This design comes from an exercise in tuning for small area, a short achievable clock period and few clock cycles per item on the open sky130 flow, not from production work.
Only simulation tests tie the RTL to the original design; equivalence was not proved.
The series may have gaps, and a smaller design here may also do less where the tests do not look.

==> flow/design.v <==
module SNN(
	clk,
	rst_n,
	in_valid,
	img,
	ker,
	weight,
	out_valid,
	out_data
);
input clk;
input rst_n;
input in_valid;
input [7:0] img;
input [7:0] ker;
input [7:0] weight;
output reg out_valid;
output reg [9:0] out_data;
reg       cnt_img;
reg [2:0] cnt_row;
reg [2:0] cnt_col;
always @(posedge clk or negedge rst_n) begin
	if (!rst_n) begin
		cnt_img <= 1'b0;
		cnt_row <= 3'd0;
		cnt_col <= 3'd0;
	end else if (!in_valid) begin
		cnt_img <= 1'b0;
		cnt_row <= 3'd0;
		cnt_col <= 3'd0;
	end else if (cnt_col == 3'd5) begin
		cnt_col <= 3'd0;
		if (cnt_row == 3'd5) begin
			cnt_row <= 3'd0;
			cnt_img <= ~cnt_img;
		end else
			cnt_row <= cnt_row + 3'd1;
	end else
		cnt_col <= cnt_col + 3'd1;
end
wire first_row = in_valid && !cnt_img && cnt_row == 3'd0;
wire second_row = in_valid && !cnt_img && cnt_row == 3'd1;
reg [7:0] k0, k1, k2, k3, k4, k5, k6, k7, k8;
reg [7:0] w0, w1, w2, w3;
always @(posedge clk) begin
	if (first_row && cnt_col == 3'd0) k0 <= ker;
	if (first_row && cnt_col == 3'd1) k1 <= ker;
	if (first_row && cnt_col == 3'd2) k2 <= ker;
	if (first_row && cnt_col == 3'd3) k3 <= ker;
	if (first_row && cnt_col == 3'd4) k4 <= ker;
	if (first_row && cnt_col == 3'd5) k5 <= ker;
	if (second_row && cnt_col == 3'd0) k6 <= ker;
	if (second_row && cnt_col == 3'd1) k7 <= ker;
	if (second_row && cnt_col == 3'd2) k8 <= ker;
	if (first_row && cnt_col == 3'd0) w0 <= weight;
	if (first_row && cnt_col == 3'd1) w1 <= weight;
	if (first_row && cnt_col == 3'd2) w2 <= weight;
	if (first_row && cnt_col == 3'd3) w3 <= weight;
end
reg       v1;
reg [7:0] px;
reg [7:0] pxl;    
reg       img1;
reg [2:0] row1;
reg [2:0] col1;
always @(posedge clk or negedge rst_n) begin
	if (!rst_n)
		v1 <= 1'b0;
	else
		v1 <= in_valid;
end
always @(posedge clk) begin
	px   <= img;
	if (in_valid)
		pxl <= img;
	img1 <= cnt_img;
	row1 <= cnt_row;
	col1 <= cnt_col;
end
reg [7:0] sr1, sr2, sr3, sr4, sr5, sr6, sr7, sr8, sr9, sr10, sr11;
always @(posedge clk) begin
	sr1  <= px;
	sr2  <= sr1;
	sr3  <= sr2;
	sr4  <= sr3;
	sr5  <= sr4;
	sr6  <= sr5;
	sr7  <= sr6;
	sr8  <= sr7;
	sr9  <= sr8;
	sr10 <= sr9;
	sr11 <= sr10;
end
reg  [19:0] a1_s, a1_c, a2_s, a2_c, a3_s, a3_c;
reg  [19:0] conv;
reg  [7:0]  m;
reg         mright;
reg         mv, mv_d;
reg  [16:0] xs;
reg  [15:0] pin;
reg  [7:0]  wsel;
wire s1_0, s1_1;
snn_fa s1_0_u (.a((k0[0] & sr11[6])), .b((k0[1] & sr11[5])), .c((k0[2] & sr11[4])), .s(s1_0), .co(s1_1));
wire s1_2, s1_3;
snn_fa s1_2_u (.a((k0[0] & sr11[7])), .b((k0[1] & sr11[6])), .c((k0[2] & sr11[5])), .s(s1_2), .co(s1_3));
wire s1_4, s1_5;
snn_fa s1_4_u (.a((k0[3] & sr11[4])), .b((k0[4] & sr11[3])), .c((k0[5] & sr11[2])), .s(s1_4), .co(s1_5));
wire s1_6, s1_7;
snn_fa s1_6_u (.a((k0[6] & sr11[1])), .b((k0[7] & sr11[0])), .c((k1[0] & sr10[7])), .s(s1_6), .co(s1_7));
wire s1_8, s1_9;
snn_fa s1_8_u (.a((k0[1] & sr11[7])), .b((k0[2] & sr11[6])), .c((k0[3] & sr11[5])), .s(s1_8), .co(s1_9));
wire s1_10, s1_11;
snn_fa s1_10_u (.a((k0[4] & sr11[4])), .b((k0[5] & sr11[3])), .c((k0[6] & sr11[2])), .s(s1_10), .co(s1_11));
wire s1_12, s1_13;
snn_ha s1_12_u (.a((k0[7] & sr11[1])), .b((k1[1] & sr10[7])), .s(s1_12), .co(s1_13));
wire s1_14, s1_15;
snn_fa s1_14_u (.a((k0[2] & sr11[7])), .b((k0[3] & sr11[6])), .c((k0[4] & sr11[5])), .s(s1_14), .co(s1_15));
wire s1_16, s1_17;
snn_fa s1_16_u (.a((k0[0] & sr11[4])), .b((k0[1] & sr11[3])), .c((k0[2] & sr11[2])), .s(s1_16), .co(s1_17));
wire s1_18, s1_19;
snn_fa s1_18_u (.a((k0[0] & sr11[5])), .b((k0[1] & sr11[4])), .c((k0[2] & sr11[3])), .s(s1_18), .co(s1_19));
wire s1_20, s1_21;
snn_fa s1_20_u (.a((k0[3] & sr11[2])), .b((k0[4] & sr11[1])), .c((k0[5] & sr11[0])), .s(s1_20), .co(s1_21));
wire s1_22, s1_23;
snn_fa s1_22_u (.a((k1[0] & sr10[5])), .b((k1[1] & sr10[4])), .c((k1[2] & sr10[3])), .s(s1_22), .co(s1_23));
wire s1_24, s1_25;
snn_fa s1_24_u (.a((k0[3] & sr11[3])), .b((k0[4] & sr11[2])), .c((k0[5] & sr11[1])), .s(s1_24), .co(s1_25));
wire s1_26, s1_27;
snn_fa s1_26_u (.a((k0[6] & sr11[0])), .b((k1[0] & sr10[6])), .c((k1[1] & sr10[5])), .s(s1_26), .co(s1_27));
wire s1_28, s1_29;
snn_fa s1_28_u (.a((k1[2] & sr10[4])), .b((k1[3] & sr10[3])), .c((k1[4] & sr10[2])), .s(s1_28), .co(s1_29));
wire s1_30, s1_31;
snn_fa s1_30_u (.a((k1[5] & sr10[1])), .b((k1[6] & sr10[0])), .c((k2[0] & sr9[6])), .s(s1_30), .co(s1_31));
wire s1_32, s1_33;
snn_ha s1_32_u (.a((k2[1] & sr9[5])), .b((k2[2] & sr9[4])), .s(s1_32), .co(s1_33));
wire s1_34, s1_35;
snn_fa s1_34_u (.a((k1[1] & sr10[6])), .b((k1[2] & sr10[5])), .c((k1[3] & sr10[4])), .s(s1_34), .co(s1_35));
wire s1_36, s1_37;
snn_fa s1_36_u (.a((k1[4] & sr10[3])), .b((k1[5] & sr10[2])), .c((k1[6] & sr10[1])), .s(s1_36), .co(s1_37));
wire s1_38, s1_39;
snn_fa s1_38_u (.a((k1[7] & sr10[0])), .b((k2[0] & sr9[7])), .c((k2[1] & sr9[6])), .s(s1_38), .co(s1_39));
wire s1_40, s1_41;
snn_fa s1_40_u (.a((k2[2] & sr9[5])), .b((k2[3] & sr9[4])), .c((k2[4] & sr9[3])), .s(s1_40), .co(s1_41));
wire s1_42, s1_43;
snn_fa s1_42_u (.a((k2[5] & sr9[2])), .b((k2[6] & sr9[1])), .c((k2[7] & sr9[0])), .s(s1_42), .co(s1_43));
wire s1_44, s1_45;
snn_ha s1_44_u (.a(s1_1), .b(s1_2), .s(s1_44), .co(s1_45));
wire s1_46, s1_47;
snn_fa s1_46_u (.a((k1[2] & sr10[6])), .b((k1[3] & sr10[5])), .c((k1[4] & sr10[4])), .s(s1_46), .co(s1_47));
wire s1_48, s1_49;
snn_fa s1_48_u (.a((k1[5] & sr10[3])), .b((k1[6] & sr10[2])), .c((k1[7] & sr10[1])), .s(s1_48), .co(s1_49));
wire s1_50, s1_51;
snn_fa s1_50_u (.a((k2[1] & sr9[7])), .b((k2[2] & sr9[6])), .c((k2[3] & sr9[5])), .s(s1_50), .co(s1_51));
wire s1_52, s1_53;
snn_fa s1_52_u (.a((k2[4] & sr9[4])), .b((k2[5] & sr9[3])), .c((k2[6] & sr9[2])), .s(s1_52), .co(s1_53));
wire s1_54, s1_55;
snn_fa s1_54_u (.a((k2[7] & sr9[1])), .b(s1_12), .c(s1_3), .s(s1_54), .co(s1_55));
wire s1_56, s1_57;
snn_fa s1_56_u (.a(s1_5), .b(s1_7), .c(s1_8), .s(s1_56), .co(s1_57));
wire s1_58, s1_59;
snn_fa s1_58_u (.a((k0[5] & sr11[4])), .b((k0[6] & sr11[3])), .c((k0[7] & sr11[2])), .s(s1_58), .co(s1_59));
wire s1_60, s1_61;
snn_fa s1_60_u (.a((k1[2] & sr10[7])), .b((k1[3] & sr10[6])), .c((k1[4] & sr10[5])), .s(s1_60), .co(s1_61));
wire s1_62, s1_63;
snn_fa s1_62_u (.a((k1[5] & sr10[4])), .b((k1[6] & sr10[3])), .c((k1[7] & sr10[2])), .s(s1_62), .co(s1_63));
wire s1_64, s1_65;
snn_fa s1_64_u (.a((k2[2] & sr9[7])), .b((k2[3] & sr9[6])), .c((k2[4] & sr9[5])), .s(s1_64), .co(s1_65));
wire s1_66, s1_67;
snn_fa s1_66_u (.a((k2[5] & sr9[4])), .b((k2[6] & sr9[3])), .c((k2[7] & sr9[2])), .s(s1_66), .co(s1_67));
wire s1_68, s1_69;
snn_fa s1_68_u (.a(s1_13), .b(s1_9), .c(s1_11), .s(s1_68), .co(s1_69));
wire s1_70, s1_71;
snn_fa s1_70_u (.a((k0[3] & sr11[7])), .b((k0[4] & sr11[6])), .c((k0[5] & sr11[5])), .s(s1_70), .co(s1_71));
wire s1_72, s1_73;
snn_fa s1_72_u (.a((k0[6] & sr11[4])), .b((k0[7] & sr11[3])), .c((k1[3] & sr10[7])), .s(s1_72), .co(s1_73));
wire s1_74, s1_75;
snn_fa s1_74_u (.a((k1[4] & sr10[6])), .b((k1[5] & sr10[5])), .c((k1[6] & sr10[4])), .s(s1_74), .co(s1_75));
wire s1_76, s1_77;
snn_fa s1_76_u (.a((k1[7] & sr10[3])), .b((k2[3] & sr9[7])), .c((k2[4] & sr9[6])), .s(s1_76), .co(s1_77));
wire s1_78, s1_79;
snn_ha s1_78_u (.a((k2[5] & sr9[5])), .b((k2[6] & sr9[4])), .s(s1_78), .co(s1_79));
wire s1_80, s1_81;
snn_fa s1_80_u (.a((k0[4] & sr11[7])), .b((k0[5] & sr11[6])), .c((k0[6] & sr11[5])), .s(s1_80), .co(s1_81));
wire s1_82, s1_83;
snn_fa s1_82_u (.a((k0[7] & sr11[4])), .b((k1[4] & sr10[7])), .c((k1[5] & sr10[6])), .s(s1_82), .co(s1_83));
wire s1_84, s1_85;
snn_fa s1_84_u (.a((k0[0] & sr11[3])), .b((k0[1] & sr11[2])), .c((k0[2] & sr11[1])), .s(s1_84), .co(s1_85));
wire s1_86, s1_87;
snn_ha s1_86_u (.a((k0[3] & sr11[0])), .b((k1[0] & sr10[3])), .s(s1_86), .co(s1_87));
wire s1_88, s1_89;
snn_fa s1_88_u (.a((k0[3] & sr11[1])), .b((k0[4] & sr11[0])), .c((k1[0] & sr10[4])), .s(s1_88), .co(s1_89));
wire s1_90, s1_91;
snn_fa s1_90_u (.a((k1[1] & sr10[3])), .b((k1[2] & sr10[2])), .c((k1[3] & sr10[1])), .s(s1_90), .co(s1_91));
wire s1_92, s1_93;
snn_fa s1_92_u (.a((k1[4] & sr10[0])), .b((k2[0] & sr9[4])), .c((k2[1] & sr9[3])), .s(s1_92), .co(s1_93));
wire s1_94, s1_95;
snn_fa s1_94_u (.a((k1[3] & sr10[2])), .b((k1[4] & sr10[1])), .c((k1[5] & sr10[0])), .s(s1_94), .co(s1_95));
wire s1_96, s1_97;
snn_fa s1_96_u (.a((k2[0] & sr9[5])), .b((k2[1] & sr9[4])), .c((k2[2] & sr9[3])), .s(s1_96), .co(s1_97));
wire s1_98, s1_99;
snn_fa s1_98_u (.a((k2[3] & sr9[2])), .b((k2[4] & sr9[1])), .c((k2[5] & sr9[0])), .s(s1_98), .co(s1_99));
wire s1_100, s1_101;
snn_ha s1_100_u (.a(s1_17), .b(s1_18), .s(s1_100), .co(s1_101));
wire s1_102, s1_103;
snn_fa s1_102_u (.a((k2[3] & sr9[3])), .b((k2[4] & sr9[2])), .c((k2[5] & sr9[1])), .s(s1_102), .co(s1_103));
wire s1_104, s1_105;
snn_fa s1_104_u (.a((k2[6] & sr9[0])), .b(s1_32), .c(s1_19), .s(s1_104), .co(s1_105));
wire s1_106, s1_107;
snn_fa s1_106_u (.a(s1_21), .b(s1_23), .c(s1_24), .s(s1_106), .co(s1_107));
wire s1_108, s1_109;
snn_fa s1_108_u (.a(s1_26), .b(s1_28), .c(s1_30), .s(s1_108), .co(s1_109));
wire s1_110, s1_111;
snn_fa s1_110_u (.a(s1_33), .b(s1_25), .c(s1_27), .s(s1_110), .co(s1_111));
wire s1_112, s1_113;
snn_fa s1_112_u (.a(s1_29), .b(s1_31), .c(s1_34), .s(s1_112), .co(s1_113));
wire s1_114, s1_115;
snn_fa s1_114_u (.a(s1_36), .b(s1_38), .c(s1_40), .s(s1_114), .co(s1_115));
wire s1_116, s1_117;
snn_fa s1_116_u (.a(s1_42), .b(s1_4), .c(s1_6), .s(s1_116), .co(s1_117));
wire s1_118, s1_119;
snn_fa s1_118_u (.a(s1_35), .b(s1_37), .c(s1_39), .s(s1_118), .co(s1_119));
wire s1_120, s1_121;
snn_fa s1_120_u (.a(s1_41), .b(s1_43), .c(s1_46), .s(s1_120), .co(s1_121));
wire s1_122, s1_123;
snn_fa s1_122_u (.a(s1_48), .b(s1_50), .c(s1_52), .s(s1_122), .co(s1_123));
wire s1_124, s1_125;
snn_fa s1_124_u (.a(s1_10), .b(s1_45), .c(s1_54), .s(s1_124), .co(s1_125));
wire s1_126, s1_127;
snn_fa s1_126_u (.a(s1_47), .b(s1_49), .c(s1_51), .s(s1_126), .co(s1_127));
wire s1_128, s1_129;
snn_fa s1_128_u (.a(s1_53), .b(s1_58), .c(s1_60), .s(s1_128), .co(s1_129));
wire s1_130, s1_131;
snn_fa s1_130_u (.a(s1_62), .b(s1_64), .c(s1_66), .s(s1_130), .co(s1_131));
wire s1_132, s1_133;
snn_fa s1_132_u (.a(s1_14), .b(s1_55), .c(s1_57), .s(s1_132), .co(s1_133));
wire s1_134, s1_135;
snn_fa s1_134_u (.a((k2[7] & sr9[3])), .b(s1_78), .c(s1_59), .s(s1_134), .co(s1_135));
wire s1_136, s1_137;
snn_fa s1_136_u (.a(s1_61), .b(s1_63), .c(s1_65), .s(s1_136), .co(s1_137));
wire s1_138, s1_139;
snn_fa s1_138_u (.a(s1_67), .b(s1_70), .c(s1_72), .s(s1_138), .co(s1_139));
wire s1_140, s1_141;
snn_fa s1_140_u (.a(s1_74), .b(s1_76), .c(s1_15), .s(s1_140), .co(s1_141));
wire s1_142, s1_143;
snn_fa s1_142_u (.a((k1[6] & sr10[5])), .b((k1[7] & sr10[4])), .c((k2[4] & sr9[7])), .s(s1_142), .co(s1_143));
wire s1_144, s1_145;
snn_fa s1_144_u (.a((k2[5] & sr9[6])), .b((k2[6] & sr9[5])), .c((k2[7] & sr9[4])), .s(s1_144), .co(s1_145));
wire s1_146, s1_147;
snn_fa s1_146_u (.a(s1_79), .b(s1_71), .c(s1_73), .s(s1_146), .co(s1_147));
wire s1_148, s1_149;
snn_fa s1_148_u (.a(s1_75), .b(s1_77), .c(s1_80), .s(s1_148), .co(s1_149));
wire s1_150, s1_151;
snn_fa s1_150_u (.a((k0[5] & sr11[7])), .b((k0[6] & sr11[6])), .c((k0[7] & sr11[5])), .s(s1_150), .co(s1_151));
wire s1_152, s1_153;
snn_fa s1_152_u (.a((k1[5] & sr10[7])), .b((k1[6] & sr10[6])), .c((k1[7] & sr10[5])), .s(s1_152), .co(s1_153));
wire s1_154, s1_155;
snn_fa s1_154_u (.a((k2[5] & sr9[7])), .b((k2[6] & sr9[6])), .c((k2[7] & sr9[5])), .s(s1_154), .co(s1_155));
wire s1_156, s1_157;
snn_fa s1_156_u (.a((k0[0] & sr11[2])), .b((k0[1] & sr11[1])), .c((k0[2] & sr11[0])), .s(s1_156), .co(s1_157));
wire s1_158, s1_159;
snn_ha s1_158_u (.a((k1[0] & sr10[2])), .b((k1[1] & sr10[1])), .s(s1_158), .co(s1_159));
wire s1_160, s1_161;
snn_fa s1_160_u (.a((k1[1] & sr10[2])), .b((k1[2] & sr10[1])), .c((k1[3] & sr10[0])), .s(s1_160), .co(s1_161));
wire s1_162, s1_163;
snn_fa s1_162_u (.a((k2[0] & sr9[3])), .b((k2[1] & sr9[2])), .c((k2[2] & sr9[1])), .s(s1_162), .co(s1_163));
wire s1_164, s1_165;
snn_ha s1_164_u (.a((k2[3] & sr9[0])), .b(s1_86), .s(s1_164), .co(s1_165));
wire s1_166, s1_167;
snn_fa s1_166_u (.a((k2[2] & sr9[2])), .b((k2[3] & sr9[1])), .c((k2[4] & sr9[0])), .s(s1_166), .co(s1_167));
wire s1_168, s1_169;
snn_fa s1_168_u (.a(s1_87), .b(s1_85), .c(s1_88), .s(s1_168), .co(s1_169));
wire s1_170, s1_171;
snn_fa s1_170_u (.a(s1_90), .b(s1_92), .c(s1_16), .s(s1_170), .co(s1_171));
wire s1_172, s1_173;
snn_fa s1_172_u (.a(s1_89), .b(s1_91), .c(s1_93), .s(s1_172), .co(s1_173));
wire s1_174, s1_175;
snn_fa s1_174_u (.a(s1_94), .b(s1_96), .c(s1_98), .s(s1_174), .co(s1_175));
wire s1_176, s1_177;
snn_fa s1_176_u (.a(s1_20), .b(s1_22), .c(s1_100), .s(s1_176), .co(s1_177));
wire s1_178, s1_179;
snn_fa s1_178_u (.a(s1_95), .b(s1_97), .c(s1_99), .s(s1_178), .co(s1_179));
wire s1_180, s1_181;
snn_fa s1_180_u (.a(s1_102), .b(s1_0), .c(s1_101), .s(s1_180), .co(s1_181));
wire s1_182, s1_183;
snn_fa s1_182_u (.a(s1_104), .b(s1_106), .c(s1_108), .s(s1_182), .co(s1_183));
wire s1_184, s1_185;
snn_fa s1_184_u (.a(s1_103), .b(s1_44), .c(s1_105), .s(s1_184), .co(s1_185));
wire s1_186, s1_187;
snn_fa s1_186_u (.a(s1_107), .b(s1_109), .c(s1_110), .s(s1_186), .co(s1_187));
wire s1_188, s1_189;
snn_fa s1_188_u (.a(s1_112), .b(s1_114), .c(s1_116), .s(s1_188), .co(s1_189));
wire s1_190, s1_191;
snn_fa s1_190_u (.a(s1_111), .b(s1_113), .c(s1_115), .s(s1_190), .co(s1_191));
wire s1_192, s1_193;
snn_fa s1_192_u (.a(s1_117), .b(s1_118), .c(s1_120), .s(s1_192), .co(s1_193));
wire s1_194, s1_195;
snn_fa s1_194_u (.a(s1_122), .b(s1_56), .c(s1_124), .s(s1_194), .co(s1_195));
wire s1_196, s1_197;
snn_fa s1_196_u (.a(s1_119), .b(s1_121), .c(s1_123), .s(s1_196), .co(s1_197));
wire s1_198, s1_199;
snn_fa s1_198_u (.a(s1_126), .b(s1_128), .c(s1_130), .s(s1_198), .co(s1_199));
wire s1_200, s1_201;
snn_fa s1_200_u (.a(s1_68), .b(s1_125), .c(s1_132), .s(s1_200), .co(s1_201));
wire s1_202, s1_203;
snn_fa s1_202_u (.a(s1_127), .b(s1_129), .c(s1_131), .s(s1_202), .co(s1_203));
wire s1_204, s1_205;
snn_fa s1_204_u (.a(s1_134), .b(s1_136), .c(s1_138), .s(s1_204), .co(s1_205));
wire s1_206, s1_207;
snn_fa s1_206_u (.a(s1_140), .b(s1_69), .c(s1_133), .s(s1_206), .co(s1_207));
wire s1_208, s1_209;
snn_fa s1_208_u (.a(s1_142), .b(s1_144), .c(s1_82), .s(s1_208), .co(s1_209));
wire s1_210, s1_211;
snn_fa s1_210_u (.a(s1_135), .b(s1_137), .c(s1_139), .s(s1_210), .co(s1_211));
wire s1_212, s1_213;
snn_fa s1_212_u (.a(s1_141), .b(s1_146), .c(s1_148), .s(s1_212), .co(s1_213));
wire s1_214, s1_215;
snn_fa s1_214_u (.a(s1_143), .b(s1_145), .c(s1_150), .s(s1_214), .co(s1_215));
wire s1_216, s1_217;
snn_fa s1_216_u (.a(s1_152), .b(s1_154), .c(s1_81), .s(s1_216), .co(s1_217));
wire s1_218, s1_219;
snn_fa s1_218_u (.a(s1_83), .b(s1_147), .c(s1_149), .s(s1_218), .co(s1_219));
wire s1_220, s1_221;
snn_fa s1_220_u (.a((k0[6] & sr11[7])), .b((k0[7] & sr11[6])), .c((k1[6] & sr10[7])), .s(s1_220), .co(s1_221));
wire s1_222, s1_223;
snn_fa s1_222_u (.a((k1[7] & sr10[6])), .b((k2[6] & sr9[7])), .c((k2[7] & sr9[6])), .s(s1_222), .co(s1_223));
wire s1_224, s1_225;
snn_fa s1_224_u (.a(s1_151), .b(s1_153), .c(s1_155), .s(s1_224), .co(s1_225));
wire s1_226, s1_227;
snn_fa s1_226_u (.a((k0[0] & sr11[1])), .b((k0[1] & sr11[0])), .c((k1[0] & sr10[1])), .s(s1_226), .co(s1_227));
wire s1_228, s1_229;
snn_fa s1_228_u (.a((k1[2] & sr10[0])), .b((k2[0] & sr9[2])), .c((k2[1] & sr9[1])), .s(s1_228), .co(s1_229));
wire s1_230, s1_231;
snn_ha s1_230_u (.a((k2[2] & sr9[0])), .b(s1_158), .s(s1_230), .co(s1_231));
wire s1_232, s1_233;
snn_fa s1_232_u (.a(s1_159), .b(s1_157), .c(s1_160), .s(s1_232), .co(s1_233));
wire s1_234, s1_235;
snn_fa s1_234_u (.a(s1_162), .b(s1_84), .c(s1_164), .s(s1_234), .co(s1_235));
wire s1_236, s1_237;
snn_fa s1_236_u (.a(s1_161), .b(s1_163), .c(s1_166), .s(s1_236), .co(s1_237));
wire s1_238, s1_239;
snn_fa s1_238_u (.a(s1_165), .b(s1_168), .c(s1_170), .s(s1_238), .co(s1_239));
wire s1_240, s1_241;
snn_fa s1_240_u (.a(s1_167), .b(s1_169), .c(s1_171), .s(s1_240), .co(s1_241));
wire s1_242, s1_243;
snn_fa s1_242_u (.a(s1_172), .b(s1_174), .c(s1_176), .s(s1_242), .co(s1_243));
wire s1_244, s1_245;
snn_fa s1_244_u (.a(s1_173), .b(s1_175), .c(s1_178), .s(s1_244), .co(s1_245));
wire s1_246, s1_247;
snn_fa s1_246_u (.a(s1_177), .b(s1_180), .c(s1_182), .s(s1_246), .co(s1_247));
wire s1_248, s1_249;
snn_fa s1_248_u (.a(s1_179), .b(s1_181), .c(s1_183), .s(s1_248), .co(s1_249));
wire s1_250, s1_251;
snn_fa s1_250_u (.a(s1_184), .b(s1_186), .c(s1_188), .s(s1_250), .co(s1_251));
wire s1_252, s1_253;
snn_fa s1_252_u (.a(s1_185), .b(s1_187), .c(s1_189), .s(s1_252), .co(s1_253));
wire s1_254, s1_255;
snn_fa s1_254_u (.a(s1_190), .b(s1_192), .c(s1_194), .s(s1_254), .co(s1_255));
wire s1_256, s1_257;
snn_fa s1_256_u (.a(s1_191), .b(s1_193), .c(s1_196), .s(s1_256), .co(s1_257));
wire s1_258, s1_259;
snn_fa s1_258_u (.a(s1_198), .b(s1_195), .c(s1_200), .s(s1_258), .co(s1_259));
wire s1_260, s1_261;
snn_fa s1_260_u (.a(s1_197), .b(s1_199), .c(s1_202), .s(s1_260), .co(s1_261));
wire s1_262, s1_263;
snn_fa s1_262_u (.a(s1_204), .b(s1_201), .c(s1_206), .s(s1_262), .co(s1_263));
wire s1_264, s1_265;
snn_fa s1_264_u (.a(s1_208), .b(s1_203), .c(s1_205), .s(s1_264), .co(s1_265));
wire s1_266, s1_267;
snn_fa s1_266_u (.a(s1_210), .b(s1_212), .c(s1_207), .s(s1_266), .co(s1_267));
wire s1_268, s1_269;
snn_fa s1_268_u (.a(s1_209), .b(s1_214), .c(s1_216), .s(s1_268), .co(s1_269));
wire s1_270, s1_271;
snn_fa s1_270_u (.a(s1_211), .b(s1_213), .c(s1_218), .s(s1_270), .co(s1_271));
wire s1_272, s1_273;
snn_fa s1_272_u (.a(s1_220), .b(s1_222), .c(s1_215), .s(s1_272), .co(s1_273));
wire s1_274, s1_275;
snn_fa s1_274_u (.a(s1_217), .b(s1_224), .c(s1_219), .s(s1_274), .co(s1_275));
wire s1_276, s1_277;
snn_fa s1_276_u (.a((k0[7] & sr11[7])), .b((k1[7] & sr10[7])), .c((k2[7] & sr9[7])), .s(s1_276), .co(s1_277));
wire s1_278, s1_279;
snn_fa s1_278_u (.a(s1_221), .b(s1_223), .c(s1_225), .s(s1_278), .co(s1_279));
wire s1_280, s1_281;
snn_ha s1_280_u (.a((k1[1] & sr10[0])), .b((k2[0] & sr9[1])), .s(s1_280), .co(s1_281));
wire s1_282, s1_283;
snn_fa s1_282_u (.a(s1_227), .b(s1_228), .c(s1_156), .s(s1_282), .co(s1_283));
wire s1_284, s1_285;
snn_fa s1_284_u (.a(s1_229), .b(s1_231), .c(s1_232), .s(s1_284), .co(s1_285));
wire s1_286, s1_287;
snn_fa s1_286_u (.a(s1_233), .b(s1_236), .c(s1_235), .s(s1_286), .co(s1_287));
wire s1_288, s1_289;
snn_fa s1_288_u (.a(s1_237), .b(s1_239), .c(s1_240), .s(s1_288), .co(s1_289));
wire s1_290, s1_291;
snn_fa s1_290_u (.a(s1_241), .b(s1_244), .c(s1_243), .s(s1_290), .co(s1_291));
wire s1_292, s1_293;
snn_fa s1_292_u (.a(s1_245), .b(s1_247), .c(s1_248), .s(s1_292), .co(s1_293));
wire s1_294, s1_295;
snn_fa s1_294_u (.a(s1_249), .b(s1_251), .c(s1_252), .s(s1_294), .co(s1_295));
wire s1_296, s1_297;
snn_fa s1_296_u (.a(s1_253), .b(s1_256), .c(s1_255), .s(s1_296), .co(s1_297));
wire s1_298, s1_299;
snn_fa s1_298_u (.a(s1_257), .b(s1_260), .c(s1_259), .s(s1_298), .co(s1_299));
wire s1_300, s1_301;
snn_fa s1_300_u (.a(s1_261), .b(s1_264), .c(s1_263), .s(s1_300), .co(s1_301));
wire s1_302, s1_303;
snn_fa s1_302_u (.a(s1_268), .b(s1_265), .c(s1_270), .s(s1_302), .co(s1_303));
wire s1_304, s1_305;
snn_fa s1_304_u (.a(s1_269), .b(s1_272), .c(s1_271), .s(s1_304), .co(s1_305));
wire s1_306, s1_307;
snn_fa s1_306_u (.a(s1_276), .b(s1_273), .c(s1_278), .s(s1_306), .co(s1_307));
wire s1_308, s1_309;
snn_ha s1_308_u (.a((k0[0] & sr11[0])), .b((k1[0] & sr10[0])), .s(s1_308), .co(s1_309));
wire s1_310, s1_311;
snn_fa s1_310_u (.a((k2[1] & sr9[0])), .b(s1_280), .c(s1_226), .s(s1_310), .co(s1_311));
wire s1_312, s1_313;
snn_fa s1_312_u (.a(s1_281), .b(s1_230), .c(s1_282), .s(s1_312), .co(s1_313));
wire s1_314, s1_315;
snn_fa s1_314_u (.a(s1_283), .b(s1_234), .c(s1_284), .s(s1_314), .co(s1_315));
wire s1_316, s1_317;
snn_fa s1_316_u (.a(s1_285), .b(s1_238), .c(s1_286), .s(s1_316), .co(s1_317));
wire s1_318, s1_319;
snn_fa s1_318_u (.a(s1_287), .b(s1_242), .c(s1_288), .s(s1_318), .co(s1_319));
wire s1_320, s1_321;
snn_fa s1_320_u (.a(s1_289), .b(s1_246), .c(s1_290), .s(s1_320), .co(s1_321));
wire s1_322, s1_323;
snn_fa s1_322_u (.a(s1_250), .b(s1_291), .c(s1_292), .s(s1_322), .co(s1_323));
wire s1_324, s1_325;
snn_fa s1_324_u (.a(s1_293), .b(s1_294), .c(s1_254), .s(s1_324), .co(s1_325));
wire s1_326, s1_327;
snn_fa s1_326_u (.a(s1_295), .b(s1_258), .c(s1_296), .s(s1_326), .co(s1_327));
wire s1_328, s1_329;
snn_fa s1_328_u (.a(s1_262), .b(s1_297), .c(s1_298), .s(s1_328), .co(s1_329));
wire s1_330, s1_331;
snn_fa s1_330_u (.a(s1_266), .b(s1_299), .c(s1_300), .s(s1_330), .co(s1_331));
wire s1_332, s1_333;
snn_fa s1_332_u (.a(s1_302), .b(s1_267), .c(s1_301), .s(s1_332), .co(s1_333));
wire s1_334, s1_335;
snn_fa s1_334_u (.a(s1_274), .b(s1_303), .c(s1_304), .s(s1_334), .co(s1_335));
wire s1_336, s1_337;
snn_fa s1_336_u (.a(s1_306), .b(s1_275), .c(s1_305), .s(s1_336), .co(s1_337));
wire s1_338, s1_339;
snn_fa s1_338_u (.a(s1_277), .b(s1_279), .c(s1_307), .s(s1_338), .co(s1_339));
wire s2_0, s2_1;
snn_ha s2_0_u (.a(a1_s[5]), .b(a1_c[5]), .s(s2_0), .co(s2_1));
wire s2_2, s2_3;
snn_fa s2_2_u (.a(a1_s[6]), .b(a1_c[6]), .c((k3[0] & sr6[6])), .s(s2_2), .co(s2_3));
wire s2_4, s2_5;
snn_fa s2_4_u (.a((k3[1] & sr6[5])), .b((k3[2] & sr6[4])), .c((k3[3] & sr6[3])), .s(s2_4), .co(s2_5));
wire s2_6, s2_7;
snn_ha s2_6_u (.a((k3[4] & sr6[2])), .b((k3[5] & sr6[1])), .s(s2_6), .co(s2_7));
wire s2_8, s2_9;
snn_fa s2_8_u (.a(a1_s[7]), .b(a1_c[7]), .c((k3[0] & sr6[7])), .s(s2_8), .co(s2_9));
wire s2_10, s2_11;
snn_fa s2_10_u (.a((k3[1] & sr6[6])), .b((k3[2] & sr6[5])), .c((k3[3] & sr6[4])), .s(s2_10), .co(s2_11));
wire s2_12, s2_13;
snn_fa s2_12_u (.a((k3[4] & sr6[3])), .b((k3[5] & sr6[2])), .c((k3[6] & sr6[1])), .s(s2_12), .co(s2_13));
wire s2_14, s2_15;
snn_fa s2_14_u (.a((k3[7] & sr6[0])), .b((k4[0] & sr5[7])), .c((k4[1] & sr5[6])), .s(s2_14), .co(s2_15));
wire s2_16, s2_17;
snn_fa s2_16_u (.a((k4[2] & sr5[5])), .b((k4[3] & sr5[4])), .c((k4[4] & sr5[3])), .s(s2_16), .co(s2_17));
wire s2_18, s2_19;
snn_fa s2_18_u (.a(a1_s[8]), .b(a1_c[8]), .c((k3[1] & sr6[7])), .s(s2_18), .co(s2_19));
wire s2_20, s2_21;
snn_fa s2_20_u (.a((k3[2] & sr6[6])), .b((k3[3] & sr6[5])), .c((k3[4] & sr6[4])), .s(s2_20), .co(s2_21));
wire s2_22, s2_23;
snn_fa s2_22_u (.a((k3[5] & sr6[3])), .b((k3[6] & sr6[2])), .c((k3[7] & sr6[1])), .s(s2_22), .co(s2_23));
wire s2_24, s2_25;
snn_fa s2_24_u (.a((k4[1] & sr5[7])), .b((k4[2] & sr5[6])), .c((k4[3] & sr5[5])), .s(s2_24), .co(s2_25));
wire s2_26, s2_27;
snn_ha s2_26_u (.a((k4[4] & sr5[4])), .b((k4[5] & sr5[3])), .s(s2_26), .co(s2_27));
wire s2_28, s2_29;
snn_fa s2_28_u (.a(a1_s[9]), .b(a1_c[9]), .c((k3[2] & sr6[7])), .s(s2_28), .co(s2_29));
wire s2_30, s2_31;
snn_fa s2_30_u (.a((k3[3] & sr6[6])), .b((k3[4] & sr6[5])), .c((k3[5] & sr6[4])), .s(s2_30), .co(s2_31));
wire s2_32, s2_33;
snn_fa s2_32_u (.a((k3[6] & sr6[3])), .b((k3[7] & sr6[2])), .c((k4[2] & sr5[7])), .s(s2_32), .co(s2_33));
wire s2_34, s2_35;
snn_ha s2_34_u (.a(a1_s[10]), .b(a1_c[10]), .s(s2_34), .co(s2_35));
wire s2_36, s2_37;
snn_ha s2_36_u (.a(a1_s[3]), .b(a1_c[3]), .s(s2_36), .co(s2_37));
wire s2_38, s2_39;
snn_fa s2_38_u (.a(a1_s[4]), .b(a1_c[4]), .c((k3[0] & sr6[4])), .s(s2_38), .co(s2_39));
wire s2_40, s2_41;
snn_fa s2_40_u (.a((k3[1] & sr6[3])), .b((k3[2] & sr6[2])), .c((k3[3] & sr6[1])), .s(s2_40), .co(s2_41));
wire s2_42, s2_43;
snn_ha s2_42_u (.a((k3[4] & sr6[0])), .b((k4[0] & sr5[4])), .s(s2_42), .co(s2_43));
wire s2_44, s2_45;
snn_fa s2_44_u (.a(s2_0), .b((k3[0] & sr6[5])), .c((k3[1] & sr6[4])), .s(s2_44), .co(s2_45));
wire s2_46, s2_47;
snn_fa s2_46_u (.a((k3[2] & sr6[3])), .b((k3[3] & sr6[2])), .c((k3[4] & sr6[1])), .s(s2_46), .co(s2_47));
wire s2_48, s2_49;
snn_fa s2_48_u (.a((k3[5] & sr6[0])), .b((k4[0] & sr5[5])), .c((k4[1] & sr5[4])), .s(s2_48), .co(s2_49));
wire s2_50, s2_51;
snn_fa s2_50_u (.a((k4[2] & sr5[3])), .b((k4[3] & sr5[2])), .c((k4[4] & sr5[1])), .s(s2_50), .co(s2_51));
wire s2_52, s2_53;
snn_ha s2_52_u (.a((k4[5] & sr5[0])), .b((k5[0] & sr4[5])), .s(s2_52), .co(s2_53));
wire s2_54, s2_55;
snn_fa s2_54_u (.a(s2_1), .b((k3[6] & sr6[0])), .c((k4[0] & sr5[6])), .s(s2_54), .co(s2_55));
wire s2_56, s2_57;
snn_fa s2_56_u (.a((k4[1] & sr5[5])), .b((k4[2] & sr5[4])), .c((k4[3] & sr5[3])), .s(s2_56), .co(s2_57));
wire s2_58, s2_59;
snn_fa s2_58_u (.a((k4[4] & sr5[2])), .b((k4[5] & sr5[1])), .c((k4[6] & sr5[0])), .s(s2_58), .co(s2_59));
wire s2_60, s2_61;
snn_fa s2_60_u (.a((k5[0] & sr4[6])), .b((k5[1] & sr4[5])), .c((k5[2] & sr4[4])), .s(s2_60), .co(s2_61));
wire s2_62, s2_63;
snn_fa s2_62_u (.a((k5[3] & sr4[3])), .b((k5[4] & sr4[2])), .c((k5[5] & sr4[1])), .s(s2_62), .co(s2_63));
wire s2_64, s2_65;
snn_ha s2_64_u (.a((k5[6] & sr4[0])), .b(s2_6), .s(s2_64), .co(s2_65));
wire s2_66, s2_67;
snn_fa s2_66_u (.a((k4[5] & sr5[2])), .b((k4[6] & sr5[1])), .c((k4[7] & sr5[0])), .s(s2_66), .co(s2_67));
wire s2_68, s2_69;
snn_fa s2_68_u (.a((k5[0] & sr4[7])), .b((k5[1] & sr4[6])), .c((k5[2] & sr4[5])), .s(s2_68), .co(s2_69));
wire s2_70, s2_71;
snn_fa s2_70_u (.a((k5[3] & sr4[4])), .b((k5[4] & sr4[3])), .c((k5[5] & sr4[2])), .s(s2_70), .co(s2_71));
wire s2_72, s2_73;
snn_fa s2_72_u (.a((k5[6] & sr4[1])), .b((k5[7] & sr4[0])), .c(s2_7), .s(s2_72), .co(s2_73));
wire s2_74, s2_75;
snn_fa s2_74_u (.a(s2_3), .b(s2_5), .c(s2_8), .s(s2_74), .co(s2_75));
wire s2_76, s2_77;
snn_fa s2_76_u (.a(s2_10), .b(s2_12), .c(s2_14), .s(s2_76), .co(s2_77));
wire s2_78, s2_79;
snn_fa s2_78_u (.a((k4[6] & sr5[2])), .b((k4[7] & sr5[1])), .c((k5[1] & sr4[7])), .s(s2_78), .co(s2_79));
wire s2_80, s2_81;
snn_fa s2_80_u (.a((k5[2] & sr4[6])), .b((k5[3] & sr4[5])), .c((k5[4] & sr4[4])), .s(s2_80), .co(s2_81));
wire s2_82, s2_83;
snn_fa s2_82_u (.a((k5[5] & sr4[3])), .b((k5[6] & sr4[2])), .c((k5[7] & sr4[1])), .s(s2_82), .co(s2_83));
wire s2_84, s2_85;
snn_fa s2_84_u (.a(s2_26), .b(s2_9), .c(s2_11), .s(s2_84), .co(s2_85));
wire s2_86, s2_87;
snn_fa s2_86_u (.a(s2_13), .b(s2_15), .c(s2_17), .s(s2_86), .co(s2_87));
wire s2_88, s2_89;
snn_fa s2_88_u (.a(s2_18), .b(s2_20), .c(s2_22), .s(s2_88), .co(s2_89));
wire s2_90, s2_91;
snn_fa s2_90_u (.a((k4[3] & sr5[6])), .b((k4[4] & sr5[5])), .c((k4[5] & sr5[4])), .s(s2_90), .co(s2_91));
wire s2_92, s2_93;
snn_fa s2_92_u (.a((k4[6] & sr5[3])), .b((k4[7] & sr5[2])), .c((k5[2] & sr4[7])), .s(s2_92), .co(s2_93));
wire s2_94, s2_95;
snn_fa s2_94_u (.a((k5[3] & sr4[6])), .b((k5[4] & sr4[5])), .c((k5[5] & sr4[4])), .s(s2_94), .co(s2_95));
wire s2_96, s2_97;
snn_fa s2_96_u (.a((k5[6] & sr4[3])), .b((k5[7] & sr4[2])), .c(s2_27), .s(s2_96), .co(s2_97));
wire s2_98, s2_99;
snn_fa s2_98_u (.a(s2_19), .b(s2_21), .c(s2_23), .s(s2_98), .co(s2_99));
wire s2_100, s2_101;
snn_fa s2_100_u (.a(s2_25), .b(s2_28), .c(s2_30), .s(s2_100), .co(s2_101));
wire s2_102, s2_103;
snn_fa s2_102_u (.a(s2_34), .b((k3[3] & sr6[7])), .c((k3[4] & sr6[6])), .s(s2_102), .co(s2_103));
wire s2_104, s2_105;
snn_fa s2_104_u (.a((k3[5] & sr6[5])), .b((k3[6] & sr6[4])), .c((k3[7] & sr6[3])), .s(s2_104), .co(s2_105));
wire s2_106, s2_107;
snn_fa s2_106_u (.a((k4[3] & sr5[7])), .b((k4[4] & sr5[6])), .c((k4[5] & sr5[5])), .s(s2_106), .co(s2_107));
wire s2_108, s2_109;
snn_fa s2_108_u (.a((k4[6] & sr5[4])), .b((k4[7] & sr5[3])), .c((k5[3] & sr4[7])), .s(s2_108), .co(s2_109));
wire s2_110, s2_111;
snn_fa s2_110_u (.a((k5[4] & sr4[6])), .b((k5[5] & sr4[5])), .c((k5[6] & sr4[4])), .s(s2_110), .co(s2_111));
wire s2_112, s2_113;
snn_fa s2_112_u (.a((k5[7] & sr4[3])), .b(s2_29), .c(s2_31), .s(s2_112), .co(s2_113));
wire s2_114, s2_115;
snn_fa s2_114_u (.a(a1_s[11]), .b(a1_c[11]), .c(s2_35), .s(s2_114), .co(s2_115));
wire s2_116, s2_117;
snn_fa s2_116_u (.a((k3[4] & sr6[7])), .b((k3[5] & sr6[6])), .c((k3[6] & sr6[5])), .s(s2_116), .co(s2_117));
wire s2_118, s2_119;
snn_fa s2_118_u (.a((k3[7] & sr6[4])), .b((k4[4] & sr5[7])), .c((k4[5] & sr5[6])), .s(s2_118), .co(s2_119));
wire s2_120, s2_121;
snn_fa s2_120_u (.a((k4[6] & sr5[5])), .b((k4[7] & sr5[4])), .c((k5[4] & sr4[7])), .s(s2_120), .co(s2_121));
wire s2_122, s2_123;
snn_fa s2_122_u (.a(a1_s[12]), .b(a1_c[12]), .c((k3[5] & sr6[7])), .s(s2_122), .co(s2_123));
wire s2_124, s2_125;
snn_fa s2_124_u (.a(a1_s[2]), .b(a1_c[2]), .c((k3[0] & sr6[2])), .s(s2_124), .co(s2_125));
wire s2_126, s2_127;
snn_fa s2_126_u (.a(s2_36), .b((k3[0] & sr6[3])), .c((k3[1] & sr6[2])), .s(s2_126), .co(s2_127));
wire s2_128, s2_129;
snn_fa s2_128_u (.a((k3[2] & sr6[1])), .b((k3[3] & sr6[0])), .c((k4[0] & sr5[3])), .s(s2_128), .co(s2_129));
wire s2_130, s2_131;
snn_ha s2_130_u (.a((k4[1] & sr5[2])), .b((k4[2] & sr5[1])), .s(s2_130), .co(s2_131));
wire s2_132, s2_133;
snn_fa s2_132_u (.a(s2_37), .b((k4[1] & sr5[3])), .c((k4[2] & sr5[2])), .s(s2_132), .co(s2_133));
wire s2_134, s2_135;
snn_fa s2_134_u (.a((k4[3] & sr5[1])), .b((k4[4] & sr5[0])), .c((k5[0] & sr4[4])), .s(s2_134), .co(s2_135));
wire s2_136, s2_137;
snn_fa s2_136_u (.a((k5[1] & sr4[3])), .b((k5[2] & sr4[2])), .c((k5[3] & sr4[1])), .s(s2_136), .co(s2_137));
wire s2_138, s2_139;
snn_ha s2_138_u (.a((k5[4] & sr4[0])), .b(s2_42), .s(s2_138), .co(s2_139));
wire s2_140, s2_141;
snn_fa s2_140_u (.a((k5[1] & sr4[4])), .b((k5[2] & sr4[3])), .c((k5[3] & sr4[2])), .s(s2_140), .co(s2_141));
wire s2_142, s2_143;
snn_fa s2_142_u (.a((k5[4] & sr4[1])), .b((k5[5] & sr4[0])), .c(s2_43), .s(s2_142), .co(s2_143));
wire s2_144, s2_145;
snn_fa s2_144_u (.a(s2_52), .b(s2_39), .c(s2_41), .s(s2_144), .co(s2_145));
wire s2_146, s2_147;
snn_fa s2_146_u (.a(s2_44), .b(s2_46), .c(s2_48), .s(s2_146), .co(s2_147));
wire s2_148, s2_149;
snn_fa s2_148_u (.a(s2_53), .b(s2_45), .c(s2_47), .s(s2_148), .co(s2_149));
wire s2_150, s2_151;
snn_fa s2_150_u (.a(s2_49), .b(s2_51), .c(s2_54), .s(s2_150), .co(s2_151));
wire s2_152, s2_153;
snn_fa s2_152_u (.a(s2_56), .b(s2_58), .c(s2_60), .s(s2_152), .co(s2_153));
wire s2_154, s2_155;
snn_fa s2_154_u (.a(s2_62), .b(s2_2), .c(s2_4), .s(s2_154), .co(s2_155));
wire s2_156, s2_157;
snn_fa s2_156_u (.a(s2_55), .b(s2_57), .c(s2_59), .s(s2_156), .co(s2_157));
wire s2_158, s2_159;
snn_fa s2_158_u (.a(s2_61), .b(s2_63), .c(s2_66), .s(s2_158), .co(s2_159));
wire s2_160, s2_161;
snn_fa s2_160_u (.a(s2_68), .b(s2_70), .c(s2_16), .s(s2_160), .co(s2_161));
wire s2_162, s2_163;
snn_fa s2_162_u (.a(s2_65), .b(s2_72), .c(s2_74), .s(s2_162), .co(s2_163));
wire s2_164, s2_165;
snn_fa s2_164_u (.a(s2_67), .b(s2_69), .c(s2_71), .s(s2_164), .co(s2_165));
wire s2_166, s2_167;
snn_fa s2_166_u (.a(s2_78), .b(s2_80), .c(s2_82), .s(s2_166), .co(s2_167));
wire s2_168, s2_169;
snn_fa s2_168_u (.a(s2_24), .b(s2_73), .c(s2_75), .s(s2_168), .co(s2_169));
wire s2_170, s2_171;
snn_fa s2_170_u (.a(s2_77), .b(s2_84), .c(s2_86), .s(s2_170), .co(s2_171));
wire s2_172, s2_173;
snn_fa s2_172_u (.a(s2_79), .b(s2_81), .c(s2_83), .s(s2_172), .co(s2_173));
wire s2_174, s2_175;
snn_fa s2_174_u (.a(s2_90), .b(s2_92), .c(s2_94), .s(s2_174), .co(s2_175));
wire s2_176, s2_177;
snn_fa s2_176_u (.a(s2_32), .b(s2_96), .c(s2_85), .s(s2_176), .co(s2_177));
wire s2_178, s2_179;
snn_fa s2_178_u (.a(s2_87), .b(s2_89), .c(s2_98), .s(s2_178), .co(s2_179));
wire s2_180, s2_181;
snn_fa s2_180_u (.a(s2_91), .b(s2_93), .c(s2_95), .s(s2_180), .co(s2_181));
wire s2_182, s2_183;
snn_fa s2_182_u (.a(s2_102), .b(s2_104), .c(s2_106), .s(s2_182), .co(s2_183));
wire s2_184, s2_185;
snn_fa s2_184_u (.a(s2_108), .b(s2_110), .c(s2_33), .s(s2_184), .co(s2_185));
wire s2_186, s2_187;
snn_fa s2_186_u (.a(s2_97), .b(s2_99), .c(s2_101), .s(s2_186), .co(s2_187));
wire s2_188, s2_189;
snn_fa s2_188_u (.a((k5[5] & sr4[6])), .b((k5[6] & sr4[5])), .c((k5[7] & sr4[4])), .s(s2_188), .co(s2_189));
wire s2_190, s2_191;
snn_fa s2_190_u (.a(s2_114), .b(s2_103), .c(s2_105), .s(s2_190), .co(s2_191));
wire s2_192, s2_193;
snn_fa s2_192_u (.a(s2_107), .b(s2_109), .c(s2_111), .s(s2_192), .co(s2_193));
wire s2_194, s2_195;
snn_fa s2_194_u (.a(s2_116), .b(s2_118), .c(s2_120), .s(s2_194), .co(s2_195));
wire s2_196, s2_197;
snn_fa s2_196_u (.a((k3[6] & sr6[6])), .b((k3[7] & sr6[5])), .c((k4[5] & sr5[7])), .s(s2_196), .co(s2_197));
wire s2_198, s2_199;
snn_fa s2_198_u (.a((k4[6] & sr5[6])), .b((k4[7] & sr5[5])), .c((k5[5] & sr4[7])), .s(s2_198), .co(s2_199));
wire s2_200, s2_201;
snn_fa s2_200_u (.a((k5[6] & sr4[6])), .b((k5[7] & sr4[5])), .c(s2_115), .s(s2_200), .co(s2_201));
wire s2_202, s2_203;
snn_fa s2_202_u (.a(s2_117), .b(s2_119), .c(s2_121), .s(s2_202), .co(s2_203));
wire s2_204, s2_205;
snn_fa s2_204_u (.a(a1_s[13]), .b(a1_c[13]), .c((k3[6] & sr6[7])), .s(s2_204), .co(s2_205));
wire s2_206, s2_207;
snn_fa s2_206_u (.a((k3[7] & sr6[6])), .b((k4[6] & sr5[7])), .c((k4[7] & sr5[6])), .s(s2_206), .co(s2_207));
wire s2_208, s2_209;
snn_fa s2_208_u (.a(a1_s[1]), .b(a1_c[1]), .c((k3[0] & sr6[1])), .s(s2_208), .co(s2_209));
wire s2_210, s2_211;
snn_fa s2_210_u (.a((k3[1] & sr6[1])), .b((k3[2] & sr6[0])), .c((k4[0] & sr5[2])), .s(s2_210), .co(s2_211));
wire s2_212, s2_213;
snn_fa s2_212_u (.a((k4[1] & sr5[1])), .b((k4[2] & sr5[0])), .c((k5[0] & sr4[2])), .s(s2_212), .co(s2_213));
wire s2_214, s2_215;
snn_fa s2_214_u (.a((k4[3] & sr5[0])), .b((k5[0] & sr4[3])), .c((k5[1] & sr4[2])), .s(s2_214), .co(s2_215));
wire s2_216, s2_217;
snn_fa s2_216_u (.a((k5[2] & sr4[1])), .b((k5[3] & sr4[0])), .c(s2_130), .s(s2_216), .co(s2_217));
wire s2_218, s2_219;
snn_ha s2_218_u (.a(s2_125), .b(s2_126), .s(s2_218), .co(s2_219));
wire s2_220, s2_221;
snn_fa s2_220_u (.a(s2_131), .b(s2_127), .c(s2_129), .s(s2_220), .co(s2_221));
wire s2_222, s2_223;
snn_fa s2_222_u (.a(s2_132), .b(s2_134), .c(s2_136), .s(s2_222), .co(s2_223));
wire s2_224, s2_225;
snn_fa s2_224_u (.a(s2_38), .b(s2_40), .c(s2_138), .s(s2_224), .co(s2_225));
wire s2_226, s2_227;
snn_fa s2_226_u (.a(s2_133), .b(s2_135), .c(s2_137), .s(s2_226), .co(s2_227));
wire s2_228, s2_229;
snn_fa s2_228_u (.a(s2_140), .b(s2_50), .c(s2_139), .s(s2_228), .co(s2_229));
wire s2_230, s2_231;
snn_fa s2_230_u (.a(s2_142), .b(s2_144), .c(s2_146), .s(s2_230), .co(s2_231));
wire s2_232, s2_233;
snn_fa s2_232_u (.a(s2_141), .b(s2_64), .c(s2_143), .s(s2_232), .co(s2_233));
wire s2_234, s2_235;
snn_fa s2_234_u (.a(s2_145), .b(s2_147), .c(s2_148), .s(s2_234), .co(s2_235));
wire s2_236, s2_237;
snn_fa s2_236_u (.a(s2_150), .b(s2_152), .c(s2_154), .s(s2_236), .co(s2_237));
wire s2_238, s2_239;
snn_fa s2_238_u (.a(s2_149), .b(s2_151), .c(s2_153), .s(s2_238), .co(s2_239));
wire s2_240, s2_241;
snn_fa s2_240_u (.a(s2_155), .b(s2_156), .c(s2_158), .s(s2_240), .co(s2_241));
wire s2_242, s2_243;
snn_fa s2_242_u (.a(s2_160), .b(s2_76), .c(s2_162), .s(s2_242), .co(s2_243));
wire s2_244, s2_245;
snn_fa s2_244_u (.a(s2_157), .b(s2_159), .c(s2_161), .s(s2_244), .co(s2_245));
wire s2_246, s2_247;
snn_fa s2_246_u (.a(s2_164), .b(s2_166), .c(s2_88), .s(s2_246), .co(s2_247));
wire s2_248, s2_249;
snn_fa s2_248_u (.a(s2_163), .b(s2_168), .c(s2_170), .s(s2_248), .co(s2_249));
wire s2_250, s2_251;
snn_fa s2_250_u (.a(s2_165), .b(s2_167), .c(s2_172), .s(s2_250), .co(s2_251));
wire s2_252, s2_253;
snn_fa s2_252_u (.a(s2_174), .b(s2_100), .c(s2_169), .s(s2_252), .co(s2_253));
wire s2_254, s2_255;
snn_fa s2_254_u (.a(s2_171), .b(s2_176), .c(s2_178), .s(s2_254), .co(s2_255));
wire s2_256, s2_257;
snn_fa s2_256_u (.a(s2_173), .b(s2_175), .c(s2_180), .s(s2_256), .co(s2_257));
wire s2_258, s2_259;
snn_fa s2_258_u (.a(s2_182), .b(s2_184), .c(s2_112), .s(s2_258), .co(s2_259));
wire s2_260, s2_261;
snn_fa s2_260_u (.a(s2_177), .b(s2_179), .c(s2_186), .s(s2_260), .co(s2_261));
wire s2_262, s2_263;
snn_fa s2_262_u (.a(s2_188), .b(s2_181), .c(s2_183), .s(s2_262), .co(s2_263));
wire s2_264, s2_265;
snn_fa s2_264_u (.a(s2_185), .b(s2_190), .c(s2_192), .s(s2_264), .co(s2_265));
wire s2_266, s2_267;
snn_fa s2_266_u (.a(s2_194), .b(s2_113), .c(s2_187), .s(s2_266), .co(s2_267));
wire s2_268, s2_269;
snn_fa s2_268_u (.a(s2_189), .b(s2_196), .c(s2_198), .s(s2_268), .co(s2_269));
wire s2_270, s2_271;
snn_fa s2_270_u (.a(s2_122), .b(s2_200), .c(s2_191), .s(s2_270), .co(s2_271));
wire s2_272, s2_273;
snn_fa s2_272_u (.a(s2_193), .b(s2_195), .c(s2_202), .s(s2_272), .co(s2_273));
wire s2_274, s2_275;
snn_fa s2_274_u (.a((k5[6] & sr4[7])), .b((k5[7] & sr4[6])), .c(s2_197), .s(s2_274), .co(s2_275));
wire s2_276, s2_277;
snn_fa s2_276_u (.a(s2_199), .b(s2_204), .c(s2_206), .s(s2_276), .co(s2_277));
wire s2_278, s2_279;
snn_fa s2_278_u (.a(s2_123), .b(s2_201), .c(s2_203), .s(s2_278), .co(s2_279));
wire s2_280, s2_281;
snn_fa s2_280_u (.a(a1_s[14]), .b(a1_c[14]), .c((k3[7] & sr6[7])), .s(s2_280), .co(s2_281));
wire s2_282, s2_283;
snn_fa s2_282_u (.a((k4[7] & sr5[7])), .b((k5[7] & sr4[7])), .c(s2_205), .s(s2_282), .co(s2_283));
wire s2_284, s2_285;
snn_ha s2_284_u (.a(a1_s[0]), .b(a1_c[0]), .s(s2_284), .co(s2_285));
wire s2_286, s2_287;
snn_fa s2_286_u (.a((k3[1] & sr6[0])), .b((k4[0] & sr5[1])), .c((k4[1] & sr5[0])), .s(s2_286), .co(s2_287));
wire s2_288, s2_289;
snn_ha s2_288_u (.a((k5[0] & sr4[1])), .b((k5[1] & sr4[0])), .s(s2_288), .co(s2_289));
wire s2_290, s2_291;
snn_fa s2_290_u (.a((k5[1] & sr4[1])), .b((k5[2] & sr4[0])), .c(s2_209), .s(s2_290), .co(s2_291));
wire s2_292, s2_293;
snn_fa s2_292_u (.a(s2_210), .b(s2_212), .c(s2_124), .s(s2_292), .co(s2_293));
wire s2_294, s2_295;
snn_fa s2_294_u (.a(s2_211), .b(s2_213), .c(s2_214), .s(s2_294), .co(s2_295));
wire s2_296, s2_297;
snn_fa s2_296_u (.a(s2_128), .b(s2_216), .c(s2_218), .s(s2_296), .co(s2_297));
wire s2_298, s2_299;
snn_fa s2_298_u (.a(s2_215), .b(s2_217), .c(s2_219), .s(s2_298), .co(s2_299));
wire s2_300, s2_301;
snn_fa s2_300_u (.a(s2_220), .b(s2_222), .c(s2_224), .s(s2_300), .co(s2_301));
wire s2_302, s2_303;
snn_fa s2_302_u (.a(s2_221), .b(s2_223), .c(s2_226), .s(s2_302), .co(s2_303));
wire s2_304, s2_305;
snn_fa s2_304_u (.a(s2_225), .b(s2_228), .c(s2_230), .s(s2_304), .co(s2_305));
wire s2_306, s2_307;
snn_fa s2_306_u (.a(s2_227), .b(s2_229), .c(s2_232), .s(s2_306), .co(s2_307));
wire s2_308, s2_309;
snn_fa s2_308_u (.a(s2_231), .b(s2_234), .c(s2_236), .s(s2_308), .co(s2_309));
wire s2_310, s2_311;
snn_fa s2_310_u (.a(s2_233), .b(s2_235), .c(s2_237), .s(s2_310), .co(s2_311));
wire s2_312, s2_313;
snn_fa s2_312_u (.a(s2_238), .b(s2_240), .c(s2_242), .s(s2_312), .co(s2_313));
wire s2_314, s2_315;
snn_fa s2_314_u (.a(s2_239), .b(s2_241), .c(s2_244), .s(s2_314), .co(s2_315));
wire s2_316, s2_317;
snn_fa s2_316_u (.a(s2_246), .b(s2_243), .c(s2_248), .s(s2_316), .co(s2_317));
wire s2_318, s2_319;
snn_fa s2_318_u (.a(s2_245), .b(s2_247), .c(s2_250), .s(s2_318), .co(s2_319));
wire s2_320, s2_321;
snn_fa s2_320_u (.a(s2_249), .b(s2_252), .c(s2_254), .s(s2_320), .co(s2_321));
wire s2_322, s2_323;
snn_fa s2_322_u (.a(s2_251), .b(s2_256), .c(s2_258), .s(s2_322), .co(s2_323));
wire s2_324, s2_325;
snn_fa s2_324_u (.a(s2_253), .b(s2_255), .c(s2_260), .s(s2_324), .co(s2_325));
wire s2_326, s2_327;
snn_fa s2_326_u (.a(s2_257), .b(s2_259), .c(s2_262), .s(s2_326), .co(s2_327));
wire s2_328, s2_329;
snn_fa s2_328_u (.a(s2_264), .b(s2_261), .c(s2_266), .s(s2_328), .co(s2_329));
wire s2_330, s2_331;
snn_fa s2_330_u (.a(s2_268), .b(s2_263), .c(s2_265), .s(s2_330), .co(s2_331));
wire s2_332, s2_333;
snn_fa s2_332_u (.a(s2_270), .b(s2_272), .c(s2_267), .s(s2_332), .co(s2_333));
wire s2_334, s2_335;
snn_fa s2_334_u (.a(s2_269), .b(s2_274), .c(s2_276), .s(s2_334), .co(s2_335));
wire s2_336, s2_337;
snn_fa s2_336_u (.a(s2_271), .b(s2_273), .c(s2_278), .s(s2_336), .co(s2_337));
wire s2_338, s2_339;
snn_fa s2_338_u (.a(s2_280), .b(s2_207), .c(s2_275), .s(s2_338), .co(s2_339));
wire s2_340, s2_341;
snn_fa s2_340_u (.a(s2_277), .b(s2_282), .c(s2_279), .s(s2_340), .co(s2_341));
wire s2_342, s2_343;
snn_fa s2_342_u (.a(a1_s[15]), .b(a1_c[15]), .c(s2_281), .s(s2_342), .co(s2_343));
wire s2_344, s2_345;
snn_ha s2_344_u (.a(s2_284), .b((k3[0] & sr6[0])), .s(s2_344), .co(s2_345));
wire s2_346, s2_347;
snn_fa s2_346_u (.a(s2_285), .b(s2_288), .c(s2_286), .s(s2_346), .co(s2_347));
wire s2_348, s2_349;
snn_fa s2_348_u (.a(s2_289), .b(s2_287), .c(s2_290), .s(s2_348), .co(s2_349));
wire s2_350, s2_351;
snn_fa s2_350_u (.a(s2_291), .b(s2_293), .c(s2_294), .s(s2_350), .co(s2_351));
wire s2_352, s2_353;
snn_fa s2_352_u (.a(s2_295), .b(s2_297), .c(s2_298), .s(s2_352), .co(s2_353));
wire s2_354, s2_355;
snn_fa s2_354_u (.a(s2_299), .b(s2_302), .c(s2_301), .s(s2_354), .co(s2_355));
wire s2_356, s2_357;
snn_fa s2_356_u (.a(s2_303), .b(s2_306), .c(s2_305), .s(s2_356), .co(s2_357));
wire s2_358, s2_359;
snn_fa s2_358_u (.a(s2_307), .b(s2_309), .c(s2_310), .s(s2_358), .co(s2_359));
wire s2_360, s2_361;
snn_fa s2_360_u (.a(s2_311), .b(s2_314), .c(s2_313), .s(s2_360), .co(s2_361));
wire s2_362, s2_363;
snn_fa s2_362_u (.a(s2_315), .b(s2_318), .c(s2_317), .s(s2_362), .co(s2_363));
wire s2_364, s2_365;
snn_fa s2_364_u (.a(s2_319), .b(s2_322), .c(s2_321), .s(s2_364), .co(s2_365));
wire s2_366, s2_367;
snn_fa s2_366_u (.a(s2_323), .b(s2_326), .c(s2_325), .s(s2_366), .co(s2_367));
wire s2_368, s2_369;
snn_fa s2_368_u (.a(s2_327), .b(s2_330), .c(s2_329), .s(s2_368), .co(s2_369));
wire s2_370, s2_371;
snn_fa s2_370_u (.a(s2_334), .b(s2_331), .c(s2_336), .s(s2_370), .co(s2_371));
wire s2_372, s2_373;
snn_fa s2_372_u (.a(s2_335), .b(s2_338), .c(s2_337), .s(s2_372), .co(s2_373));
wire s2_374, s2_375;
snn_fa s2_374_u (.a(s2_342), .b(s2_283), .c(s2_339), .s(s2_374), .co(s2_375));
wire s2_376, s2_377;
snn_ha s2_376_u (.a(a1_s[16]), .b(a1_c[16]), .s(s2_376), .co(s2_377));
wire s2_378, s2_379;
snn_ha s2_378_u (.a((k4[0] & sr5[0])), .b((k5[0] & sr4[0])), .s(s2_378), .co(s2_379));
wire s2_380, s2_381;
snn_fa s2_380_u (.a(s2_345), .b(s2_208), .c(s2_346), .s(s2_380), .co(s2_381));
wire s2_382, s2_383;
snn_fa s2_382_u (.a(s2_347), .b(s2_292), .c(s2_348), .s(s2_382), .co(s2_383));
wire s2_384, s2_385;
snn_fa s2_384_u (.a(s2_296), .b(s2_349), .c(s2_350), .s(s2_384), .co(s2_385));
wire s2_386, s2_387;
snn_fa s2_386_u (.a(s2_351), .b(s2_300), .c(s2_352), .s(s2_386), .co(s2_387));
wire s2_388, s2_389;
snn_fa s2_388_u (.a(s2_353), .b(s2_304), .c(s2_354), .s(s2_388), .co(s2_389));
wire s2_390, s2_391;
snn_fa s2_390_u (.a(s2_308), .b(s2_355), .c(s2_356), .s(s2_390), .co(s2_391));
wire s2_392, s2_393;
snn_fa s2_392_u (.a(s2_357), .b(s2_358), .c(s2_312), .s(s2_392), .co(s2_393));
wire s2_394, s2_395;
snn_fa s2_394_u (.a(s2_359), .b(s2_316), .c(s2_360), .s(s2_394), .co(s2_395));
wire s2_396, s2_397;
snn_fa s2_396_u (.a(s2_320), .b(s2_361), .c(s2_362), .s(s2_396), .co(s2_397));
wire s2_398, s2_399;
snn_fa s2_398_u (.a(s2_324), .b(s2_363), .c(s2_364), .s(s2_398), .co(s2_399));
wire s2_400, s2_401;
snn_fa s2_400_u (.a(s2_328), .b(s2_365), .c(s2_366), .s(s2_400), .co(s2_401));
wire s2_402, s2_403;
snn_fa s2_402_u (.a(s2_332), .b(s2_367), .c(s2_368), .s(s2_402), .co(s2_403));
wire s2_404, s2_405;
snn_fa s2_404_u (.a(s2_370), .b(s2_333), .c(s2_369), .s(s2_404), .co(s2_405));
wire s2_406, s2_407;
snn_fa s2_406_u (.a(s2_340), .b(s2_371), .c(s2_372), .s(s2_406), .co(s2_407));
wire s2_408, s2_409;
snn_fa s2_408_u (.a(s2_374), .b(s2_341), .c(s2_373), .s(s2_408), .co(s2_409));
wire s2_410, s2_411;
snn_fa s2_410_u (.a(s2_376), .b(s2_343), .c(s2_375), .s(s2_410), .co(s2_411));
wire s2_412, s2_413;
snn_fa s2_412_u (.a(a1_s[17]), .b(a1_c[17]), .c(s2_377), .s(s2_412), .co(s2_413));
wire s2_414, s2_415;
snn_ha s2_414_u (.a(a1_s[18]), .b(a1_c[18]), .s(s2_414), .co(s2_415));
wire s3_0, s3_1;
snn_ha s3_0_u (.a(a2_s[5]), .b(a2_c[5]), .s(s3_0), .co(s3_1));
wire s3_2, s3_3;
snn_fa s3_2_u (.a(a2_s[6]), .b(a2_c[6]), .c((k6[0] & sr1[6])), .s(s3_2), .co(s3_3));
wire s3_4, s3_5;
snn_fa s3_4_u (.a((k6[1] & sr1[5])), .b((k6[2] & sr1[4])), .c((k6[3] & sr1[3])), .s(s3_4), .co(s3_5));
wire s3_6, s3_7;
snn_fa s3_6_u (.a(a2_s[7]), .b(a2_c[7]), .c((k6[0] & sr1[7])), .s(s3_6), .co(s3_7));
wire s3_8, s3_9;
snn_fa s3_8_u (.a((k6[1] & sr1[6])), .b((k6[2] & sr1[5])), .c((k6[3] & sr1[4])), .s(s3_8), .co(s3_9));
wire s3_10, s3_11;
snn_fa s3_10_u (.a((k6[4] & sr1[3])), .b((k6[5] & sr1[2])), .c((k6[6] & sr1[1])), .s(s3_10), .co(s3_11));
wire s3_12, s3_13;
snn_ha s3_12_u (.a((k6[7] & sr1[0])), .b((k7[0] & px[7])), .s(s3_12), .co(s3_13));
wire s3_14, s3_15;
snn_fa s3_14_u (.a(a2_s[8]), .b(a2_c[8]), .c((k6[1] & sr1[7])), .s(s3_14), .co(s3_15));
wire s3_16, s3_17;
snn_fa s3_16_u (.a((k6[2] & sr1[6])), .b((k6[3] & sr1[5])), .c((k6[4] & sr1[4])), .s(s3_16), .co(s3_17));
wire s3_18, s3_19;
snn_fa s3_18_u (.a((k6[5] & sr1[3])), .b((k6[6] & sr1[2])), .c((k6[7] & sr1[1])), .s(s3_18), .co(s3_19));
wire s3_20, s3_21;
snn_ha s3_20_u (.a((k7[1] & px[7])), .b((k7[2] & px[6])), .s(s3_20), .co(s3_21));
wire s3_22, s3_23;
snn_fa s3_22_u (.a(a2_s[9]), .b(a2_c[9]), .c((k6[2] & sr1[7])), .s(s3_22), .co(s3_23));
wire s3_24, s3_25;
snn_fa s3_24_u (.a((k6[3] & sr1[6])), .b((k6[4] & sr1[5])), .c((k6[5] & sr1[4])), .s(s3_24), .co(s3_25));
wire s3_26, s3_27;
snn_ha s3_26_u (.a((k6[6] & sr1[3])), .b((k6[7] & sr1[2])), .s(s3_26), .co(s3_27));
wire s3_28, s3_29;
snn_fa s3_28_u (.a(a2_s[10]), .b(a2_c[10]), .c((k6[3] & sr1[7])), .s(s3_28), .co(s3_29));
wire s3_30, s3_31;
snn_ha s3_30_u (.a(a2_s[3]), .b(a2_c[3]), .s(s3_30), .co(s3_31));
wire s3_32, s3_33;
snn_fa s3_32_u (.a(a2_s[4]), .b(a2_c[4]), .c((k6[0] & sr1[4])), .s(s3_32), .co(s3_33));
wire s3_34, s3_35;
snn_fa s3_34_u (.a((k6[1] & sr1[3])), .b((k6[2] & sr1[2])), .c((k6[3] & sr1[1])), .s(s3_34), .co(s3_35));
wire s3_36, s3_37;
snn_fa s3_36_u (.a(s3_0), .b((k6[0] & sr1[5])), .c((k6[1] & sr1[4])), .s(s3_36), .co(s3_37));
wire s3_38, s3_39;
snn_fa s3_38_u (.a((k6[2] & sr1[3])), .b((k6[3] & sr1[2])), .c((k6[4] & sr1[1])), .s(s3_38), .co(s3_39));
wire s3_40, s3_41;
snn_fa s3_40_u (.a((k6[5] & sr1[0])), .b((k7[0] & px[5])), .c((k7[1] & px[4])), .s(s3_40), .co(s3_41));
wire s3_42, s3_43;
snn_fa s3_42_u (.a(s3_1), .b((k6[4] & sr1[2])), .c((k6[5] & sr1[1])), .s(s3_42), .co(s3_43));
wire s3_44, s3_45;
snn_fa s3_44_u (.a((k6[6] & sr1[0])), .b((k7[0] & px[6])), .c((k7[1] & px[5])), .s(s3_44), .co(s3_45));
wire s3_46, s3_47;
snn_fa s3_46_u (.a((k7[2] & px[4])), .b((k7[3] & px[3])), .c((k7[4] & px[2])), .s(s3_46), .co(s3_47));
wire s3_48, s3_49;
snn_ha s3_48_u (.a((k7[5] & px[1])), .b((k7[6] & px[0])), .s(s3_48), .co(s3_49));
wire s3_50, s3_51;
snn_fa s3_50_u (.a((k7[1] & px[6])), .b((k7[2] & px[5])), .c((k7[3] & px[4])), .s(s3_50), .co(s3_51));
wire s3_52, s3_53;
snn_fa s3_52_u (.a((k7[4] & px[3])), .b((k7[5] & px[2])), .c((k7[6] & px[1])), .s(s3_52), .co(s3_53));
wire s3_54, s3_55;
snn_fa s3_54_u (.a((k7[7] & px[0])), .b(s3_12), .c(s3_3), .s(s3_54), .co(s3_55));
wire s3_56, s3_57;
snn_fa s3_56_u (.a(s3_5), .b(s3_6), .c(s3_8), .s(s3_56), .co(s3_57));
wire s3_58, s3_59;
snn_fa s3_58_u (.a((k7[3] & px[5])), .b((k7[4] & px[4])), .c((k7[5] & px[3])), .s(s3_58), .co(s3_59));
wire s3_60, s3_61;
snn_fa s3_60_u (.a((k7[6] & px[2])), .b((k7[7] & px[1])), .c(s3_13), .s(s3_60), .co(s3_61));
wire s3_62, s3_63;
snn_fa s3_62_u (.a(s3_20), .b(s3_7), .c(s3_9), .s(s3_62), .co(s3_63));
wire s3_64, s3_65;
snn_fa s3_64_u (.a(s3_11), .b(s3_14), .c(s3_16), .s(s3_64), .co(s3_65));
wire s3_66, s3_67;
snn_fa s3_66_u (.a((k7[2] & px[7])), .b((k7[3] & px[6])), .c((k7[4] & px[5])), .s(s3_66), .co(s3_67));
wire s3_68, s3_69;
snn_fa s3_68_u (.a((k7[5] & px[4])), .b((k7[6] & px[3])), .c((k7[7] & px[2])), .s(s3_68), .co(s3_69));
wire s3_70, s3_71;
snn_fa s3_70_u (.a(s3_21), .b(s3_26), .c(s3_15), .s(s3_70), .co(s3_71));
wire s3_72, s3_73;
snn_fa s3_72_u (.a(s3_17), .b(s3_19), .c(s3_22), .s(s3_72), .co(s3_73));
wire s3_74, s3_75;
snn_fa s3_74_u (.a((k6[4] & sr1[6])), .b((k6[5] & sr1[5])), .c((k6[6] & sr1[4])), .s(s3_74), .co(s3_75));
wire s3_76, s3_77;
snn_fa s3_76_u (.a((k6[7] & sr1[3])), .b((k7[3] & px[7])), .c((k7[4] & px[6])), .s(s3_76), .co(s3_77));
wire s3_78, s3_79;
snn_fa s3_78_u (.a((k7[5] & px[5])), .b((k7[6] & px[4])), .c((k7[7] & px[3])), .s(s3_78), .co(s3_79));
wire s3_80, s3_81;
snn_fa s3_80_u (.a(s3_27), .b(s3_23), .c(s3_25), .s(s3_80), .co(s3_81));
wire s3_82, s3_83;
snn_fa s3_82_u (.a(a2_s[11]), .b(a2_c[11]), .c((k6[4] & sr1[7])), .s(s3_82), .co(s3_83));
wire s3_84, s3_85;
snn_fa s3_84_u (.a((k6[5] & sr1[6])), .b((k6[6] & sr1[5])), .c((k6[7] & sr1[4])), .s(s3_84), .co(s3_85));
wire s3_86, s3_87;
snn_fa s3_86_u (.a((k7[4] & px[7])), .b((k7[5] & px[6])), .c((k7[6] & px[5])), .s(s3_86), .co(s3_87));
wire s3_88, s3_89;
snn_fa s3_88_u (.a(a2_s[12]), .b(a2_c[12]), .c((k6[5] & sr1[7])), .s(s3_88), .co(s3_89));
wire s3_90, s3_91;
snn_fa s3_90_u (.a(a2_s[2]), .b(a2_c[2]), .c((k6[0] & sr1[2])), .s(s3_90), .co(s3_91));
wire s3_92, s3_93;
snn_fa s3_92_u (.a(s3_30), .b((k6[0] & sr1[3])), .c((k6[1] & sr1[2])), .s(s3_92), .co(s3_93));
wire s3_94, s3_95;
snn_fa s3_94_u (.a((k6[2] & sr1[1])), .b((k6[3] & sr1[0])), .c((k7[0] & px[3])), .s(s3_94), .co(s3_95));
wire s3_96, s3_97;
snn_fa s3_96_u (.a(s3_31), .b((k6[4] & sr1[0])), .c((k7[0] & px[4])), .s(s3_96), .co(s3_97));
wire s3_98, s3_99;
snn_fa s3_98_u (.a((k7[1] & px[3])), .b((k7[2] & px[2])), .c((k7[3] & px[1])), .s(s3_98), .co(s3_99));
wire s3_100, s3_101;
snn_ha s3_100_u (.a((k7[4] & px[0])), .b(s3_32), .s(s3_100), .co(s3_101));
wire s3_102, s3_103;
snn_fa s3_102_u (.a((k7[2] & px[3])), .b((k7[3] & px[2])), .c((k7[4] & px[1])), .s(s3_102), .co(s3_103));
wire s3_104, s3_105;
snn_fa s3_104_u (.a((k7[5] & px[0])), .b(s3_33), .c(s3_35), .s(s3_104), .co(s3_105));
wire s3_106, s3_107;
snn_fa s3_106_u (.a(s3_36), .b(s3_38), .c(s3_40), .s(s3_106), .co(s3_107));
wire s3_108, s3_109;
snn_fa s3_108_u (.a(s3_48), .b(s3_37), .c(s3_39), .s(s3_108), .co(s3_109));
wire s3_110, s3_111;
snn_fa s3_110_u (.a(s3_41), .b(s3_42), .c(s3_44), .s(s3_110), .co(s3_111));
wire s3_112, s3_113;
snn_fa s3_112_u (.a(s3_46), .b(s3_2), .c(s3_4), .s(s3_112), .co(s3_113));
wire s3_114, s3_115;
snn_fa s3_114_u (.a(s3_49), .b(s3_43), .c(s3_45), .s(s3_114), .co(s3_115));
wire s3_116, s3_117;
snn_fa s3_116_u (.a(s3_47), .b(s3_50), .c(s3_52), .s(s3_116), .co(s3_117));
wire s3_118, s3_119;
snn_fa s3_118_u (.a(s3_10), .b(s3_54), .c(s3_56), .s(s3_118), .co(s3_119));
wire s3_120, s3_121;
snn_fa s3_120_u (.a(s3_51), .b(s3_53), .c(s3_58), .s(s3_120), .co(s3_121));
wire s3_122, s3_123;
snn_fa s3_122_u (.a(s3_18), .b(s3_60), .c(s3_55), .s(s3_122), .co(s3_123));
wire s3_124, s3_125;
snn_fa s3_124_u (.a(s3_57), .b(s3_62), .c(s3_64), .s(s3_124), .co(s3_125));
wire s3_126, s3_127;
snn_fa s3_126_u (.a(s3_59), .b(s3_66), .c(s3_68), .s(s3_126), .co(s3_127));
wire s3_128, s3_129;
snn_fa s3_128_u (.a(s3_24), .b(s3_61), .c(s3_63), .s(s3_128), .co(s3_129));
wire s3_130, s3_131;
snn_fa s3_130_u (.a(s3_65), .b(s3_70), .c(s3_72), .s(s3_130), .co(s3_131));
wire s3_132, s3_133;
snn_fa s3_132_u (.a(s3_67), .b(s3_69), .c(s3_74), .s(s3_132), .co(s3_133));
wire s3_134, s3_135;
snn_fa s3_134_u (.a(s3_76), .b(s3_78), .c(s3_28), .s(s3_134), .co(s3_135));
wire s3_136, s3_137;
snn_fa s3_136_u (.a(s3_71), .b(s3_73), .c(s3_80), .s(s3_136), .co(s3_137));
wire s3_138, s3_139;
snn_fa s3_138_u (.a((k7[7] & px[4])), .b(s3_75), .c(s3_77), .s(s3_138), .co(s3_139));
wire s3_140, s3_141;
snn_fa s3_140_u (.a(s3_79), .b(s3_82), .c(s3_84), .s(s3_140), .co(s3_141));
wire s3_142, s3_143;
snn_fa s3_142_u (.a(s3_86), .b(s3_29), .c(s3_81), .s(s3_142), .co(s3_143));
wire s3_144, s3_145;
snn_fa s3_144_u (.a((k6[6] & sr1[6])), .b((k6[7] & sr1[5])), .c((k7[5] & px[7])), .s(s3_144), .co(s3_145));
wire s3_146, s3_147;
snn_fa s3_146_u (.a((k7[6] & px[6])), .b((k7[7] & px[5])), .c(s3_83), .s(s3_146), .co(s3_147));
wire s3_148, s3_149;
snn_fa s3_148_u (.a(s3_85), .b(s3_87), .c(s3_88), .s(s3_148), .co(s3_149));
wire s3_150, s3_151;
snn_fa s3_150_u (.a(a2_s[13]), .b(a2_c[13]), .c((k6[6] & sr1[7])), .s(s3_150), .co(s3_151));
wire s3_152, s3_153;
snn_fa s3_152_u (.a((k6[7] & sr1[6])), .b((k7[6] & px[7])), .c((k7[7] & px[6])), .s(s3_152), .co(s3_153));
wire s3_154, s3_155;
snn_fa s3_154_u (.a(a2_s[1]), .b(a2_c[1]), .c((k6[0] & sr1[1])), .s(s3_154), .co(s3_155));
wire s3_156, s3_157;
snn_fa s3_156_u (.a((k6[1] & sr1[1])), .b((k6[2] & sr1[0])), .c((k7[0] & px[2])), .s(s3_156), .co(s3_157));
wire s3_158, s3_159;
snn_ha s3_158_u (.a((k7[1] & px[1])), .b((k7[2] & px[0])), .s(s3_158), .co(s3_159));
wire s3_160, s3_161;
snn_fa s3_160_u (.a((k7[1] & px[2])), .b((k7[2] & px[1])), .c((k7[3] & px[0])), .s(s3_160), .co(s3_161));
wire s3_162, s3_163;
snn_fa s3_162_u (.a(s3_91), .b(s3_92), .c(s3_94), .s(s3_162), .co(s3_163));
wire s3_164, s3_165;
snn_fa s3_164_u (.a(s3_93), .b(s3_95), .c(s3_96), .s(s3_164), .co(s3_165));
wire s3_166, s3_167;
snn_fa s3_166_u (.a(s3_98), .b(s3_34), .c(s3_100), .s(s3_166), .co(s3_167));
wire s3_168, s3_169;
snn_fa s3_168_u (.a(s3_97), .b(s3_99), .c(s3_102), .s(s3_168), .co(s3_169));
wire s3_170, s3_171;
snn_fa s3_170_u (.a(s3_101), .b(s3_104), .c(s3_106), .s(s3_170), .co(s3_171));
wire s3_172, s3_173;
snn_fa s3_172_u (.a(s3_103), .b(s3_105), .c(s3_107), .s(s3_172), .co(s3_173));
wire s3_174, s3_175;
snn_fa s3_174_u (.a(s3_108), .b(s3_110), .c(s3_112), .s(s3_174), .co(s3_175));
wire s3_176, s3_177;
snn_fa s3_176_u (.a(s3_109), .b(s3_111), .c(s3_113), .s(s3_176), .co(s3_177));
wire s3_178, s3_179;
snn_fa s3_178_u (.a(s3_114), .b(s3_116), .c(s3_118), .s(s3_178), .co(s3_179));
wire s3_180, s3_181;
snn_fa s3_180_u (.a(s3_115), .b(s3_117), .c(s3_120), .s(s3_180), .co(s3_181));
wire s3_182, s3_183;
snn_fa s3_182_u (.a(s3_119), .b(s3_122), .c(s3_124), .s(s3_182), .co(s3_183));
wire s3_184, s3_185;
snn_fa s3_184_u (.a(s3_121), .b(s3_126), .c(s3_123), .s(s3_184), .co(s3_185));
wire s3_186, s3_187;
snn_fa s3_186_u (.a(s3_125), .b(s3_128), .c(s3_130), .s(s3_186), .co(s3_187));
wire s3_188, s3_189;
snn_fa s3_188_u (.a(s3_127), .b(s3_132), .c(s3_134), .s(s3_188), .co(s3_189));
wire s3_190, s3_191;
snn_fa s3_190_u (.a(s3_129), .b(s3_131), .c(s3_136), .s(s3_190), .co(s3_191));
wire s3_192, s3_193;
snn_fa s3_192_u (.a(s3_133), .b(s3_135), .c(s3_138), .s(s3_192), .co(s3_193));
wire s3_194, s3_195;
snn_fa s3_194_u (.a(s3_140), .b(s3_137), .c(s3_142), .s(s3_194), .co(s3_195));
wire s3_196, s3_197;
snn_fa s3_196_u (.a(s3_144), .b(s3_139), .c(s3_141), .s(s3_196), .co(s3_197));
wire s3_198, s3_199;
snn_fa s3_198_u (.a(s3_146), .b(s3_148), .c(s3_143), .s(s3_198), .co(s3_199));
wire s3_200, s3_201;
snn_fa s3_200_u (.a(s3_145), .b(s3_150), .c(s3_152), .s(s3_200), .co(s3_201));
wire s3_202, s3_203;
snn_fa s3_202_u (.a(s3_89), .b(s3_147), .c(s3_149), .s(s3_202), .co(s3_203));
wire s3_204, s3_205;
snn_fa s3_204_u (.a(a2_s[14]), .b(a2_c[14]), .c((k6[7] & sr1[7])), .s(s3_204), .co(s3_205));
wire s3_206, s3_207;
snn_fa s3_206_u (.a((k7[7] & px[7])), .b(s3_151), .c(s3_153), .s(s3_206), .co(s3_207));
wire s3_208, s3_209;
snn_ha s3_208_u (.a(a2_s[0]), .b(a2_c[0]), .s(s3_208), .co(s3_209));
wire s3_210, s3_211;
snn_fa s3_210_u (.a((k6[1] & sr1[0])), .b((k7[0] & px[1])), .c((k7[1] & px[0])), .s(s3_210), .co(s3_211));
wire s3_212, s3_213;
snn_fa s3_212_u (.a(s3_158), .b(s3_155), .c(s3_156), .s(s3_212), .co(s3_213));
wire s3_214, s3_215;
snn_fa s3_214_u (.a(s3_159), .b(s3_157), .c(s3_160), .s(s3_214), .co(s3_215));
wire s3_216, s3_217;
snn_fa s3_216_u (.a(s3_161), .b(s3_163), .c(s3_164), .s(s3_216), .co(s3_217));
wire s3_218, s3_219;
snn_fa s3_218_u (.a(s3_165), .b(s3_168), .c(s3_167), .s(s3_218), .co(s3_219));
wire s3_220, s3_221;
snn_fa s3_220_u (.a(s3_169), .b(s3_171), .c(s3_172), .s(s3_220), .co(s3_221));
wire s3_222, s3_223;
snn_fa s3_222_u (.a(s3_173), .b(s3_175), .c(s3_176), .s(s3_222), .co(s3_223));
wire s3_224, s3_225;
snn_fa s3_224_u (.a(s3_177), .b(s3_180), .c(s3_179), .s(s3_224), .co(s3_225));
wire s3_226, s3_227;
snn_fa s3_226_u (.a(s3_181), .b(s3_183), .c(s3_184), .s(s3_226), .co(s3_227));
wire s3_228, s3_229;
snn_fa s3_228_u (.a(s3_188), .b(s3_185), .c(s3_187), .s(s3_228), .co(s3_229));
wire s3_230, s3_231;
snn_fa s3_230_u (.a(s3_189), .b(s3_192), .c(s3_191), .s(s3_230), .co(s3_231));
wire s3_232, s3_233;
snn_fa s3_232_u (.a(s3_193), .b(s3_196), .c(s3_195), .s(s3_232), .co(s3_233));
wire s3_234, s3_235;
snn_fa s3_234_u (.a(s3_200), .b(s3_197), .c(s3_202), .s(s3_234), .co(s3_235));
wire s3_236, s3_237;
snn_fa s3_236_u (.a(s3_204), .b(s3_201), .c(s3_206), .s(s3_236), .co(s3_237));
wire s3_238, s3_239;
snn_fa s3_238_u (.a(a2_s[15]), .b(a2_c[15]), .c(s3_205), .s(s3_238), .co(s3_239));
wire s3_240, s3_241;
snn_ha s3_240_u (.a(s3_208), .b((k6[0] & sr1[0])), .s(s3_240), .co(s3_241));
wire s3_242, s3_243;
snn_fa s3_242_u (.a(s3_209), .b(s3_210), .c(s3_154), .s(s3_242), .co(s3_243));
wire s3_244, s3_245;
snn_fa s3_244_u (.a(s3_211), .b(s3_90), .c(s3_212), .s(s3_244), .co(s3_245));
wire s3_246, s3_247;
snn_fa s3_246_u (.a(s3_213), .b(s3_214), .c(s3_162), .s(s3_246), .co(s3_247));
wire s3_248, s3_249;
snn_fa s3_248_u (.a(s3_215), .b(s3_166), .c(s3_216), .s(s3_248), .co(s3_249));
wire s3_250, s3_251;
snn_fa s3_250_u (.a(s3_217), .b(s3_170), .c(s3_218), .s(s3_250), .co(s3_251));
wire s3_252, s3_253;
snn_fa s3_252_u (.a(s3_174), .b(s3_219), .c(s3_220), .s(s3_252), .co(s3_253));
wire s3_254, s3_255;
snn_fa s3_254_u (.a(s3_221), .b(s3_222), .c(s3_178), .s(s3_254), .co(s3_255));
wire s3_256, s3_257;
snn_fa s3_256_u (.a(s3_223), .b(s3_182), .c(s3_224), .s(s3_256), .co(s3_257));
wire s3_258, s3_259;
snn_fa s3_258_u (.a(s3_186), .b(s3_225), .c(s3_226), .s(s3_258), .co(s3_259));
wire s3_260, s3_261;
snn_fa s3_260_u (.a(s3_190), .b(s3_227), .c(s3_228), .s(s3_260), .co(s3_261));
wire s3_262, s3_263;
snn_fa s3_262_u (.a(s3_194), .b(s3_229), .c(s3_230), .s(s3_262), .co(s3_263));
wire s3_264, s3_265;
snn_fa s3_264_u (.a(s3_198), .b(s3_231), .c(s3_232), .s(s3_264), .co(s3_265));
wire s3_266, s3_267;
snn_fa s3_266_u (.a(s3_234), .b(s3_199), .c(s3_233), .s(s3_266), .co(s3_267));
wire s3_268, s3_269;
snn_fa s3_268_u (.a(s3_236), .b(s3_203), .c(s3_235), .s(s3_268), .co(s3_269));
wire s3_270, s3_271;
snn_fa s3_270_u (.a(s3_238), .b(s3_207), .c(s3_237), .s(s3_270), .co(s3_271));
wire s3_272, s3_273;
snn_fa s3_272_u (.a(a2_s[16]), .b(a2_c[16]), .c(s3_239), .s(s3_272), .co(s3_273));
wire s3_274, s3_275;
snn_ha s3_274_u (.a(a2_s[17]), .b(a2_c[17]), .s(s3_274), .co(s3_275));
wire s3_276, s3_277;
snn_ha s3_276_u (.a(a2_s[18]), .b(a2_c[18]), .s(s3_276), .co(s3_277));
wire s4_0, s4_1;
snn_ha s4_0_u (.a(a3_s[7]), .b(a3_c[7]), .s(s4_0), .co(s4_1));
wire s4_2, s4_3;
snn_ha s4_2_u (.a(a3_s[8]), .b(a3_c[8]), .s(s4_2), .co(s4_3));
wire s4_4, s4_5;
snn_ha s4_4_u (.a(a3_s[4]), .b(a3_c[4]), .s(s4_4), .co(s4_5));
wire s4_6, s4_7;
snn_fa s4_6_u (.a(a3_s[5]), .b(a3_c[5]), .c((k8[0] & pxl[5])), .s(s4_6), .co(s4_7));
wire s4_8, s4_9;
snn_ha s4_8_u (.a((k8[1] & pxl[4])), .b((k8[2] & pxl[3])), .s(s4_8), .co(s4_9));
wire s4_10, s4_11;
snn_fa s4_10_u (.a(a3_s[6]), .b(a3_c[6]), .c((k8[0] & pxl[6])), .s(s4_10), .co(s4_11));
wire s4_12, s4_13;
snn_fa s4_12_u (.a((k8[1] & pxl[5])), .b((k8[2] & pxl[4])), .c((k8[3] & pxl[3])), .s(s4_12), .co(s4_13));
wire s4_14, s4_15;
snn_ha s4_14_u (.a((k8[4] & pxl[2])), .b((k8[5] & pxl[1])), .s(s4_14), .co(s4_15));
wire s4_16, s4_17;
snn_fa s4_16_u (.a(s4_0), .b((k8[0] & pxl[7])), .c((k8[1] & pxl[6])), .s(s4_16), .co(s4_17));
wire s4_18, s4_19;
snn_fa s4_18_u (.a((k8[2] & pxl[5])), .b((k8[3] & pxl[4])), .c((k8[4] & pxl[3])), .s(s4_18), .co(s4_19));
wire s4_20, s4_21;
snn_fa s4_20_u (.a((k8[5] & pxl[2])), .b((k8[6] & pxl[1])), .c((k8[7] & pxl[0])), .s(s4_20), .co(s4_21));
wire s4_22, s4_23;
snn_fa s4_22_u (.a(s4_1), .b(s4_2), .c((k8[1] & pxl[7])), .s(s4_22), .co(s4_23));
wire s4_24, s4_25;
snn_fa s4_24_u (.a((k8[2] & pxl[6])), .b((k8[3] & pxl[5])), .c((k8[4] & pxl[4])), .s(s4_24), .co(s4_25));
wire s4_26, s4_27;
snn_fa s4_26_u (.a((k8[5] & pxl[3])), .b((k8[6] & pxl[2])), .c((k8[7] & pxl[1])), .s(s4_26), .co(s4_27));
wire s4_28, s4_29;
snn_fa s4_28_u (.a(a3_s[9]), .b(a3_c[9]), .c(s4_3), .s(s4_28), .co(s4_29));
wire s4_30, s4_31;
snn_fa s4_30_u (.a((k8[2] & pxl[7])), .b((k8[3] & pxl[6])), .c((k8[4] & pxl[5])), .s(s4_30), .co(s4_31));
wire s4_32, s4_33;
snn_fa s4_32_u (.a((k8[5] & pxl[4])), .b((k8[6] & pxl[3])), .c((k8[7] & pxl[2])), .s(s4_32), .co(s4_33));
wire s4_34, s4_35;
snn_fa s4_34_u (.a(a3_s[10]), .b(a3_c[10]), .c((k8[3] & pxl[7])), .s(s4_34), .co(s4_35));
wire s4_36, s4_37;
snn_fa s4_36_u (.a((k8[4] & pxl[6])), .b((k8[5] & pxl[5])), .c((k8[6] & pxl[4])), .s(s4_36), .co(s4_37));
wire s4_38, s4_39;
snn_fa s4_38_u (.a(a3_s[11]), .b(a3_c[11]), .c((k8[4] & pxl[7])), .s(s4_38), .co(s4_39));
wire s4_40, s4_41;
snn_ha s4_40_u (.a(a3_s[2]), .b(a3_c[2]), .s(s4_40), .co(s4_41));
wire s4_42, s4_43;
snn_fa s4_42_u (.a(a3_s[3]), .b(a3_c[3]), .c((k8[0] & pxl[3])), .s(s4_42), .co(s4_43));
wire s4_44, s4_45;
snn_ha s4_44_u (.a((k8[1] & pxl[2])), .b((k8[2] & pxl[1])), .s(s4_44), .co(s4_45));
wire s4_46, s4_47;
snn_fa s4_46_u (.a(s4_4), .b((k8[0] & pxl[4])), .c((k8[1] & pxl[3])), .s(s4_46), .co(s4_47));
wire s4_48, s4_49;
snn_fa s4_48_u (.a((k8[2] & pxl[2])), .b((k8[3] & pxl[1])), .c((k8[4] & pxl[0])), .s(s4_48), .co(s4_49));
wire s4_50, s4_51;
snn_fa s4_50_u (.a(s4_5), .b((k8[3] & pxl[2])), .c((k8[4] & pxl[1])), .s(s4_50), .co(s4_51));
wire s4_52, s4_53;
snn_fa s4_52_u (.a((k8[5] & pxl[0])), .b(s4_8), .c(s4_6), .s(s4_52), .co(s4_53));
wire s4_54, s4_55;
snn_fa s4_54_u (.a((k8[6] & pxl[0])), .b(s4_9), .c(s4_14), .s(s4_54), .co(s4_55));
wire s4_56, s4_57;
snn_fa s4_56_u (.a(s4_7), .b(s4_10), .c(s4_12), .s(s4_56), .co(s4_57));
wire s4_58, s4_59;
snn_fa s4_58_u (.a(s4_15), .b(s4_11), .c(s4_13), .s(s4_58), .co(s4_59));
wire s4_60, s4_61;
snn_fa s4_60_u (.a(s4_16), .b(s4_18), .c(s4_20), .s(s4_60), .co(s4_61));
wire s4_62, s4_63;
snn_fa s4_62_u (.a(s4_17), .b(s4_19), .c(s4_21), .s(s4_62), .co(s4_63));
wire s4_64, s4_65;
snn_fa s4_64_u (.a(s4_22), .b(s4_24), .c(s4_26), .s(s4_64), .co(s4_65));
wire s4_66, s4_67;
snn_fa s4_66_u (.a(s4_28), .b(s4_23), .c(s4_25), .s(s4_66), .co(s4_67));
wire s4_68, s4_69;
snn_fa s4_68_u (.a(s4_27), .b(s4_30), .c(s4_32), .s(s4_68), .co(s4_69));
wire s4_70, s4_71;
snn_fa s4_70_u (.a((k8[7] & pxl[3])), .b(s4_29), .c(s4_31), .s(s4_70), .co(s4_71));
wire s4_72, s4_73;
snn_fa s4_72_u (.a(s4_33), .b(s4_34), .c(s4_36), .s(s4_72), .co(s4_73));
wire s4_74, s4_75;
snn_fa s4_74_u (.a((k8[5] & pxl[6])), .b((k8[6] & pxl[5])), .c((k8[7] & pxl[4])), .s(s4_74), .co(s4_75));
wire s4_76, s4_77;
snn_fa s4_76_u (.a(s4_35), .b(s4_37), .c(s4_38), .s(s4_76), .co(s4_77));
wire s4_78, s4_79;
snn_fa s4_78_u (.a(a3_s[12]), .b(a3_c[12]), .c((k8[5] & pxl[7])), .s(s4_78), .co(s4_79));
wire s4_80, s4_81;
snn_fa s4_80_u (.a((k8[6] & pxl[6])), .b((k8[7] & pxl[5])), .c(s4_39), .s(s4_80), .co(s4_81));
wire s4_82, s4_83;
snn_fa s4_82_u (.a(a3_s[13]), .b(a3_c[13]), .c((k8[6] & pxl[7])), .s(s4_82), .co(s4_83));
wire s4_84, s4_85;
snn_ha s4_84_u (.a(a3_s[1]), .b(a3_c[1]), .s(s4_84), .co(s4_85));
wire s4_86, s4_87;
snn_fa s4_86_u (.a(s4_40), .b((k8[0] & pxl[2])), .c((k8[1] & pxl[1])), .s(s4_86), .co(s4_87));
wire s4_88, s4_89;
snn_fa s4_88_u (.a(s4_41), .b((k8[3] & pxl[0])), .c(s4_44), .s(s4_88), .co(s4_89));
wire s4_90, s4_91;
snn_fa s4_90_u (.a(s4_45), .b(s4_43), .c(s4_46), .s(s4_90), .co(s4_91));
wire s4_92, s4_93;
snn_fa s4_92_u (.a(s4_47), .b(s4_49), .c(s4_50), .s(s4_92), .co(s4_93));
wire s4_94, s4_95;
snn_fa s4_94_u (.a(s4_51), .b(s4_54), .c(s4_53), .s(s4_94), .co(s4_95));
wire s4_96, s4_97;
snn_fa s4_96_u (.a(s4_55), .b(s4_57), .c(s4_58), .s(s4_96), .co(s4_97));
wire s4_98, s4_99;
snn_fa s4_98_u (.a(s4_59), .b(s4_61), .c(s4_62), .s(s4_98), .co(s4_99));
wire s4_100, s4_101;
snn_fa s4_100_u (.a(s4_63), .b(s4_65), .c(s4_66), .s(s4_100), .co(s4_101));
wire s4_102, s4_103;
snn_fa s4_102_u (.a(s4_67), .b(s4_69), .c(s4_70), .s(s4_102), .co(s4_103));
wire s4_104, s4_105;
snn_fa s4_104_u (.a(s4_74), .b(s4_71), .c(s4_73), .s(s4_104), .co(s4_105));
wire s4_106, s4_107;
snn_fa s4_106_u (.a(s4_75), .b(s4_78), .c(s4_77), .s(s4_106), .co(s4_107));
wire s4_108, s4_109;
snn_fa s4_108_u (.a((k8[7] & pxl[6])), .b(s4_79), .c(s4_82), .s(s4_108), .co(s4_109));
wire s4_110, s4_111;
snn_fa s4_110_u (.a(a3_s[14]), .b(a3_c[14]), .c((k8[7] & pxl[7])), .s(s4_110), .co(s4_111));
wire s4_112, s4_113;
snn_ha s4_112_u (.a(a3_s[0]), .b(a3_c[0]), .s(s4_112), .co(s4_113));
wire s4_114, s4_115;
snn_fa s4_114_u (.a(s4_84), .b((k8[0] & pxl[1])), .c((k8[1] & pxl[0])), .s(s4_114), .co(s4_115));
wire s4_116, s4_117;
snn_fa s4_116_u (.a(s4_85), .b((k8[2] & pxl[0])), .c(s4_86), .s(s4_116), .co(s4_117));
wire s4_118, s4_119;
snn_fa s4_118_u (.a(s4_87), .b(s4_42), .c(s4_88), .s(s4_118), .co(s4_119));
wire s4_120, s4_121;
snn_fa s4_120_u (.a(s4_48), .b(s4_89), .c(s4_90), .s(s4_120), .co(s4_121));
wire s4_122, s4_123;
snn_fa s4_122_u (.a(s4_91), .b(s4_92), .c(s4_52), .s(s4_122), .co(s4_123));
wire s4_124, s4_125;
snn_fa s4_124_u (.a(s4_93), .b(s4_56), .c(s4_94), .s(s4_124), .co(s4_125));
wire s4_126, s4_127;
snn_fa s4_126_u (.a(s4_60), .b(s4_95), .c(s4_96), .s(s4_126), .co(s4_127));
wire s4_128, s4_129;
snn_fa s4_128_u (.a(s4_64), .b(s4_97), .c(s4_98), .s(s4_128), .co(s4_129));
wire s4_130, s4_131;
snn_fa s4_130_u (.a(s4_68), .b(s4_99), .c(s4_100), .s(s4_130), .co(s4_131));
wire s4_132, s4_133;
snn_fa s4_132_u (.a(s4_72), .b(s4_101), .c(s4_102), .s(s4_132), .co(s4_133));
wire s4_134, s4_135;
snn_fa s4_134_u (.a(s4_76), .b(s4_103), .c(s4_104), .s(s4_134), .co(s4_135));
wire s4_136, s4_137;
snn_fa s4_136_u (.a(s4_80), .b(s4_105), .c(s4_106), .s(s4_136), .co(s4_137));
wire s4_138, s4_139;
snn_fa s4_138_u (.a(s4_108), .b(s4_81), .c(s4_107), .s(s4_138), .co(s4_139));
wire s4_140, s4_141;
snn_fa s4_140_u (.a(s4_110), .b(s4_83), .c(s4_109), .s(s4_140), .co(s4_141));
wire s4_142, s4_143;
snn_fa s4_142_u (.a(a3_s[15]), .b(a3_c[15]), .c(s4_111), .s(s4_142), .co(s4_143));
wire s4_144, s4_145;
snn_ha s4_144_u (.a(a3_s[16]), .b(a3_c[16]), .s(s4_144), .co(s4_145));
wire s4_146, s4_147;
snn_ha s4_146_u (.a(a3_s[17]), .b(a3_c[17]), .s(s4_146), .co(s4_147));
wire s4_148, s4_149;
snn_ha s4_148_u (.a(a3_s[18]), .b(a3_c[18]), .s(s4_148), .co(s4_149));
wire s4_150, s4_151;
snn_ha s4_150_u (.a(a3_s[19]), .b(a3_c[19]), .s(s4_150), .co(s4_151));
wire [19:0] s1_s = {1'b0, 1'b0, 1'b0, s1_339, s1_337, s1_335, s1_333, s1_331, s1_329, s1_327, s1_325, s1_323, s1_321, s1_319, s1_317, s1_315, s1_313, s1_311, s1_309, s1_308};
wire [19:0] s1_c = {1'b0, 1'b0, 1'b0, 1'b0, s1_338, s1_336, s1_334, s1_332, s1_330, s1_328, s1_326, s1_324, s1_322, s1_320, s1_318, s1_316, s1_314, s1_312, s1_310, (k2[0] & sr9[0])};
wire [19:0] s2_s = {1'b0, s2_413, s2_411, s2_409, s2_407, s2_405, s2_403, s2_401, s2_399, s2_397, s2_395, s2_393, s2_391, s2_389, s2_387, s2_385, s2_383, s2_381, s2_379, s2_378};
wire [19:0] s2_c = {1'b0, s2_414, s2_412, s2_410, s2_408, s2_406, s2_404, s2_402, s2_400, s2_398, s2_396, s2_394, s2_392, s2_390, s2_388, s2_386, s2_384, s2_382, s2_380, s2_344};
wire [19:0] s3_s = {1'b0, s3_275, s3_273, s3_271, s3_269, s3_267, s3_265, s3_263, s3_261, s3_259, s3_257, s3_255, s3_253, s3_251, s3_249, s3_247, s3_245, s3_243, s3_241, s3_240};
wire [19:0] s3_c = {1'b0, s3_276, s3_274, s3_272, s3_270, s3_268, s3_266, s3_264, s3_262, s3_260, s3_258, s3_256, s3_254, s3_252, s3_250, s3_248, s3_246, s3_244, s3_242, (k7[0] & px[0])};
wire [19:0] conv_nx = {s4_149, s4_147, s4_145, s4_143, s4_141, s4_139, s4_137, s4_135, s4_133, s4_131, s4_129, s4_127, s4_125, s4_123, s4_121, s4_119, s4_117, s4_115, s4_113, s4_112} + {s4_150, s4_148, s4_146, s4_144, s4_142, s4_140, s4_138, s4_136, s4_134, s4_132, s4_130, s4_128, s4_126, s4_124, s4_122, s4_120, s4_118, s4_116, s4_114, (k8[0] & pxl[0])};
wire dq_0, dq_1;
snn_ha dq_0_u (.a(~conv[14]), .b(~conv[12]), .s(dq_0), .co(dq_1));
wire dq_2, dq_3;
snn_fa dq_2_u (.a(~conv[15]), .b(~conv[13]), .c(conv[11]), .s(dq_2), .co(dq_3));
wire dq_4, dq_5;
snn_fa dq_4_u (.a(~conv[16]), .b(~conv[14]), .c(conv[12]), .s(dq_4), .co(dq_5));
wire dq_6, dq_7;
snn_ha dq_6_u (.a(~conv[10]), .b(conv[7]), .s(dq_6), .co(dq_7));
wire dq_8, dq_9;
snn_fa dq_8_u (.a(~conv[17]), .b(~conv[15]), .c(conv[13]), .s(dq_8), .co(dq_9));
wire dq_10, dq_11;
snn_ha dq_10_u (.a(~conv[11]), .b(conv[8]), .s(dq_10), .co(dq_11));
wire dq_12, dq_13;
snn_fa dq_12_u (.a(~conv[18]), .b(~conv[16]), .c(conv[14]), .s(dq_12), .co(dq_13));
wire dq_14, dq_15;
snn_fa dq_14_u (.a(~conv[12]), .b(conv[9]), .c(conv[6]), .s(dq_14), .co(dq_15));
wire dq_16, dq_17;
snn_fa dq_16_u (.a(~conv[19]), .b(~conv[17]), .c(conv[15]), .s(dq_16), .co(dq_17));
wire dq_18, dq_19;
snn_fa dq_18_u (.a(~conv[13]), .b(conv[10]), .c(conv[7]), .s(dq_18), .co(dq_19));
wire dq_20, dq_21;
snn_fa dq_20_u (.a(~conv[18]), .b(conv[16]), .c(~conv[14]), .s(dq_20), .co(dq_21));
wire dq_22, dq_23;
snn_fa dq_22_u (.a(conv[11]), .b(conv[8]), .c(~conv[5]), .s(dq_22), .co(dq_23));
wire dq_24, dq_25;
snn_fa dq_24_u (.a(~conv[19]), .b(conv[17]), .c(~conv[15]), .s(dq_24), .co(dq_25));
wire dq_26, dq_27;
snn_fa dq_26_u (.a(conv[12]), .b(conv[9]), .c(~conv[6]), .s(dq_26), .co(dq_27));
wire dq_28, dq_29;
snn_fa dq_28_u (.a(conv[18]), .b(~conv[16]), .c(conv[13]), .s(dq_28), .co(dq_29));
wire dq_30, dq_31;
snn_fa dq_30_u (.a(conv[19]), .b(~conv[17]), .c(conv[14]), .s(dq_30), .co(dq_31));
wire dq_32, dq_33;
snn_ha dq_32_u (.a(~conv[18]), .b(conv[15]), .s(dq_32), .co(dq_33));
wire dq_34, dq_35;
snn_ha dq_34_u (.a(~conv[19]), .b(conv[16]), .s(dq_34), .co(dq_35));
wire dq_36, dq_37;
snn_fa dq_36_u (.a(conv[10]), .b(~conv[8]), .c(conv[5]), .s(dq_36), .co(dq_37));
wire dq_38, dq_39;
snn_fa dq_38_u (.a(~conv[9]), .b(conv[6]), .c(conv[3]), .s(dq_38), .co(dq_39));
wire dq_40, dq_41;
snn_ha dq_40_u (.a(~conv[0]), .b(dq_1), .s(dq_40), .co(dq_41));
wire dq_42, dq_43;
snn_fa dq_42_u (.a(conv[4]), .b(~conv[1]), .c(1'b1), .s(dq_42), .co(dq_43));
wire dq_44, dq_45;
snn_fa dq_44_u (.a(dq_6), .b(dq_3), .c(dq_4), .s(dq_44), .co(dq_45));
wire dq_46, dq_47;
snn_fa dq_46_u (.a(conv[5]), .b(~conv[2]), .c(dq_7), .s(dq_46), .co(dq_47));
wire dq_48, dq_49;
snn_fa dq_48_u (.a(dq_10), .b(dq_5), .c(dq_8), .s(dq_48), .co(dq_49));
wire dq_50, dq_51;
snn_fa dq_50_u (.a(~conv[3]), .b(conv[0]), .c(dq_11), .s(dq_50), .co(dq_51));
wire dq_52, dq_53;
snn_fa dq_52_u (.a(dq_9), .b(dq_12), .c(dq_14), .s(dq_52), .co(dq_53));
wire dq_54, dq_55;
snn_fa dq_54_u (.a(~conv[4]), .b(conv[1]), .c(dq_13), .s(dq_54), .co(dq_55));
wire dq_56, dq_57;
snn_fa dq_56_u (.a(dq_15), .b(dq_16), .c(dq_18), .s(dq_56), .co(dq_57));
wire dq_58, dq_59;
snn_fa dq_58_u (.a(conv[2]), .b(1'b1), .c(dq_17), .s(dq_58), .co(dq_59));
wire dq_60, dq_61;
snn_fa dq_60_u (.a(dq_19), .b(dq_20), .c(dq_22), .s(dq_60), .co(dq_61));
wire dq_62, dq_63;
snn_fa dq_62_u (.a(conv[3]), .b(1'b1), .c(dq_21), .s(dq_62), .co(dq_63));
wire dq_64, dq_65;
snn_fa dq_64_u (.a(dq_23), .b(dq_24), .c(dq_26), .s(dq_64), .co(dq_65));
wire dq_66, dq_67;
snn_fa dq_66_u (.a(conv[10]), .b(~conv[7]), .c(conv[4]), .s(dq_66), .co(dq_67));
wire dq_68, dq_69;
snn_fa dq_68_u (.a(dq_25), .b(dq_27), .c(dq_28), .s(dq_68), .co(dq_69));
wire dq_70, dq_71;
snn_fa dq_70_u (.a(conv[11]), .b(~conv[8]), .c(conv[5]), .s(dq_70), .co(dq_71));
wire dq_72, dq_73;
snn_fa dq_72_u (.a(1'b1), .b(dq_29), .c(dq_30), .s(dq_72), .co(dq_73));
wire dq_74, dq_75;
snn_fa dq_74_u (.a(conv[12]), .b(~conv[9]), .c(conv[6]), .s(dq_74), .co(dq_75));
wire dq_76, dq_77;
snn_fa dq_76_u (.a(1'b1), .b(dq_32), .c(dq_31), .s(dq_76), .co(dq_77));
wire dq_78, dq_79;
snn_fa dq_78_u (.a(conv[13]), .b(~conv[10]), .c(conv[7]), .s(dq_78), .co(dq_79));
wire dq_80, dq_81;
snn_fa dq_80_u (.a(1'b1), .b(dq_33), .c(dq_34), .s(dq_80), .co(dq_81));
wire dq_82, dq_83;
snn_fa dq_82_u (.a(conv[17]), .b(conv[14]), .c(~conv[11]), .s(dq_82), .co(dq_83));
wire dq_84, dq_85;
snn_ha dq_84_u (.a(conv[8]), .b(dq_35), .s(dq_84), .co(dq_85));
wire dq_86, dq_87;
snn_fa dq_86_u (.a(conv[18]), .b(conv[15]), .c(~conv[12]), .s(dq_86), .co(dq_87));
wire dq_88, dq_89;
snn_ha dq_88_u (.a(conv[9]), .b(1'b1), .s(dq_88), .co(dq_89));
wire dq_90, dq_91;
snn_fa dq_90_u (.a(conv[19]), .b(conv[16]), .c(~conv[13]), .s(dq_90), .co(dq_91));
wire dq_92, dq_93;
snn_ha dq_92_u (.a(conv[10]), .b(1'b1), .s(dq_92), .co(dq_93));
wire dq_94, dq_95;
snn_fa dq_94_u (.a(conv[17]), .b(~conv[14]), .c(conv[11]), .s(dq_94), .co(dq_95));
wire dq_96, dq_97;
snn_ha dq_96_u (.a(conv[18]), .b(~conv[15]), .s(dq_96), .co(dq_97));
wire dq_98, dq_99;
snn_ha dq_98_u (.a(conv[19]), .b(~conv[16]), .s(dq_98), .co(dq_99));
wire dq_100, dq_101;
snn_ha dq_100_u (.a(conv[2]), .b(1'b1), .s(dq_100), .co(dq_101));
wire dq_102, dq_103;
snn_fa dq_102_u (.a(dq_37), .b(dq_38), .c(dq_2), .s(dq_102), .co(dq_103));
wire dq_104, dq_105;
snn_fa dq_104_u (.a(dq_39), .b(dq_42), .c(dq_41), .s(dq_104), .co(dq_105));
wire dq_106, dq_107;
snn_fa dq_106_u (.a(dq_43), .b(dq_46), .c(dq_45), .s(dq_106), .co(dq_107));
wire dq_108, dq_109;
snn_fa dq_108_u (.a(dq_47), .b(dq_50), .c(dq_49), .s(dq_108), .co(dq_109));
wire dq_110, dq_111;
snn_fa dq_110_u (.a(dq_51), .b(dq_53), .c(dq_54), .s(dq_110), .co(dq_111));
wire dq_112, dq_113;
snn_fa dq_112_u (.a(dq_55), .b(dq_57), .c(dq_58), .s(dq_112), .co(dq_113));
wire dq_114, dq_115;
snn_fa dq_114_u (.a(dq_59), .b(dq_61), .c(dq_62), .s(dq_114), .co(dq_115));
wire dq_116, dq_117;
snn_fa dq_116_u (.a(dq_66), .b(dq_63), .c(dq_65), .s(dq_116), .co(dq_117));
wire dq_118, dq_119;
snn_fa dq_118_u (.a(dq_67), .b(dq_70), .c(dq_69), .s(dq_118), .co(dq_119));
wire dq_120, dq_121;
snn_fa dq_120_u (.a(dq_71), .b(dq_74), .c(dq_73), .s(dq_120), .co(dq_121));
wire dq_122, dq_123;
snn_fa dq_122_u (.a(dq_75), .b(dq_78), .c(dq_80), .s(dq_122), .co(dq_123));
wire dq_124, dq_125;
snn_fa dq_124_u (.a(dq_79), .b(dq_82), .c(dq_84), .s(dq_124), .co(dq_125));
wire dq_126, dq_127;
snn_fa dq_126_u (.a(dq_88), .b(dq_83), .c(dq_86), .s(dq_126), .co(dq_127));
wire dq_128, dq_129;
snn_fa dq_128_u (.a(dq_89), .b(dq_92), .c(dq_87), .s(dq_128), .co(dq_129));
wire dq_130, dq_131;
snn_fa dq_130_u (.a(1'b1), .b(dq_93), .c(dq_91), .s(dq_130), .co(dq_131));
wire dq_132, dq_133;
snn_fa dq_132_u (.a(conv[12]), .b(1'b1), .c(dq_96), .s(dq_132), .co(dq_133));
wire dq_134, dq_135;
snn_fa dq_134_u (.a(conv[13]), .b(1'b1), .c(dq_97), .s(dq_134), .co(dq_135));
wire dq_136, dq_137;
snn_fa dq_136_u (.a(~conv[17]), .b(conv[14]), .c(1'b1), .s(dq_136), .co(dq_137));
wire dq_138, dq_139;
snn_ha dq_138_u (.a(~conv[18]), .b(conv[15]), .s(dq_138), .co(dq_139));
wire dq_140, dq_141;
snn_ha dq_140_u (.a(~conv[19]), .b(conv[16]), .s(dq_140), .co(dq_141));
wire dq_142, dq_143;
snn_ha dq_142_u (.a(dq_100), .b(dq_0), .s(dq_142), .co(dq_143));
wire dq_144, dq_145;
snn_fa dq_144_u (.a(dq_101), .b(dq_40), .c(dq_102), .s(dq_144), .co(dq_145));
wire dq_146, dq_147;
snn_fa dq_146_u (.a(dq_103), .b(dq_44), .c(dq_104), .s(dq_146), .co(dq_147));
wire dq_148, dq_149;
snn_fa dq_148_u (.a(dq_48), .b(dq_105), .c(dq_106), .s(dq_148), .co(dq_149));
wire dq_150, dq_151;
snn_fa dq_150_u (.a(dq_52), .b(dq_107), .c(dq_108), .s(dq_150), .co(dq_151));
wire dq_152, dq_153;
snn_fa dq_152_u (.a(dq_56), .b(dq_109), .c(dq_110), .s(dq_152), .co(dq_153));
wire dq_154, dq_155;
snn_fa dq_154_u (.a(dq_60), .b(dq_111), .c(dq_112), .s(dq_154), .co(dq_155));
wire dq_156, dq_157;
snn_fa dq_156_u (.a(dq_64), .b(dq_113), .c(dq_114), .s(dq_156), .co(dq_157));
wire dq_158, dq_159;
snn_fa dq_158_u (.a(dq_68), .b(dq_115), .c(dq_116), .s(dq_158), .co(dq_159));
wire dq_160, dq_161;
snn_fa dq_160_u (.a(dq_72), .b(dq_117), .c(dq_118), .s(dq_160), .co(dq_161));
wire dq_162, dq_163;
snn_fa dq_162_u (.a(dq_76), .b(dq_119), .c(dq_120), .s(dq_162), .co(dq_163));
wire dq_164, dq_165;
snn_fa dq_164_u (.a(dq_77), .b(dq_122), .c(dq_121), .s(dq_164), .co(dq_165));
wire dq_166, dq_167;
snn_fa dq_166_u (.a(dq_81), .b(dq_124), .c(dq_123), .s(dq_166), .co(dq_167));
wire dq_168, dq_169;
snn_fa dq_168_u (.a(dq_85), .b(dq_126), .c(dq_125), .s(dq_168), .co(dq_169));
wire dq_170, dq_171;
snn_fa dq_170_u (.a(dq_90), .b(dq_127), .c(dq_128), .s(dq_170), .co(dq_171));
wire dq_172, dq_173;
snn_fa dq_172_u (.a(dq_94), .b(dq_129), .c(dq_130), .s(dq_172), .co(dq_173));
wire dq_174, dq_175;
snn_fa dq_174_u (.a(dq_95), .b(dq_132), .c(dq_131), .s(dq_174), .co(dq_175));
wire dq_176, dq_177;
snn_fa dq_176_u (.a(dq_98), .b(dq_133), .c(dq_134), .s(dq_176), .co(dq_177));
wire dq_178, dq_179;
snn_fa dq_178_u (.a(dq_99), .b(dq_136), .c(dq_135), .s(dq_178), .co(dq_179));
wire dq_180, dq_181;
snn_fa dq_180_u (.a(1'b1), .b(dq_138), .c(dq_137), .s(dq_180), .co(dq_181));
wire dq_182, dq_183;
snn_fa dq_182_u (.a(1'b1), .b(dq_139), .c(dq_140), .s(dq_182), .co(dq_183));
wire dq_184, dq_185;
snn_ha dq_184_u (.a(conv[17]), .b(dq_141), .s(dq_184), .co(dq_185));
wire dq_186, dq_187;
snn_ha dq_186_u (.a(conv[18]), .b(1'b1), .s(dq_186), .co(dq_187));
wire [22:0] qsum = {dq_185, dq_183, dq_181, dq_179, dq_177, dq_175, dq_173, dq_171, dq_169, dq_167, dq_165, dq_163, dq_161, dq_159, dq_157, dq_155, dq_153, dq_151, dq_149, dq_147, dq_145, dq_143, dq_142} + {dq_186, dq_184, dq_182, dq_180, dq_178, dq_176, dq_174, dq_172, dq_170, dq_168, dq_166, dq_164, dq_162, dq_160, dq_158, dq_156, dq_154, dq_152, dq_150, dq_148, dq_146, dq_144, dq_36};
wire [7:0] q_nx = qsum[22:15];
wire fc_0, fc_1;
snn_ha fc_0_u (.a(pin[5]), .b((wsel[0] & m[5])), .s(fc_0), .co(fc_1));
wire fc_2, fc_3;
snn_fa fc_2_u (.a(pin[6]), .b((wsel[0] & m[6])), .c((wsel[1] & m[5])), .s(fc_2), .co(fc_3));
wire fc_4, fc_5;
snn_ha fc_4_u (.a((wsel[2] & m[4])), .b((wsel[3] & m[3])), .s(fc_4), .co(fc_5));
wire fc_6, fc_7;
snn_fa fc_6_u (.a(pin[7]), .b((wsel[0] & m[7])), .c((wsel[1] & m[6])), .s(fc_6), .co(fc_7));
wire fc_8, fc_9;
snn_fa fc_8_u (.a((wsel[2] & m[5])), .b((wsel[3] & m[4])), .c((wsel[4] & m[3])), .s(fc_8), .co(fc_9));
wire fc_10, fc_11;
snn_ha fc_10_u (.a((wsel[5] & m[2])), .b((wsel[6] & m[1])), .s(fc_10), .co(fc_11));
wire fc_12, fc_13;
snn_fa fc_12_u (.a(pin[8]), .b((wsel[1] & m[7])), .c((wsel[2] & m[6])), .s(fc_12), .co(fc_13));
wire fc_14, fc_15;
snn_fa fc_14_u (.a((wsel[3] & m[5])), .b((wsel[4] & m[4])), .c((wsel[5] & m[3])), .s(fc_14), .co(fc_15));
wire fc_16, fc_17;
snn_ha fc_16_u (.a((wsel[6] & m[2])), .b((wsel[7] & m[1])), .s(fc_16), .co(fc_17));
wire fc_18, fc_19;
snn_fa fc_18_u (.a(pin[9]), .b((wsel[2] & m[7])), .c((wsel[3] & m[6])), .s(fc_18), .co(fc_19));
wire fc_20, fc_21;
snn_fa fc_20_u (.a((wsel[4] & m[5])), .b((wsel[5] & m[4])), .c((wsel[6] & m[3])), .s(fc_20), .co(fc_21));
wire fc_22, fc_23;
snn_fa fc_22_u (.a(pin[10]), .b((wsel[3] & m[7])), .c((wsel[4] & m[6])), .s(fc_22), .co(fc_23));
wire fc_24, fc_25;
snn_ha fc_24_u (.a(pin[3]), .b((wsel[0] & m[3])), .s(fc_24), .co(fc_25));
wire fc_26, fc_27;
snn_fa fc_26_u (.a(pin[4]), .b((wsel[0] & m[4])), .c((wsel[1] & m[3])), .s(fc_26), .co(fc_27));
wire fc_28, fc_29;
snn_ha fc_28_u (.a((wsel[2] & m[2])), .b((wsel[3] & m[1])), .s(fc_28), .co(fc_29));
wire fc_30, fc_31;
snn_fa fc_30_u (.a((wsel[1] & m[4])), .b((wsel[2] & m[3])), .c((wsel[3] & m[2])), .s(fc_30), .co(fc_31));
wire fc_32, fc_33;
snn_fa fc_32_u (.a((wsel[4] & m[1])), .b((wsel[5] & m[0])), .c(fc_0), .s(fc_32), .co(fc_33));
wire fc_34, fc_35;
snn_fa fc_34_u (.a((wsel[4] & m[2])), .b((wsel[5] & m[1])), .c((wsel[6] & m[0])), .s(fc_34), .co(fc_35));
wire fc_36, fc_37;
snn_fa fc_36_u (.a(fc_1), .b(fc_4), .c(fc_2), .s(fc_36), .co(fc_37));
wire fc_38, fc_39;
snn_fa fc_38_u (.a((wsel[7] & m[0])), .b(fc_5), .c(fc_10), .s(fc_38), .co(fc_39));
wire fc_40, fc_41;
snn_fa fc_40_u (.a(fc_3), .b(fc_6), .c(fc_8), .s(fc_40), .co(fc_41));
wire fc_42, fc_43;
snn_fa fc_42_u (.a(fc_11), .b(fc_16), .c(fc_7), .s(fc_42), .co(fc_43));
wire fc_44, fc_45;
snn_fa fc_44_u (.a(fc_9), .b(fc_12), .c(fc_14), .s(fc_44), .co(fc_45));
wire fc_46, fc_47;
snn_fa fc_46_u (.a((wsel[7] & m[2])), .b(fc_17), .c(fc_13), .s(fc_46), .co(fc_47));
wire fc_48, fc_49;
snn_fa fc_48_u (.a(fc_15), .b(fc_18), .c(fc_20), .s(fc_48), .co(fc_49));
wire fc_50, fc_51;
snn_fa fc_50_u (.a((wsel[5] & m[5])), .b((wsel[6] & m[4])), .c((wsel[7] & m[3])), .s(fc_50), .co(fc_51));
wire fc_52, fc_53;
snn_fa fc_52_u (.a(fc_19), .b(fc_21), .c(fc_22), .s(fc_52), .co(fc_53));
wire fc_54, fc_55;
snn_fa fc_54_u (.a(pin[11]), .b((wsel[4] & m[7])), .c((wsel[5] & m[6])), .s(fc_54), .co(fc_55));
wire fc_56, fc_57;
snn_fa fc_56_u (.a((wsel[6] & m[5])), .b((wsel[7] & m[4])), .c(fc_23), .s(fc_56), .co(fc_57));
wire fc_58, fc_59;
snn_fa fc_58_u (.a(pin[12]), .b((wsel[5] & m[7])), .c((wsel[6] & m[6])), .s(fc_58), .co(fc_59));
wire fc_60, fc_61;
snn_ha fc_60_u (.a(pin[2]), .b((wsel[0] & m[2])), .s(fc_60), .co(fc_61));
wire fc_62, fc_63;
snn_fa fc_62_u (.a((wsel[1] & m[2])), .b((wsel[2] & m[1])), .c((wsel[3] & m[0])), .s(fc_62), .co(fc_63));
wire fc_64, fc_65;
snn_fa fc_64_u (.a((wsel[4] & m[0])), .b(fc_25), .c(fc_28), .s(fc_64), .co(fc_65));
wire fc_66, fc_67;
snn_fa fc_66_u (.a(fc_29), .b(fc_27), .c(fc_30), .s(fc_66), .co(fc_67));
wire fc_68, fc_69;
snn_fa fc_68_u (.a(fc_31), .b(fc_34), .c(fc_33), .s(fc_68), .co(fc_69));
wire fc_70, fc_71;
snn_fa fc_70_u (.a(fc_35), .b(fc_38), .c(fc_37), .s(fc_70), .co(fc_71));
wire fc_72, fc_73;
snn_fa fc_72_u (.a(fc_39), .b(fc_41), .c(fc_42), .s(fc_72), .co(fc_73));
wire fc_74, fc_75;
snn_fa fc_74_u (.a(fc_43), .b(fc_45), .c(fc_46), .s(fc_74), .co(fc_75));
wire fc_76, fc_77;
snn_fa fc_76_u (.a(fc_50), .b(fc_47), .c(fc_49), .s(fc_76), .co(fc_77));
wire fc_78, fc_79;
snn_fa fc_78_u (.a(fc_51), .b(fc_54), .c(fc_53), .s(fc_78), .co(fc_79));
wire fc_80, fc_81;
snn_fa fc_80_u (.a((wsel[7] & m[5])), .b(fc_55), .c(fc_58), .s(fc_80), .co(fc_81));
wire fc_82, fc_83;
snn_fa fc_82_u (.a(pin[13]), .b((wsel[6] & m[7])), .c((wsel[7] & m[6])), .s(fc_82), .co(fc_83));
wire fc_84, fc_85;
snn_ha fc_84_u (.a(pin[1]), .b((wsel[0] & m[1])), .s(fc_84), .co(fc_85));
wire fc_86, fc_87;
snn_fa fc_86_u (.a((wsel[1] & m[1])), .b((wsel[2] & m[0])), .c(fc_60), .s(fc_86), .co(fc_87));
wire fc_88, fc_89;
snn_fa fc_88_u (.a(fc_61), .b(fc_24), .c(fc_62), .s(fc_88), .co(fc_89));
wire fc_90, fc_91;
snn_fa fc_90_u (.a(fc_63), .b(fc_26), .c(fc_64), .s(fc_90), .co(fc_91));
wire fc_92, fc_93;
snn_fa fc_92_u (.a(fc_65), .b(fc_32), .c(fc_66), .s(fc_92), .co(fc_93));
wire fc_94, fc_95;
snn_fa fc_94_u (.a(fc_67), .b(fc_36), .c(fc_68), .s(fc_94), .co(fc_95));
wire fc_96, fc_97;
snn_fa fc_96_u (.a(fc_40), .b(fc_69), .c(fc_70), .s(fc_96), .co(fc_97));
wire fc_98, fc_99;
snn_fa fc_98_u (.a(fc_44), .b(fc_71), .c(fc_72), .s(fc_98), .co(fc_99));
wire fc_100, fc_101;
snn_fa fc_100_u (.a(fc_48), .b(fc_73), .c(fc_74), .s(fc_100), .co(fc_101));
wire fc_102, fc_103;
snn_fa fc_102_u (.a(fc_52), .b(fc_75), .c(fc_76), .s(fc_102), .co(fc_103));
wire fc_104, fc_105;
snn_fa fc_104_u (.a(fc_56), .b(fc_77), .c(fc_78), .s(fc_104), .co(fc_105));
wire fc_106, fc_107;
snn_fa fc_106_u (.a(fc_80), .b(fc_57), .c(fc_79), .s(fc_106), .co(fc_107));
wire fc_108, fc_109;
snn_fa fc_108_u (.a(fc_82), .b(fc_59), .c(fc_81), .s(fc_108), .co(fc_109));
wire fc_110, fc_111;
snn_fa fc_110_u (.a(pin[14]), .b((wsel[7] & m[7])), .c(fc_83), .s(fc_110), .co(fc_111));
wire [16:0] x_nx = {1'b0, fc_111, fc_109, fc_107, fc_105, fc_103, fc_101, fc_99, fc_97, fc_95, fc_93, fc_91, fc_89, fc_87, fc_85, fc_84, pin[0]} + {1'b0, pin[15], fc_110, fc_108, fc_106, fc_104, fc_102, fc_100, fc_98, fc_96, fc_94, fc_92, fc_90, fc_88, fc_86, (wsel[1] & m[0]), (wsel[0] & m[0])};
always @(posedge clk) begin
	a1_s <= s1_s;
	a1_c <= s1_c;
	a2_s <= s2_s;
	a2_c <= s2_c;
	a3_s <= s3_s;
	a3_c <= s3_c;
	conv <= conv_nx;
end
reg       cv;
reg       cimg;
reg [1:0] cr;
reg [1:0] cc;
always @(posedge clk or negedge rst_n) begin
	if (!rst_n)
		cv <= 1'b0;
	else
		cv <= v1 && row1 >= 3'd2 && col1 >= 3'd2;
end
always @(posedge clk) begin
	cimg <= img1;
	cr   <= row1[1:0] - 2'd2;
	cc   <= col1[1:0] - 2'd2;
end
reg        qv;
reg  [7:0] q;
reg        qimg;
reg  [1:0] qr;
reg  [1:0] qc;
always @(posedge clk or negedge rst_n) begin
	if (!rst_n)
		qv <= 1'b0;
	else
		qv <= cv;
end
always @(posedge clk) begin
	q    <= q_nx;
	qimg <= cimg;
	qr   <= cr;
	qc   <= cc;
end
reg  [7:0] mp_l, mp_r;
wire [7:0] mcur = qc[1] ? mp_r : mp_l;
wire [7:0] mnew = (qr[0] || qc[0]) ? ((mcur > q) ? mcur : q) : q;
wire       mdone = qv && qr[0] && qc[0];
reg mimg;
reg mbot;
always @(posedge clk) begin
	if (qv && !qc[1])
		mp_l <= mnew;
	if (qv && qc[1])
		mp_r <= mnew;
	if (mdone) begin
		m      <= mnew;
		mimg   <= qimg;
		mright <= qc[1];
		mbot   <= qr[1];
	end
end
always @(posedge clk or negedge rst_n) begin
	if (!rst_n) begin
		mv   <= 1'b0;
		mv_d <= 1'b0;
	end else begin
		mv   <= mdone;
		mv_d <= mv;
	end
end
reg xv;
reg ximg;
reg xbot;
wire nxt_right = mdone ? qc[1] : mright;
always @(posedge clk) begin
	xs   <= x_nx;
	pin  <= nxt_right ? xs[15:0] : 16'd0;
	wsel <= mdone ? (qc[1] ? w2 : w0) : (mright ? w3 : w1);
	ximg <= mimg;
	xbot <= mbot;
end
always @(posedge clk or negedge rst_n) begin
	if (!rst_n)
		xv <= 1'b0;
	else
		xv <= (mv || mv_d) && mright;
end
wire [15:0] y = xs[16:1];
wire [7:0]  yh = y[15:8];
wire [8:0]  fl = y[7:0] + yh + 9'd1;
wire        fc = fl[8];
wire [7:0]  f = yh + fc;
reg  [7:0] fa0, fa1, fa2, fa3;
reg  [9:0] acc;
reg  [1:0] fcnt;
wire [9:0] base = (fcnt == 2'd0) ? 10'd0 : acc;
wire [9:0] sp = base + fa0 - yh - fc;
wire [9:0] sn = base + yh + fc - fa0;
wire [9:0] dtot = (fa0 > yh) ? sp : sn;
always @(posedge clk) begin
	if (xv) begin
		fa0 <= fa1;
		fa1 <= fa2;
		fa2 <= fa3;
		fa3 <= f;
		acc <= dtot;
	end
end
always @(posedge clk or negedge rst_n) begin
	if (!rst_n)
		fcnt <= 2'd0;
	else if (xv)
		fcnt <= fcnt + 2'd1;
end
always @(posedge clk or negedge rst_n) begin
	if (!rst_n) begin
		out_valid <= 1'b0;
		out_data  <= 10'd0;
	end else if (xv && ximg && fcnt == 2'd3) begin
		out_valid <= 1'b1;
		out_data  <= (dtot > 10'd15) ? dtot : 10'd0;
	end else begin
		out_valid <= 1'b0;
		out_data  <= 10'd0;
	end
end
endmodule
module snn_fa(
	input a,
	input b,
	input c,
	output s,
	output co
);
assign s = a ^ b ^ c;
assign co = (a & b) | (a & c) | (b & c);
endmodule
module snn_ha(
	input a,
	input b,
	output s,
	output co
);
assign s = a ^ b;
assign co = a & b;
endmodule
==> flow/run.sh <==
#!/bin/bash
# synth_recipe.tcl (not shown) runs the flow's synth.tcl, then flattens the netlist and writes it again
# the make line also repeats each setting of config.mk as NAME=value (left out here)
make -C /OpenROAD-flow-scripts/flow DESIGN_CONFIG=/design/flow/config.mk WORK_HOME=/design/flow/orfs CLKGATE_MAP_FILE= SYNTH_SCRIPT=/design/flow/synth_recipe.tcl finish
==> flow/config.mk <==
export PLATFORM = sky130hd
export DESIGN_NAME = SNN
export DESIGN_NICKNAME = SNN
export VERILOG_FILES = /design/flow/design.v
export SDC_FILE = /design/flow/constraint.sdc
export NUM_CORES = 4
export LEC_CHECK = 0
export CAP_MARGIN = 20
export CORE_MARGIN = 2
export CORE_UTILIZATION = 40
export SLEW_MARGIN = 20
export SYNTH_HIERARCHICAL = 1
==> flow/constraint.sdc <==
create_clock -name core_clock -period 17.0 [get_ports {clk}]
set_input_delay 3.4000 -clock core_clock [delete_from_list [all_inputs] [get_ports {clk}]]
set_output_delay 3.4000 -clock core_clock [all_outputs]
set_load 0.01 [all_outputs]
Fig. 1: run 1, the clock network
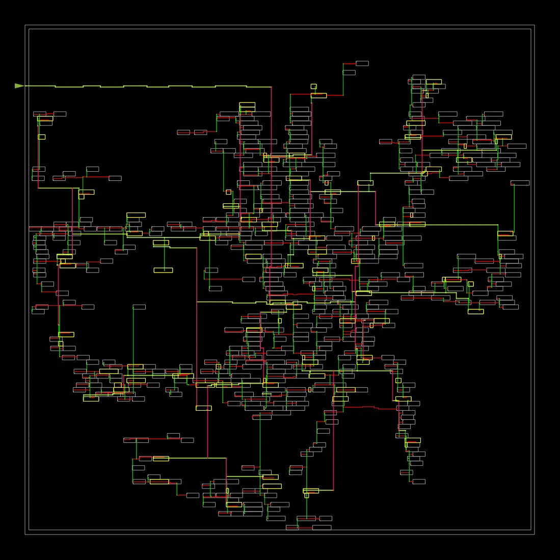
Worst-Skew Late Latency: 0.64 ns
sequential cell count: 496

Fig. 2: run 1, I/O nets highlighted
(1.5 px per um)
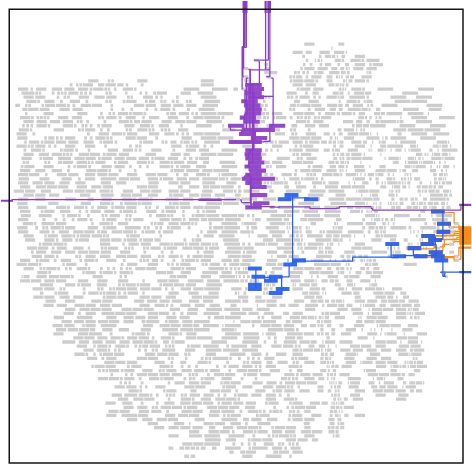
| port | color | direction | end cells | buffers | wire |
|---|---|---|---|---|---|
| weight | purple | input | 32 | 8 | 1050 um |
| rst_n | blue | input | 26 | 2 | 286 um |
| out_data | orange | output | 10 | 10 | 177 um |
port buffer count: 37
Boundary Pins: 38

==> impl_metrics.ini, run 1 <==
[setup_path]
critPathSlowestCell = nor2_2
path_cells = clkdlybuf4s50_1 > buf_4 > nor4b_1 > nand2b_1 > nor2_2
reg2reg_to = conv[16]
startpoint_type = input port
max_stage_delay_ns = 0.76
cp_max_fo = 17

[clock_tree]
cts_sinks = 496
clk_pin_slew_worst_paths_ns = 0.06
root_buffer = clkbuf_16
cts_tree = built
cts_hold_buf = 0
cts_setup_buffers = 0
cts_buffer_depth = 3

[layout]
layout-drive-gt1-share = 0.0439
layout.core_utilization = 0.446
layout_common_cells = fa_1, and2_1, dfxtp_1
fin_cells = 3925

[logic_synthesis]
synthArstFlopShare = 0.0524
synth_area_leaders = fa_1, dfxtp_1, edfxtp_1
synth.distinct_cells = 68
netlist_instances = 2604
post-synth-top-count-cell = fa_1
syn_area_per_cell_um2 = 13.6

[global_route]
grt_use_total = 0.183
grt_pass1_wl_mm = 128
antenna_found_initial = 4
grt_max_degree = 47

[outcome]
status = no timing/DRC/antenna violations

[drt]
drt_iter0_drc = 1035
final_antenna_net_count = 0
wire_per_inst_um = 20.1
finalWirelength_mm = 78.9
num_vias = 19568

[timing]
min_period_ns = 5.34
finalHoldViolations = 0
fmax_mhz = 187
slew_headroom = 0.312
setup_viol = 0
skew_ns = 0.0232

[hold_path]
whs_path_depth = 0
holdCritStartpoint = sr8[0]
hold_path_class = reg2reg

[placed_design]
place_hpwl_mm = 63.7
pre_cts_ws_ns = 10.99
dp.cells = 3822

[floorplanning]
die_x_um = 302
Testbench counts for the RTL of run 1, summed over its fixed seeds: cycles 14,976, items 192.
Fig. 3: run 1, supply network
(1.5 px per um) Pins as bars on the die edge. Tap cells in gray.
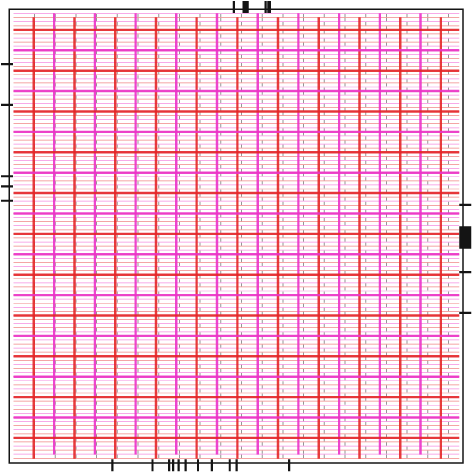
| net | color |
|---|---|
| VDD | magenta |
| VSS | red |
signal pins: 38
met4 straps: 21
rows: 109

==> run 1: worst max path at each step <==
stage | startpoint | end | slack (ns) | cells after the start
finish | in_valid | k2[5] | 11.66 | 5
global route | in_valid | w2[2] | 11.44 | 5
CTS | in_valid | k1[3] | 11.65 | 5
detailed placement | in_valid | k1[3] | 10.99 | 5
global placement | in_valid | w2[1] | 11.10 | 5
floorplan | in_valid | k0[0] | 11.12 | 3
==> run 1: critical path, delay by kind of cell <==
kind | cells | cell delay [ns]
and+or+nand+nor | 3 | 1.50
buffers and inverters | 2 | 0.68
==> run 1: logic make-up after synthesis <==
logic type               after synthesis  share of synthesized area
flip-flops                           496                      0.335
multiplexers                          23                    0.00689
buffers and inverters                122                     0.0130
AO/OA/AOI/OAI                        186                     0.0343
AND/OR/NAND/NOR                      840                      0.142
other                                  2                   0.000212
adder cells (fa/ha/maj)              874                      0.454
XOR/XNOR                              61                     0.0151
==> run 1: per-layer routing <==
| metal | up-vias | GRT usage | wire length [um] |
|---|---|---|---|
| li1 | 8675 | - | - |
| met1 | 10375 | 0.239 | 33600 |
| met2 | 391 | 0.313 | 39600 |
| met3 | 121 | 0.0312 | 3680 |
| met4 | 6 | 0.0507 | 1910 |
| met5 | - | 0 | 41 |
==> run 1: state kept, by name, summed over array words and instances, names as in the netlist, 17 cells and up <==
signal and count:
conv 20, a2_s 19, a3_s 19, a2_c 19, a1_s 17, xs 17
a3_c 19
==> run 1: Yosys stat by module, one instance, submodules excluded <==
module	cell area (um^2)	copies in the design
SNN	21100	1
snn_ha	12.5	78
snn_fa	20.0	665
==> run 1: final cells by class <==
class | instances | area [um^2]
fillers | 8012 | 48800
multi-input cells | 2007 | 23200
inverters | 112 | 420
well taps | 1165 | 1460
clock inverters | 35 | 483
repair buffers | 42 | 408
clock buffers | 66 | 1450
flip-flops and latches | 496 | 11900
diodes | 2 | 5.00
==> run 2: changes to the inputs <==
--- a/flow/config.mk
+++ b/flow/config.mk
@@ -7,6 +7,7 @@
 export LEC_CHECK = 0
 export CAP_MARGIN = 20
 export CORE_MARGIN = 2
-export CORE_UTILIZATION = 40
+export CORE_UTILIZATION = 55
+export CTS_BUF_LIST = sky130_fd_sc_hd__clkbuf_8 sky130_fd_sc_hd__clkbuf_4
 export SLEW_MARGIN = 20
 export SYNTH_HIERARCHICAL = 1
Fig. 4: run 2, I/O nets highlighted
(2 px per um)
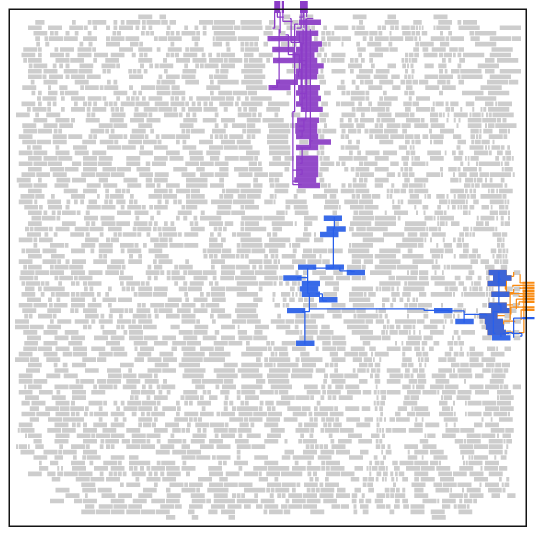
| port | color | direction | end cells | buffers | wire |
|---|---|---|---|---|---|
| weight | purple | input | 32 | 8 | 526 um |
| rst_n | blue | input | 26 | 2 | 267 um |
| out_data | orange | output | 10 | 10 | 135 um |

==> impl_metrics.ini, run 2 <==
[timing]
finalHoldViolations = 0
min_period_ns = 5.16

[setup_path]
cp_max_fo = 17
startpoint_type = input port

[drt]
routed.top_layer = met5
wl_met3_mm = 4.60
num_vias = 19813
wl_met2_mm = 40.1
final_antenna_net_count = 0

[placed_design]
io_buffers = 37
pre_cts_ws_ns = 11.18

[layout]
nFillCells = 5114
largest_reg_flops = 20
fin_cells = 3679
largest_register = conv
layout.core_utilization = 0.607
layout_common_cells = fa_1, and2_1, dfxtp_1

[clock_tree]
cts_hold_buf = 0
cts_tree = built
clock_latency_ns = 0.69
clk_pin_slew_worst_paths_ns = 0.06

[global_route]
grt_max_degree = 47
grt_busiest_layer = met2
antenna_found_initial = 4
grtUsageMet2 = 0.430
grt_use_total = 0.255

[hold_path]
whs_path_depth = 0
hold_path_class = reg2reg

[floorplanning]
io_pins = 38

[outcome]
status = no timing/DRC/antenna violations

[logic_synthesis]
netlist_instances = 2604
synth.distinct_cells = 68
post-synth-top-count-cell = fa_1
synthArstFlopShare = 0.0524
Fig. 5: run 2, the clock network
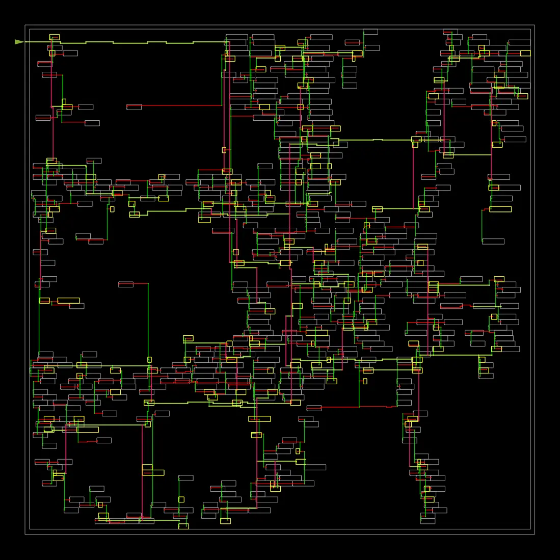
CTS Buf Count: 87
clkbuf count: 122
Layout Skew: 0.0500 ns

run 2: per-module statistics from Yosys (local to each module, per instance):
| module | flops+latches | area [um^2] | cells | copies in the design |
|---|---|---|---|---|
| SNN | 496 | 21100 | 1861 | 1 |
| snn_fa | 0 | 20.0 | 1 | 665 |
| snn_ha | 0 | 12.5 | 1 | 78 |
run 2: layout make-up:
| type | instances | area (um^2) | share of cell area |
|---|---|---|---|
| diodes | 1 | 2.50 | 0.0000643 |
| clock buffers | 122 | 1550 | 0.0399 |
| clock inverters | 40 | 385 | 0.00990 |
| inverters | 112 | 420 | 0.0108 |
| multi-input cells | 2007 | 23200 | 0.596 |
| flip-flops and latches | 496 | 11900 | 0.304 |
| well taps | 855 | 1070 | 0.0275 |
| repair buffers | 46 | 438 | 0.0112 |
run 2: through the flow:
stage          hold slack [ns]
2_1_floorplan            0.310
6_report                 0.310
4_1_cts                  0.302
3_3_place_gp             0.311
3_5_place_dp             0.312
5_1_grt                  0.305
run 2: path summary, 6_finish.rpt:
kind	slack (ns)	endpoint	from
worst max-delay path	11.84	k4[2]	in_valid
worst min-delay path	0.31	sr9[0]	sr8[0]
worst max register to register	12.18	q[5]	conv[16]
worst min register to register	0.31	sr9[0]	sr8[0]
max in group asynchronous	13.56	xv	rst_n
min in group asynchronous	3.11	out_data[1]	rst_n
run 2: kinds of logic (layout without fill, tap and decap cells):
| family | after synthesis | after routing | share of synthesized area |
|---|---|---|---|
| flip-flops | 496 | 496 | 0.335 |
| XOR/XNOR | 61 | 61 | 0.0151 |
| AND/OR/NAND/NOR | 840 | 840 | 0.142 |
| multiplexers | 23 | 23 | 0.00689 |
| adder cells (fa/ha/maj) | 874 | 874 | 0.454 |
| other | 2 | 24 | 0.000212 |
| AO/OA/AOI/OAI | 186 | 186 | 0.0343 |
| buffers and inverters | 122 | 320 | 0.0130 |
run 2: critical path, stage by stage:
cell and delay [ns]:
clkdlybuf4s50_1 0.47, buf_4 0.23, nor4b_1 0.35, nand2b_1 0.27, nor4_2 0.71
## Run 3: large edit since run 2, in outline
flow/design.v: 1741 -> 3029 lines; modules unchanged: 2
  SNN: edited, 1722 -> 3003 lines
  snn_pp: new, 7 lines
==> module snn_pp as of run 3 <==
module snn_pp(
	input a,
	input b,
	output y
);
assign y = ~(a | b);
endmodule
Fig. 6: run 3, placement density heat map
(1.5 px per um) 25 x 25 tiles, from white (low) to dark blue (high), 0 to 100% covered.
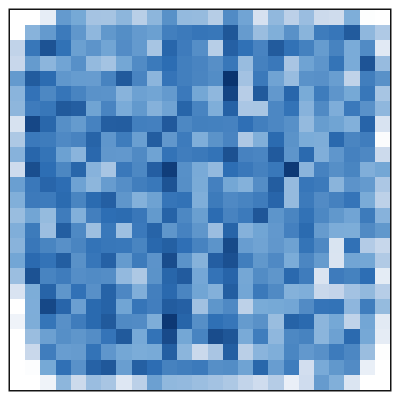
mean over tiles: 57%
nearly empty tiles: 2.6%
fullest tile: 99%
tiles over 75% full: 16%
emptiest ninth of the die: lower right
Util after Layout: 0.612
Core ar.: 61600 um^2
starting density of the core: 0.555

==> impl_metrics.ini, run 3 <==
[drt]
num_vias = 19861
final_antenna_net_count = 0

[global_route]
antenna_found_initial = 1

[setup_path]
timing.rr.start = xs[10]
crit_family = buffers and inverters
reg2reg_slack_ns = 12.33
cp_num_cells = 1
startpoint_type = register
path_cells = clkdlybuf4s50_1
critPathBufInv = 1
startpoint = out_data[9]
max_stage_delay_ns = 0.53
cp_max_fo = 1

[logic_synthesis]
synthArstFlopShare = 0.0509
post-synth-top-count-cell = fa_1
synth.distinct_cells = 64

[hold_path]
holdCritStartpoint = sr2_n[0]
hold_path_class = reg2reg

[timing]
skew_ns = 0.0451
finalHoldViolations = 0

[clock_tree]
clk_pin_slew_worst_paths_ns = 0.06
cts_hold_buf = 0
cts_tree = built

[floorplanning]
io_pins = 38

[outcome]
status = no timing/DRC/antenna violations

[layout]
nFillCells = 4961
largest_register = conv
Testbench counts for the RTL of run 3, summed over its fixed seeds: cycles 14,976, items 192.
Fig. 7: run 3, supply network
(2 px per um) Pins as bars on the die edge. Tap cells in gray.
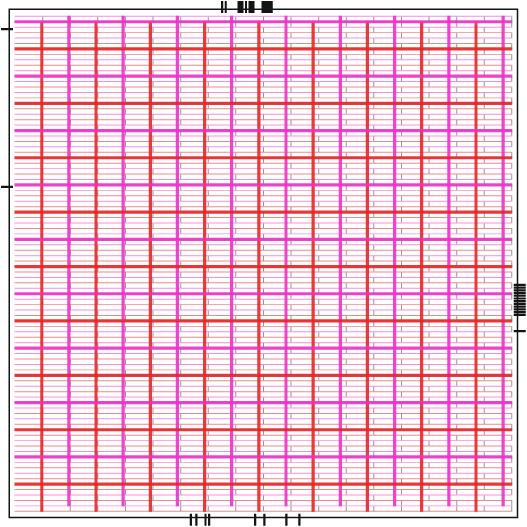
| net | color |
|---|---|
| VSS | red |
| VDD | magenta |
tap cells: 837
rows: 91
chip width: 253 um
Die Span Y: 253 um

## run 3: cell count changes in the layout (fill, tap and decap cells not counted), moves of 11 or more
cell      previous run  this run
and2_1             650        11
clkbuf_4            20        31
dfxtp_1            290       306
inv_1              111       134
mux2i_1             12        23
nand2_1             26        42
nor2_1              61       682
## run 3: cells by family after synthesis
group | after synthesis | share of synthesized area
fa+ha+maj | 871 | 0.469
mux | 42 | 0.0131
xor+xnor | 65 | 0.0166
compound gates | 143 | 0.0285
flops | 511 | 0.355
buf+inv | 143 | 0.0159
other cells | 2 | 0.000220
simple gates | 843 | 0.101
## run 3: worst min-delay path by stage
stage | end | slack, ns | cells after the start
final | sr3_n[0] | 0.31 | 0
after floorplan | qc[0] | 0.31 | 0
after detailed placement | qc[1] | 0.31 | 0
after CTS | sr3_n[0] | 0.32 | 0
after global placement | qc[1] | 0.31 | 0
after global routing | sr3_n[0] | 0.32 | 0
## run 3: area by class of cell
| class | count | area, um^2 | share of cell area |
|---|---|---|---|
| Multi-Input combinational cell | 1984 | 21600 | 0.573 |
| Sequential cell | 511 | 12200 | 0.322 |
| Clock buffer | 131 | 1610 | 0.0427 |
| Tap cell | 837 | 1050 | 0.0278 |
| Inverter | 134 | 503 | 0.0133 |
| Timing Repair Buffer | 48 | 453 | 0.0120 |
| Clock inverter | 26 | 312 | 0.00827 |
| Antenna cell | 3 | 7.51 | 0.000199 |
## run 3: per-layer routing
layer	up-vias	part of all wire	global-route usage
met4	0	0.030	0.0883
met3	137	0.056	0.0530
met5	-	0	0
met2	518	0.51	0.431
met1	10460	0.41	0.338
li1	8746	-	-
## run 3: through the flow
stage               hold WS [ns]  setup slack, ns  utilization  instances  instance area, um^2
finish                     0.315            12.05        0.612       3674                37700
floorplan                  0.310            12.75            -       2638                34300
global route               0.315            11.93        0.612       3672                37700
CTS                        0.318            11.97        0.612       3671                37700
detailed placement         0.312            12.29        0.580       3514                35800
global placement           0.311            12.29        0.580       3514                35800
## run 3: per-module statistics from Yosys (local to each module, per instance)
module,flops+latches,cell area (um^2),cells
SNN,511,17500,1239
snn_fa,0,20.0,1
snn_ha,0,12.5,1
snn_pp,0,3.75,1
==> run 4: changes to the inputs <==
==> flow/flow/run.sh (new file) <==
#!/bin/bash
# The standard layout, with the port buffers made of buf_4 cells instead of
# the cell buffer_ports picks by default (a slow delay buffer).
set -o pipefail
export BUFFER_PORTS_ARGS="-buffer_cell sky130_fd_sc_hd__buf_4"
bash standard.sh 2>&1 | tee standard.log
==> flow/standard.sh (new file) <==
#!/bin/bash
# synth_recipe.tcl (not shown) runs the flow's synth.tcl, then flattens the netlist and writes it again
# the make line also repeats each setting of config.mk as NAME=value (left out here)
make -C /OpenROAD-flow-scripts/flow DESIGN_CONFIG=/design/flow/config.mk WORK_HOME=/design/flow/orfs CLKGATE_MAP_FILE= SYNTH_SCRIPT=/design/flow/synth_recipe.tcl "${@:-finish}"
removed: flow/run.sh
Fig. 8: run 4, I/O nets highlighted
(2 px per um)
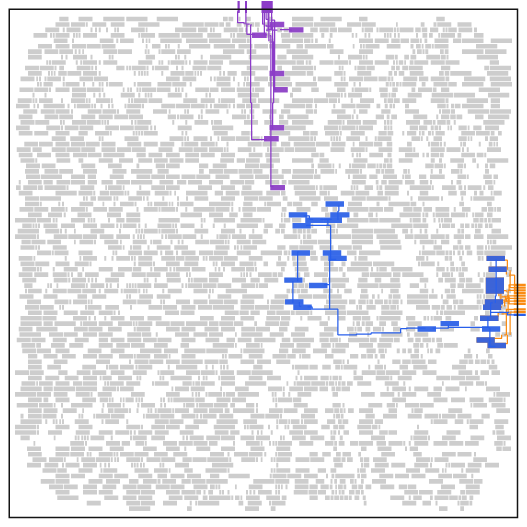
| port | color | direction | end cells | buffers | wire |
|---|---|---|---|---|---|
| out_data | orange | output | 10 | 10 | 159 um |
| weight | purple | input | 8 | 8 | 358 um |
| rst_n | blue | input | 26 | 1 | 282 um |

==> impl_metrics.ini, run 4 <==
[drt]
drt_iter0_drc = 1215
final_antenna_net_count = 0
finalWirelength_mm = 78.7
num_vias = 19987

[setup_path]
cp-end-kind = register
reg2reg_slack_ns = 12.29
timing.rr.start = xs[10]
crit_family = adder cells
max_stage_delay_ns = 0.52
startpoint_type = register
crit_arrival_ns = 5.27
path_cells = ha_1 > o21a_1 > o21a_1 > o21ai_0 > nand2b_1 > a21oi_1 > nor2b_1 > o21ai_0 > a21oi_1 > fa_1 > fa_1 > inv_1 > ha_1 > inv_1 > fa_1 > inv_1 > a21o_1 > a311oi_1 > xnor2_1 > mux2i_1 > nand3_1 > nor4_4 > nor2_1
cp_max_fo = 5
critPathBufInv = 3
critical_path_class = reg2reg

[logic_synthesis]
ys_warn_count = 7
synth.distinct_cells = 64
synthArstFlopShare = 0.0509
post-synth-top-count-cell = fa_1

[timing]
finalHoldViolations = 0
slew_viol_final = 0
setup_viol = 0
skew_ns = 0.0353
worstMarginPinSlew_ns = 0.963
fin_crit_sh = 0.277

[clock_tree]
cts_hold_buf = 0
cts_tree = built
clock_latency_ns = 0.69
clk_pin_slew_worst_paths_ns = 0.06

[floorplanning]
io_pins = 38
initial_utilization = 0.555
coreArea_um2 = 61600
die_height_um = 253
die_x_um = 253

[outcome]
status = no timing/DRC/antenna violations

[layout]
ff_latch_area_um2 = 12200
nFillCells = 4858
largest_reg_flops = 20
multi_input_area_um2 = 21600
largest_register = conv

[placed_design]
io_buffers = 37
place_area_um2 = 35700

[global_route]
antenna_found_initial = 2
grt_max_degree = 47

[hold_path]
hold_path_class = reg2reg
holdPathEnd = sr4_n[3]
whs_path_depth = 0
holdCritStartpoint = sr3_n[3]
Fig. 9: run 4, placed cells, one color a class
(1.5 px per um)
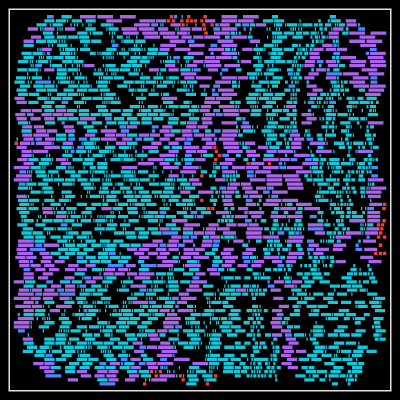
| class | color | cells | share of their area |
|---|---|---|---|
| combinational and other logic | cyan | 2118 | 60% |
| remaining buffers and delay cells | red | 47 | 0.96% |
| clock drivers and dummy loads | blue | 159 | 5.7% |
| sequential cells | purple | 511 | 33% |
Final Cell Area: 37700 um^2
Seq area share: 0.322
Util after Layout: 0.613

==> run 4: logic make-up after synthesis <==
kind of cell	after synthesis	synth area share
AO/OA/AOI/OAI	143	0.0285
adder cells (fa/ha/maj)	871	0.469
XOR/XNOR	65	0.0166
buffers and inverters	143	0.0159
AND/OR/NAND/NOR	843	0.101
flip-flops	511	0.355
other	2	0.000220
multiplexers	42	0.0131
==> run 4: layout make-up <==
class,count,area share
sequential,511,0.322
inverter,134,0.0133
timing repair buffer,47,0.00935
antenna,2,0.000133
clock buffer,124,0.0422
multi-input combinational,1984,0.572
clock inverter,35,0.0128
tap,837,0.0278
==> run 4: Yosys stat by module, one instance, submodules excluded <==
module	cells inside	copies in the design	cell area [um^2]
snn_pp	1	640	3.75
snn_fa	1	665	20.0
snn_ha	1	76	12.5
SNN	1239	1	17500
==> run 4: routing by layer <==
metal	vias up	global-route usage	wire, um
li1	8753	-	-
met1	10500	0.348	31700
met2	593	0.440	39900
met3	141	0.0503	4560
met4	0	0.0925	2430
met5	-	0	0
==> run 4: how the worst max path moves through the flow <==
stage / start / endpoint / cells after the start
3_3_place_gp: conv[17] / q[7] / 14
2_1_floorplan: xs[10] / out_data[0] / 23
5_1_grt: xs[10] / out_data[2] / 23
4_1_cts: xs[10] / out_data[2] / 23
6_report: xs[10] / out_data[2] / 23
3_5_place_dp: xs[10] / out_data[2] / 23
==> run 4: through the flow <==
step                hold WS (ns)  setup slack [ns]  instances
floorplan                  0.310             12.75       2638
global placement           0.311             12.40       3513
detailed placement         0.312             12.26       3513
CTS                        0.326             12.29       3672
global route               0.329             11.95       3673
finish                     0.325             12.29       3674
==> run 5: changes to the inputs <==
--- a/flow/design.v
+++ b/flow/design.v
@@ -40,9 +40,26 @@
 end
 reg [7:0] k0_n, k1_n, k2_n, k3_n, k4_n, k5_n, k6_n, k7_n, k8_n;
 reg [7:0] w0, w1, w2, w3;
+wire cap_row0 = !cnt_img && cnt_row == 3'd0;
+wire cap_row1 = !cnt_img && cnt_row == 3'd1;
+wire [7:0] ker_n = ~ker;
+always @(posedge clk) begin
+	if (cap_row0 && cnt_col == 3'd0) k0_n <= ker_n;
+	if (cap_row0 && cnt_col == 3'd1) k1_n <= ker_n;
+	if (cap_row0 && cnt_col == 3'd2) k2_n <= ker_n;
+	if (cap_row0 && cnt_col == 3'd3) k3_n <= ker_n;
+	if (cap_row0 && cnt_col == 3'd4) k4_n <= ker_n;
+	if (cap_row0 && cnt_col == 3'd5) k5_n <= ker_n;
+	if (cap_row1 && cnt_col == 3'd0) k6_n <= ker_n;
+	if (cap_row1 && cnt_col == 3'd1) k7_n <= ker_n;
+	if (cap_row1 && cnt_col == 3'd2) k8_n <= ker_n;
+	if (in_valid && cap_row0 && cnt_col == 3'd0) w0 <= weight;
+	if (cap_row0 && cnt_col == 3'd1) w1 <= weight;
+	if (cap_row0 && cnt_col == 3'd2) w2 <= weight;
+	if (cap_row0 && cnt_col == 3'd3) w3 <= weight;
+end
 reg       v1;
 reg [7:0] px_n;
-reg [7:0] pxl_n;    
 reg       img1;
 reg [2:0] row1;
 reg [2:0] col1;
@@ -54,34 +71,10 @@
 end
 always @(posedge clk) begin
 	px_n <= ~img;
-	if (in_valid)
-		pxl_n <= ~img;
 	img1 <= cnt_img;
 	row1 <= cnt_row;
 	col1 <= cnt_col;
 end
-reg [7:0] ker1_n, wgt1;
-always @(posedge clk) begin
-	ker1_n <= ~ker;
-	wgt1 <= weight;
-end
-wire first_row1 = v1 && !img1 && row1 == 3'd0;
-wire second_row1 = v1 && !img1 && row1 == 3'd1;
-always @(posedge clk) begin
-	if (first_row1 && col1 == 3'd0) k0_n <= ker1_n;
-	if (first_row1 && col1 == 3'd1) k1_n <= ker1_n;
-	if (first_row1 && col1 == 3'd2) k2_n <= ker1_n;
-	if (first_row1 && col1 == 3'd3) k3_n <= ker1_n;
-	if (first_row1 && col1 == 3'd4) k4_n <= ker1_n;
-	if (first_row1 && col1 == 3'd5) k5_n <= ker1_n;
-	if (second_row1 && col1 == 3'd0) k6_n <= ker1_n;
-	if (second_row1 && col1 == 3'd1) k7_n <= ker1_n;
-	if (second_row1 && col1 == 3'd2) k8_n <= ker1_n;
-	if (first_row1 && col1 == 3'd0) w0 <= wgt1;
-	if (first_row1 && col1 == 3'd1) w1 <= wgt1;
-	if (first_row1 && col1 == 3'd2) w2 <= wgt1;
-	if (first_row1 && col1 == 3'd3) w3 <= wgt1;
-end
 reg [7:0] sr1_n, sr2_n, sr3_n, sr4_n, sr5_n, sr6_n, sr7_n, sr8_n, sr9_n, sr10_n, sr11_n;
 always @(posedge clk) begin
 	sr1_n  <= px_n;
@@ -2161,133 +2154,133 @@
 wire s3_404, s3_405;
 snn_ha s3_404_u (.a(a2_s[18]), .b(a2_c[18]), .s(s3_404), .co(s3_405));
 wire s4_pp0_0;
-snn_pp s4_pp0_0_u (.a(k8_n[0]), .b(pxl_n[0]), .y(s4_pp0_0));
+snn_pp s4_pp0_0_u (.a(k8_n[0]), .b(px_n[0]), .y(s4_pp0_0));
 wire s4_pp1_0;
-snn_pp s4_pp1_0_u (.a(k8_n[0]), .b(pxl_n[1]), .y(s4_pp1_0));
+snn_pp s4_pp1_0_u (.a(k8_n[0]), .b(px_n[1]), .y(s4_pp1_0));
 wire s4_pp2_0;
-snn_pp s4_pp2_0_u (.a(k8_n[0]), .b(pxl_n[2]), .y(s4_pp2_0));
+snn_pp s4_pp2_0_u (.a(k8_n[0]), .b(px_n[2]), .y(s4_pp2_0));
 wire s4_pp3_0;
-snn_pp s4_pp3_0_u (.a(k8_n[0]), .b(pxl_n[3]), .y(s4_pp3_0));
+snn_pp s4_pp3_0_u (.a(k8_n[0]), .b(px_n[3]), .y(s4_pp3_0));
 wire s4_pp4_0;
-snn_pp s4_pp4_0_u (.a(k8_n[0]), .b(pxl_n[4]), .y(s4_pp4_0));
+snn_pp s4_pp4_0_u (.a(k8_n[0]), .b(px_n[4]), .y(s4_pp4_0));
 wire s4_pp5_0;
-snn_pp s4_pp5_0_u (.a(k8_n[0]), .b(pxl_n[5]), .y(s4_pp5_0));
+snn_pp s4_pp5_0_u (.a(k8_n[0]), .b(px_n[5]), .y(s4_pp5_0));
 wire s4_pp6_0;
-snn_pp s4_pp6_0_u (.a(k8_n[0]), .b(pxl_n[6]), .y(s4_pp6_0));
+snn_pp s4_pp6_0_u (.a(k8_n[0]), .b(px_n[6]), .y(s4_pp6_0));
 wire s4_pp7_0;
-snn_pp s4_pp7_0_u (.a(k8_n[0]), .b(pxl_n[7]), .y(s4_pp7_0));
+snn_pp s4_pp7_0_u (.a(k8_n[0]), .b(px_n[7]), .y(s4_pp7_0));
 wire s4_pp8_0;
-snn_pp s4_pp8_0_u (.a(k8_n[1]), .b(pxl_n[0]), .y(s4_pp8_0));
+snn_pp s4_pp8_0_u (.a(k8_n[1]), .b(px_n[0]), .y(s4_pp8_0));
 wire s4_pp9_0;
-snn_pp s4_pp9_0_u (.a(k8_n[1]), .b(pxl_n[1]), .y(s4_pp9_0));
+snn_pp s4_pp9_0_u (.a(k8_n[1]), .b(px_n[1]), .y(s4_pp9_0));
 wire s4_pp10_0;
-snn_pp s4_pp10_0_u (.a(k8_n[1]), .b(pxl_n[2]), .y(s4_pp10_0));
+snn_pp s4_pp10_0_u (.a(k8_n[1]), .b(px_n[2]), .y(s4_pp10_0));
 wire s4_pp11_0;
-snn_pp s4_pp11_0_u (.a(k8_n[1]), .b(pxl_n[3]), .y(s4_pp11_0));
+snn_pp s4_pp11_0_u (.a(k8_n[1]), .b(px_n[3]), .y(s4_pp11_0));
 wire s4_pp12_0;
-snn_pp s4_pp12_0_u (.a(k8_n[1]), .b(pxl_n[4]), .y(s4_pp12_0));
+snn_pp s4_pp12_0_u (.a(k8_n[1]), .b(px_n[4]), .y(s4_pp12_0));
 wire s4_pp13_0;
-snn_pp s4_pp13_0_u (.a(k8_n[1]), .b(pxl_n[5]), .y(s4_pp13_0));
+snn_pp s4_pp13_0_u (.a(k8_n[1]), .b(px_n[5]), .y(s4_pp13_0));
 wire s4_pp14_0;
-snn_pp s4_pp14_0_u (.a(k8_n[1]), .b(pxl_n[6]), .y(s4_pp14_0));
+snn_pp s4_pp14_0_u (.a(k8_n[1]), .b(px_n[6]), .y(s4_pp14_0));
 wire s4_pp15_0;
-snn_pp s4_pp15_0_u (.a(k8_n[1]), .b(pxl_n[7]), .y(s4_pp15_0));
+snn_pp s4_pp15_0_u (.a(k8_n[1]), .b(px_n[7]), .y(s4_pp15_0));
 wire s4_pp16_0;
-snn_pp s4_pp16_0_u (.a(k8_n[2]), .b(pxl_n[0]), .y(s4_pp16_0));
+snn_pp s4_pp16_0_u (.a(k8_n[2]), .b(px_n[0]), .y(s4_pp16_0));
 wire s4_pp17_0;
-snn_pp s4_pp17_0_u (.a(k8_n[2]), .b(pxl_n[1]), .y(s4_pp17_0));
+snn_pp s4_pp17_0_u (.a(k8_n[2]), .b(px_n[1]), .y(s4_pp17_0));
 wire s4_pp18_0;
-snn_pp s4_pp18_0_u (.a(k8_n[2]), .b(pxl_n[2]), .y(s4_pp18_0));
+snn_pp s4_pp18_0_u (.a(k8_n[2]), .b(px_n[2]), .y(s4_pp18_0));
 wire s4_pp19_0;
-snn_pp s4_pp19_0_u (.a(k8_n[2]), .b(pxl_n[3]), .y(s4_pp19_0));
+snn_pp s4_pp19_0_u (.a(k8_n[2]), .b(px_n[3]), .y(s4_pp19_0));
 wire s4_pp20_0;
-snn_pp s4_pp20_0_u (.a(k8_n[2]), .b(pxl_n[4]), .y(s4_pp20_0));
+snn_pp s4_pp20_0_u (.a(k8_n[2]), .b(px_n[4]), .y(s4_pp20_0));
 wire s4_pp21_0;
-snn_pp s4_pp21_0_u (.a(k8_n[2]), .b(pxl_n[5]), .y(s4_pp21_0));
+snn_pp s4_pp21_0_u (.a(k8_n[2]), .b(px_n[5]), .y(s4_pp21_0));
 wire s4_pp22_0;
-snn_pp s4_pp22_0_u (.a(k8_n[2]), .b(pxl_n[6]), .y(s4_pp22_0));
+snn_pp s4_pp22_0_u (.a(k8_n[2]), .b(px_n[6]), .y(s4_pp22_0));
 wire s4_pp23_0;
-snn_pp s4_pp23_0_u (.a(k8_n[2]), .b(pxl_n[7]), .y(s4_pp23_0));
+snn_pp s4_pp23_0_u (.a(k8_n[2]), .b(px_n[7]), .y(s4_pp23_0));
 wire s4_pp24_0;
-snn_pp s4_pp24_0_u (.a(k8_n[3]), .b(pxl_n[0]), .y(s4_pp24_0));
+snn_pp s4_pp24_0_u (.a(k8_n[3]), .b(px_n[0]), .y(s4_pp24_0));
 wire s4_pp25_0;
-snn_pp s4_pp25_0_u (.a(k8_n[3]), .b(pxl_n[1]), .y(s4_pp25_0));
+snn_pp s4_pp25_0_u (.a(k8_n[3]), .b(px_n[1]), .y(s4_pp25_0));
 wire s4_pp26_0;
-snn_pp s4_pp26_0_u (.a(k8_n[3]), .b(pxl_n[2]), .y(s4_pp26_0));
+snn_pp s4_pp26_0_u (.a(k8_n[3]), .b(px_n[2]), .y(s4_pp26_0));
 wire s4_pp27_0;
-snn_pp s4_pp27_0_u (.a(k8_n[3]), .b(pxl_n[3]), .y(s4_pp27_0));
+snn_pp s4_pp27_0_u (.a(k8_n[3]), .b(px_n[3]), .y(s4_pp27_0));
 wire s4_pp28_0;
-snn_pp s4_pp28_0_u (.a(k8_n[3]), .b(pxl_n[4]), .y(s4_pp28_0));
+snn_pp s4_pp28_0_u (.a(k8_n[3]), .b(px_n[4]), .y(s4_pp28_0));
 wire s4_pp29_0;
-snn_pp s4_pp29_0_u (.a(k8_n[3]), .b(pxl_n[5]), .y(s4_pp29_0));
+snn_pp s4_pp29_0_u (.a(k8_n[3]), .b(px_n[5]), .y(s4_pp29_0));
 wire s4_pp30_0;
-snn_pp s4_pp30_0_u (.a(k8_n[3]), .b(pxl_n[6]), .y(s4_pp30_0));
+snn_pp s4_pp30_0_u (.a(k8_n[3]), .b(px_n[6]), .y(s4_pp30_0));
 wire s4_pp31_0;
-snn_pp s4_pp31_0_u (.a(k8_n[3]), .b(pxl_n[7]), .y(s4_pp31_0));
+snn_pp s4_pp31_0_u (.a(k8_n[3]), .b(px_n[7]), .y(s4_pp31_0));
 wire s4_pp32_0;
-snn_pp s4_pp32_0_u (.a(k8_n[4]), .b(pxl_n[0]), .y(s4_pp32_0));
+snn_pp s4_pp32_0_u (.a(k8_n[4]), .b(px_n[0]), .y(s4_pp32_0));
 wire s4_pp33_0;
-snn_pp s4_pp33_0_u (.a(k8_n[4]), .b(pxl_n[1]), .y(s4_pp33_0));
+snn_pp s4_pp33_0_u (.a(k8_n[4]), .b(px_n[1]), .y(s4_pp33_0));
 wire s4_pp34_0;
-snn_pp s4_pp34_0_u (.a(k8_n[4]), .b(pxl_n[2]), .y(s4_pp34_0));
+snn_pp s4_pp34_0_u (.a(k8_n[4]), .b(px_n[2]), .y(s4_pp34_0));
 wire s4_pp35_0;
-snn_pp s4_pp35_0_u (.a(k8_n[4]), .b(pxl_n[3]), .y(s4_pp35_0));
+snn_pp s4_pp35_0_u (.a(k8_n[4]), .b(px_n[3]), .y(s4_pp35_0));
 wire s4_pp36_0;
-snn_pp s4_pp36_0_u (.a(k8_n[4]), .b(pxl_n[4]), .y(s4_pp36_0));
+snn_pp s4_pp36_0_u (.a(k8_n[4]), .b(px_n[4]), .y(s4_pp36_0));
 wire s4_pp37_0;
-snn_pp s4_pp37_0_u (.a(k8_n[4]), .b(pxl_n[5]), .y(s4_pp37_0));
+snn_pp s4_pp37_0_u (.a(k8_n[4]), .b(px_n[5]), .y(s4_pp37_0));
 wire s4_pp38_0;
-snn_pp s4_pp38_0_u (.a(k8_n[4]), .b(pxl_n[6]), .y(s4_pp38_0));
+snn_pp s4_pp38_0_u (.a(k8_n[4]), .b(px_n[6]), .y(s4_pp38_0));
 wire s4_pp39_0;
-snn_pp s4_pp39_0_u (.a(k8_n[4]), .b(pxl_n[7]), .y(s4_pp39_0));
+snn_pp s4_pp39_0_u (.a(k8_n[4]), .b(px_n[7]), .y(s4_pp39_0));
 wire s4_pp40_0;
-snn_pp s4_pp40_0_u (.a(k8_n[5]), .b(pxl_n[0]), .y(s4_pp40_0));
+snn_pp s4_pp40_0_u (.a(k8_n[5]), .b(px_n[0]), .y(s4_pp40_0));
 wire s4_pp41_0;
-snn_pp s4_pp41_0_u (.a(k8_n[5]), .b(pxl_n[1]), .y(s4_pp41_0));
+snn_pp s4_pp41_0_u (.a(k8_n[5]), .b(px_n[1]), .y(s4_pp41_0));
 wire s4_pp42_0;
-snn_pp s4_pp42_0_u (.a(k8_n[5]), .b(pxl_n[2]), .y(s4_pp42_0));
+snn_pp s4_pp42_0_u (.a(k8_n[5]), .b(px_n[2]), .y(s4_pp42_0));
 wire s4_pp43_0;
-snn_pp s4_pp43_0_u (.a(k8_n[5]), .b(pxl_n[3]), .y(s4_pp43_0));
+snn_pp s4_pp43_0_u (.a(k8_n[5]), .b(px_n[3]), .y(s4_pp43_0));
 wire s4_pp44_0;
-snn_pp s4_pp44_0_u (.a(k8_n[5]), .b(pxl_n[4]), .y(s4_pp44_0));
+snn_pp s4_pp44_0_u (.a(k8_n[5]), .b(px_n[4]), .y(s4_pp44_0));
 wire s4_pp45_0;
-snn_pp s4_pp45_0_u (.a(k8_n[5]), .b(pxl_n[5]), .y(s4_pp45_0));
+snn_pp s4_pp45_0_u (.a(k8_n[5]), .b(px_n[5]), .y(s4_pp45_0));
 wire s4_pp46_0;
-snn_pp s4_pp46_0_u (.a(k8_n[5]), .b(pxl_n[6]), .y(s4_pp46_0));
+snn_pp s4_pp46_0_u (.a(k8_n[5]), .b(px_n[6]), .y(s4_pp46_0));
 wire s4_pp47_0;
-snn_pp s4_pp47_0_u (.a(k8_n[5]), .b(pxl_n[7]), .y(s4_pp47_0));
+snn_pp s4_pp47_0_u (.a(k8_n[5]), .b(px_n[7]), .y(s4_pp47_0));
 wire s4_pp48_0;
-snn_pp s4_pp48_0_u (.a(k8_n[6]), .b(pxl_n[0]), .y(s4_pp48_0));
+snn_pp s4_pp48_0_u (.a(k8_n[6]), .b(px_n[0]), .y(s4_pp48_0));
 wire s4_pp49_0;
-snn_pp s4_pp49_0_u (.a(k8_n[6]), .b(pxl_n[1]), .y(s4_pp49_0));
+snn_pp s4_pp49_0_u (.a(k8_n[6]), .b(px_n[1]), .y(s4_pp49_0));
 wire s4_pp50_0;
-snn_pp s4_pp50_0_u (.a(k8_n[6]), .b(pxl_n[2]), .y(s4_pp50_0));
+snn_pp s4_pp50_0_u (.a(k8_n[6]), .b(px_n[2]), .y(s4_pp50_0));
 wire s4_pp51_0;
-snn_pp s4_pp51_0_u (.a(k8_n[6]), .b(pxl_n[3]), .y(s4_pp51_0));
+snn_pp s4_pp51_0_u (.a(k8_n[6]), .b(px_n[3]), .y(s4_pp51_0));
 wire s4_pp52_0;
-snn_pp s4_pp52_0_u (.a(k8_n[6]), .b(pxl_n[4]), .y(s4_pp52_0));
+snn_pp s4_pp52_0_u (.a(k8_n[6]), .b(px_n[4]), .y(s4_pp52_0));
 wire s4_pp53_0;
-snn_pp s4_pp53_0_u (.a(k8_n[6]), .b(pxl_n[5]), .y(s4_pp53_0));
+snn_pp s4_pp53_0_u (.a(k8_n[6]), .b(px_n[5]), .y(s4_pp53_0));
 wire s4_pp54_0;
-snn_pp s4_pp54_0_u (.a(k8_n[6]), .b(pxl_n[6]), .y(s4_pp54_0));
+snn_pp s4_pp54_0_u (.a(k8_n[6]), .b(px_n[6]), .y(s4_pp54_0));
 wire s4_pp55_0;
-snn_pp s4_pp55_0_u (.a(k8_n[6]), .b(pxl_n[7]), .y(s4_pp55_0));
+snn_pp s4_pp55_0_u (.a(k8_n[6]), .b(px_n[7]), .y(s4_pp55_0));
 wire s4_pp56_0;
-snn_pp s4_pp56_0_u (.a(k8_n[7]), .b(pxl_n[0]), .y(s4_pp56_0));
+snn_pp s4_pp56_0_u (.a(k8_n[7]), .b(px_n[0]), .y(s4_pp56_0));
 wire s4_pp57_0;
-snn_pp s4_pp57_0_u (.a(k8_n[7]), .b(pxl_n[1]), .y(s4_pp57_0));
+snn_pp s4_pp57_0_u (.a(k8_n[7]), .b(px_n[1]), .y(s4_pp57_0));
 wire s4_pp58_0;
-snn_pp s4_pp58_0_u (.a(k8_n[7]), .b(pxl_n[2]), .y(s4_pp58_0));
+snn_pp s4_pp58_0_u (.a(k8_n[7]), .b(px_n[2]), .y(s4_pp58_0));
 wire s4_pp59_0;
-snn_pp s4_pp59_0_u (.a(k8_n[7]), .b(pxl_n[3]), .y(s4_pp59_0));
+snn_pp s4_pp59_0_u (.a(k8_n[7]), .b(px_n[3]), .y(s4_pp59_0));
 wire s4_pp60_0;
-snn_pp s4_pp60_0_u (.a(k8_n[7]), .b(pxl_n[4]), .y(s4_pp60_0));
+snn_pp s4_pp60_0_u (.a(k8_n[7]), .b(px_n[4]), .y(s4_pp60_0));
 wire s4_pp61_0;
-snn_pp s4_pp61_0_u (.a(k8_n[7]), .b(pxl_n[5]), .y(s4_pp61_0));
+snn_pp s4_pp61_0_u (.a(k8_n[7]), .b(px_n[5]), .y(s4_pp61_0));
 wire s4_pp62_0;
-snn_pp s4_pp62_0_u (.a(k8_n[7]), .b(pxl_n[6]), .y(s4_pp62_0));
+snn_pp s4_pp62_0_u (.a(k8_n[7]), .b(px_n[6]), .y(s4_pp62_0));
 wire s4_pp63_0;
-snn_pp s4_pp63_0_u (.a(k8_n[7]), .b(pxl_n[7]), .y(s4_pp63_0));
+snn_pp s4_pp63_0_u (.a(k8_n[7]), .b(px_n[7]), .y(s4_pp63_0));
 wire s4_64, s4_65;
 snn_ha s4_64_u (.a(a3_s[7]), .b(a3_c[7]), .s(s4_64), .co(s4_65));
 wire s4_66, s4_67;
@@ -2963,16 +2956,18 @@
 end
 wire [15:0] y = xs[16:1];
 wire [7:0]  yh = y[15:8];
-wire [8:0]  fl = y[7:0] + yh + 9'd1;
-wire        fc = fl[8];
+wire        fc = y[7:0] >= ~yh;
 wire [7:0]  f = yh + fc;
 reg  [7:0] fa0, fa1, fa2, fa3;
 reg  [9:0] acc;
 reg  [1:0] fcnt;
 wire [9:0] base = (fcnt == 2'd0) ? 10'd0 : acc;
-wire [9:0] sp = base + fa0 - yh - fc;
-wire [9:0] sn = base + yh + fc - fa0;
-wire [9:0] dtot = (fa0 > yh) ? sp : sn;
+wire [9:0] sp1 = base + fa0 + ~{2'b11, yh};            
+wire [9:0] sp0 = base + fa0 + ~{2'b11, yh} + 10'd1;    
+wire [9:0] sn0 = base + yh + ~{2'b11, fa0} + 10'd1;    
+wire [9:0] sn1 = base + yh + ~{2'b11, fa0} + 10'd2;    
+wire       gt = fa0 > yh;
+wire [9:0] dtot = gt ? (fc ? sp1 : sp0) : (fc ? sn1 : sn0);
 always @(posedge clk) begin
 	if (xv) begin
 		fa0 <= fa1;
@@ -3008,6 +3003,21 @@
 );
 assign y = ~(a | b);
 endmodule
+module snn_x2(
+	input a,
+	input b,
+	output y
+);
+assign y = a ^ b;
+endmodule
+module snn_mj(
+	input a,
+	input b,
+	input c,
+	output y
+);
+assign y = (a & b) | (a & c) | (b & c);
+endmodule
 module snn_fa(
 	input a,
 	input b,
==> flow/flow/run.sh (replaced) <==
#!/bin/bash
# The standard layout (standard.sh), with these changes to how it is made:
#  - the port buffers are buf_4 cells instead of the cell buffer_ports picks
#    by default (a slow delay buffer);
#  - the timing repair steps aim for 12.5 ns of setup slack on the 17 ns
#    clock and may change a cell's footprint, so they size up the gates of
#    the longest paths. The clock, its period and the constraints are
#    unchanged.
set -o pipefail
bash standard.sh \
  BUFFER_PORTS_ARGS="-buffer_cell sky130_fd_sc_hd__buf_4" \
  SETUP_SLACK_MARGIN=12.5 \
  MATCH_CELL_FOOTPRINT=0 \
  finish 2>&1 | tee standard.log
--- a/flow/config.mk
+++ b/flow/config.mk
@@ -8,6 +8,8 @@
 export CAP_MARGIN = 20
 export CORE_MARGIN = 2
 export CORE_UTILIZATION = 55
-export CTS_BUF_LIST = sky130_fd_sc_hd__clkbuf_8 sky130_fd_sc_hd__clkbuf_4
+export CTS_BUF_LIST = sky130_fd_sc_hd__clkbuf_16
+export CTS_CLUSTER_DIAMETER = 115
+export CTS_CLUSTER_SIZE = 26
 export SLEW_MARGIN = 20
 export SYNTH_HIERARCHICAL = 1
Fig. 10: run 5, placement density heat map
(1.5 px per um) 25 x 25 tiles, from white (low) to dark blue (high), 0 to 100% covered.
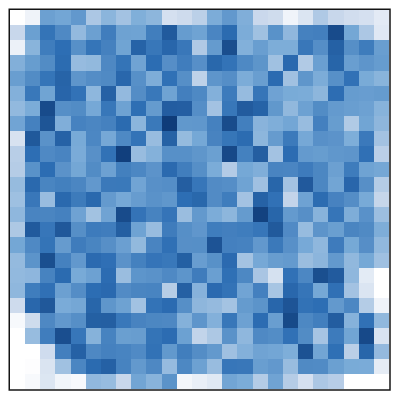
fullest tile: 95%
mean over tiles: 56%
tiles over 75% full: 14%
nearly empty tiles: 1.9%

==> impl_metrics.ini, run 5 <==
[outcome]
status = no timing/DRC/antenna violations

[floorplanning]
die_height_um = 253
io_pins = 38
die_x_um = 253
coreArea_um2 = 61500
rows = 91
initial_utilization = 0.554

[setup_path]
path_cells = buf_6
max_stage_delay_ns = 0.41
crit_family = flip-flops
timing.rr.start = k8_n[0]
startpoint = out_data[3]
critPathBufInv = 1
cp-end-kind = primary output
startpoint_type = register
crit_arrival_ns = 1.11
cp_max_fo = 1
critical_path_class = reg2out

[logic_synthesis]
ys_warn_count = 7
synthArstFlopShare = 0.0534
post-synth-top-count-cell = nor2_1
synth.distinct_cells = 81
synth_ff_type = dfxtp_1

[clock_tree]
cts_tree = built
clock_latency_ns = 0.59
htreeDepth = 1
root_buffer = clkbuf_16
cts_hold_buf = 0
clk_pin_slew_worst_paths_ns = 0.10

[placed_design]
io_buffers = 37

[hold_path]
hold_path_class = reg2reg
holdCritStartpoint = sr3_n[1]

[layout]
largest_reg_flops = 20
layout.core_utilization = 0.600
largest_register = conv
ff_latch_area_um2 = 11600
nFillCells = 4973
diodes = 0
multi_input_area_um2 = 22300

[drt]
finalWirelength_mm = 77.2
drt_iter0_drc = 1109
final_antenna_net_count = 0
num_vias = 20150

[timing]
finalHoldViolations = 0
min_period_ns = 4.51
slew_viol_final = 0
fin_crit_sh = 0.265
skew_ns = 0.0211
worstMarginPinSlew_ns = 1.05

[global_route]
antenna_found_initial = 1
grt_max_degree = 47

[power]
Testbench counts for the RTL of run 5, summed over its fixed seeds: cycles 14,976, items 192.
Fig. 11: run 5, I/O nets highlighted
(2 px per um)
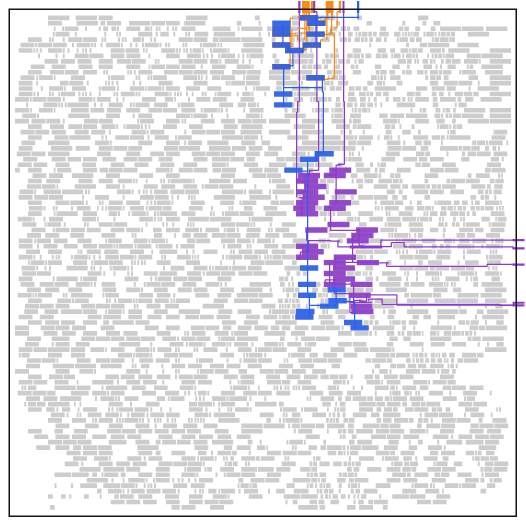
| port | color | direction | end cells | buffers | wire |
|---|---|---|---|---|---|
| out_data | orange | output | 10 | 10 | 210 um |
| rst_n | blue | input | 26 | 1 | 283 um |
| weight | purple | input | 32 | 8 | 963 um |

-- run 5: cell families (layout without fill, tap and decap cells) --
family / Yosys count / in the layout / synth area share
other: 2 / 20 / 0.000221
XOR/XNOR: 70 / 70 / 0.0180
adder cells (fa/ha/maj): 862 / 862 / 0.467
AO/OA/AOI/OAI: 171 / 171 / 0.0370
buffers and inverters: 130 / 254 / 0.0149
AND/OR/NAND/NOR: 895 / 895 / 0.110
flip-flops: 487 / 487 / 0.340
multiplexers: 39 / 39 / 0.0121
-- run 5: worst paths after layout --
kind	end	slack [ns]	cells after the start
min reg2reg	sr4_n[1]	0.32	0
min in group asynchronous	out_data[2]	2.72	1
max	out_data[3]	12.49	1
max in group asynchronous	xv	13.98	1
min	sr4_n[1]	0.32	0
max reg2reg	conv[18]	12.62	14
-- run 5: modules after synthesis, one instance, submodules excluded --
| module | area (um^2) | cells inside | copies in the design | flip-flops and latches |
|---|---|---|---|---|
| SNN | 17400 | 1275 | 1 | 487 |
| snn_fa | 20.0 | 1 | 665 | 0 |
| snn_ha | 12.5 | 1 | 76 | 0 |
| snn_pp | 3.75 | 1 | 640 | 0 |
-- run 5: layout make-up --
cell class	instances	share of cell area
Clock buffer	25	0.0170
Clock inverter	19	0.00336
Inverter	114	0.0119
Multi-Input combinational cell	2057	0.604
Sequential cell	487	0.316
Tap cell	790	0.0268
Timing Repair Buffer	96	0.0210
-- run 5: repair_timing --
item | CTS | global route
cloned | 0 | 0
setup endpoints to repair | 28 | 31
endpoints found under the hold margin | 0 | 0
pin swaps | 14 | 29
setup buffers | 17 | 34
gates resized for setup | 50 | 47
-- run 5: stage by stage --
stage	setup slack [ns]	cell area, um^2	hold WS (ns)	instances
finish	12.49	36900	0.325	3588
global route	12.43	36900	0.334	3588
CTS	12.45	36400	0.327	3554
detailed placement	11.90	35400	0.312	3493
global placement	12.02	35400	0.311	3493
floorplan	12.52	34100	0.310	2674
-- run 5: metal layers --
layer / up-vias / track usage / share of wire
met5: - / 0 / 0.00018
met4: 2 / 0.0663 / 0.029
met3: 134 / 0.0426 / 0.054
met2: 505 / 0.424 / 0.50
met1: 10625 / 0.359 / 0.42
li1: 8884 / - / -
==> run 6: changes to the inputs <==
--- a/flow/config.mk
+++ b/flow/config.mk
@@ -7,9 +7,9 @@
 export LEC_CHECK = 0
 export CAP_MARGIN = 20
 export CORE_MARGIN = 2
-export CORE_UTILIZATION = 55
+export CORE_UTILIZATION = 50
 export CTS_BUF_LIST = sky130_fd_sc_hd__clkbuf_16
-export CTS_CLUSTER_DIAMETER = 115
-export CTS_CLUSTER_SIZE = 26
+export CTS_CLUSTER_DIAMETER = 110
+export CTS_CLUSTER_SIZE = 24
 export SLEW_MARGIN = 20
 export SYNTH_HIERARCHICAL = 1
Fig. 12: run 6, supply network
(2 px per um) Pins as bars on the die edge. Tap cells in gray.
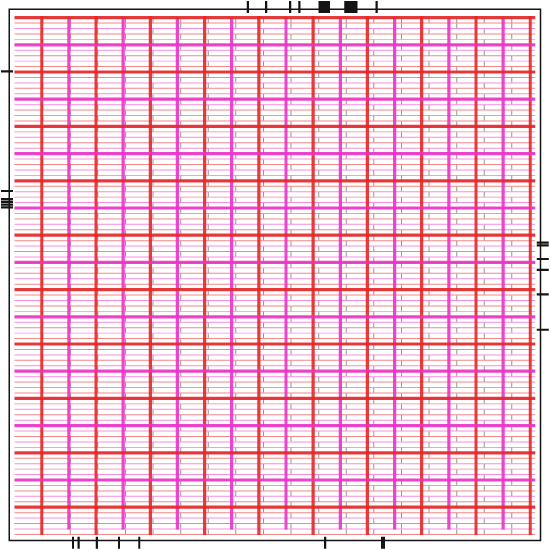
| net | color |
|---|---|
| VDD | magenta |
| VSS | red |
met4 straps: 19
met1 rails: 96
chip width: 265 um
Core ar.: 67300 um^2

==> impl_metrics.ini, run 6 <==
[floorplanning]
io_pins = 38
rows = 95

[placed_design]
dp.cells = 3575
pre_cts_ws_ns = 11.81
io_buffers = 37

[layout]
largest_reg_flops = 20
num-nonclk-buffers = 89
multi_input_area_um2 = 22300
multi_input_cells = 2057
final_area_um2 = 36900
largest_register = conv
top_area_cell_class = multi-input gates
fin_cells = 3666
diodes = 0
layout.core_utilization = 0.548
clock_cell_area_share = 0.0201
design.seq.count = 487
multi_input_area_share = 0.604
seq_share = 0.316

[clock_tree]
root_buffer = clkbuf_16
cts_tree = built
clk_pin_slew_worst_paths_ns = 0.10
clock_latency_ns = 0.60

[drt]
drt_iter0_drc = 1358
final_antenna_net_count = 0
finalWirelength_mm = 77.6
num_vias = 20166

[timing]
min_period_ns = 4.50
worst_slack_ns = 12.50
slew_viol_final = 0
hold_ws_ns = 0.331
skew_ns = 0.0290
fin_crit_sh = 0.265
worstMarginPinSlew_ns = 1.10

[global_route]
grt.met3_usage = 0.0417
grt_use_met1 = 0.322
grtUsageMet2 = 0.389
antenna_found_initial = 1
grt_busiest_layer = met2

[logic_synthesis]
post-synth-top-count-cell = nor2_1
ys_warn_count = 7
synthArstFlopShare = 0.0534
synth.distinct_cells = 81

[outcome]
status = no timing/DRC/antenna violations

[setup_path]
critPathBufInv = 1
path_cells = buf_6
max_stage_delay_ns = 0.40
crit_family = flip-flops
Fig. 13: run 6, placement density heat map
(1.5 px per um) 26 x 26 tiles, from white (low) to dark blue (high), 0 to 100% covered.
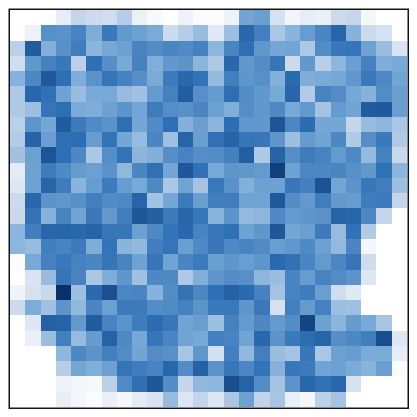
tiles over 75% full: 9.8%
fullest tile: 100%
mean over tiles: 51%
nearly empty tiles: 7.1%

==> run 6: cell counts after synthesis <==
Identical to the previous run, type by type.
==> run 6: worst reg2reg max path, stage by stage (launching register included) <==
cell and delay, ns:
edfxtp_1 0.43, nor2_1 0.18, fa_2 0.49, fa_2 0.38, fa_1 0.46, fa_1 0.54, ha_4 0.24, a2111o_1 0.45
o211ai_1 0.26, a21oi_2 0.12, nor4_2 0.20, nor3_2 0.10, a211oi_2 0.22, a21oi_1 0.11, xor2_1 0.14
==> run 6: metal layers <==
| metal | up-vias | routed length, um | share of wire |
|---|---|---|---|
| li1 | 8868 | - | - |
| met1 | 10632 | 32500 | 0.42 |
| met2 | 565 | 38600 | 0.50 |
| met3 | 101 | 4730 | 0.061 |
| met4 | 0 | 1810 | 0.023 |
| met5 | - | 0 | 0 |
==> run 6: logic make-up (layout without fill, tap and decap cells) <==
logic type,after synthesis,after routing,share of synthesized area
and+or+nand+nor,895,895,0.110
adders and majority gates,862,862,0.467
DFF,487,487,0.340
AOI/OAI and AO/OA,171,171,0.0370
buffers and inverters,130,249,0.0149
xor gates and xnor gates,70,70,0.0180
muxes,39,39,0.0121
other,2,20,0.000221
==> run 6: final timing paths <==
kind | from | endpoint | slack, ns | depth (start not counted)
worst min-delay path | sr3_n[2] | sr4_n[2] | 0.33 | 0
worst min register to register | sr3_n[2] | sr4_n[2] | 0.33 | 0
min in group asynchronous | rst_n | out_data[6] | 2.72 | 1
worst max-delay path | out_data[9] | out_data[9] | 12.50 | 1
worst max register to register | k8_n[3] | conv[18] | 12.55 | 14
max in group asynchronous | rst_n | xv | 13.99 | 1
==> run 6: modules after synthesis, one instance, submodules excluded <==
module,copies in the design,area (um^2),cells
snn_ha,76,12.5,1
snn_fa,665,20.0,1
SNN,1,17400,1275
snn_pp,640,3.75,1
==> run 6: repair_timing <==
action | in CTS | in global routing
setup endpoints to repair | 28 | 28
pin swaps | 13 | 22
resized for setup | 45 | 50
endpoints found under the hold margin | 0 | 0
hold buffers | 0 | 0
buffers inserted | 16 | 29
==> run 7: changes to the inputs <==
==> flow/flow/run.sh (replaced) <==
#!/bin/bash
# The standard layout (standard.sh), with these changes to how it is made:
#  - the port buffers are buf_4 cells instead of the cell buffer_ports picks
#    by default (a slow delay buffer);
#  - the timing repair steps aim for 12.45 ns of setup slack on the 17 ns
#    clock and may change a cell's footprint, so they size up the gates of
#    the longest paths. The clock, its period and the constraints are
#    unchanged.
set -o pipefail
bash standard.sh \
  BUFFER_PORTS_ARGS="-buffer_cell sky130_fd_sc_hd__buf_4" \
  SETUP_SLACK_MARGIN=12.45 \
  MATCH_CELL_FOOTPRINT=0 \
  finish 2>&1 | tee standard.log
--- a/flow/config.mk
+++ b/flow/config.mk
@@ -7,7 +7,7 @@
 export LEC_CHECK = 0
 export CAP_MARGIN = 20
 export CORE_MARGIN = 2
-export CORE_UTILIZATION = 50
+export CORE_UTILIZATION = 55
 export CTS_BUF_LIST = sky130_fd_sc_hd__clkbuf_16
 export CTS_CLUSTER_DIAMETER = 110
 export CTS_CLUSTER_SIZE = 24
Fig. 14: run 7, I/O nets highlighted
(2 px per um)
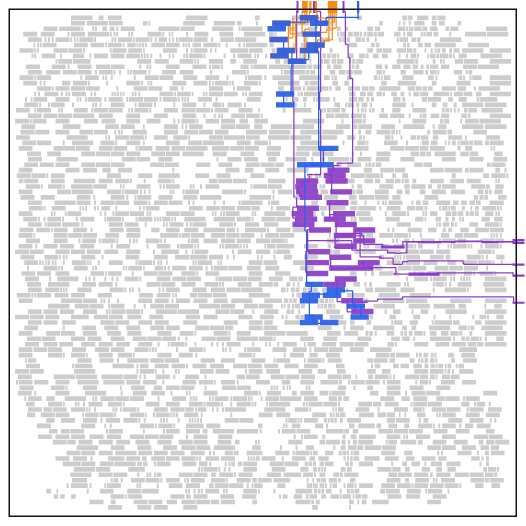
| port | color | direction | end cells | buffers | wire |
|---|---|---|---|---|---|
| rst_n | blue | input | 26 | 1 | 297 um |
| out_data | orange | output | 10 | 10 | 200 um |
| weight | purple | input | 32 | 8 | 977 um |

==> impl_metrics.ini, run 7 <==
[outcome]
status = no timing/DRC/antenna violations

[drt]
drt_iter0_drc = 1265
final_antenna_net_count = 0
num_vias = 20219
finalWirelength_mm = 77.7

[timing]
worstMarginPinSlew_ns = 1.04
worst_slack_ns = 12.50
min_period_ns = 4.50
slew_viol_final = 0
skew_ns = 0.0318
fin_crit_sh = 0.265

[layout]
final_area_um2 = 36700
largest_reg_flops = 20
fin_cells = 3575
diodes = 0
largest_register = conv

[clock_tree]
root_buffer = clkbuf_16
clock_latency_ns = 0.60
cts_tree = built
cts_hold_buf = 0

[floorplanning]
die_x_um = 253
rows = 91
io_pins = 38

[setup_path]
max_stage_delay_ns = 0.39
crit_family = flip-flops
critPathBufInv = 1
reg2reg_slack_ns = 12.57
rr_worst_depth = 15
path_cells = buf_6
timing.rr.start = fcnt[0]

[logic_synthesis]
synthArstFlopShare = 0.0534
synth.distinct_cells = 81

[hold_path]
holdPathEnd = sr4_n[3]
holdCritStartpoint = sr3_n[3]

[placed_design]
dp.cells = 3492
io_buffers = 37
pre_cts_ws_ns = 11.82

[global_route]
antenna_found_initial = 2
Fig. 15: run 7, placement density heat map
(1.5 px per um) 25 x 25 tiles, from white (low) to dark blue (high), 0 to 100% covered.
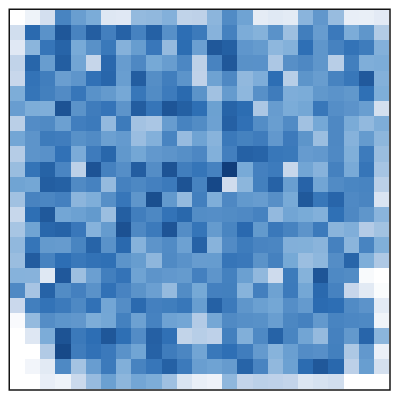
nearly empty tiles: 1.8%
tiles over 75% full: 12%
mean over tiles: 56%
fullest tile: 95%
Util after Layout: 0.597
Core ar.: 61500 um^2
starting density of the core: 0.554

[run 7: cell count changes in the layout (fill, tap and decap cells not counted), sizes merged]
cell / previous run / this run
clkinvlp: 2 / 1
buf: 89 / 79
clkbuf: 25 / 27
bufinv: 0 / 1
[run 7: how the worst max path moves through the flow]
stage                     cells past startpoint           to         from  slack (ns)
after global placement                       15     conv[18]      px_n[6]       12.00
after floorplan                              14     conv[18]      px_n[5]       12.50
after global routing                         14     conv[18]      k8_n[0]       12.44
final                                         1  out_data[0]  out_data[0]       12.50
after detailed placement                     15     conv[18]      px_n[6]       11.82
after CTS                                    14     conv[18]      k8_n[0]       12.43
[run 7: logic make-up (layout without fill, tap and decap cells)]
family          count (synthesis)  count (layout)  share of synthesized area
mux                            39              39                     0.0121
simple gates                  895             895                      0.110
compound gates                171             171                     0.0370
fa+ha+maj                     862             862                      0.467
flops                         487             487                      0.340
buf+inv                       130             241                     0.0149
xor+xnor                       70              70                     0.0180
other cells                     2              20                   0.000221
[run 7: layer usage]
layer,GRT usage,part of all wire,vias up
met1,0.364,0.42,10684
met2,0.431,0.50,545
met3,0.0331,0.051,133
met5,0,0.00030,-
li1,-,-,8853
met4,0.0698,0.029,4
[run 7: final cells by class]
cell class / instances / area [um^2] / share of cell area
Inverter: 114 / 432 / 0.0118
Tap cell: 790 / 988 / 0.0269
Multi-Input combinational cell: 2057 / 22200 / 0.604
Timing Repair Buffer: 79 / 623 / 0.0170
Clock buffer: 27 / 676 / 0.0184
Sequential cell: 487 / 11600 / 0.317
Clock inverter: 21 / 159 / 0.00433
[run 7: what timing repair did]
item | 4_1_cts | 5_1_grt
hold endpoints to repair | 0 | 0
setup endpoints to repair | 16 | 22
pin swaps | 11 | 17
setup buffers | 13 | 22
gates resized for setup | 36 | 33
==> run 8: changes to the inputs <==
--- a/flow/config.mk
+++ b/flow/config.mk
@@ -9,7 +9,7 @@
 export CORE_MARGIN = 2
 export CORE_UTILIZATION = 55
 export CTS_BUF_LIST = sky130_fd_sc_hd__clkbuf_16
-export CTS_CLUSTER_DIAMETER = 110
-export CTS_CLUSTER_SIZE = 24
+export CTS_CLUSTER_DIAMETER = 100
+export CTS_CLUSTER_SIZE = 20
 export SLEW_MARGIN = 20
 export SYNTH_HIERARCHICAL = 1
Fig. 16: run 8, track usage over the die
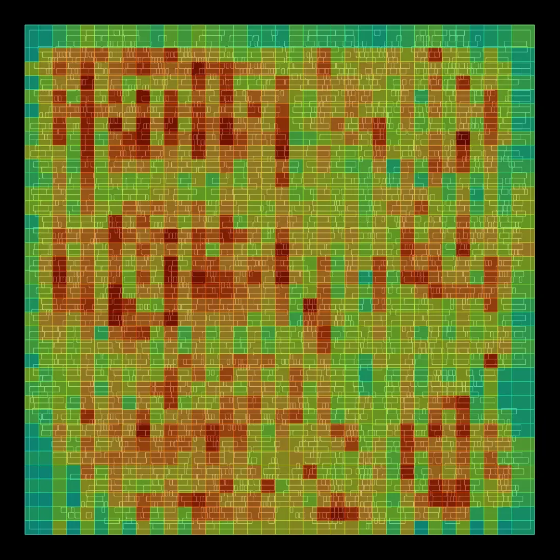
most used routing layer: met2
GR Util met1: 0.362

==> impl_metrics.ini, run 8 <==
[layout]
multi_input_area_um2 = 22200
largest_register = conv
final_area_um2 = 36800
ff_latch_area_um2 = 11600
fin_cells = 3586
largest_reg_flops = 20

[global_route]
grtUsageMet2 = 0.434
antenna_found_initial = 2

[floorplanning]
io_pins = 38
die_x_um = 253
coreArea_um2 = 61500
initial_utilization = 0.554

[setup_path]
path_cells = buf_6
crit_family = flip-flops
critPathBufInv = 1

[timing]
fin_crit_sh = 0.266
worstMarginPinSlew_ns = 1.06
skew_ns = 0.0373
slew_viol_final = 0
min_period_ns = 4.52

[logic_synthesis]
synth_top_family_by_area = adder cells
synthAdderAreaFrac = 0.467
synth_mux_area_frac = 0.0121
synthArstFlopShare = 0.0534
synth_xor_area_frac = 0.0180
synth_compound_area_frac = 0.0370

[clock_tree]
cts_tree = built
clock_latency_ns = 0.63
root_buffer = clkbuf_16

[placed_design]
place_area_um2 = 35400
dp.cells = 3492
io_buffers = 37

[outcome]
status = no timing/DRC/antenna violations

[drt]
finalWirelength_mm = 78.0
drt_iter0_drc = 1341
num_vias = 20320
final_antenna_net_count = 0
Fig. 17: run 8, placement density heat map
(1.5 px per um) 25 x 25 tiles, from white (low) to dark blue (high), 0 to 100% covered.
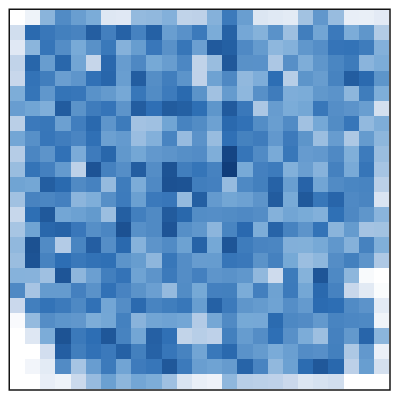
tiles over 75% full: 12%
nearly empty tiles: 1.8%
mean over tiles: 56%
fullest tile: 95%
Util after Layout: 0.599

==> run 8: cell types whose count changed in the layout (fill, tap and decap cells not counted), moves of 2 or more <==
cell	delta
buf_4	-3
buf_6	+3
clkbuf_16	+4
clkinv_8	+2
dfxtp_2	+2
dfxtp_4	-3
ha_1	-2
ha_2	+2
inv_2	+2
==> run 8: what timing repair did <==
| action | 4_1_cts | 5_1_grt |
|---|---|---|
| pin swaps | 11 | 16 |
| gates resized for setup | 43 | 28 |
| setup buffers | 14 | 21 |
| endpoints found under the hold margin | 0 | 0 |
| endpoints found under the setup margin | 23 | 25 |
| hold buffers | 0 | 0 |
==> run 8: layout make-up <==
cell class,count,area share
Antenna cell,1,0.0000680
Clock buffer,31,0.0211
Clock inverter,27,0.00455
Inverter,114,0.0117
Multi-Input combinational cell,2057,0.603
Sequential cell,487,0.316
Tap cell,790,0.0268
Timing Repair Buffer,79,0.0172
==> run 8: routing by layer <==
layer  up-vias  wire length (um)
li1       8879                 -
met1     10742             32600
met2       560             38900
met3       135              4250
met4         4              2300
met5         -                23
==> run 8: logic make-up (layout without fill, tap and decap cells) <==
group                    after synthesis  in the layout
adder cells (fa/ha/maj)              862            862
AO/OA/AOI/OAI                        171            171
flip-flops                           487            487
other                                  2             21
AND/OR/NAND/NOR                      895            895
multiplexers                          39             39
XOR/XNOR                              70             70
buffers and inverters                130            251
==> run 8: worst paths after layout <==
path	from	endpoint	slack [ns]	cells past startpoint
min	sr8_n[0]	sr9_n[0]	0.32	0
max in group asynchronous	rst_n	xv	14.00	1
min reg2reg	sr8_n[0]	sr9_n[0]	0.32	0
max reg2reg	fcnt[0]	out_data[2]	12.60	15
min in group asynchronous	rst_n	out_data[2]	2.70	1
max	out_data[6]	out_data[6]	12.48	1
==> run 8: per-module statistics from Yosys (local to each module, per instance) <==
module	cell area, um^2	flops+latches
snn_fa	20.0	0
snn_ha	12.5	0
SNN	17400	487
snn_pp	3.75	0
==> run 9: changes to the inputs <==
--- a/flow/config.mk
+++ b/flow/config.mk
@@ -5,6 +5,7 @@
 export SDC_FILE = /design/flow/constraint.sdc
 export NUM_CORES = 4
 export LEC_CHECK = 0
+export ABC_AREA = 1
 export CAP_MARGIN = 20
 export CORE_MARGIN = 2
 export CORE_UTILIZATION = 55
Fig. 18: run 9, I/O nets highlighted
(2 px per um)
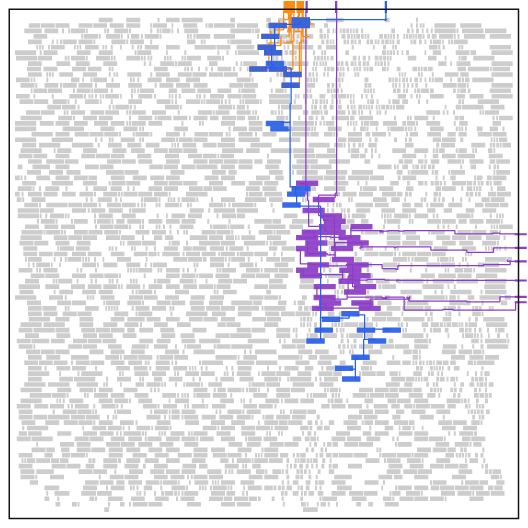
| port | color | direction | end cells | buffers | wire |
|---|---|---|---|---|---|
| weight | purple | input | 32 | 8 | 1060 um |
| rst_n | blue | input | 26 | 1 | 321 um |
| out_data | orange | output | 10 | 10 | 272 um |

==> impl_metrics.ini, run 9 <==
[logic_synthesis]
synth.distinct_cells = 44
synth_area_leaders = fa_1, dfxtp_1, edfxtp_1
synthArstFlopShare = 0.0534

[timing]
min_period_ns = 4.53
skew_ns = 0.0195
fin_crit_sh = 0.266
slew_viol_final = 0
worstMarginPinSlew_ns = 1.05

[global_route]
antenna_found_initial = 1

[layout]
layout.core_utilization = 0.596
largest_register = conv
final_area_um2 = 36800

[setup_path]
reg2reg_slack_ns = 12.64
path_cells = buf_6
reg2reg_to = conv[16]
timing.rr.start = k8_n[4]
rr_worst_depth = 11
crit_family = flip-flops

[placed_design]
dp.cells = 3814

[outcome]
status = no timing/DRC/antenna violations

[hold_path]
holdPathEnd = sr3_n[3]

[floorplanning]
io_pins = 38
initial_utilization = 0.557

[clock_tree]
cts_setup_buffers = 0
clk_pin_slew_worst_paths_ns = 0.09
cts-resized-gates = 9
cts_tree = built
root_buffer = clkbuf_16
clock_latency_ns = 0.61

[drt]
num_vias = 21325
finalWirelength_mm = 79.1
drt_iter0_drc = 1375
wire_per_inst_um = 20.4
Fig. 19: run 9, the clock network
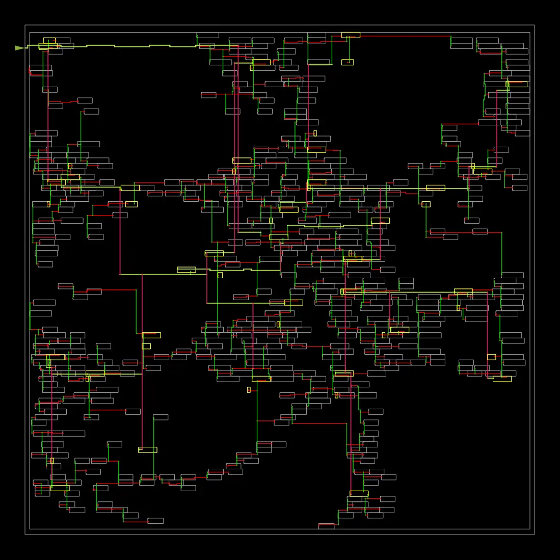
CTS Buf Count: 31
sequential cell count: 487

==> run 9: kinds of logic after synthesis <==
| family | share of synthesized area |
|---|---|
| simple gates | 0.128 |
| fa+ha+maj | 0.463 |
| flops | 0.337 |
| buf+inv | 0.0236 |
| compound gates | 0.0304 |
| xor+xnor | 0.0125 |
| mux | 0.00466 |
| other cells | 0.000219 |
==> run 9: per-layer routing <==
metal,GRT usage,part of all wire
met1,0.364,0.42
met3,0.0372,0.053
met4,0.0692,0.030
met5,0,0
met2,0.435,0.49
==> run 9: how the worst max path moves through the flow <==
stage / from / to / depth (start not counted) / slack (ns)
finish: out_data[9] / out_data[9] / 1 / 12.47
global route: out_data[1] / out_data[1] / 1 / 12.43
CTS: out_data[9] / out_data[9] / 1 / 12.42
detailed placement: in_valid / w0[6] / 3 / 12.10
global placement: in_valid / w0[0] / 3 / 12.23
floorplan: in_valid / w0[0] / 2 / 12.54
==> run 9: final cells by class <==
class,instances,area (um^2),area share
Antenna cell,1,2.50,0.0000681
Sequential cell,487,11600,0.316
Multi-Input combinational cell,2241,22000,0.600
Clock buffer,31,776,0.0211
Clock inverter,26,160,0.00436
Timing Repair Buffer,42,349,0.00949
Inverter,208,781,0.0212
Tap cell,837,1050,0.0285
==> run 9: Yosys stat by module (local to each module, per instance) <==
| module | copies in the design | cell area, um^2 | flip-flops and latches | cells inside |
|---|---|---|---|---|
| snn_fa | 665 | 20.0 | 0 | 1 |
| snn_pp | 640 | 3.75 | 0 | 1 |
| SNN | 1 | 17700 | 487 | 1544 |
| snn_ha | 76 | 12.5 | 0 | 1 |
==> run 9: worst reg2reg max path: stages, from the launching register on <==
cell      delay [ns]
edfxtp_1        0.67
nor2_1          0.14
fa_1            0.47
fa_1            0.43
fa_1            0.46
fa_1            0.38
ha_1            0.45
a21oi_1         0.42
o21ai_0         0.26
a21oi_1         0.26
o21ai_1         0.10
xor2_1          0.17
==> run 10: changes to the inputs <==
--- a/flow/config.mk
+++ b/flow/config.mk
@@ -5,10 +5,9 @@
 export SDC_FILE = /design/flow/constraint.sdc
 export NUM_CORES = 4
 export LEC_CHECK = 0
-export ABC_AREA = 1
 export CAP_MARGIN = 20
 export CORE_MARGIN = 2
-export CORE_UTILIZATION = 55
+export CORE_UTILIZATION = 65
 export CTS_BUF_LIST = sky130_fd_sc_hd__clkbuf_16
 export CTS_CLUSTER_DIAMETER = 100
 export CTS_CLUSTER_SIZE = 20
Fig. 20: run 10, supply network
(2 px per um) Pins as bars on the die edge. Tap cells in gray.
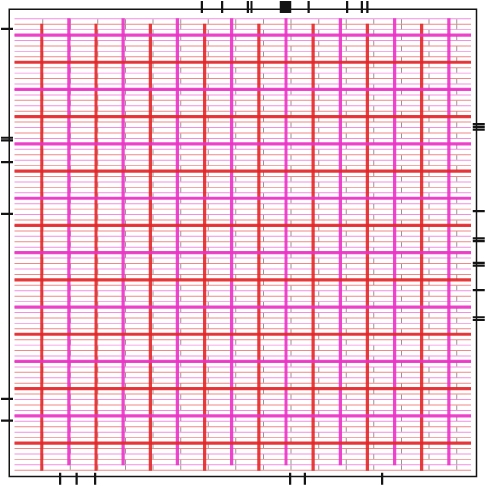
| net | color |
|---|---|
| VDD | magenta |
| VSS | red |
rows: 83
met5 straps: 16
met1 rails: 84
met4 straps: 16
chip width: 233 um
Core ar.: 51500 um^2
Die Span Y: 233 um

==> impl_metrics.ini, run 10 <==
[setup_path]
max_stage_delay_ns = 0.54
reg2reg_slack_ns = 12.41
startpoint_type = register
path_cells = nor2_2 > fa_1 > fa_2 > fa_1 > fa_1 > ha_4 > a2111o_1 > o211ai_1 > a21oi_2 > nor4_2 > nor3_2 > a211oi_2 > a21oi_1 > xor2_1

[floorplanning]
io_pins = 38
nWellTaps = 680
initial_utilization = 0.661

[timing]
slew_viol_final = 0
worstMarginPinSlew_ns = 1.05
fin_crit_sh = 0.270
skew_ns = 0.0388
rsz0062_at_grt = yes
slew_headroom = 0.300
min_period_ns = 4.59

[layout]
multi_input_area_um2 = 22200
fin_cells = 3473
design.seq.count = 487
nFillCells = 3677
buf_share = 0.0167
final_area_um2 = 36600
n_all_inverters = 114
clock_buffers = 31
multi_input_cells = 2057
layout.core_utilization = 0.710
top_area_cell_class = multi-input gates
num-nonclk-buffers = 79
multi_input_area_share = 0.606
layout_common_cells = nor2_1, fa_1, dfxtp_1
largest_register = conv
clock_cell_area_share = 0.0247
seq_share = 0.318
diodes = 0
ff_latch_area_um2 = 11600

[clock_tree]
numCtsBuffers = 30
clk_pin_slew_worst_paths_ns = 0.09
clock_latency_ns = 0.62
root_buffer = clkbuf_16
cts_tree = built

[global_route]
grt_pass1_wl_mm = 124
antenna_found_initial = 0

[drt]
num_vias = 20530
drt_iter0_drc = 1402
wire_per_inst_um = 22.0
finalWirelength_mm = 76.6

[logic_synthesis]
synthArstFlopShare = 0.0534
synth.distinct_cells = 81
synth_area_leaders = fa_1, dfxtp_1, edfxtp_1
synthTopCellsByCount = nor2_1, fa_1, dfxtp_1, ha_1, edfxtp_1

[hold_path]
hold_path_class = reg2reg

[placed_design]
dp.cells = 3383

[outcome]
status = no timing/DRC/antenna violations
Fig. 21: run 10, placement density heat map
(1.5 px per um) 23 x 23 tiles, from white (low) to dark blue (high), 0 to 100% covered.
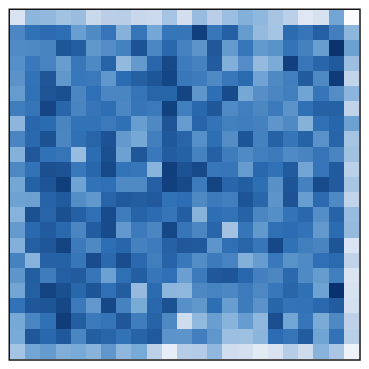
fullest tile: 100%
mean over tiles: 66%
tiles over 75% full: 33%

-- run 10: cell count changes in the layout (fill, tap and decap cells not counted), moves of 16 or more --
cell | previous run | this run
a21oi_1 | 84 | 38
buf_4 | 33 | 73
inv_1 | 224 | 129
nand2_1 | 238 | 47
nand2b_1 | 0 | 16
nand3_1 | 79 | 21
nor2_1 | 730 | 697
nor2b_1 | 0 | 23
o21ai_0 | 58 | 30
xnor2_1 | 12 | 49
xor2_1 | 37 | 19
-- run 10: kinds of logic after synthesis --
| family | share of synthesized area |
|---|---|
| AOI/OAI and AO/OA | 0.0370 |
| xor gates and xnor gates | 0.0180 |
| adders and majority gates | 0.467 |
| buffers and inverters | 0.0149 |
| DFF | 0.340 |
| muxes | 0.0121 |
| other | 0.000221 |
| and+or+nand+nor | 0.110 |
-- run 10: routing by layer --
| metal | track usage | wire, um |
|---|---|---|
| met1 | 0.415 | 31000 |
| met2 | 0.492 | 37800 |
| met3 | 0.0587 | 5230 |
| met4 | 0.0922 | 2440 |
| met5 | 0.0129 | 85 |
-- run 10: modules after synthesis (local to each module, per instance) --
module / flops+latches / copies in the design
snn_pp: 0 / 640
snn_fa: 0 / 665
SNN: 487 / 1
snn_ha: 0 / 76
-- run 10: worst max-delay path: cells and delay by family, from the launching register on --
family,cells,cell delay (ns)
adder cells (fa/ha/maj),5,2.06
AO/OA/AOI/OAI,5,1.18
AND/OR/NAND/NOR,3,0.57
flip-flops,1,0.50
XOR/XNOR,1,0.15
-- run 10: repair_timing --
action	CTS	global route
gates resized for setup	35	26
pin swaps	2	23
endpoints found under the setup margin	17	20
setup buffers	9	24
-- run 10: worst paths after layout --
| path | to | from | depth (start not counted) |
|---|---|---|---|
| max in group asynchronous | xv | rst_n | 1 |
| max reg2reg | conv[18] | k8_n[0] | 14 |
| min reg2reg | sr3_n[5] | sr2_n[5] | 0 |
| min | sr3_n[5] | sr2_n[5] | 0 |
| max | conv[18] | k8_n[0] | 14 |
| min in group asynchronous | out_data[1] | rst_n | 1 |
==> run 11: changes to the inputs <==
--- a/flow/config.mk
+++ b/flow/config.mk
@@ -7,9 +7,9 @@
 export LEC_CHECK = 0
 export CAP_MARGIN = 20
 export CORE_MARGIN = 2
-export CORE_UTILIZATION = 65
+export CORE_UTILIZATION = 70
 export CTS_BUF_LIST = sky130_fd_sc_hd__clkbuf_16
 export CTS_CLUSTER_DIAMETER = 100
-export CTS_CLUSTER_SIZE = 20
+export CTS_CLUSTER_SIZE = 24
 export SLEW_MARGIN = 20
 export SYNTH_HIERARCHICAL = 1
Fig. 22: run 11, supply network
(2 px per um) Pins as bars on the die edge. Tap cells in gray.
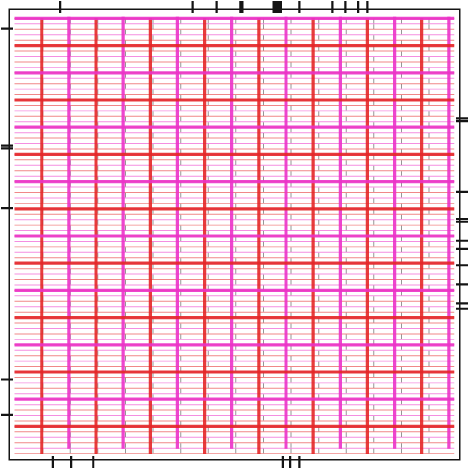
| net | color |
|---|---|
| VDD | magenta |
| VSS | red |
met5 straps: 16
met4 straps: 16
tap cells: 615
Die Span Y: 225 um
Core ar.: 47800 um^2
chip width: 225 um

==> impl_metrics.ini, run 11 <==
[outcome]
status = no timing/DRC/antenna violations

[logic_synthesis]
synth_mux_area_frac = 0.0121
synthAdderAreaFrac = 0.467
yosys.area_share.simple = 0.110
synth_compound_area_frac = 0.0370
synthTopCellsByCount = nor2_1, fa_1, dfxtp_1, ha_1, edfxtp_1
synth_xor_area_frac = 0.0180
synth.cell_area_um2 = 34000
synthArstFlopShare = 0.0534
synth_area_leaders = fa_1, dfxtp_1, edfxtp_1
synth_edf_count = 171
synth.distinct_cells = 81

[layout]
mostFrequentLayoutCell = nor2_1
layout.core_utilization = 0.766
layout_common_cells = nor2_1, fa_1, dfxtp_1
largest_register = conv
fin_nets = 3669
fin_cells = 3417
largest_reg_flops = 20

[timing]
slew_viol_final = 0
min_period_ns = 4.65
fin_crit_sh = 0.273
worstMarginPinSlew_ns = 1.10
rsz0062_at_grt = yes
skew_ns = 0.0279
slew_headroom = 0.264

[floorplanning]
initial_utilization = 0.712
io_pins = 38
rows = 80

[clock_tree]
cts_tree = built
clock_latency_ns = 0.60
numCtsBuffers = 26
clk_pin_slew_worst_paths_ns = 0.10
root_buffer = clkbuf_16

[setup_path]
max_stage_delay_ns = 0.56
startpoint_type = register
path_cells = nor2_2 > fa_1 > fa_2 > fa_1 > fa_1 > ha_4 > a2111o_1 > o211ai_1 > a21oi_2 > nor4_2 > nor3_2 > a211oi_2 > a21oi_2 > xor2_1

[hold_path]
hold_path_class = reg2reg

[drt]
drt_iter0_drc = 1776
wire_per_inst_um = 22.9
num_vias = 20901
finalWirelength_mm = 78.4

[global_route]
antenna_found_initial = 2

[placed_design]
dp.cells = 3317
Fig. 23: run 11, placed cells, one color a class
(1.5 px per um)
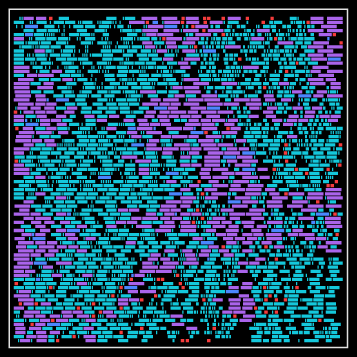
| class | color | cells | share of their area |
|---|---|---|---|
| combinational and other logic | cyan | 2171 | 63% |
| sequential cells | purple | 487 | 32% |
| remaining buffers and delay cells | red | 94 | 2.0% |
| clock drivers and dummy loads | blue | 48 | 2.2% |
Seq area share: 0.318
Final Cell Area: 36600 um^2

## run 11: repair_timing
action	CTS	global route
pin swaps	2	27
resized for setup	31	49
setup buffers	8	42
endpoints found under the setup margin	16	15
## run 11: per-module statistics from Yosys (local to each module, per instance)
module	cells	flops+latches	copies in the design	area (um^2)
snn_ha	1	0	76	12.5
SNN	1275	487	1	17400
snn_pp	1	0	640	3.75
snn_fa	1	0	665	20.0
## run 11: worst paths after layout
path,from,endpoint,slack [ns],cells after the start
worst max-delay path,k8_n[0],conv[18],12.35,14
worst min-delay path,cr,qr,0.33,0
worst max register to register,k8_n[0],conv[18],12.35,14
worst min register to register,cr,qr,0.33,0
max in group asynchronous,rst_n,xv,13.92,1
min in group asynchronous,rst_n,cnt_row[0],2.73,1
## run 11: cell families (layout without fill, tap and decap cells)
kind of cell               after synthesis  after routing
buffers and inverters                  130            256
adders and majority gates              862            862
other                                    2             22
AOI/OAI and AO/OA                      171            171
xor gates and xnor gates                70             70
muxes                                   39             39
and+or+nand+nor                        895            895
DFF                                    487            487
## run 11: metal layers
metal / track usage / wire length [um] / up-vias
li1: - / - / 8893
met1: 0.449 / 30500 / 10884
met2: 0.546 / 39400 / 904
met3: 0.0589 / 5360 / 220
met4: 0.118 / 3100 / 0
met5: 0 / 0 / -
## run 11: final cells by class
| cell class | count | area [um^2] |
|---|---|---|
| fillers | 3085 | 11200 |
| well taps | 615 | 769 |
| repair buffers | 94 | 703 |
| inverters | 114 | 443 |
| flip-flops and latches | 487 | 11600 |
| diodes | 2 | 5.00 |
| multi-input cells | 2057 | 22300 |
| clock inverters | 21 | 129 |
| clock buffers | 27 | 676 |
## run 11: worst max-delay path: cells and delay by family, from the launching register on
family	cells	cell delay (ns)
AOI/OAI and AO/OA	5	1.22
xor gates and xnor gates	1	0.14
adders and majority gates	5	2.06
DFF	1	0.48
and+or+nand+nor	3	0.63
==> run 12: changes to the inputs <==
==> flow/flow/run.sh (replaced) <==
#!/bin/bash
# The standard layout (standard.sh), with these changes to how it is made:
#  - the port buffers are buf_4 cells instead of the cell buffer_ports picks
#    by default (a slow delay buffer);
#  - after placement's resizing, the output registers are given the
#    strongest drive of their own cell type (flow/upsize_out.tcl);
#  - the timing repair steps aim for 12.45 ns of setup slack on the 17 ns
#    clock and may change a cell's footprint, so they size up the gates of
#    the longest paths. The clock, its period and the constraints are
#    unchanged.
set -o pipefail
bash standard.sh \
  BUFFER_PORTS_ARGS="-buffer_cell sky130_fd_sc_hd__buf_4" \
  POST_RESIZE_TCL="$PWD/flow/upsize_out.tcl" \
  SETUP_SLACK_MARGIN=12.45 \
  MATCH_CELL_FOOTPRINT=0 \
  finish 2>&1 | tee standard.log
==> flow/flow/upsize_out.tcl (new file) <==
# Output registers: a stronger flip-flop of the same type, so the output
# ports are driven sooner after the clock edge.
foreach inst [get_cells -quiet {out_data* out_valid*}] {
  puts "upsize_out: [get_full_name $inst] -> sky130_fd_sc_hd__dfrtp_4"
  replace_cell $inst sky130_fd_sc_hd__dfrtp_4
}
--- a/flow/config.mk
+++ b/flow/config.mk
@@ -7,9 +7,9 @@
 export LEC_CHECK = 0
 export CAP_MARGIN = 20
 export CORE_MARGIN = 2
-export CORE_UTILIZATION = 70
+export CORE_UTILIZATION = 55
 export CTS_BUF_LIST = sky130_fd_sc_hd__clkbuf_16
 export CTS_CLUSTER_DIAMETER = 100
-export CTS_CLUSTER_SIZE = 24
+export CTS_CLUSTER_SIZE = 20
 export SLEW_MARGIN = 20
 export SYNTH_HIERARCHICAL = 1
Fig. 24: run 12, I/O nets highlighted
(2 px per um)
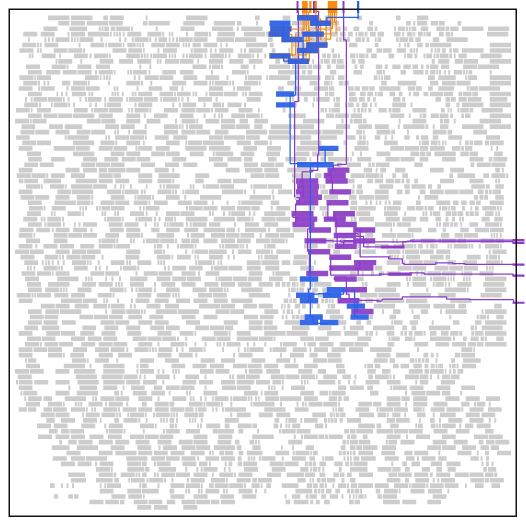
| port | color | direction | end cells | buffers | wire |
|---|---|---|---|---|---|
| weight | purple | input | 32 | 8 | 957 um |
| rst_n | blue | input | 26 | 1 | 289 um |
| out_data | orange | output | 10 | 10 | 219 um |

==> impl_metrics.ini, run 12 <==
[outcome]
status = no timing/DRC/antenna violations

[timing]
min_period_ns = 4.62
skew_ns = 0.0397
slew_viol_final = 0
worstMarginPinSlew_ns = 1.01
slew_headroom = 0.326
rsz0062_at_grt = yes
fin_crit_sh = 0.272

[clock_tree]
cts_tree = built
root_buffer = clkbuf_16
clk_pin_slew_worst_paths_ns = 0.09
cts_sinks = 487
clock_latency_ns = 0.63
numCtsBuffers = 31

[hold_path]
hold_path_class = reg2reg

[layout]
fin_nets = 3666
fin_cells = 3594
final_area_um2 = 36900
layout_common_cells = nor2_1, fa_1, dfxtp_1
largest_reg_flops = 20
largest_register = conv
nFillCells = 4961
mostFrequentLayoutCell = nor2_1

[floorplanning]
initial_utilization = 0.554
die_x_um = 253
die_height_um = 253
rows = 91
io_pins = 38
coreArea_um2 = 61500

[setup_path]
max_stage_delay_ns = 0.48
reg2reg_slack_ns = 12.42
crit_family = flip-flops
path_cells = buf_6
startpoint_type = register
critPathSlowestCell = dfrtp_4

[global_route]
antenna_found_initial = 3
grt_overflow = 0

[logic_synthesis]
synth.distinct_cells = 81
synthArstFlopShare = 0.0534
synthTopCellsByCount = nor2_1, fa_1, dfxtp_1, ha_1, edfxtp_1
synth.cell_area_um2 = 34000

[drt]
num_vias = 20292
finalWirelength_mm = 77.8
drt_iter0_drc = 1313
wire_per_inst_um = 21.6

[placed_design]
dp.cells = 3492
Fig. 25: run 12, supply network
(2 px per um) Pins as bars on the die edge. Tap cells in gray.
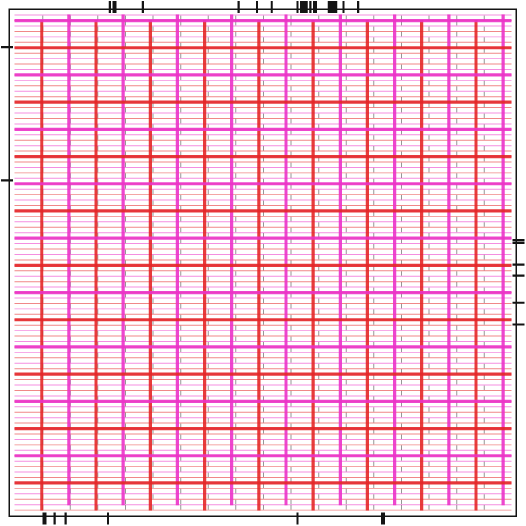
| net | color |
|---|---|
| VDD | magenta |
| VSS | red |
tap cells: 790
signal pins: 38
met5 straps: 18
met1 rails: 92
met4 straps: 18

run 12: cell counts after synthesis:
No cell type changed its count.
run 12: layer usage:
metal	track usage	up-vias	part of all wire
met5	0	-	0.00026
met4	0.0739	4	0.031
met3	0.0348	131	0.055
met2	0.429	580	0.50
met1	0.360	10686	0.42
li1	-	8891	-
run 12: per-module statistics from Yosys (local to each module, per instance):
module | copies in the design | cell area [um^2] | flops+latches
snn_fa | 665 | 20.0 | 0
snn_ha | 76 | 12.5 | 0
snn_pp | 640 | 3.75 | 0
SNN | 1 | 17400 | 487
run 12: cells by family after synthesis:
group | share of synthesized area
AND/OR/NAND/NOR | 0.110
adder cells (fa/ha/maj) | 0.467
flip-flops | 0.340
AO/OA/AOI/OAI | 0.0370
buffers and inverters | 0.0149
XOR/XNOR | 0.0180
multiplexers | 0.0121
other | 0.000221
run 12: what timing repair did:
action | in CTS | in global routing
pin swaps | 0 | 23
setup buffers | 5 | 37
hold endpoints to repair | 0 | 0
setup endpoints to repair | 25 | 26
gates cloned | 0 | 0
resized for setup | 37 | 37
hold buffers | 0 | 0
run 12: final timing paths:
| check | from | endpoint | depth (start not counted) |
|---|---|---|---|
| worst max register to register | px_n[4] | conv[18] | 14 |
| worst min-delay path | sr8_n[5] | sr9_n[5] | 0 |
| max in group asynchronous | rst_n | xv | 1 |
| worst min register to register | sr8_n[5] | sr9_n[5] | 0 |
| worst max-delay path | out_data[7] | out_data[7] | 1 |
| min in group asynchronous | rst_n | out_data[0] | 1 |
run 12: through the flow:
stage                util
global placement    0.575
detailed placement  0.576
global route        0.601
floorplan               -
finish              0.601
CTS                 0.594
run 12: cell type report:
type,count,area (um^2),area share
Inverter,114,432,0.0117
Timing Repair Buffer,86,684,0.0185
Antenna cell,2,5.00,0.000135
Clock inverter,26,161,0.00437
Tap cell,790,988,0.0268
Sequential cell,487,11700,0.316
Multi-Input combinational cell,2057,22200,0.601
Clock buffer,32,801,0.0217
==> run 13: too many edits to list; what changed since run 12 <==
flow/design.v: 3039 -> 3240 lines; modules unchanged: 5
  SNN: edited, 2998 -> 3199 lines
==> flow/flow/run.sh (replaced) <==
#!/bin/bash
# The standard layout, with the port buffers made of buf_4 cells instead of
# the cell buffer_ports picks by default (a slow delay buffer).
set -o pipefail
export BUFFER_PORTS_ARGS="-buffer_cell sky130_fd_sc_hd__buf_4"
bash standard.sh 2>&1 | tee standard.log
--- a/flow/config.mk
+++ b/flow/config.mk
@@ -9,7 +9,5 @@
 export CORE_MARGIN = 2
 export CORE_UTILIZATION = 55
-export CTS_BUF_LIST = sky130_fd_sc_hd__clkbuf_16
-export CTS_CLUSTER_DIAMETER = 100
-export CTS_CLUSTER_SIZE = 20
+export CTS_BUF_LIST = sky130_fd_sc_hd__clkbuf_8 sky130_fd_sc_hd__clkbuf_4
 export SLEW_MARGIN = 20
 export SYNTH_HIERARCHICAL = 1
removed: flow/flow/upsize_out.tcl
Fig. 26: run 13, placed cells, one color a class
(1.5 px per um)
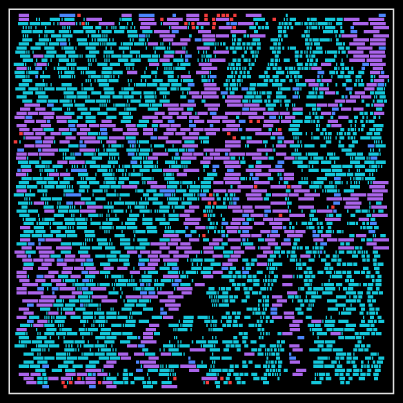
| class | color | cells | share of their area |
|---|---|---|---|
| clock drivers and dummy loads | blue | 156 | 5.1% |
| remaining buffers and delay cells | red | 43 | 0.87% |
| sequential cells | purple | 495 | 32% |
| combinational and other logic | cyan | 2294 | 62% |

==> impl_metrics.ini, run 13 <==
[layout]
fin_nets = 3740
largest_register = conv
mostFrequentLayoutCell = nor2_1
nFillCells = 5073

[drt]
drt_iter0_drc = 1230
wire_per_inst_um = 21.3
finalWirelength_mm = 81.8

[global_route]
grt_busiest_layer = met2
grt_overflow = 0
grt.met3_usage = 0.0442

[floorplanning]
initial_utilization = 0.553
coreArea_um2 = 62700

[timing]
slew_headroom = 0.234
slew_viol_final = 0
worstMarginPinSlew_ns = 1.14

[clock_tree]
cts-resized-gates = 0
cts_setup_buffers = 0
clock_latency_ns = 0.69
clk_pin_slew_worst_paths_ns = 0.06
cts_tree = built
cts_sinks = 495
root_buffer = clkbuf_8

[logic_synthesis]
synth_xor_area_frac = 0.0516
synthArstFlopShare = 0.0525
synth_top_family_by_area = adder cells
synth.distinct_cells = 79
synthTopCellsByCount = nor2_1, fa_1, dfxtp_1, edfxtp_1, ha_1
synthAdderAreaFrac = 0.442

[setup_path]
max_stage_delay_ns = 0.37
crit_family = flip-flops

[outcome]
status = no timing/DRC/antenna violations
Testbench counts for the RTL of run 13, summed over its fixed seeds: cycles 14,976, items 192.
Fig. 27: run 13, the clock network
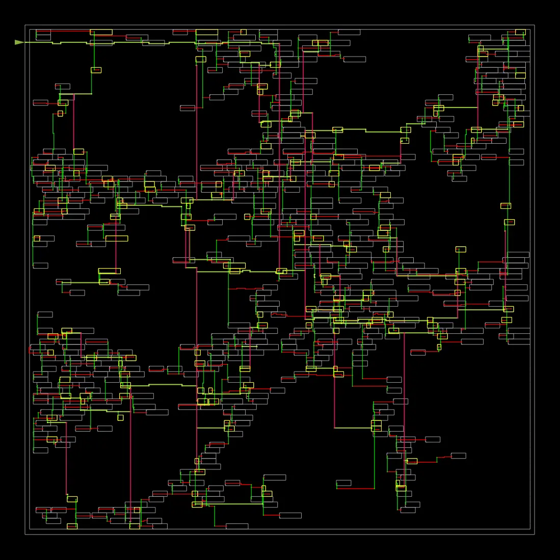
CTS Buf Count: 83
sequential cell count: 495
clkbuf count: 128

[run 13: metrics by stage]
| step | area (um^2) | util | cells | worst slack (ns) |
|---|---|---|---|---|
| after global routing | 38000 | 0.606 | 3838 | 12.09 |
| after CTS | 38000 | 0.606 | 3834 | 12.34 |
| after floorplan | 34800 | - | 2800 | 12.90 |
| final | 38000 | 0.606 | 3839 | 12.41 |
| after detailed placement | 36100 | 0.576 | 3678 | 12.50 |
| after global placement | 36100 | 0.576 | 3678 | 12.49 |
[run 13: layout make-up]
class,count,area [um^2],area share
multi-input combinational,2179,22500,0.592
sequential,495,11800,0.311
clock buffer,128,1580,0.0415
tap,846,1060,0.0278
inverter,115,432,0.0113
timing repair buffer,43,323,0.00849
clock inverter,28,299,0.00786
antenna,5,12.5,0.000329
[run 13: kinds of logic (layout without fill, tap and decap cells)]
group	Yosys count	count (layout)
AND/OR/NAND/NOR	870	870
adder cells (fa/ha/maj)	862	862
flip-flops	495	495
XOR/XNOR	202	202
AO/OA/AOI/OAI	179	179
buffers and inverters	126	314
multiplexers	40	40
other	2	31
[run 13: path summary, 6_finish.rpt]
kind,start,cells past startpoint,end
worst max-delay path,out_data[3],1,out_data[3]
worst min-delay path,col1[0],0,cc[0]
worst max register to register,k8_n[0],16,conv[18]
worst min register to register,col1[0],0,cc[0]
max in group asynchronous,rst_n,1,xv
min in group asynchronous,rst_n,1,out_data[5]
[run 13: routing by layer]
metal	part of all wire	vias to the layer above
met1	0.42	10931
met5	0	-
met2	0.49	628
met4	0.037	0
li1	-	9409
met3	0.051	185
[run 13: per-module statistics from Yosys, one instance, submodules excluded]
module  cells  area (um^2)
SNN      1263        17500
snn_fa      1         20.0
snn_ha      1         12.5
snn_mj      1         11.3
snn_x2      1         8.76
snn_pp      1         3.75
==> run 14: changes to the inputs <==
--- a/flow/config.mk
+++ b/flow/config.mk
@@ -7,7 +7,9 @@
 export LEC_CHECK = 0
 export CAP_MARGIN = 20
 export CORE_MARGIN = 2
-export CORE_UTILIZATION = 55
-export CTS_BUF_LIST = sky130_fd_sc_hd__clkbuf_8 sky130_fd_sc_hd__clkbuf_4
+export CORE_UTILIZATION = 60
+export CTS_BUF_LIST = sky130_fd_sc_hd__clkbuf_16 sky130_fd_sc_hd__clkbuf_8
+export CTS_CLUSTER_DIAMETER = 60
+export CTS_CLUSTER_SIZE = 30
 export SLEW_MARGIN = 20
 export SYNTH_HIERARCHICAL = 1
Fig. 28: run 14, placement density heat map
(1.5 px per um) 24 x 24 tiles, from white (low) to dark blue (high), 0 to 100% covered.
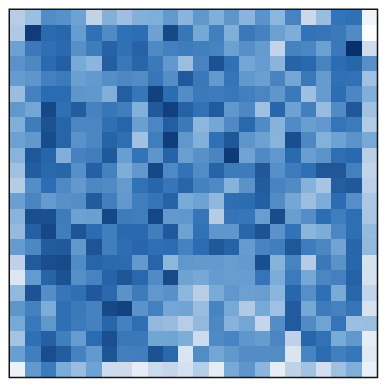
mean over tiles: 62%
tiles over 75% full: 23%
nearly empty tiles: 0.20%
fullest tile: 100%
Util after Layout: 0.660
starting density of the core: 0.604
Core ar.: 57500 um^2

==> impl_metrics.ini, run 14 <==
[outcome]
status = no timing/DRC/antenna violations

[clock_tree]
cts_setup_buffers = 0
cts-resized-gates = 0
clk_pin_slew_worst_paths_ns = 0.11
cts_sinks = 495
root_buffer = clkbuf_16
cts_tree = built

[logic_synthesis]
synth.distinct_cells = 79
synthTopCellsByCount = nor2_1, fa_1, dfxtp_1, edfxtp_1, ha_1
synthArstFlopShare = 0.0525

[placed_design]
dp.cells = 3598
pre_cts_ws_ns = 12.46

[layout]
fin_nets = 3701
multi_input_area_um2 = 22500
mostFrequentLayoutCell = nor2_1
nFillCells = 4363
largest_register = conv

[global_route]
grt_busiest_layer = met2

[drt]
drt_iter0_drc = 1311

[timing]
worstMarginPinSlew_ns = 1.05
slew_headroom = 0.300

[setup_path]
crit_family = compound AO/OA/AOI/OAI gates
cp_num_cells = 16
startpoint = pxl_n[4]
Fig. 29: run 14, track usage over the die
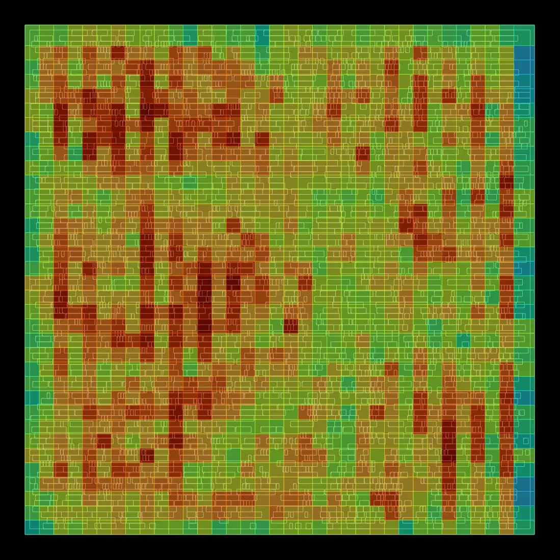
post-DR wirelength/cell: 22.0 um
met3 Track Usage GR: 0.0419
GR Util met1: 0.398

==> run 14: how the worst min path moves through the flow <==
stage                           to  slack (ns)  cells past startpoint
final                     sr3_n[7]        0.32                      0
after floorplan              cc[0]        0.31                      0
after detailed placement  sr4_n[2]        0.31                      0
after global placement       qc[1]        0.31                      0
after CTS                 sr3_n[5]        0.32                      0
after global routing      sr3_n[5]        0.32                      0
==> run 14: stage by stage <==
step	util	hold slack [ns]
floorplan	-	0.310
CTS	0.660	0.322
detailed placement	0.627	0.312
global route	0.660	0.324
finish	0.660	0.321
global placement	0.627	0.311
==> run 14: layer usage <==
| layer | part of all wire | wire length [um] |
|---|---|---|
| met5 | 0.000099 | 8 |
| met4 | 0.041 | 3310 |
| met3 | 0.054 | 4380 |
| met2 | 0.49 | 39300 |
| met1 | 0.42 | 33700 |
==> run 14: cell families (layout without fill, tap and decap cells) <==
family / count (synthesis) / after routing / share of synthesized area
XOR/XNOR: 202 / 202 / 0.0516
buffers and inverters: 126 / 238 / 0.0139
AND/OR/NAND/NOR: 870 / 870 / 0.104
other: 2 / 27 / 0.000216
AO/OA/AOI/OAI: 179 / 179 / 0.0352
adder cells (fa/ha/maj): 862 / 862 / 0.442
multiplexers: 40 / 40 / 0.0124
flip-flops: 495 / 495 / 0.341
==> run 14: modules after synthesis, one instance, submodules excluded <==
module	copies in the design	area [um^2]
snn_ha	76	12.5
snn_pp	640	3.75
snn_mj	66	11.3
SNN	1	17500
snn_x2	132	8.76
snn_fa	599	20.0
==> run 14: cell type report <==
class	instances	area share
multi-input combinational	2179	0.593
sequential	495	0.312
clock buffer	45	0.0297
tap	765	0.0252
clock inverter	34	0.0201
inverter	115	0.0114
timing repair buffer	44	0.00871
antenna	1	0.0000660
==> run 15: changes to the inputs <==
==> flow/flow/run.sh (replaced) <==
#!/bin/bash
# The standard layout (standard.sh), with these changes to how it is made:
#  - the port buffers are buf_4 cells instead of the cell buffer_ports picks
#    by default (a slow delay buffer);
#  - the timing repair steps aim for 12.7 ns of setup slack on the 17 ns
#    clock and may change a cell's footprint, so they size up the gates of
#    the longest paths. The clock, its period and the constraints are
#    unchanged.
set -o pipefail
bash standard.sh \
  BUFFER_PORTS_ARGS="-buffer_cell sky130_fd_sc_hd__buf_4" \
  SETUP_SLACK_MARGIN=12.45 \
  MATCH_CELL_FOOTPRINT=0 \
  finish 2>&1 | tee standard.log
--- a/flow/config.mk
+++ b/flow/config.mk
@@ -7,9 +7,7 @@
 export LEC_CHECK = 0
 export CAP_MARGIN = 20
 export CORE_MARGIN = 2
-export CORE_UTILIZATION = 60
+export CORE_UTILIZATION = 55
 export CTS_BUF_LIST = sky130_fd_sc_hd__clkbuf_16 sky130_fd_sc_hd__clkbuf_8
-export CTS_CLUSTER_DIAMETER = 60
-export CTS_CLUSTER_SIZE = 30
 export SLEW_MARGIN = 20
 export SYNTH_HIERARCHICAL = 1
Fig. 30: run 15, placed cells, one color a class
(1.5 px per um)
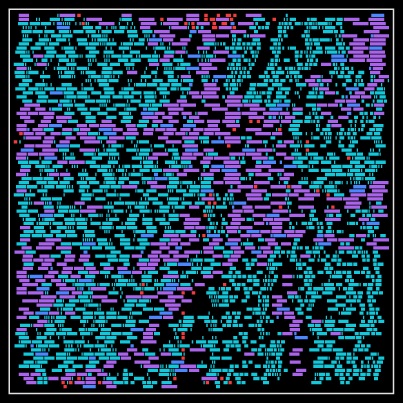
| class | color | cells | share of their area |
|---|---|---|---|
| sequential cells | purple | 495 | 32% |
| remaining buffers and delay cells | red | 58 | 1.2% |
| combinational and other logic | cyan | 2294 | 62% |
| clock drivers and dummy loads | blue | 103 | 5.1% |

==> impl_metrics.ini, run 15 <==
[logic_synthesis]
synth_mux_area_frac = 0.0124
synthAdderAreaFrac = 0.442
synth_top_family_by_area = adder cells
yosysTopAreaCellShare = 0.356
synthTopCellsByCount = nor2_1, fa_1, dfxtp_1, edfxtp_1, ha_1
synth_xor_area_frac = 0.0516
synth_compound_area_frac = 0.0352
synthArstFlopShare = 0.0525
yosys.area_share.simple = 0.104

[drt]
wl_met2_mm = 39.5
wire_per_inst_um = 21.5
routed.top_layer = met4
drt_iter0_drc = 1285
wl_met1_mm = 34.8
wl_met3_mm = 4.15

[clock_tree]
clk_pin_slew_worst_paths_ns = 0.07
cts-resized-gates = 4
cts_tree = built

[floorplanning]
coreArea_um2 = 62700
die_x_um = 255

[setup_path]
crit_family = flip-flops
crit_arrival_ns = 1.11
required_ns = 13.60

[global_route]
grt.met3_usage = 0.0421
grt_busiest_layer = met2
grt_use_met1 = 0.364

[outcome]
status = no timing/DRC/antenna violations

[layout]
fin_nets = 3727
largest_register = conv
layout.core_utilization = 0.610
mostFrequentLayoutCell = nor2_1

[timing]
min_period_ns = 4.51
slew_headroom = 0.275
fin_setup_tns_ns = 0
Fig. 31: run 15, the clock network
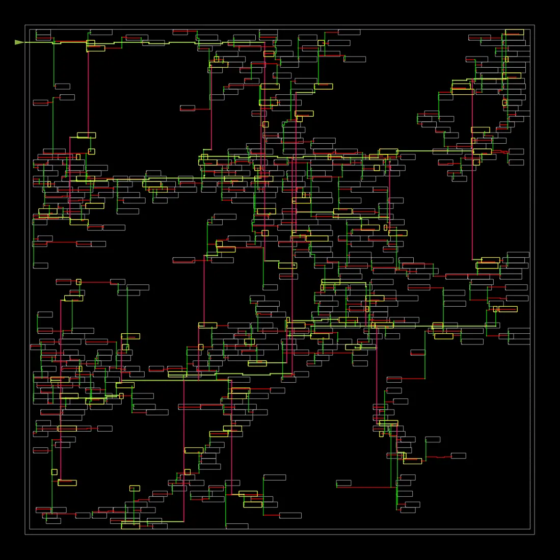
clkbuf count: 65
CTS Buf Count: 55
clock sink count: 495

==> run 15: cell counts after synthesis <==
Identical to the previous run, type by type.
==> run 15: path summary, 6_finish.rpt <==
check / slack (ns) / end / cells past startpoint / from
worst max-delay path: 12.49 / out_data[2] / 1 / out_data[2]
worst min-delay path: 0.32 / sr9_n[0] / 0 / sr8_n[0]
worst max register to register: 12.54 / conv[18] / 15 / pxl_n[5]
worst min register to register: 0.32 / sr9_n[0] / 0 / sr8_n[0]
max in group asynchronous: 14.00 / cnt_col[0] / 1 / rst_n
min in group asynchronous: 2.71 / out_data[5] / 1 / rst_n
==> run 15: cell families (layout without fill, tap and decap cells) <==
group | after synthesis | after routing
compound gates | 179 | 179
simple gates | 870 | 870
xor+xnor | 202 | 202
fa+ha+maj | 862 | 862
flops | 495 | 495
other cells | 2 | 30
buf+inv | 126 | 276
mux | 40 | 40
==> run 15: area by class of cell <==
class / count / area (um^2)
Tap cell: 846 / 1060
Clock inverter: 38 / 319
Fill cell: 5071 / 24500
Inverter: 115 / 432
Timing Repair Buffer: 58 / 450
Multi-Input combinational cell: 2179 / 22600
Antenna cell: 4 / 10.0
Clock buffer: 65 / 1580
Sequential cell: 495 / 11800
==> run 15: through the flow <==
| step | cells | hold WS [ns] | instance area (um^2) |
|---|---|---|---|
| floorplan | 2800 | 0.310 | 34800 |
| global placement | 3678 | 0.310 | 36100 |
| detailed placement | 3678 | 0.313 | 36100 |
| CTS | 3781 | 0.312 | 38100 |
| global route | 3799 | 0.317 | 38300 |
| finish | 3800 | 0.320 | 38300 |
==> run 15: modules after synthesis, one instance, submodules excluded <==
module,cell area [um^2],copies in the design
snn_ha,12.5,76
snn_x2,8.76,132
snn_pp,3.75,640
snn_mj,11.3,66
SNN,17500,1
snn_fa,20.0,599
==> run 16: changes to the inputs <==
--- a/flow/flow/run.sh
+++ b/flow/flow/run.sh
@@ -9,6 +9,6 @@
 set -o pipefail
 bash standard.sh \
   BUFFER_PORTS_ARGS="-buffer_cell sky130_fd_sc_hd__buf_4" \
-  SETUP_SLACK_MARGIN=12.45 \
+  SETUP_SLACK_MARGIN=12.7 \
   MATCH_CELL_FOOTPRINT=0 \
   finish 2>&1 | tee standard.log
--- a/flow/config.mk
+++ b/flow/config.mk
@@ -8,6 +8,6 @@
 export CAP_MARGIN = 20
 export CORE_MARGIN = 2
 export CORE_UTILIZATION = 55
-export CTS_BUF_LIST = sky130_fd_sc_hd__clkbuf_16 sky130_fd_sc_hd__clkbuf_8
+export CTS_BUF_LIST = sky130_fd_sc_hd__clkbuf_8 sky130_fd_sc_hd__clkbuf_4
 export SLEW_MARGIN = 20
 export SYNTH_HIERARCHICAL = 1
Fig. 32: run 16, track usage over the die
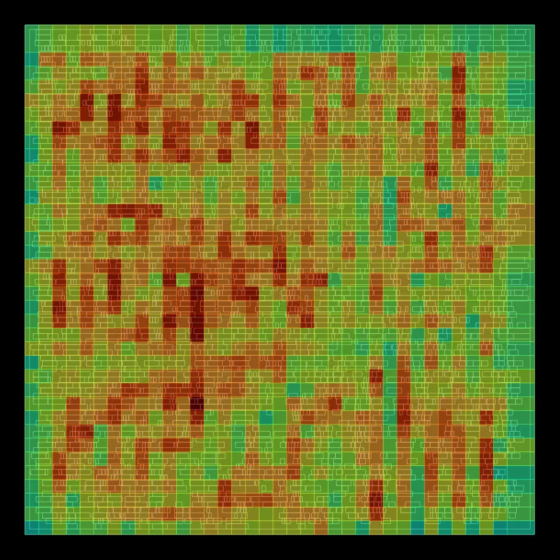
post-DR wirelength/cell: 21.2 um
GRT Total Usage: 0.268
Util after Layout: 0.619
GR Util met1: 0.365
met3 Track Usage GR: 0.0437

==> impl_metrics.ini, run 16 <==
[logic_synthesis]
yosysTopAreaCellShare = 0.356
post-synth-top-count-cell = nor2_1
synth_area_leaders = fa_1, dfxtp_1, edfxtp_1
post-synth-top-area-cell = fa_1
synthTopCellsByCount = nor2_1, fa_1, dfxtp_1, edfxtp_1, ha_1
synthArstFlopShare = 0.0525

[setup_path]
reg2reg_to = conv[18]
path_cells = buf_6
cp-end-kind = primary output
rr_worst_depth = 15
startpoint = out_data[3]
cp_num_cells = 1
timing.rr.start = k8_n[0]
required_ns = 13.60
crit_arrival_ns = 1.19
crit_family = flip-flops

[layout]
nFillCells = 5029
multi_input_area_um2 = 22800
ff_latch_area_um2 = 11900
largest_register = conv
fin_nets = 3796
mostFrequentLayoutCell = nor2_1

[clock_tree]
htreeDepth = 3
numCtsBuffers = 83
cts_tree = built
cts_sinks = 495

[floorplanning]
die_x_um = 255
coreArea_um2 = 62700
rows = 92

[global_route]
grt_pass1_vias = 23402

[timing]
slew_headroom = 0.232
fin_setup_tns_ns = 0
min_period_ns = 4.59

[drt]
vias_per_cell = 5.50
drt_iter0_drc = 1276

[outcome]
status = no timing/DRC/antenna violations
Fig. 33: run 16, the clock network
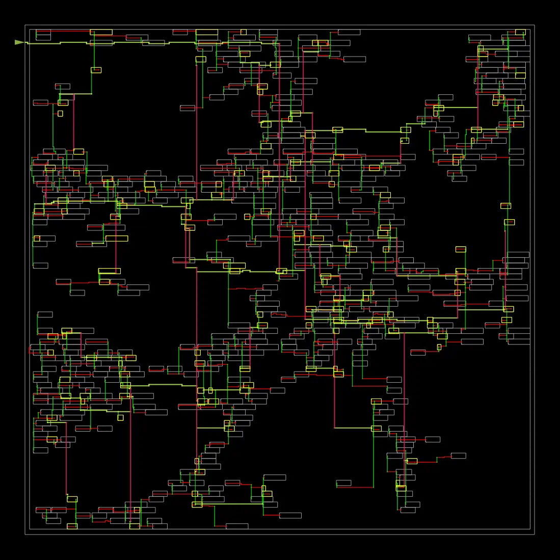
Layout Skew: 0.0336 ns
clkbuf count: 128

## run 16: cell type report
type | instances | share of cell area
repair buffers | 99 | 0.0206
multi-input cells | 2179 | 0.587
well taps | 846 | 0.0273
diodes | 4 | 0.000258
flip-flops and latches | 495 | 0.305
clock buffers | 128 | 0.0407
inverters | 115 | 0.0113
clock inverters | 28 | 0.00770
## run 16: metal layers
layer	routed length, um	GRT usage	share of wire	vias to the layer above
li1	-	-	-	9510
met1	34900	0.365	0.42	11120
met2	40400	0.435	0.49	604
met3	4200	0.0437	0.051	179
met4	2970	0.106	0.036	0
met5	0	0	0	-
## run 16: cells by family after synthesis
kind of cell	count (synthesis)	synth area share
adders and majority gates	862	0.442
xor gates and xnor gates	202	0.0516
muxes	40	0.0124
other	2	0.000216
AOI/OAI and AO/OA	179	0.0352
and+or+nand+nor	870	0.104
buffers and inverters	126	0.0139
DFF	495	0.341
## run 16: repair_timing
item | CTS | global route
endpoints found under the setup margin | 22 | 32
gates cloned | 0 | 0
gates resized for setup | 23 | 65
pin swaps | 1 | 28
buffers inserted | 13 | 43
## run 16: how the worst min path moves through the flow
stage / from / endpoint / slack (ns) / depth (start not counted)
floorplan: col1[0] / cc[0] / 0.31 / 0
global placement: cc[1] / qc[1] / 0.31 / 0
detailed placement: sr2_n[0] / sr3_n[0] / 0.31 / 0
CTS: col1[0] / cc[0] / 0.30 / 0
global route: sr8_n[1] / sr9_n[1] / 0.31 / 0
finish: col1[0] / cc[0] / 0.31 / 0
## run 16: Yosys stat by module, one instance, submodules excluded
module / area [um^2] / flops+latches / times used
snn_x2: 8.76 / 0 / 132
snn_pp: 3.75 / 0 / 640
snn_fa: 20.0 / 0 / 599
snn_mj: 11.3 / 0 / 66
snn_ha: 12.5 / 0 / 76
SNN: 17500 / 495 / 1
## run 16: metrics by stage
stage          area, um^2  instances
2_1_floorplan       34800       2800
3_3_place_gp        36100       3678
3_5_place_dp        36100       3678
4_1_cts             38200       3847
5_1_grt             38800       3893
6_report            38800       3894
==> run 17: changes to the inputs <==
--- a/flow/flow/run.sh
+++ b/flow/flow/run.sh
@@ -9,6 +9,6 @@
 set -o pipefail
 bash standard.sh \
   BUFFER_PORTS_ARGS="-buffer_cell sky130_fd_sc_hd__buf_4" \
-  SETUP_SLACK_MARGIN=12.7 \
+  SETUP_SLACK_MARGIN=12.45 \
   MATCH_CELL_FOOTPRINT=0 \
   finish 2>&1 | tee standard.log
--- a/flow/config.mk
+++ b/flow/config.mk
@@ -8,6 +8,8 @@
 export CAP_MARGIN = 20
 export CORE_MARGIN = 2
 export CORE_UTILIZATION = 55
-export CTS_BUF_LIST = sky130_fd_sc_hd__clkbuf_8 sky130_fd_sc_hd__clkbuf_4
+export CTS_BUF_LIST = sky130_fd_sc_hd__clkbuf_16
+export CTS_CLUSTER_DIAMETER = 100
+export CTS_CLUSTER_SIZE = 20
 export SLEW_MARGIN = 20
 export SYNTH_HIERARCHICAL = 1
Fig. 34: run 17, the clock network
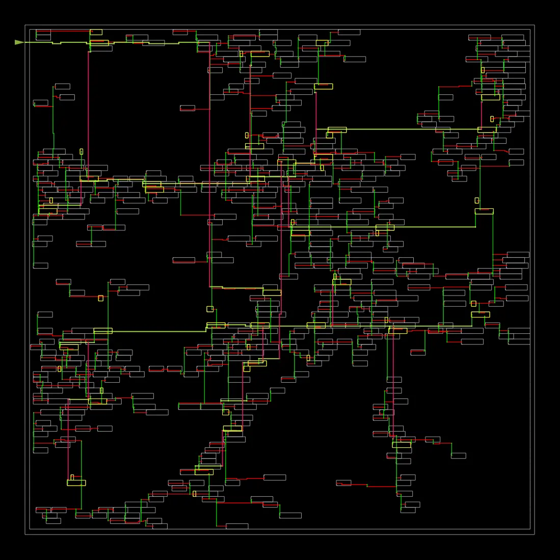
Layout Skew: 0.0256 ns
Worst-Skew Late Latency: 0.62 ns

==> impl_metrics.ini, run 17 <==
[outcome]
status = no timing/DRC/antenna violations

[timing]
worst_slack_ns = 12.46
fmax_mhz = 220
slew_headroom = 0.262
min_period_ns = 4.54

[logic_synthesis]
synthArstFlopShare = 0.0525
post-synth-top-area-cell = fa_1
yosysTopAreaCellShare = 0.356
synthTopCellsByCount = nor2_1, fa_1, dfxtp_1, edfxtp_1, ha_1
post-synth-top-count-cell = nor2_1
synth_ff_type = dfxtp_1
synth.cell_area_um2 = 34700

[clock_tree]
numCtsBuffers = 31
cts_sinks = 495
root_buffer = clkbuf_16
cts_tree = built
htreeDepth = 1

[hold_path]
whs_path_depth = 0
holdPathEnd = sr9_n[4]

[layout]
mostFrequentLayoutCell = nor2_1
largest_register = conv
layout.core_utilization = 0.594

[placed_design]
dp.cells = 3678
io_buffers = 37

[setup_path]
crit_arrival_ns = 1.14
cp-end-kind = primary output
timing.rr.start = conv[16]
reg2reg_to = q[7]
required_ns = 13.60
rr_worst_depth = 16
cp_num_cells = 1

[drt]
drt_iter0_drc = 1335
vias_per_cell = 5.56
wire_per_inst_um = 21.5

[global_route]
grt_use_total = 0.262

[power]
Fig. 35: run 17, supply network
(2 px per um) Pins as bars on the die edge. Tap cells in gray.
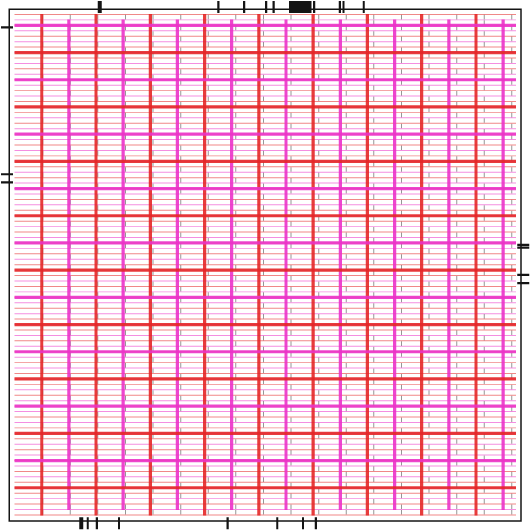
| net | color |
|---|---|
| VDD | magenta |
| VSS | red |
rows: 92
met5 straps: 18
met4 straps: 18
Die Span Y: 255 um
chip width: 255 um
Core ar.: 62700 um^2

## run 17: modules after synthesis, one instance, submodules excluded
module / area, um^2 / cells inside / flip-flops and latches
SNN: 17500 / 1263 / 495
snn_fa: 20.0 / 1 / 0
snn_ha: 12.5 / 1 / 0
snn_mj: 11.3 / 1 / 0
snn_pp: 3.75 / 1 / 0
snn_x2: 8.76 / 1 / 0
## run 17: layer usage
metal | vias to the layer above | wire (um) | global-route usage
li1 | 9273 | - | -
met1 | 10844 | 34600 | 0.366
met2 | 583 | 39700 | 0.433
met3 | 135 | 3890 | 0.0314
met4 | 0 | 2510 | 0.0827
met5 | - | 0 | 0
## run 17: per-stage QoR
| stage | area [um^2] | hold slack, ns |
|---|---|---|
| finish | 37200 | 0.326 |
| global route | 37200 | 0.335 |
| CTS | 37100 | 0.326 |
| detailed placement | 36100 | 0.313 |
| global placement | 36100 | 0.310 |
| floorplan | 34800 | 0.310 |
## run 17: area by class of cell
class / count / area, um^2
diodes: 3 / 7.51
clock buffers: 32 / 801
clock inverters: 26 / 149
fillers: 5153 / 25500
inverters: 115 / 432
multi-input cells: 2179 / 22500
flip-flops and latches: 495 / 11800
well taps: 846 / 1060
repair buffers: 51 / 413
## run 17: timing repair
item                                   4_1_cts  5_1_grt
endpoints found under the hold margin        0        0
setup endpoints to repair                    8       19
pin swaps                                    0        0
resized for setup                            8       13
setup buffers                                0        8
## run 17: how the worst max path moves through the flow
stage                      from          end
finish              out_data[3]  out_data[3]
global route            k8_n[0]     conv[18]
CTS                 out_data[3]  out_data[3]
detailed placement     conv[18]         q[7]
global placement       conv[12]         q[7]
floorplan              pxl_n[5]     conv[18]
## run 17: cells by family after synthesis
kind of cell	after synthesis	share of synthesized area
and+or+nand+nor	870	0.104
buffers and inverters	126	0.0139
DFF	495	0.341
xor gates and xnor gates	202	0.0516
muxes	40	0.0124
AOI/OAI and AO/OA	179	0.0352
adders and majority gates	862	0.442
other	2	0.000216
==> run 18: changes to the inputs <==
--- a/flow/flow/run.sh
+++ b/flow/flow/run.sh
@@ -2,7 +2,7 @@
 # The standard layout (standard.sh), with these changes to how it is made:
 #  - the port buffers are buf_4 cells instead of the cell buffer_ports picks
 #    by default (a slow delay buffer);
-#  - the timing repair steps aim for 12.7 ns of setup slack on the 17 ns
+#  - the timing repair steps aim for 12.45 ns of setup slack on the 17 ns
 #    clock and may change a cell's footprint, so they size up the gates of
 #    the longest paths. The clock, its period and the constraints are
 #    unchanged.
Fig. 36: run 18, I/O nets highlighted
(2 px per um)
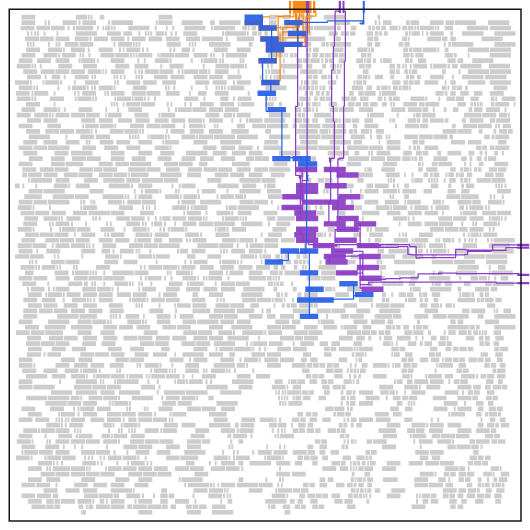
| port | color | direction | end cells | buffers | wire |
|---|---|---|---|---|---|
| rst_n | blue | input | 26 | 1 | 283 um |
| out_data | orange | output | 10 | 10 | 221 um |
| weight | purple | input | 32 | 8 | 989 um |

==> impl_metrics.ini, run 18 <==
[outcome]
status = no timing/DRC/antenna violations

[timing]
fmax_mhz = 220

[logic_synthesis]
yosysTopAreaCellShare = 0.356
post-synth-top-count-cell = nor2_1
synth_compound_area_frac = 0.0352
synth_mux_area_frac = 0.0124
yosys.area_share.simple = 0.104
synthTopCellsByCount = nor2_1, fa_1, dfxtp_1, edfxtp_1, ha_1

[clock_tree]
htreeDepth = 1
cts_sinks = 495
root_buffer = clkbuf_16
cts_tree = built

[drt]
drt_iter0_drc = 1335
wl_met2_mm = 39.7
vias_per_cell = 5.56
routed.top_layer = met4
wire_per_inst_um = 21.5

[layout]
nFillCells = 5153
largest_register = conv
layout.core_utilization = 0.594

[global_route]
grt_use_total = 0.262

[setup_path]
crit_arrival_ns = 1.14
cp-end-kind = primary output

[floorplanning]
die_height_um = 255
Fig. 37: run 18, track usage over the die
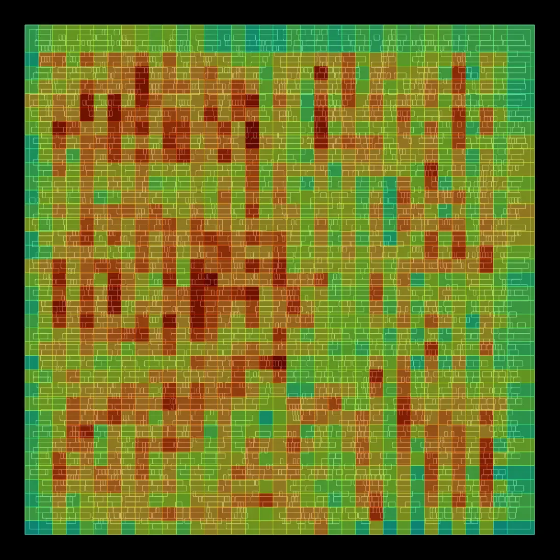
met2 Usage GRT: 0.433
met3 Track Usage GR: 0.0314

-- run 18: cell counts in the layout (fill, tap and decap cells not counted) --
Identical to the previous run, type by type.
-- run 18: per-module statistics from Yosys (local to each module, per instance) --
module | cells inside | cell area [um^2] | copies in the design | flops+latches
snn_ha | 1 | 12.5 | 76 | 0
snn_mj | 1 | 11.3 | 66 | 0
SNN | 1263 | 17500 | 1 | 495
snn_fa | 1 | 20.0 | 599 | 0
snn_pp | 1 | 3.75 | 640 | 0
snn_x2 | 1 | 8.76 | 132 | 0
-- run 18: routing by layer --
layer,track usage,up-vias
met5,0,-
met4,0.0827,0
met3,0.0314,135
met2,0.433,583
met1,0.366,10844
li1,-,9273
-- run 18: final cells by class --
class	count	area share
multi-input combinational	2179	0.605
tap	846	0.0284
sequential	495	0.318
clock buffer	32	0.0215
timing repair buffer	51	0.0111
antenna	3	0.000202
inverter	115	0.0116
clock inverter	26	0.00400
-- run 18: logic make-up (layout without fill, tap and decap cells) --
kind of cell,count (synthesis),count (layout)
AND/OR/NAND/NOR,870,870
adder cells (fa/ha/maj),862,862
flip-flops,495,495
XOR/XNOR,202,202
AO/OA/AOI/OAI,179,179
buffers and inverters,126,224
multiplexers,40,40
other,2,29
-- run 18: final timing paths --
check | start | endpoint | slack, ns | cells past startpoint
min | sr8_n[4] | sr9_n[4] | 0.33 | 0
max | out_data[3] | out_data[3] | 12.46 | 1
min in group asynchronous | rst_n | out_data[0] | 2.68 | 1
max in group asynchronous | rst_n | xv | 14.02 | 1
min reg2reg | sr8_n[4] | sr9_n[4] | 0.33 | 0
max reg2reg | conv[16] | q[7] | 12.59 | 16
-- run 18: stage by stage --
stage                     hold WS (ns)  area [um^2]  instances
after global routing             0.335        37200       3747
final                            0.326        37200       3747
after CTS                        0.326        37100       3736
after global placement           0.310        36100       3678
after floorplan                  0.310        34800       2800
after detailed placement         0.313        36100       3678
-- run 18: what timing repair did --
action / in CTS / in global routing
setup buffers: 0 / 8
pin swaps: 0 / 0
endpoints found under the hold margin: 0 / 0
setup endpoints to repair: 8 / 19
gates resized for setup: 8 / 13

==> screenshots <==
Track usage over the die.
panel A
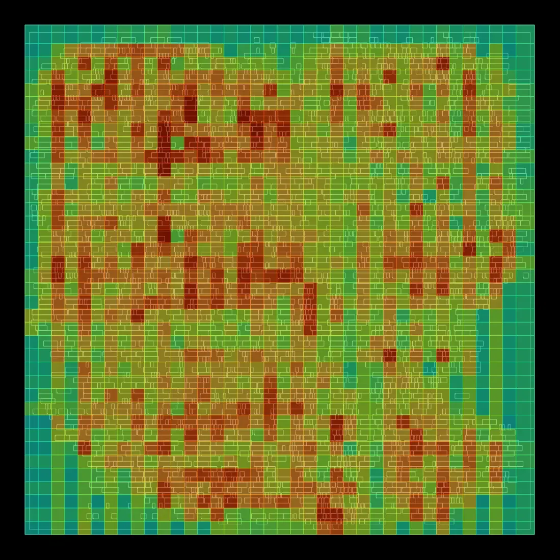
panel B
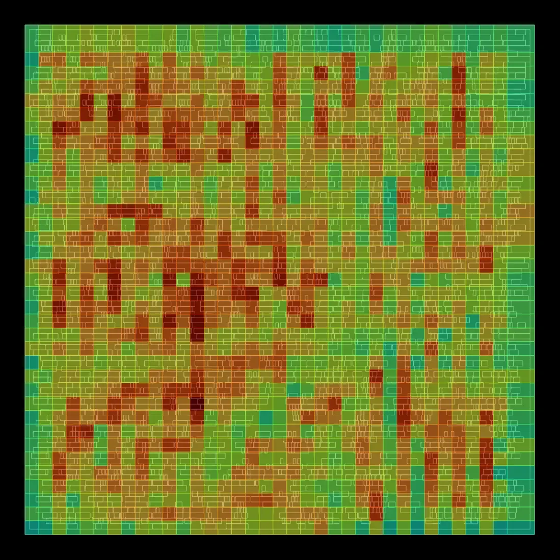
panel C
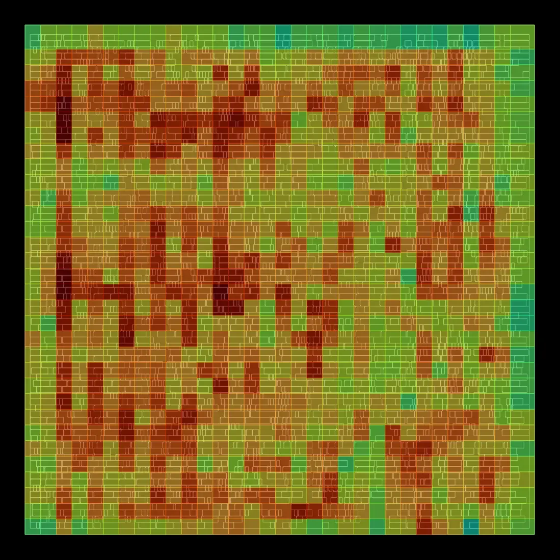
panel D
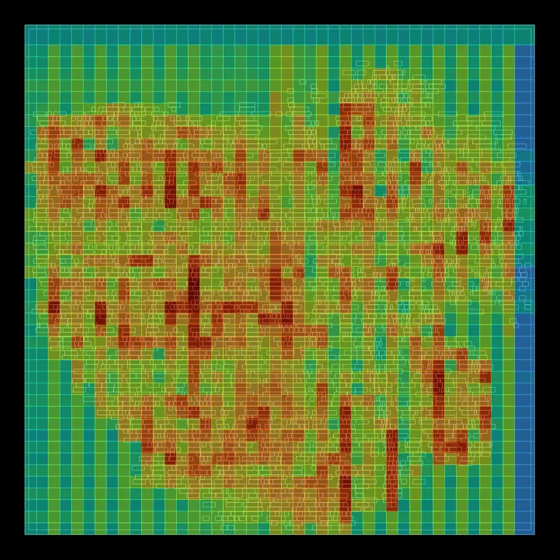
- panel B = run 13
- panel D = run 1
- panel C = run 11
- panel A = run 6
- lowest utilization: panel D
- highest track usage: panel C


==> gallery <==
The clock network.
shot_01.png
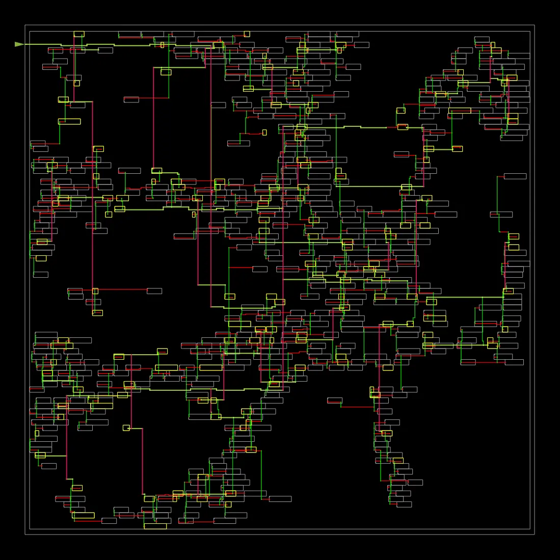
shot_02.png
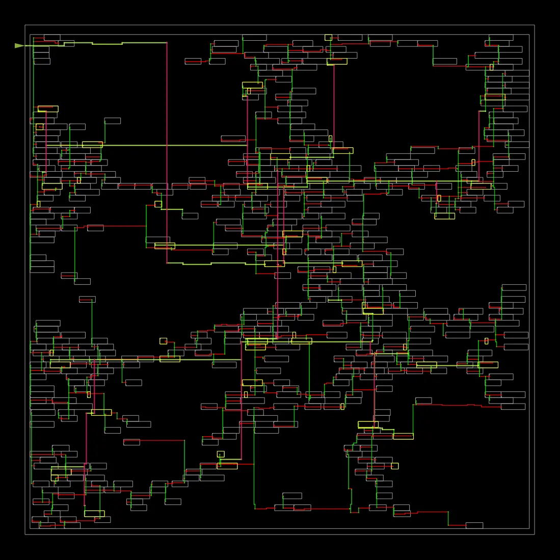
shot_01.png -> run 4
shot_02.png -> run 10
The one with the most clock buffers is shot_01.png.

[afterwards: timing with drivers on the ports]
How much do the figures lean on ideal ports? The routed layouts below were timed once more, with nothing changed but the port constraints.
Step 1: set_driving_cell puts a clkbuf_16 on clk and a buf_2 on each other input, an assumption about the parent block.
Step 2 also shifts input and output timing later by t, the mid clock arrival at the registers, as if the neighbouring blocks saw the same clock.
Slacks: ideal / step 1 / step 2; pairs: ideal / step 1.
| run | shift t [ns] | slack for setup (ns) | worst setup path at the end | worst register clock-pin slew, ns |
|---|---|---|---|---|
| run 1 | 0.688 | 11.662 / 11.690 / 11.003 | input to register | 0.07 / 0.07 |
| run 2 | 0.730 | 11.839 / 11.878 / 11.148 | input to register | 0.07 / 0.07 |
| run 3 | 0.720 | 12.048 / 11.989 / 12.291 | input to register | 0.07 / 0.07 |
| run 4 | 0.732 | 12.292 / 12.292 / 12.292 | register to register | 0.07 / 0.07 |
| run 5 | 0.641 | 12.491 / 12.426 / 12.616 | input to register | 0.12 / 0.12 |
| run 6 | 0.647 | 12.498 / 12.434 / 12.552 | register to register | 0.10 / 0.10 |
| run 7 | 0.649 | 12.498 / 12.433 / 12.575 | register to register | 0.10 / 0.10 |
| run 8 | 0.681 | 12.480 / 12.413 / 12.584 | input to register | 0.09 / 0.09 |
| run 9 | 0.659 | 12.471 / 12.412 / 12.406 | input to register | 0.09 / 0.09 |
| run 10 | 0.657 | 12.406 / 12.406 / 12.406 | register to register | 0.09 / 0.09 |
| run 11 | 0.641 | 12.353 / 12.353 / 12.353 | register to register | 0.10 / 0.10 |
| run 12 | 0.685 | 12.382 / 12.314 / 12.423 | register to register | 0.09 / 0.09 |
| run 13 | 0.734 | 12.409 / 12.345 / 12.507 | register to register | 0.07 / 0.07 |
| run 14 | 0.653 | 12.419 / 12.419 / 12.419 | register to register | 0.11 / 0.11 |
| run 15 | 0.666 | 12.488 / 12.424 / 12.539 | register to register | 0.07 / 0.07 |
| run 16 | 0.734 | 12.415 / 12.350 / 12.543 | input to register | 0.07 / 0.07 |
| run 17 | 0.672 | 12.462 / 12.396 / 12.552 | input to register | 0.09 / 0.09 |
| run 18 | 0.672 | 12.462 / 12.396 / 12.552 | input to register | 0.09 / 0.09 |
After both steps every run listed still meets setup and hold. For run 2, which loses most, drivers alone change the setup slack by +0.039 ns; drivers and shift together by -0.691 ns.
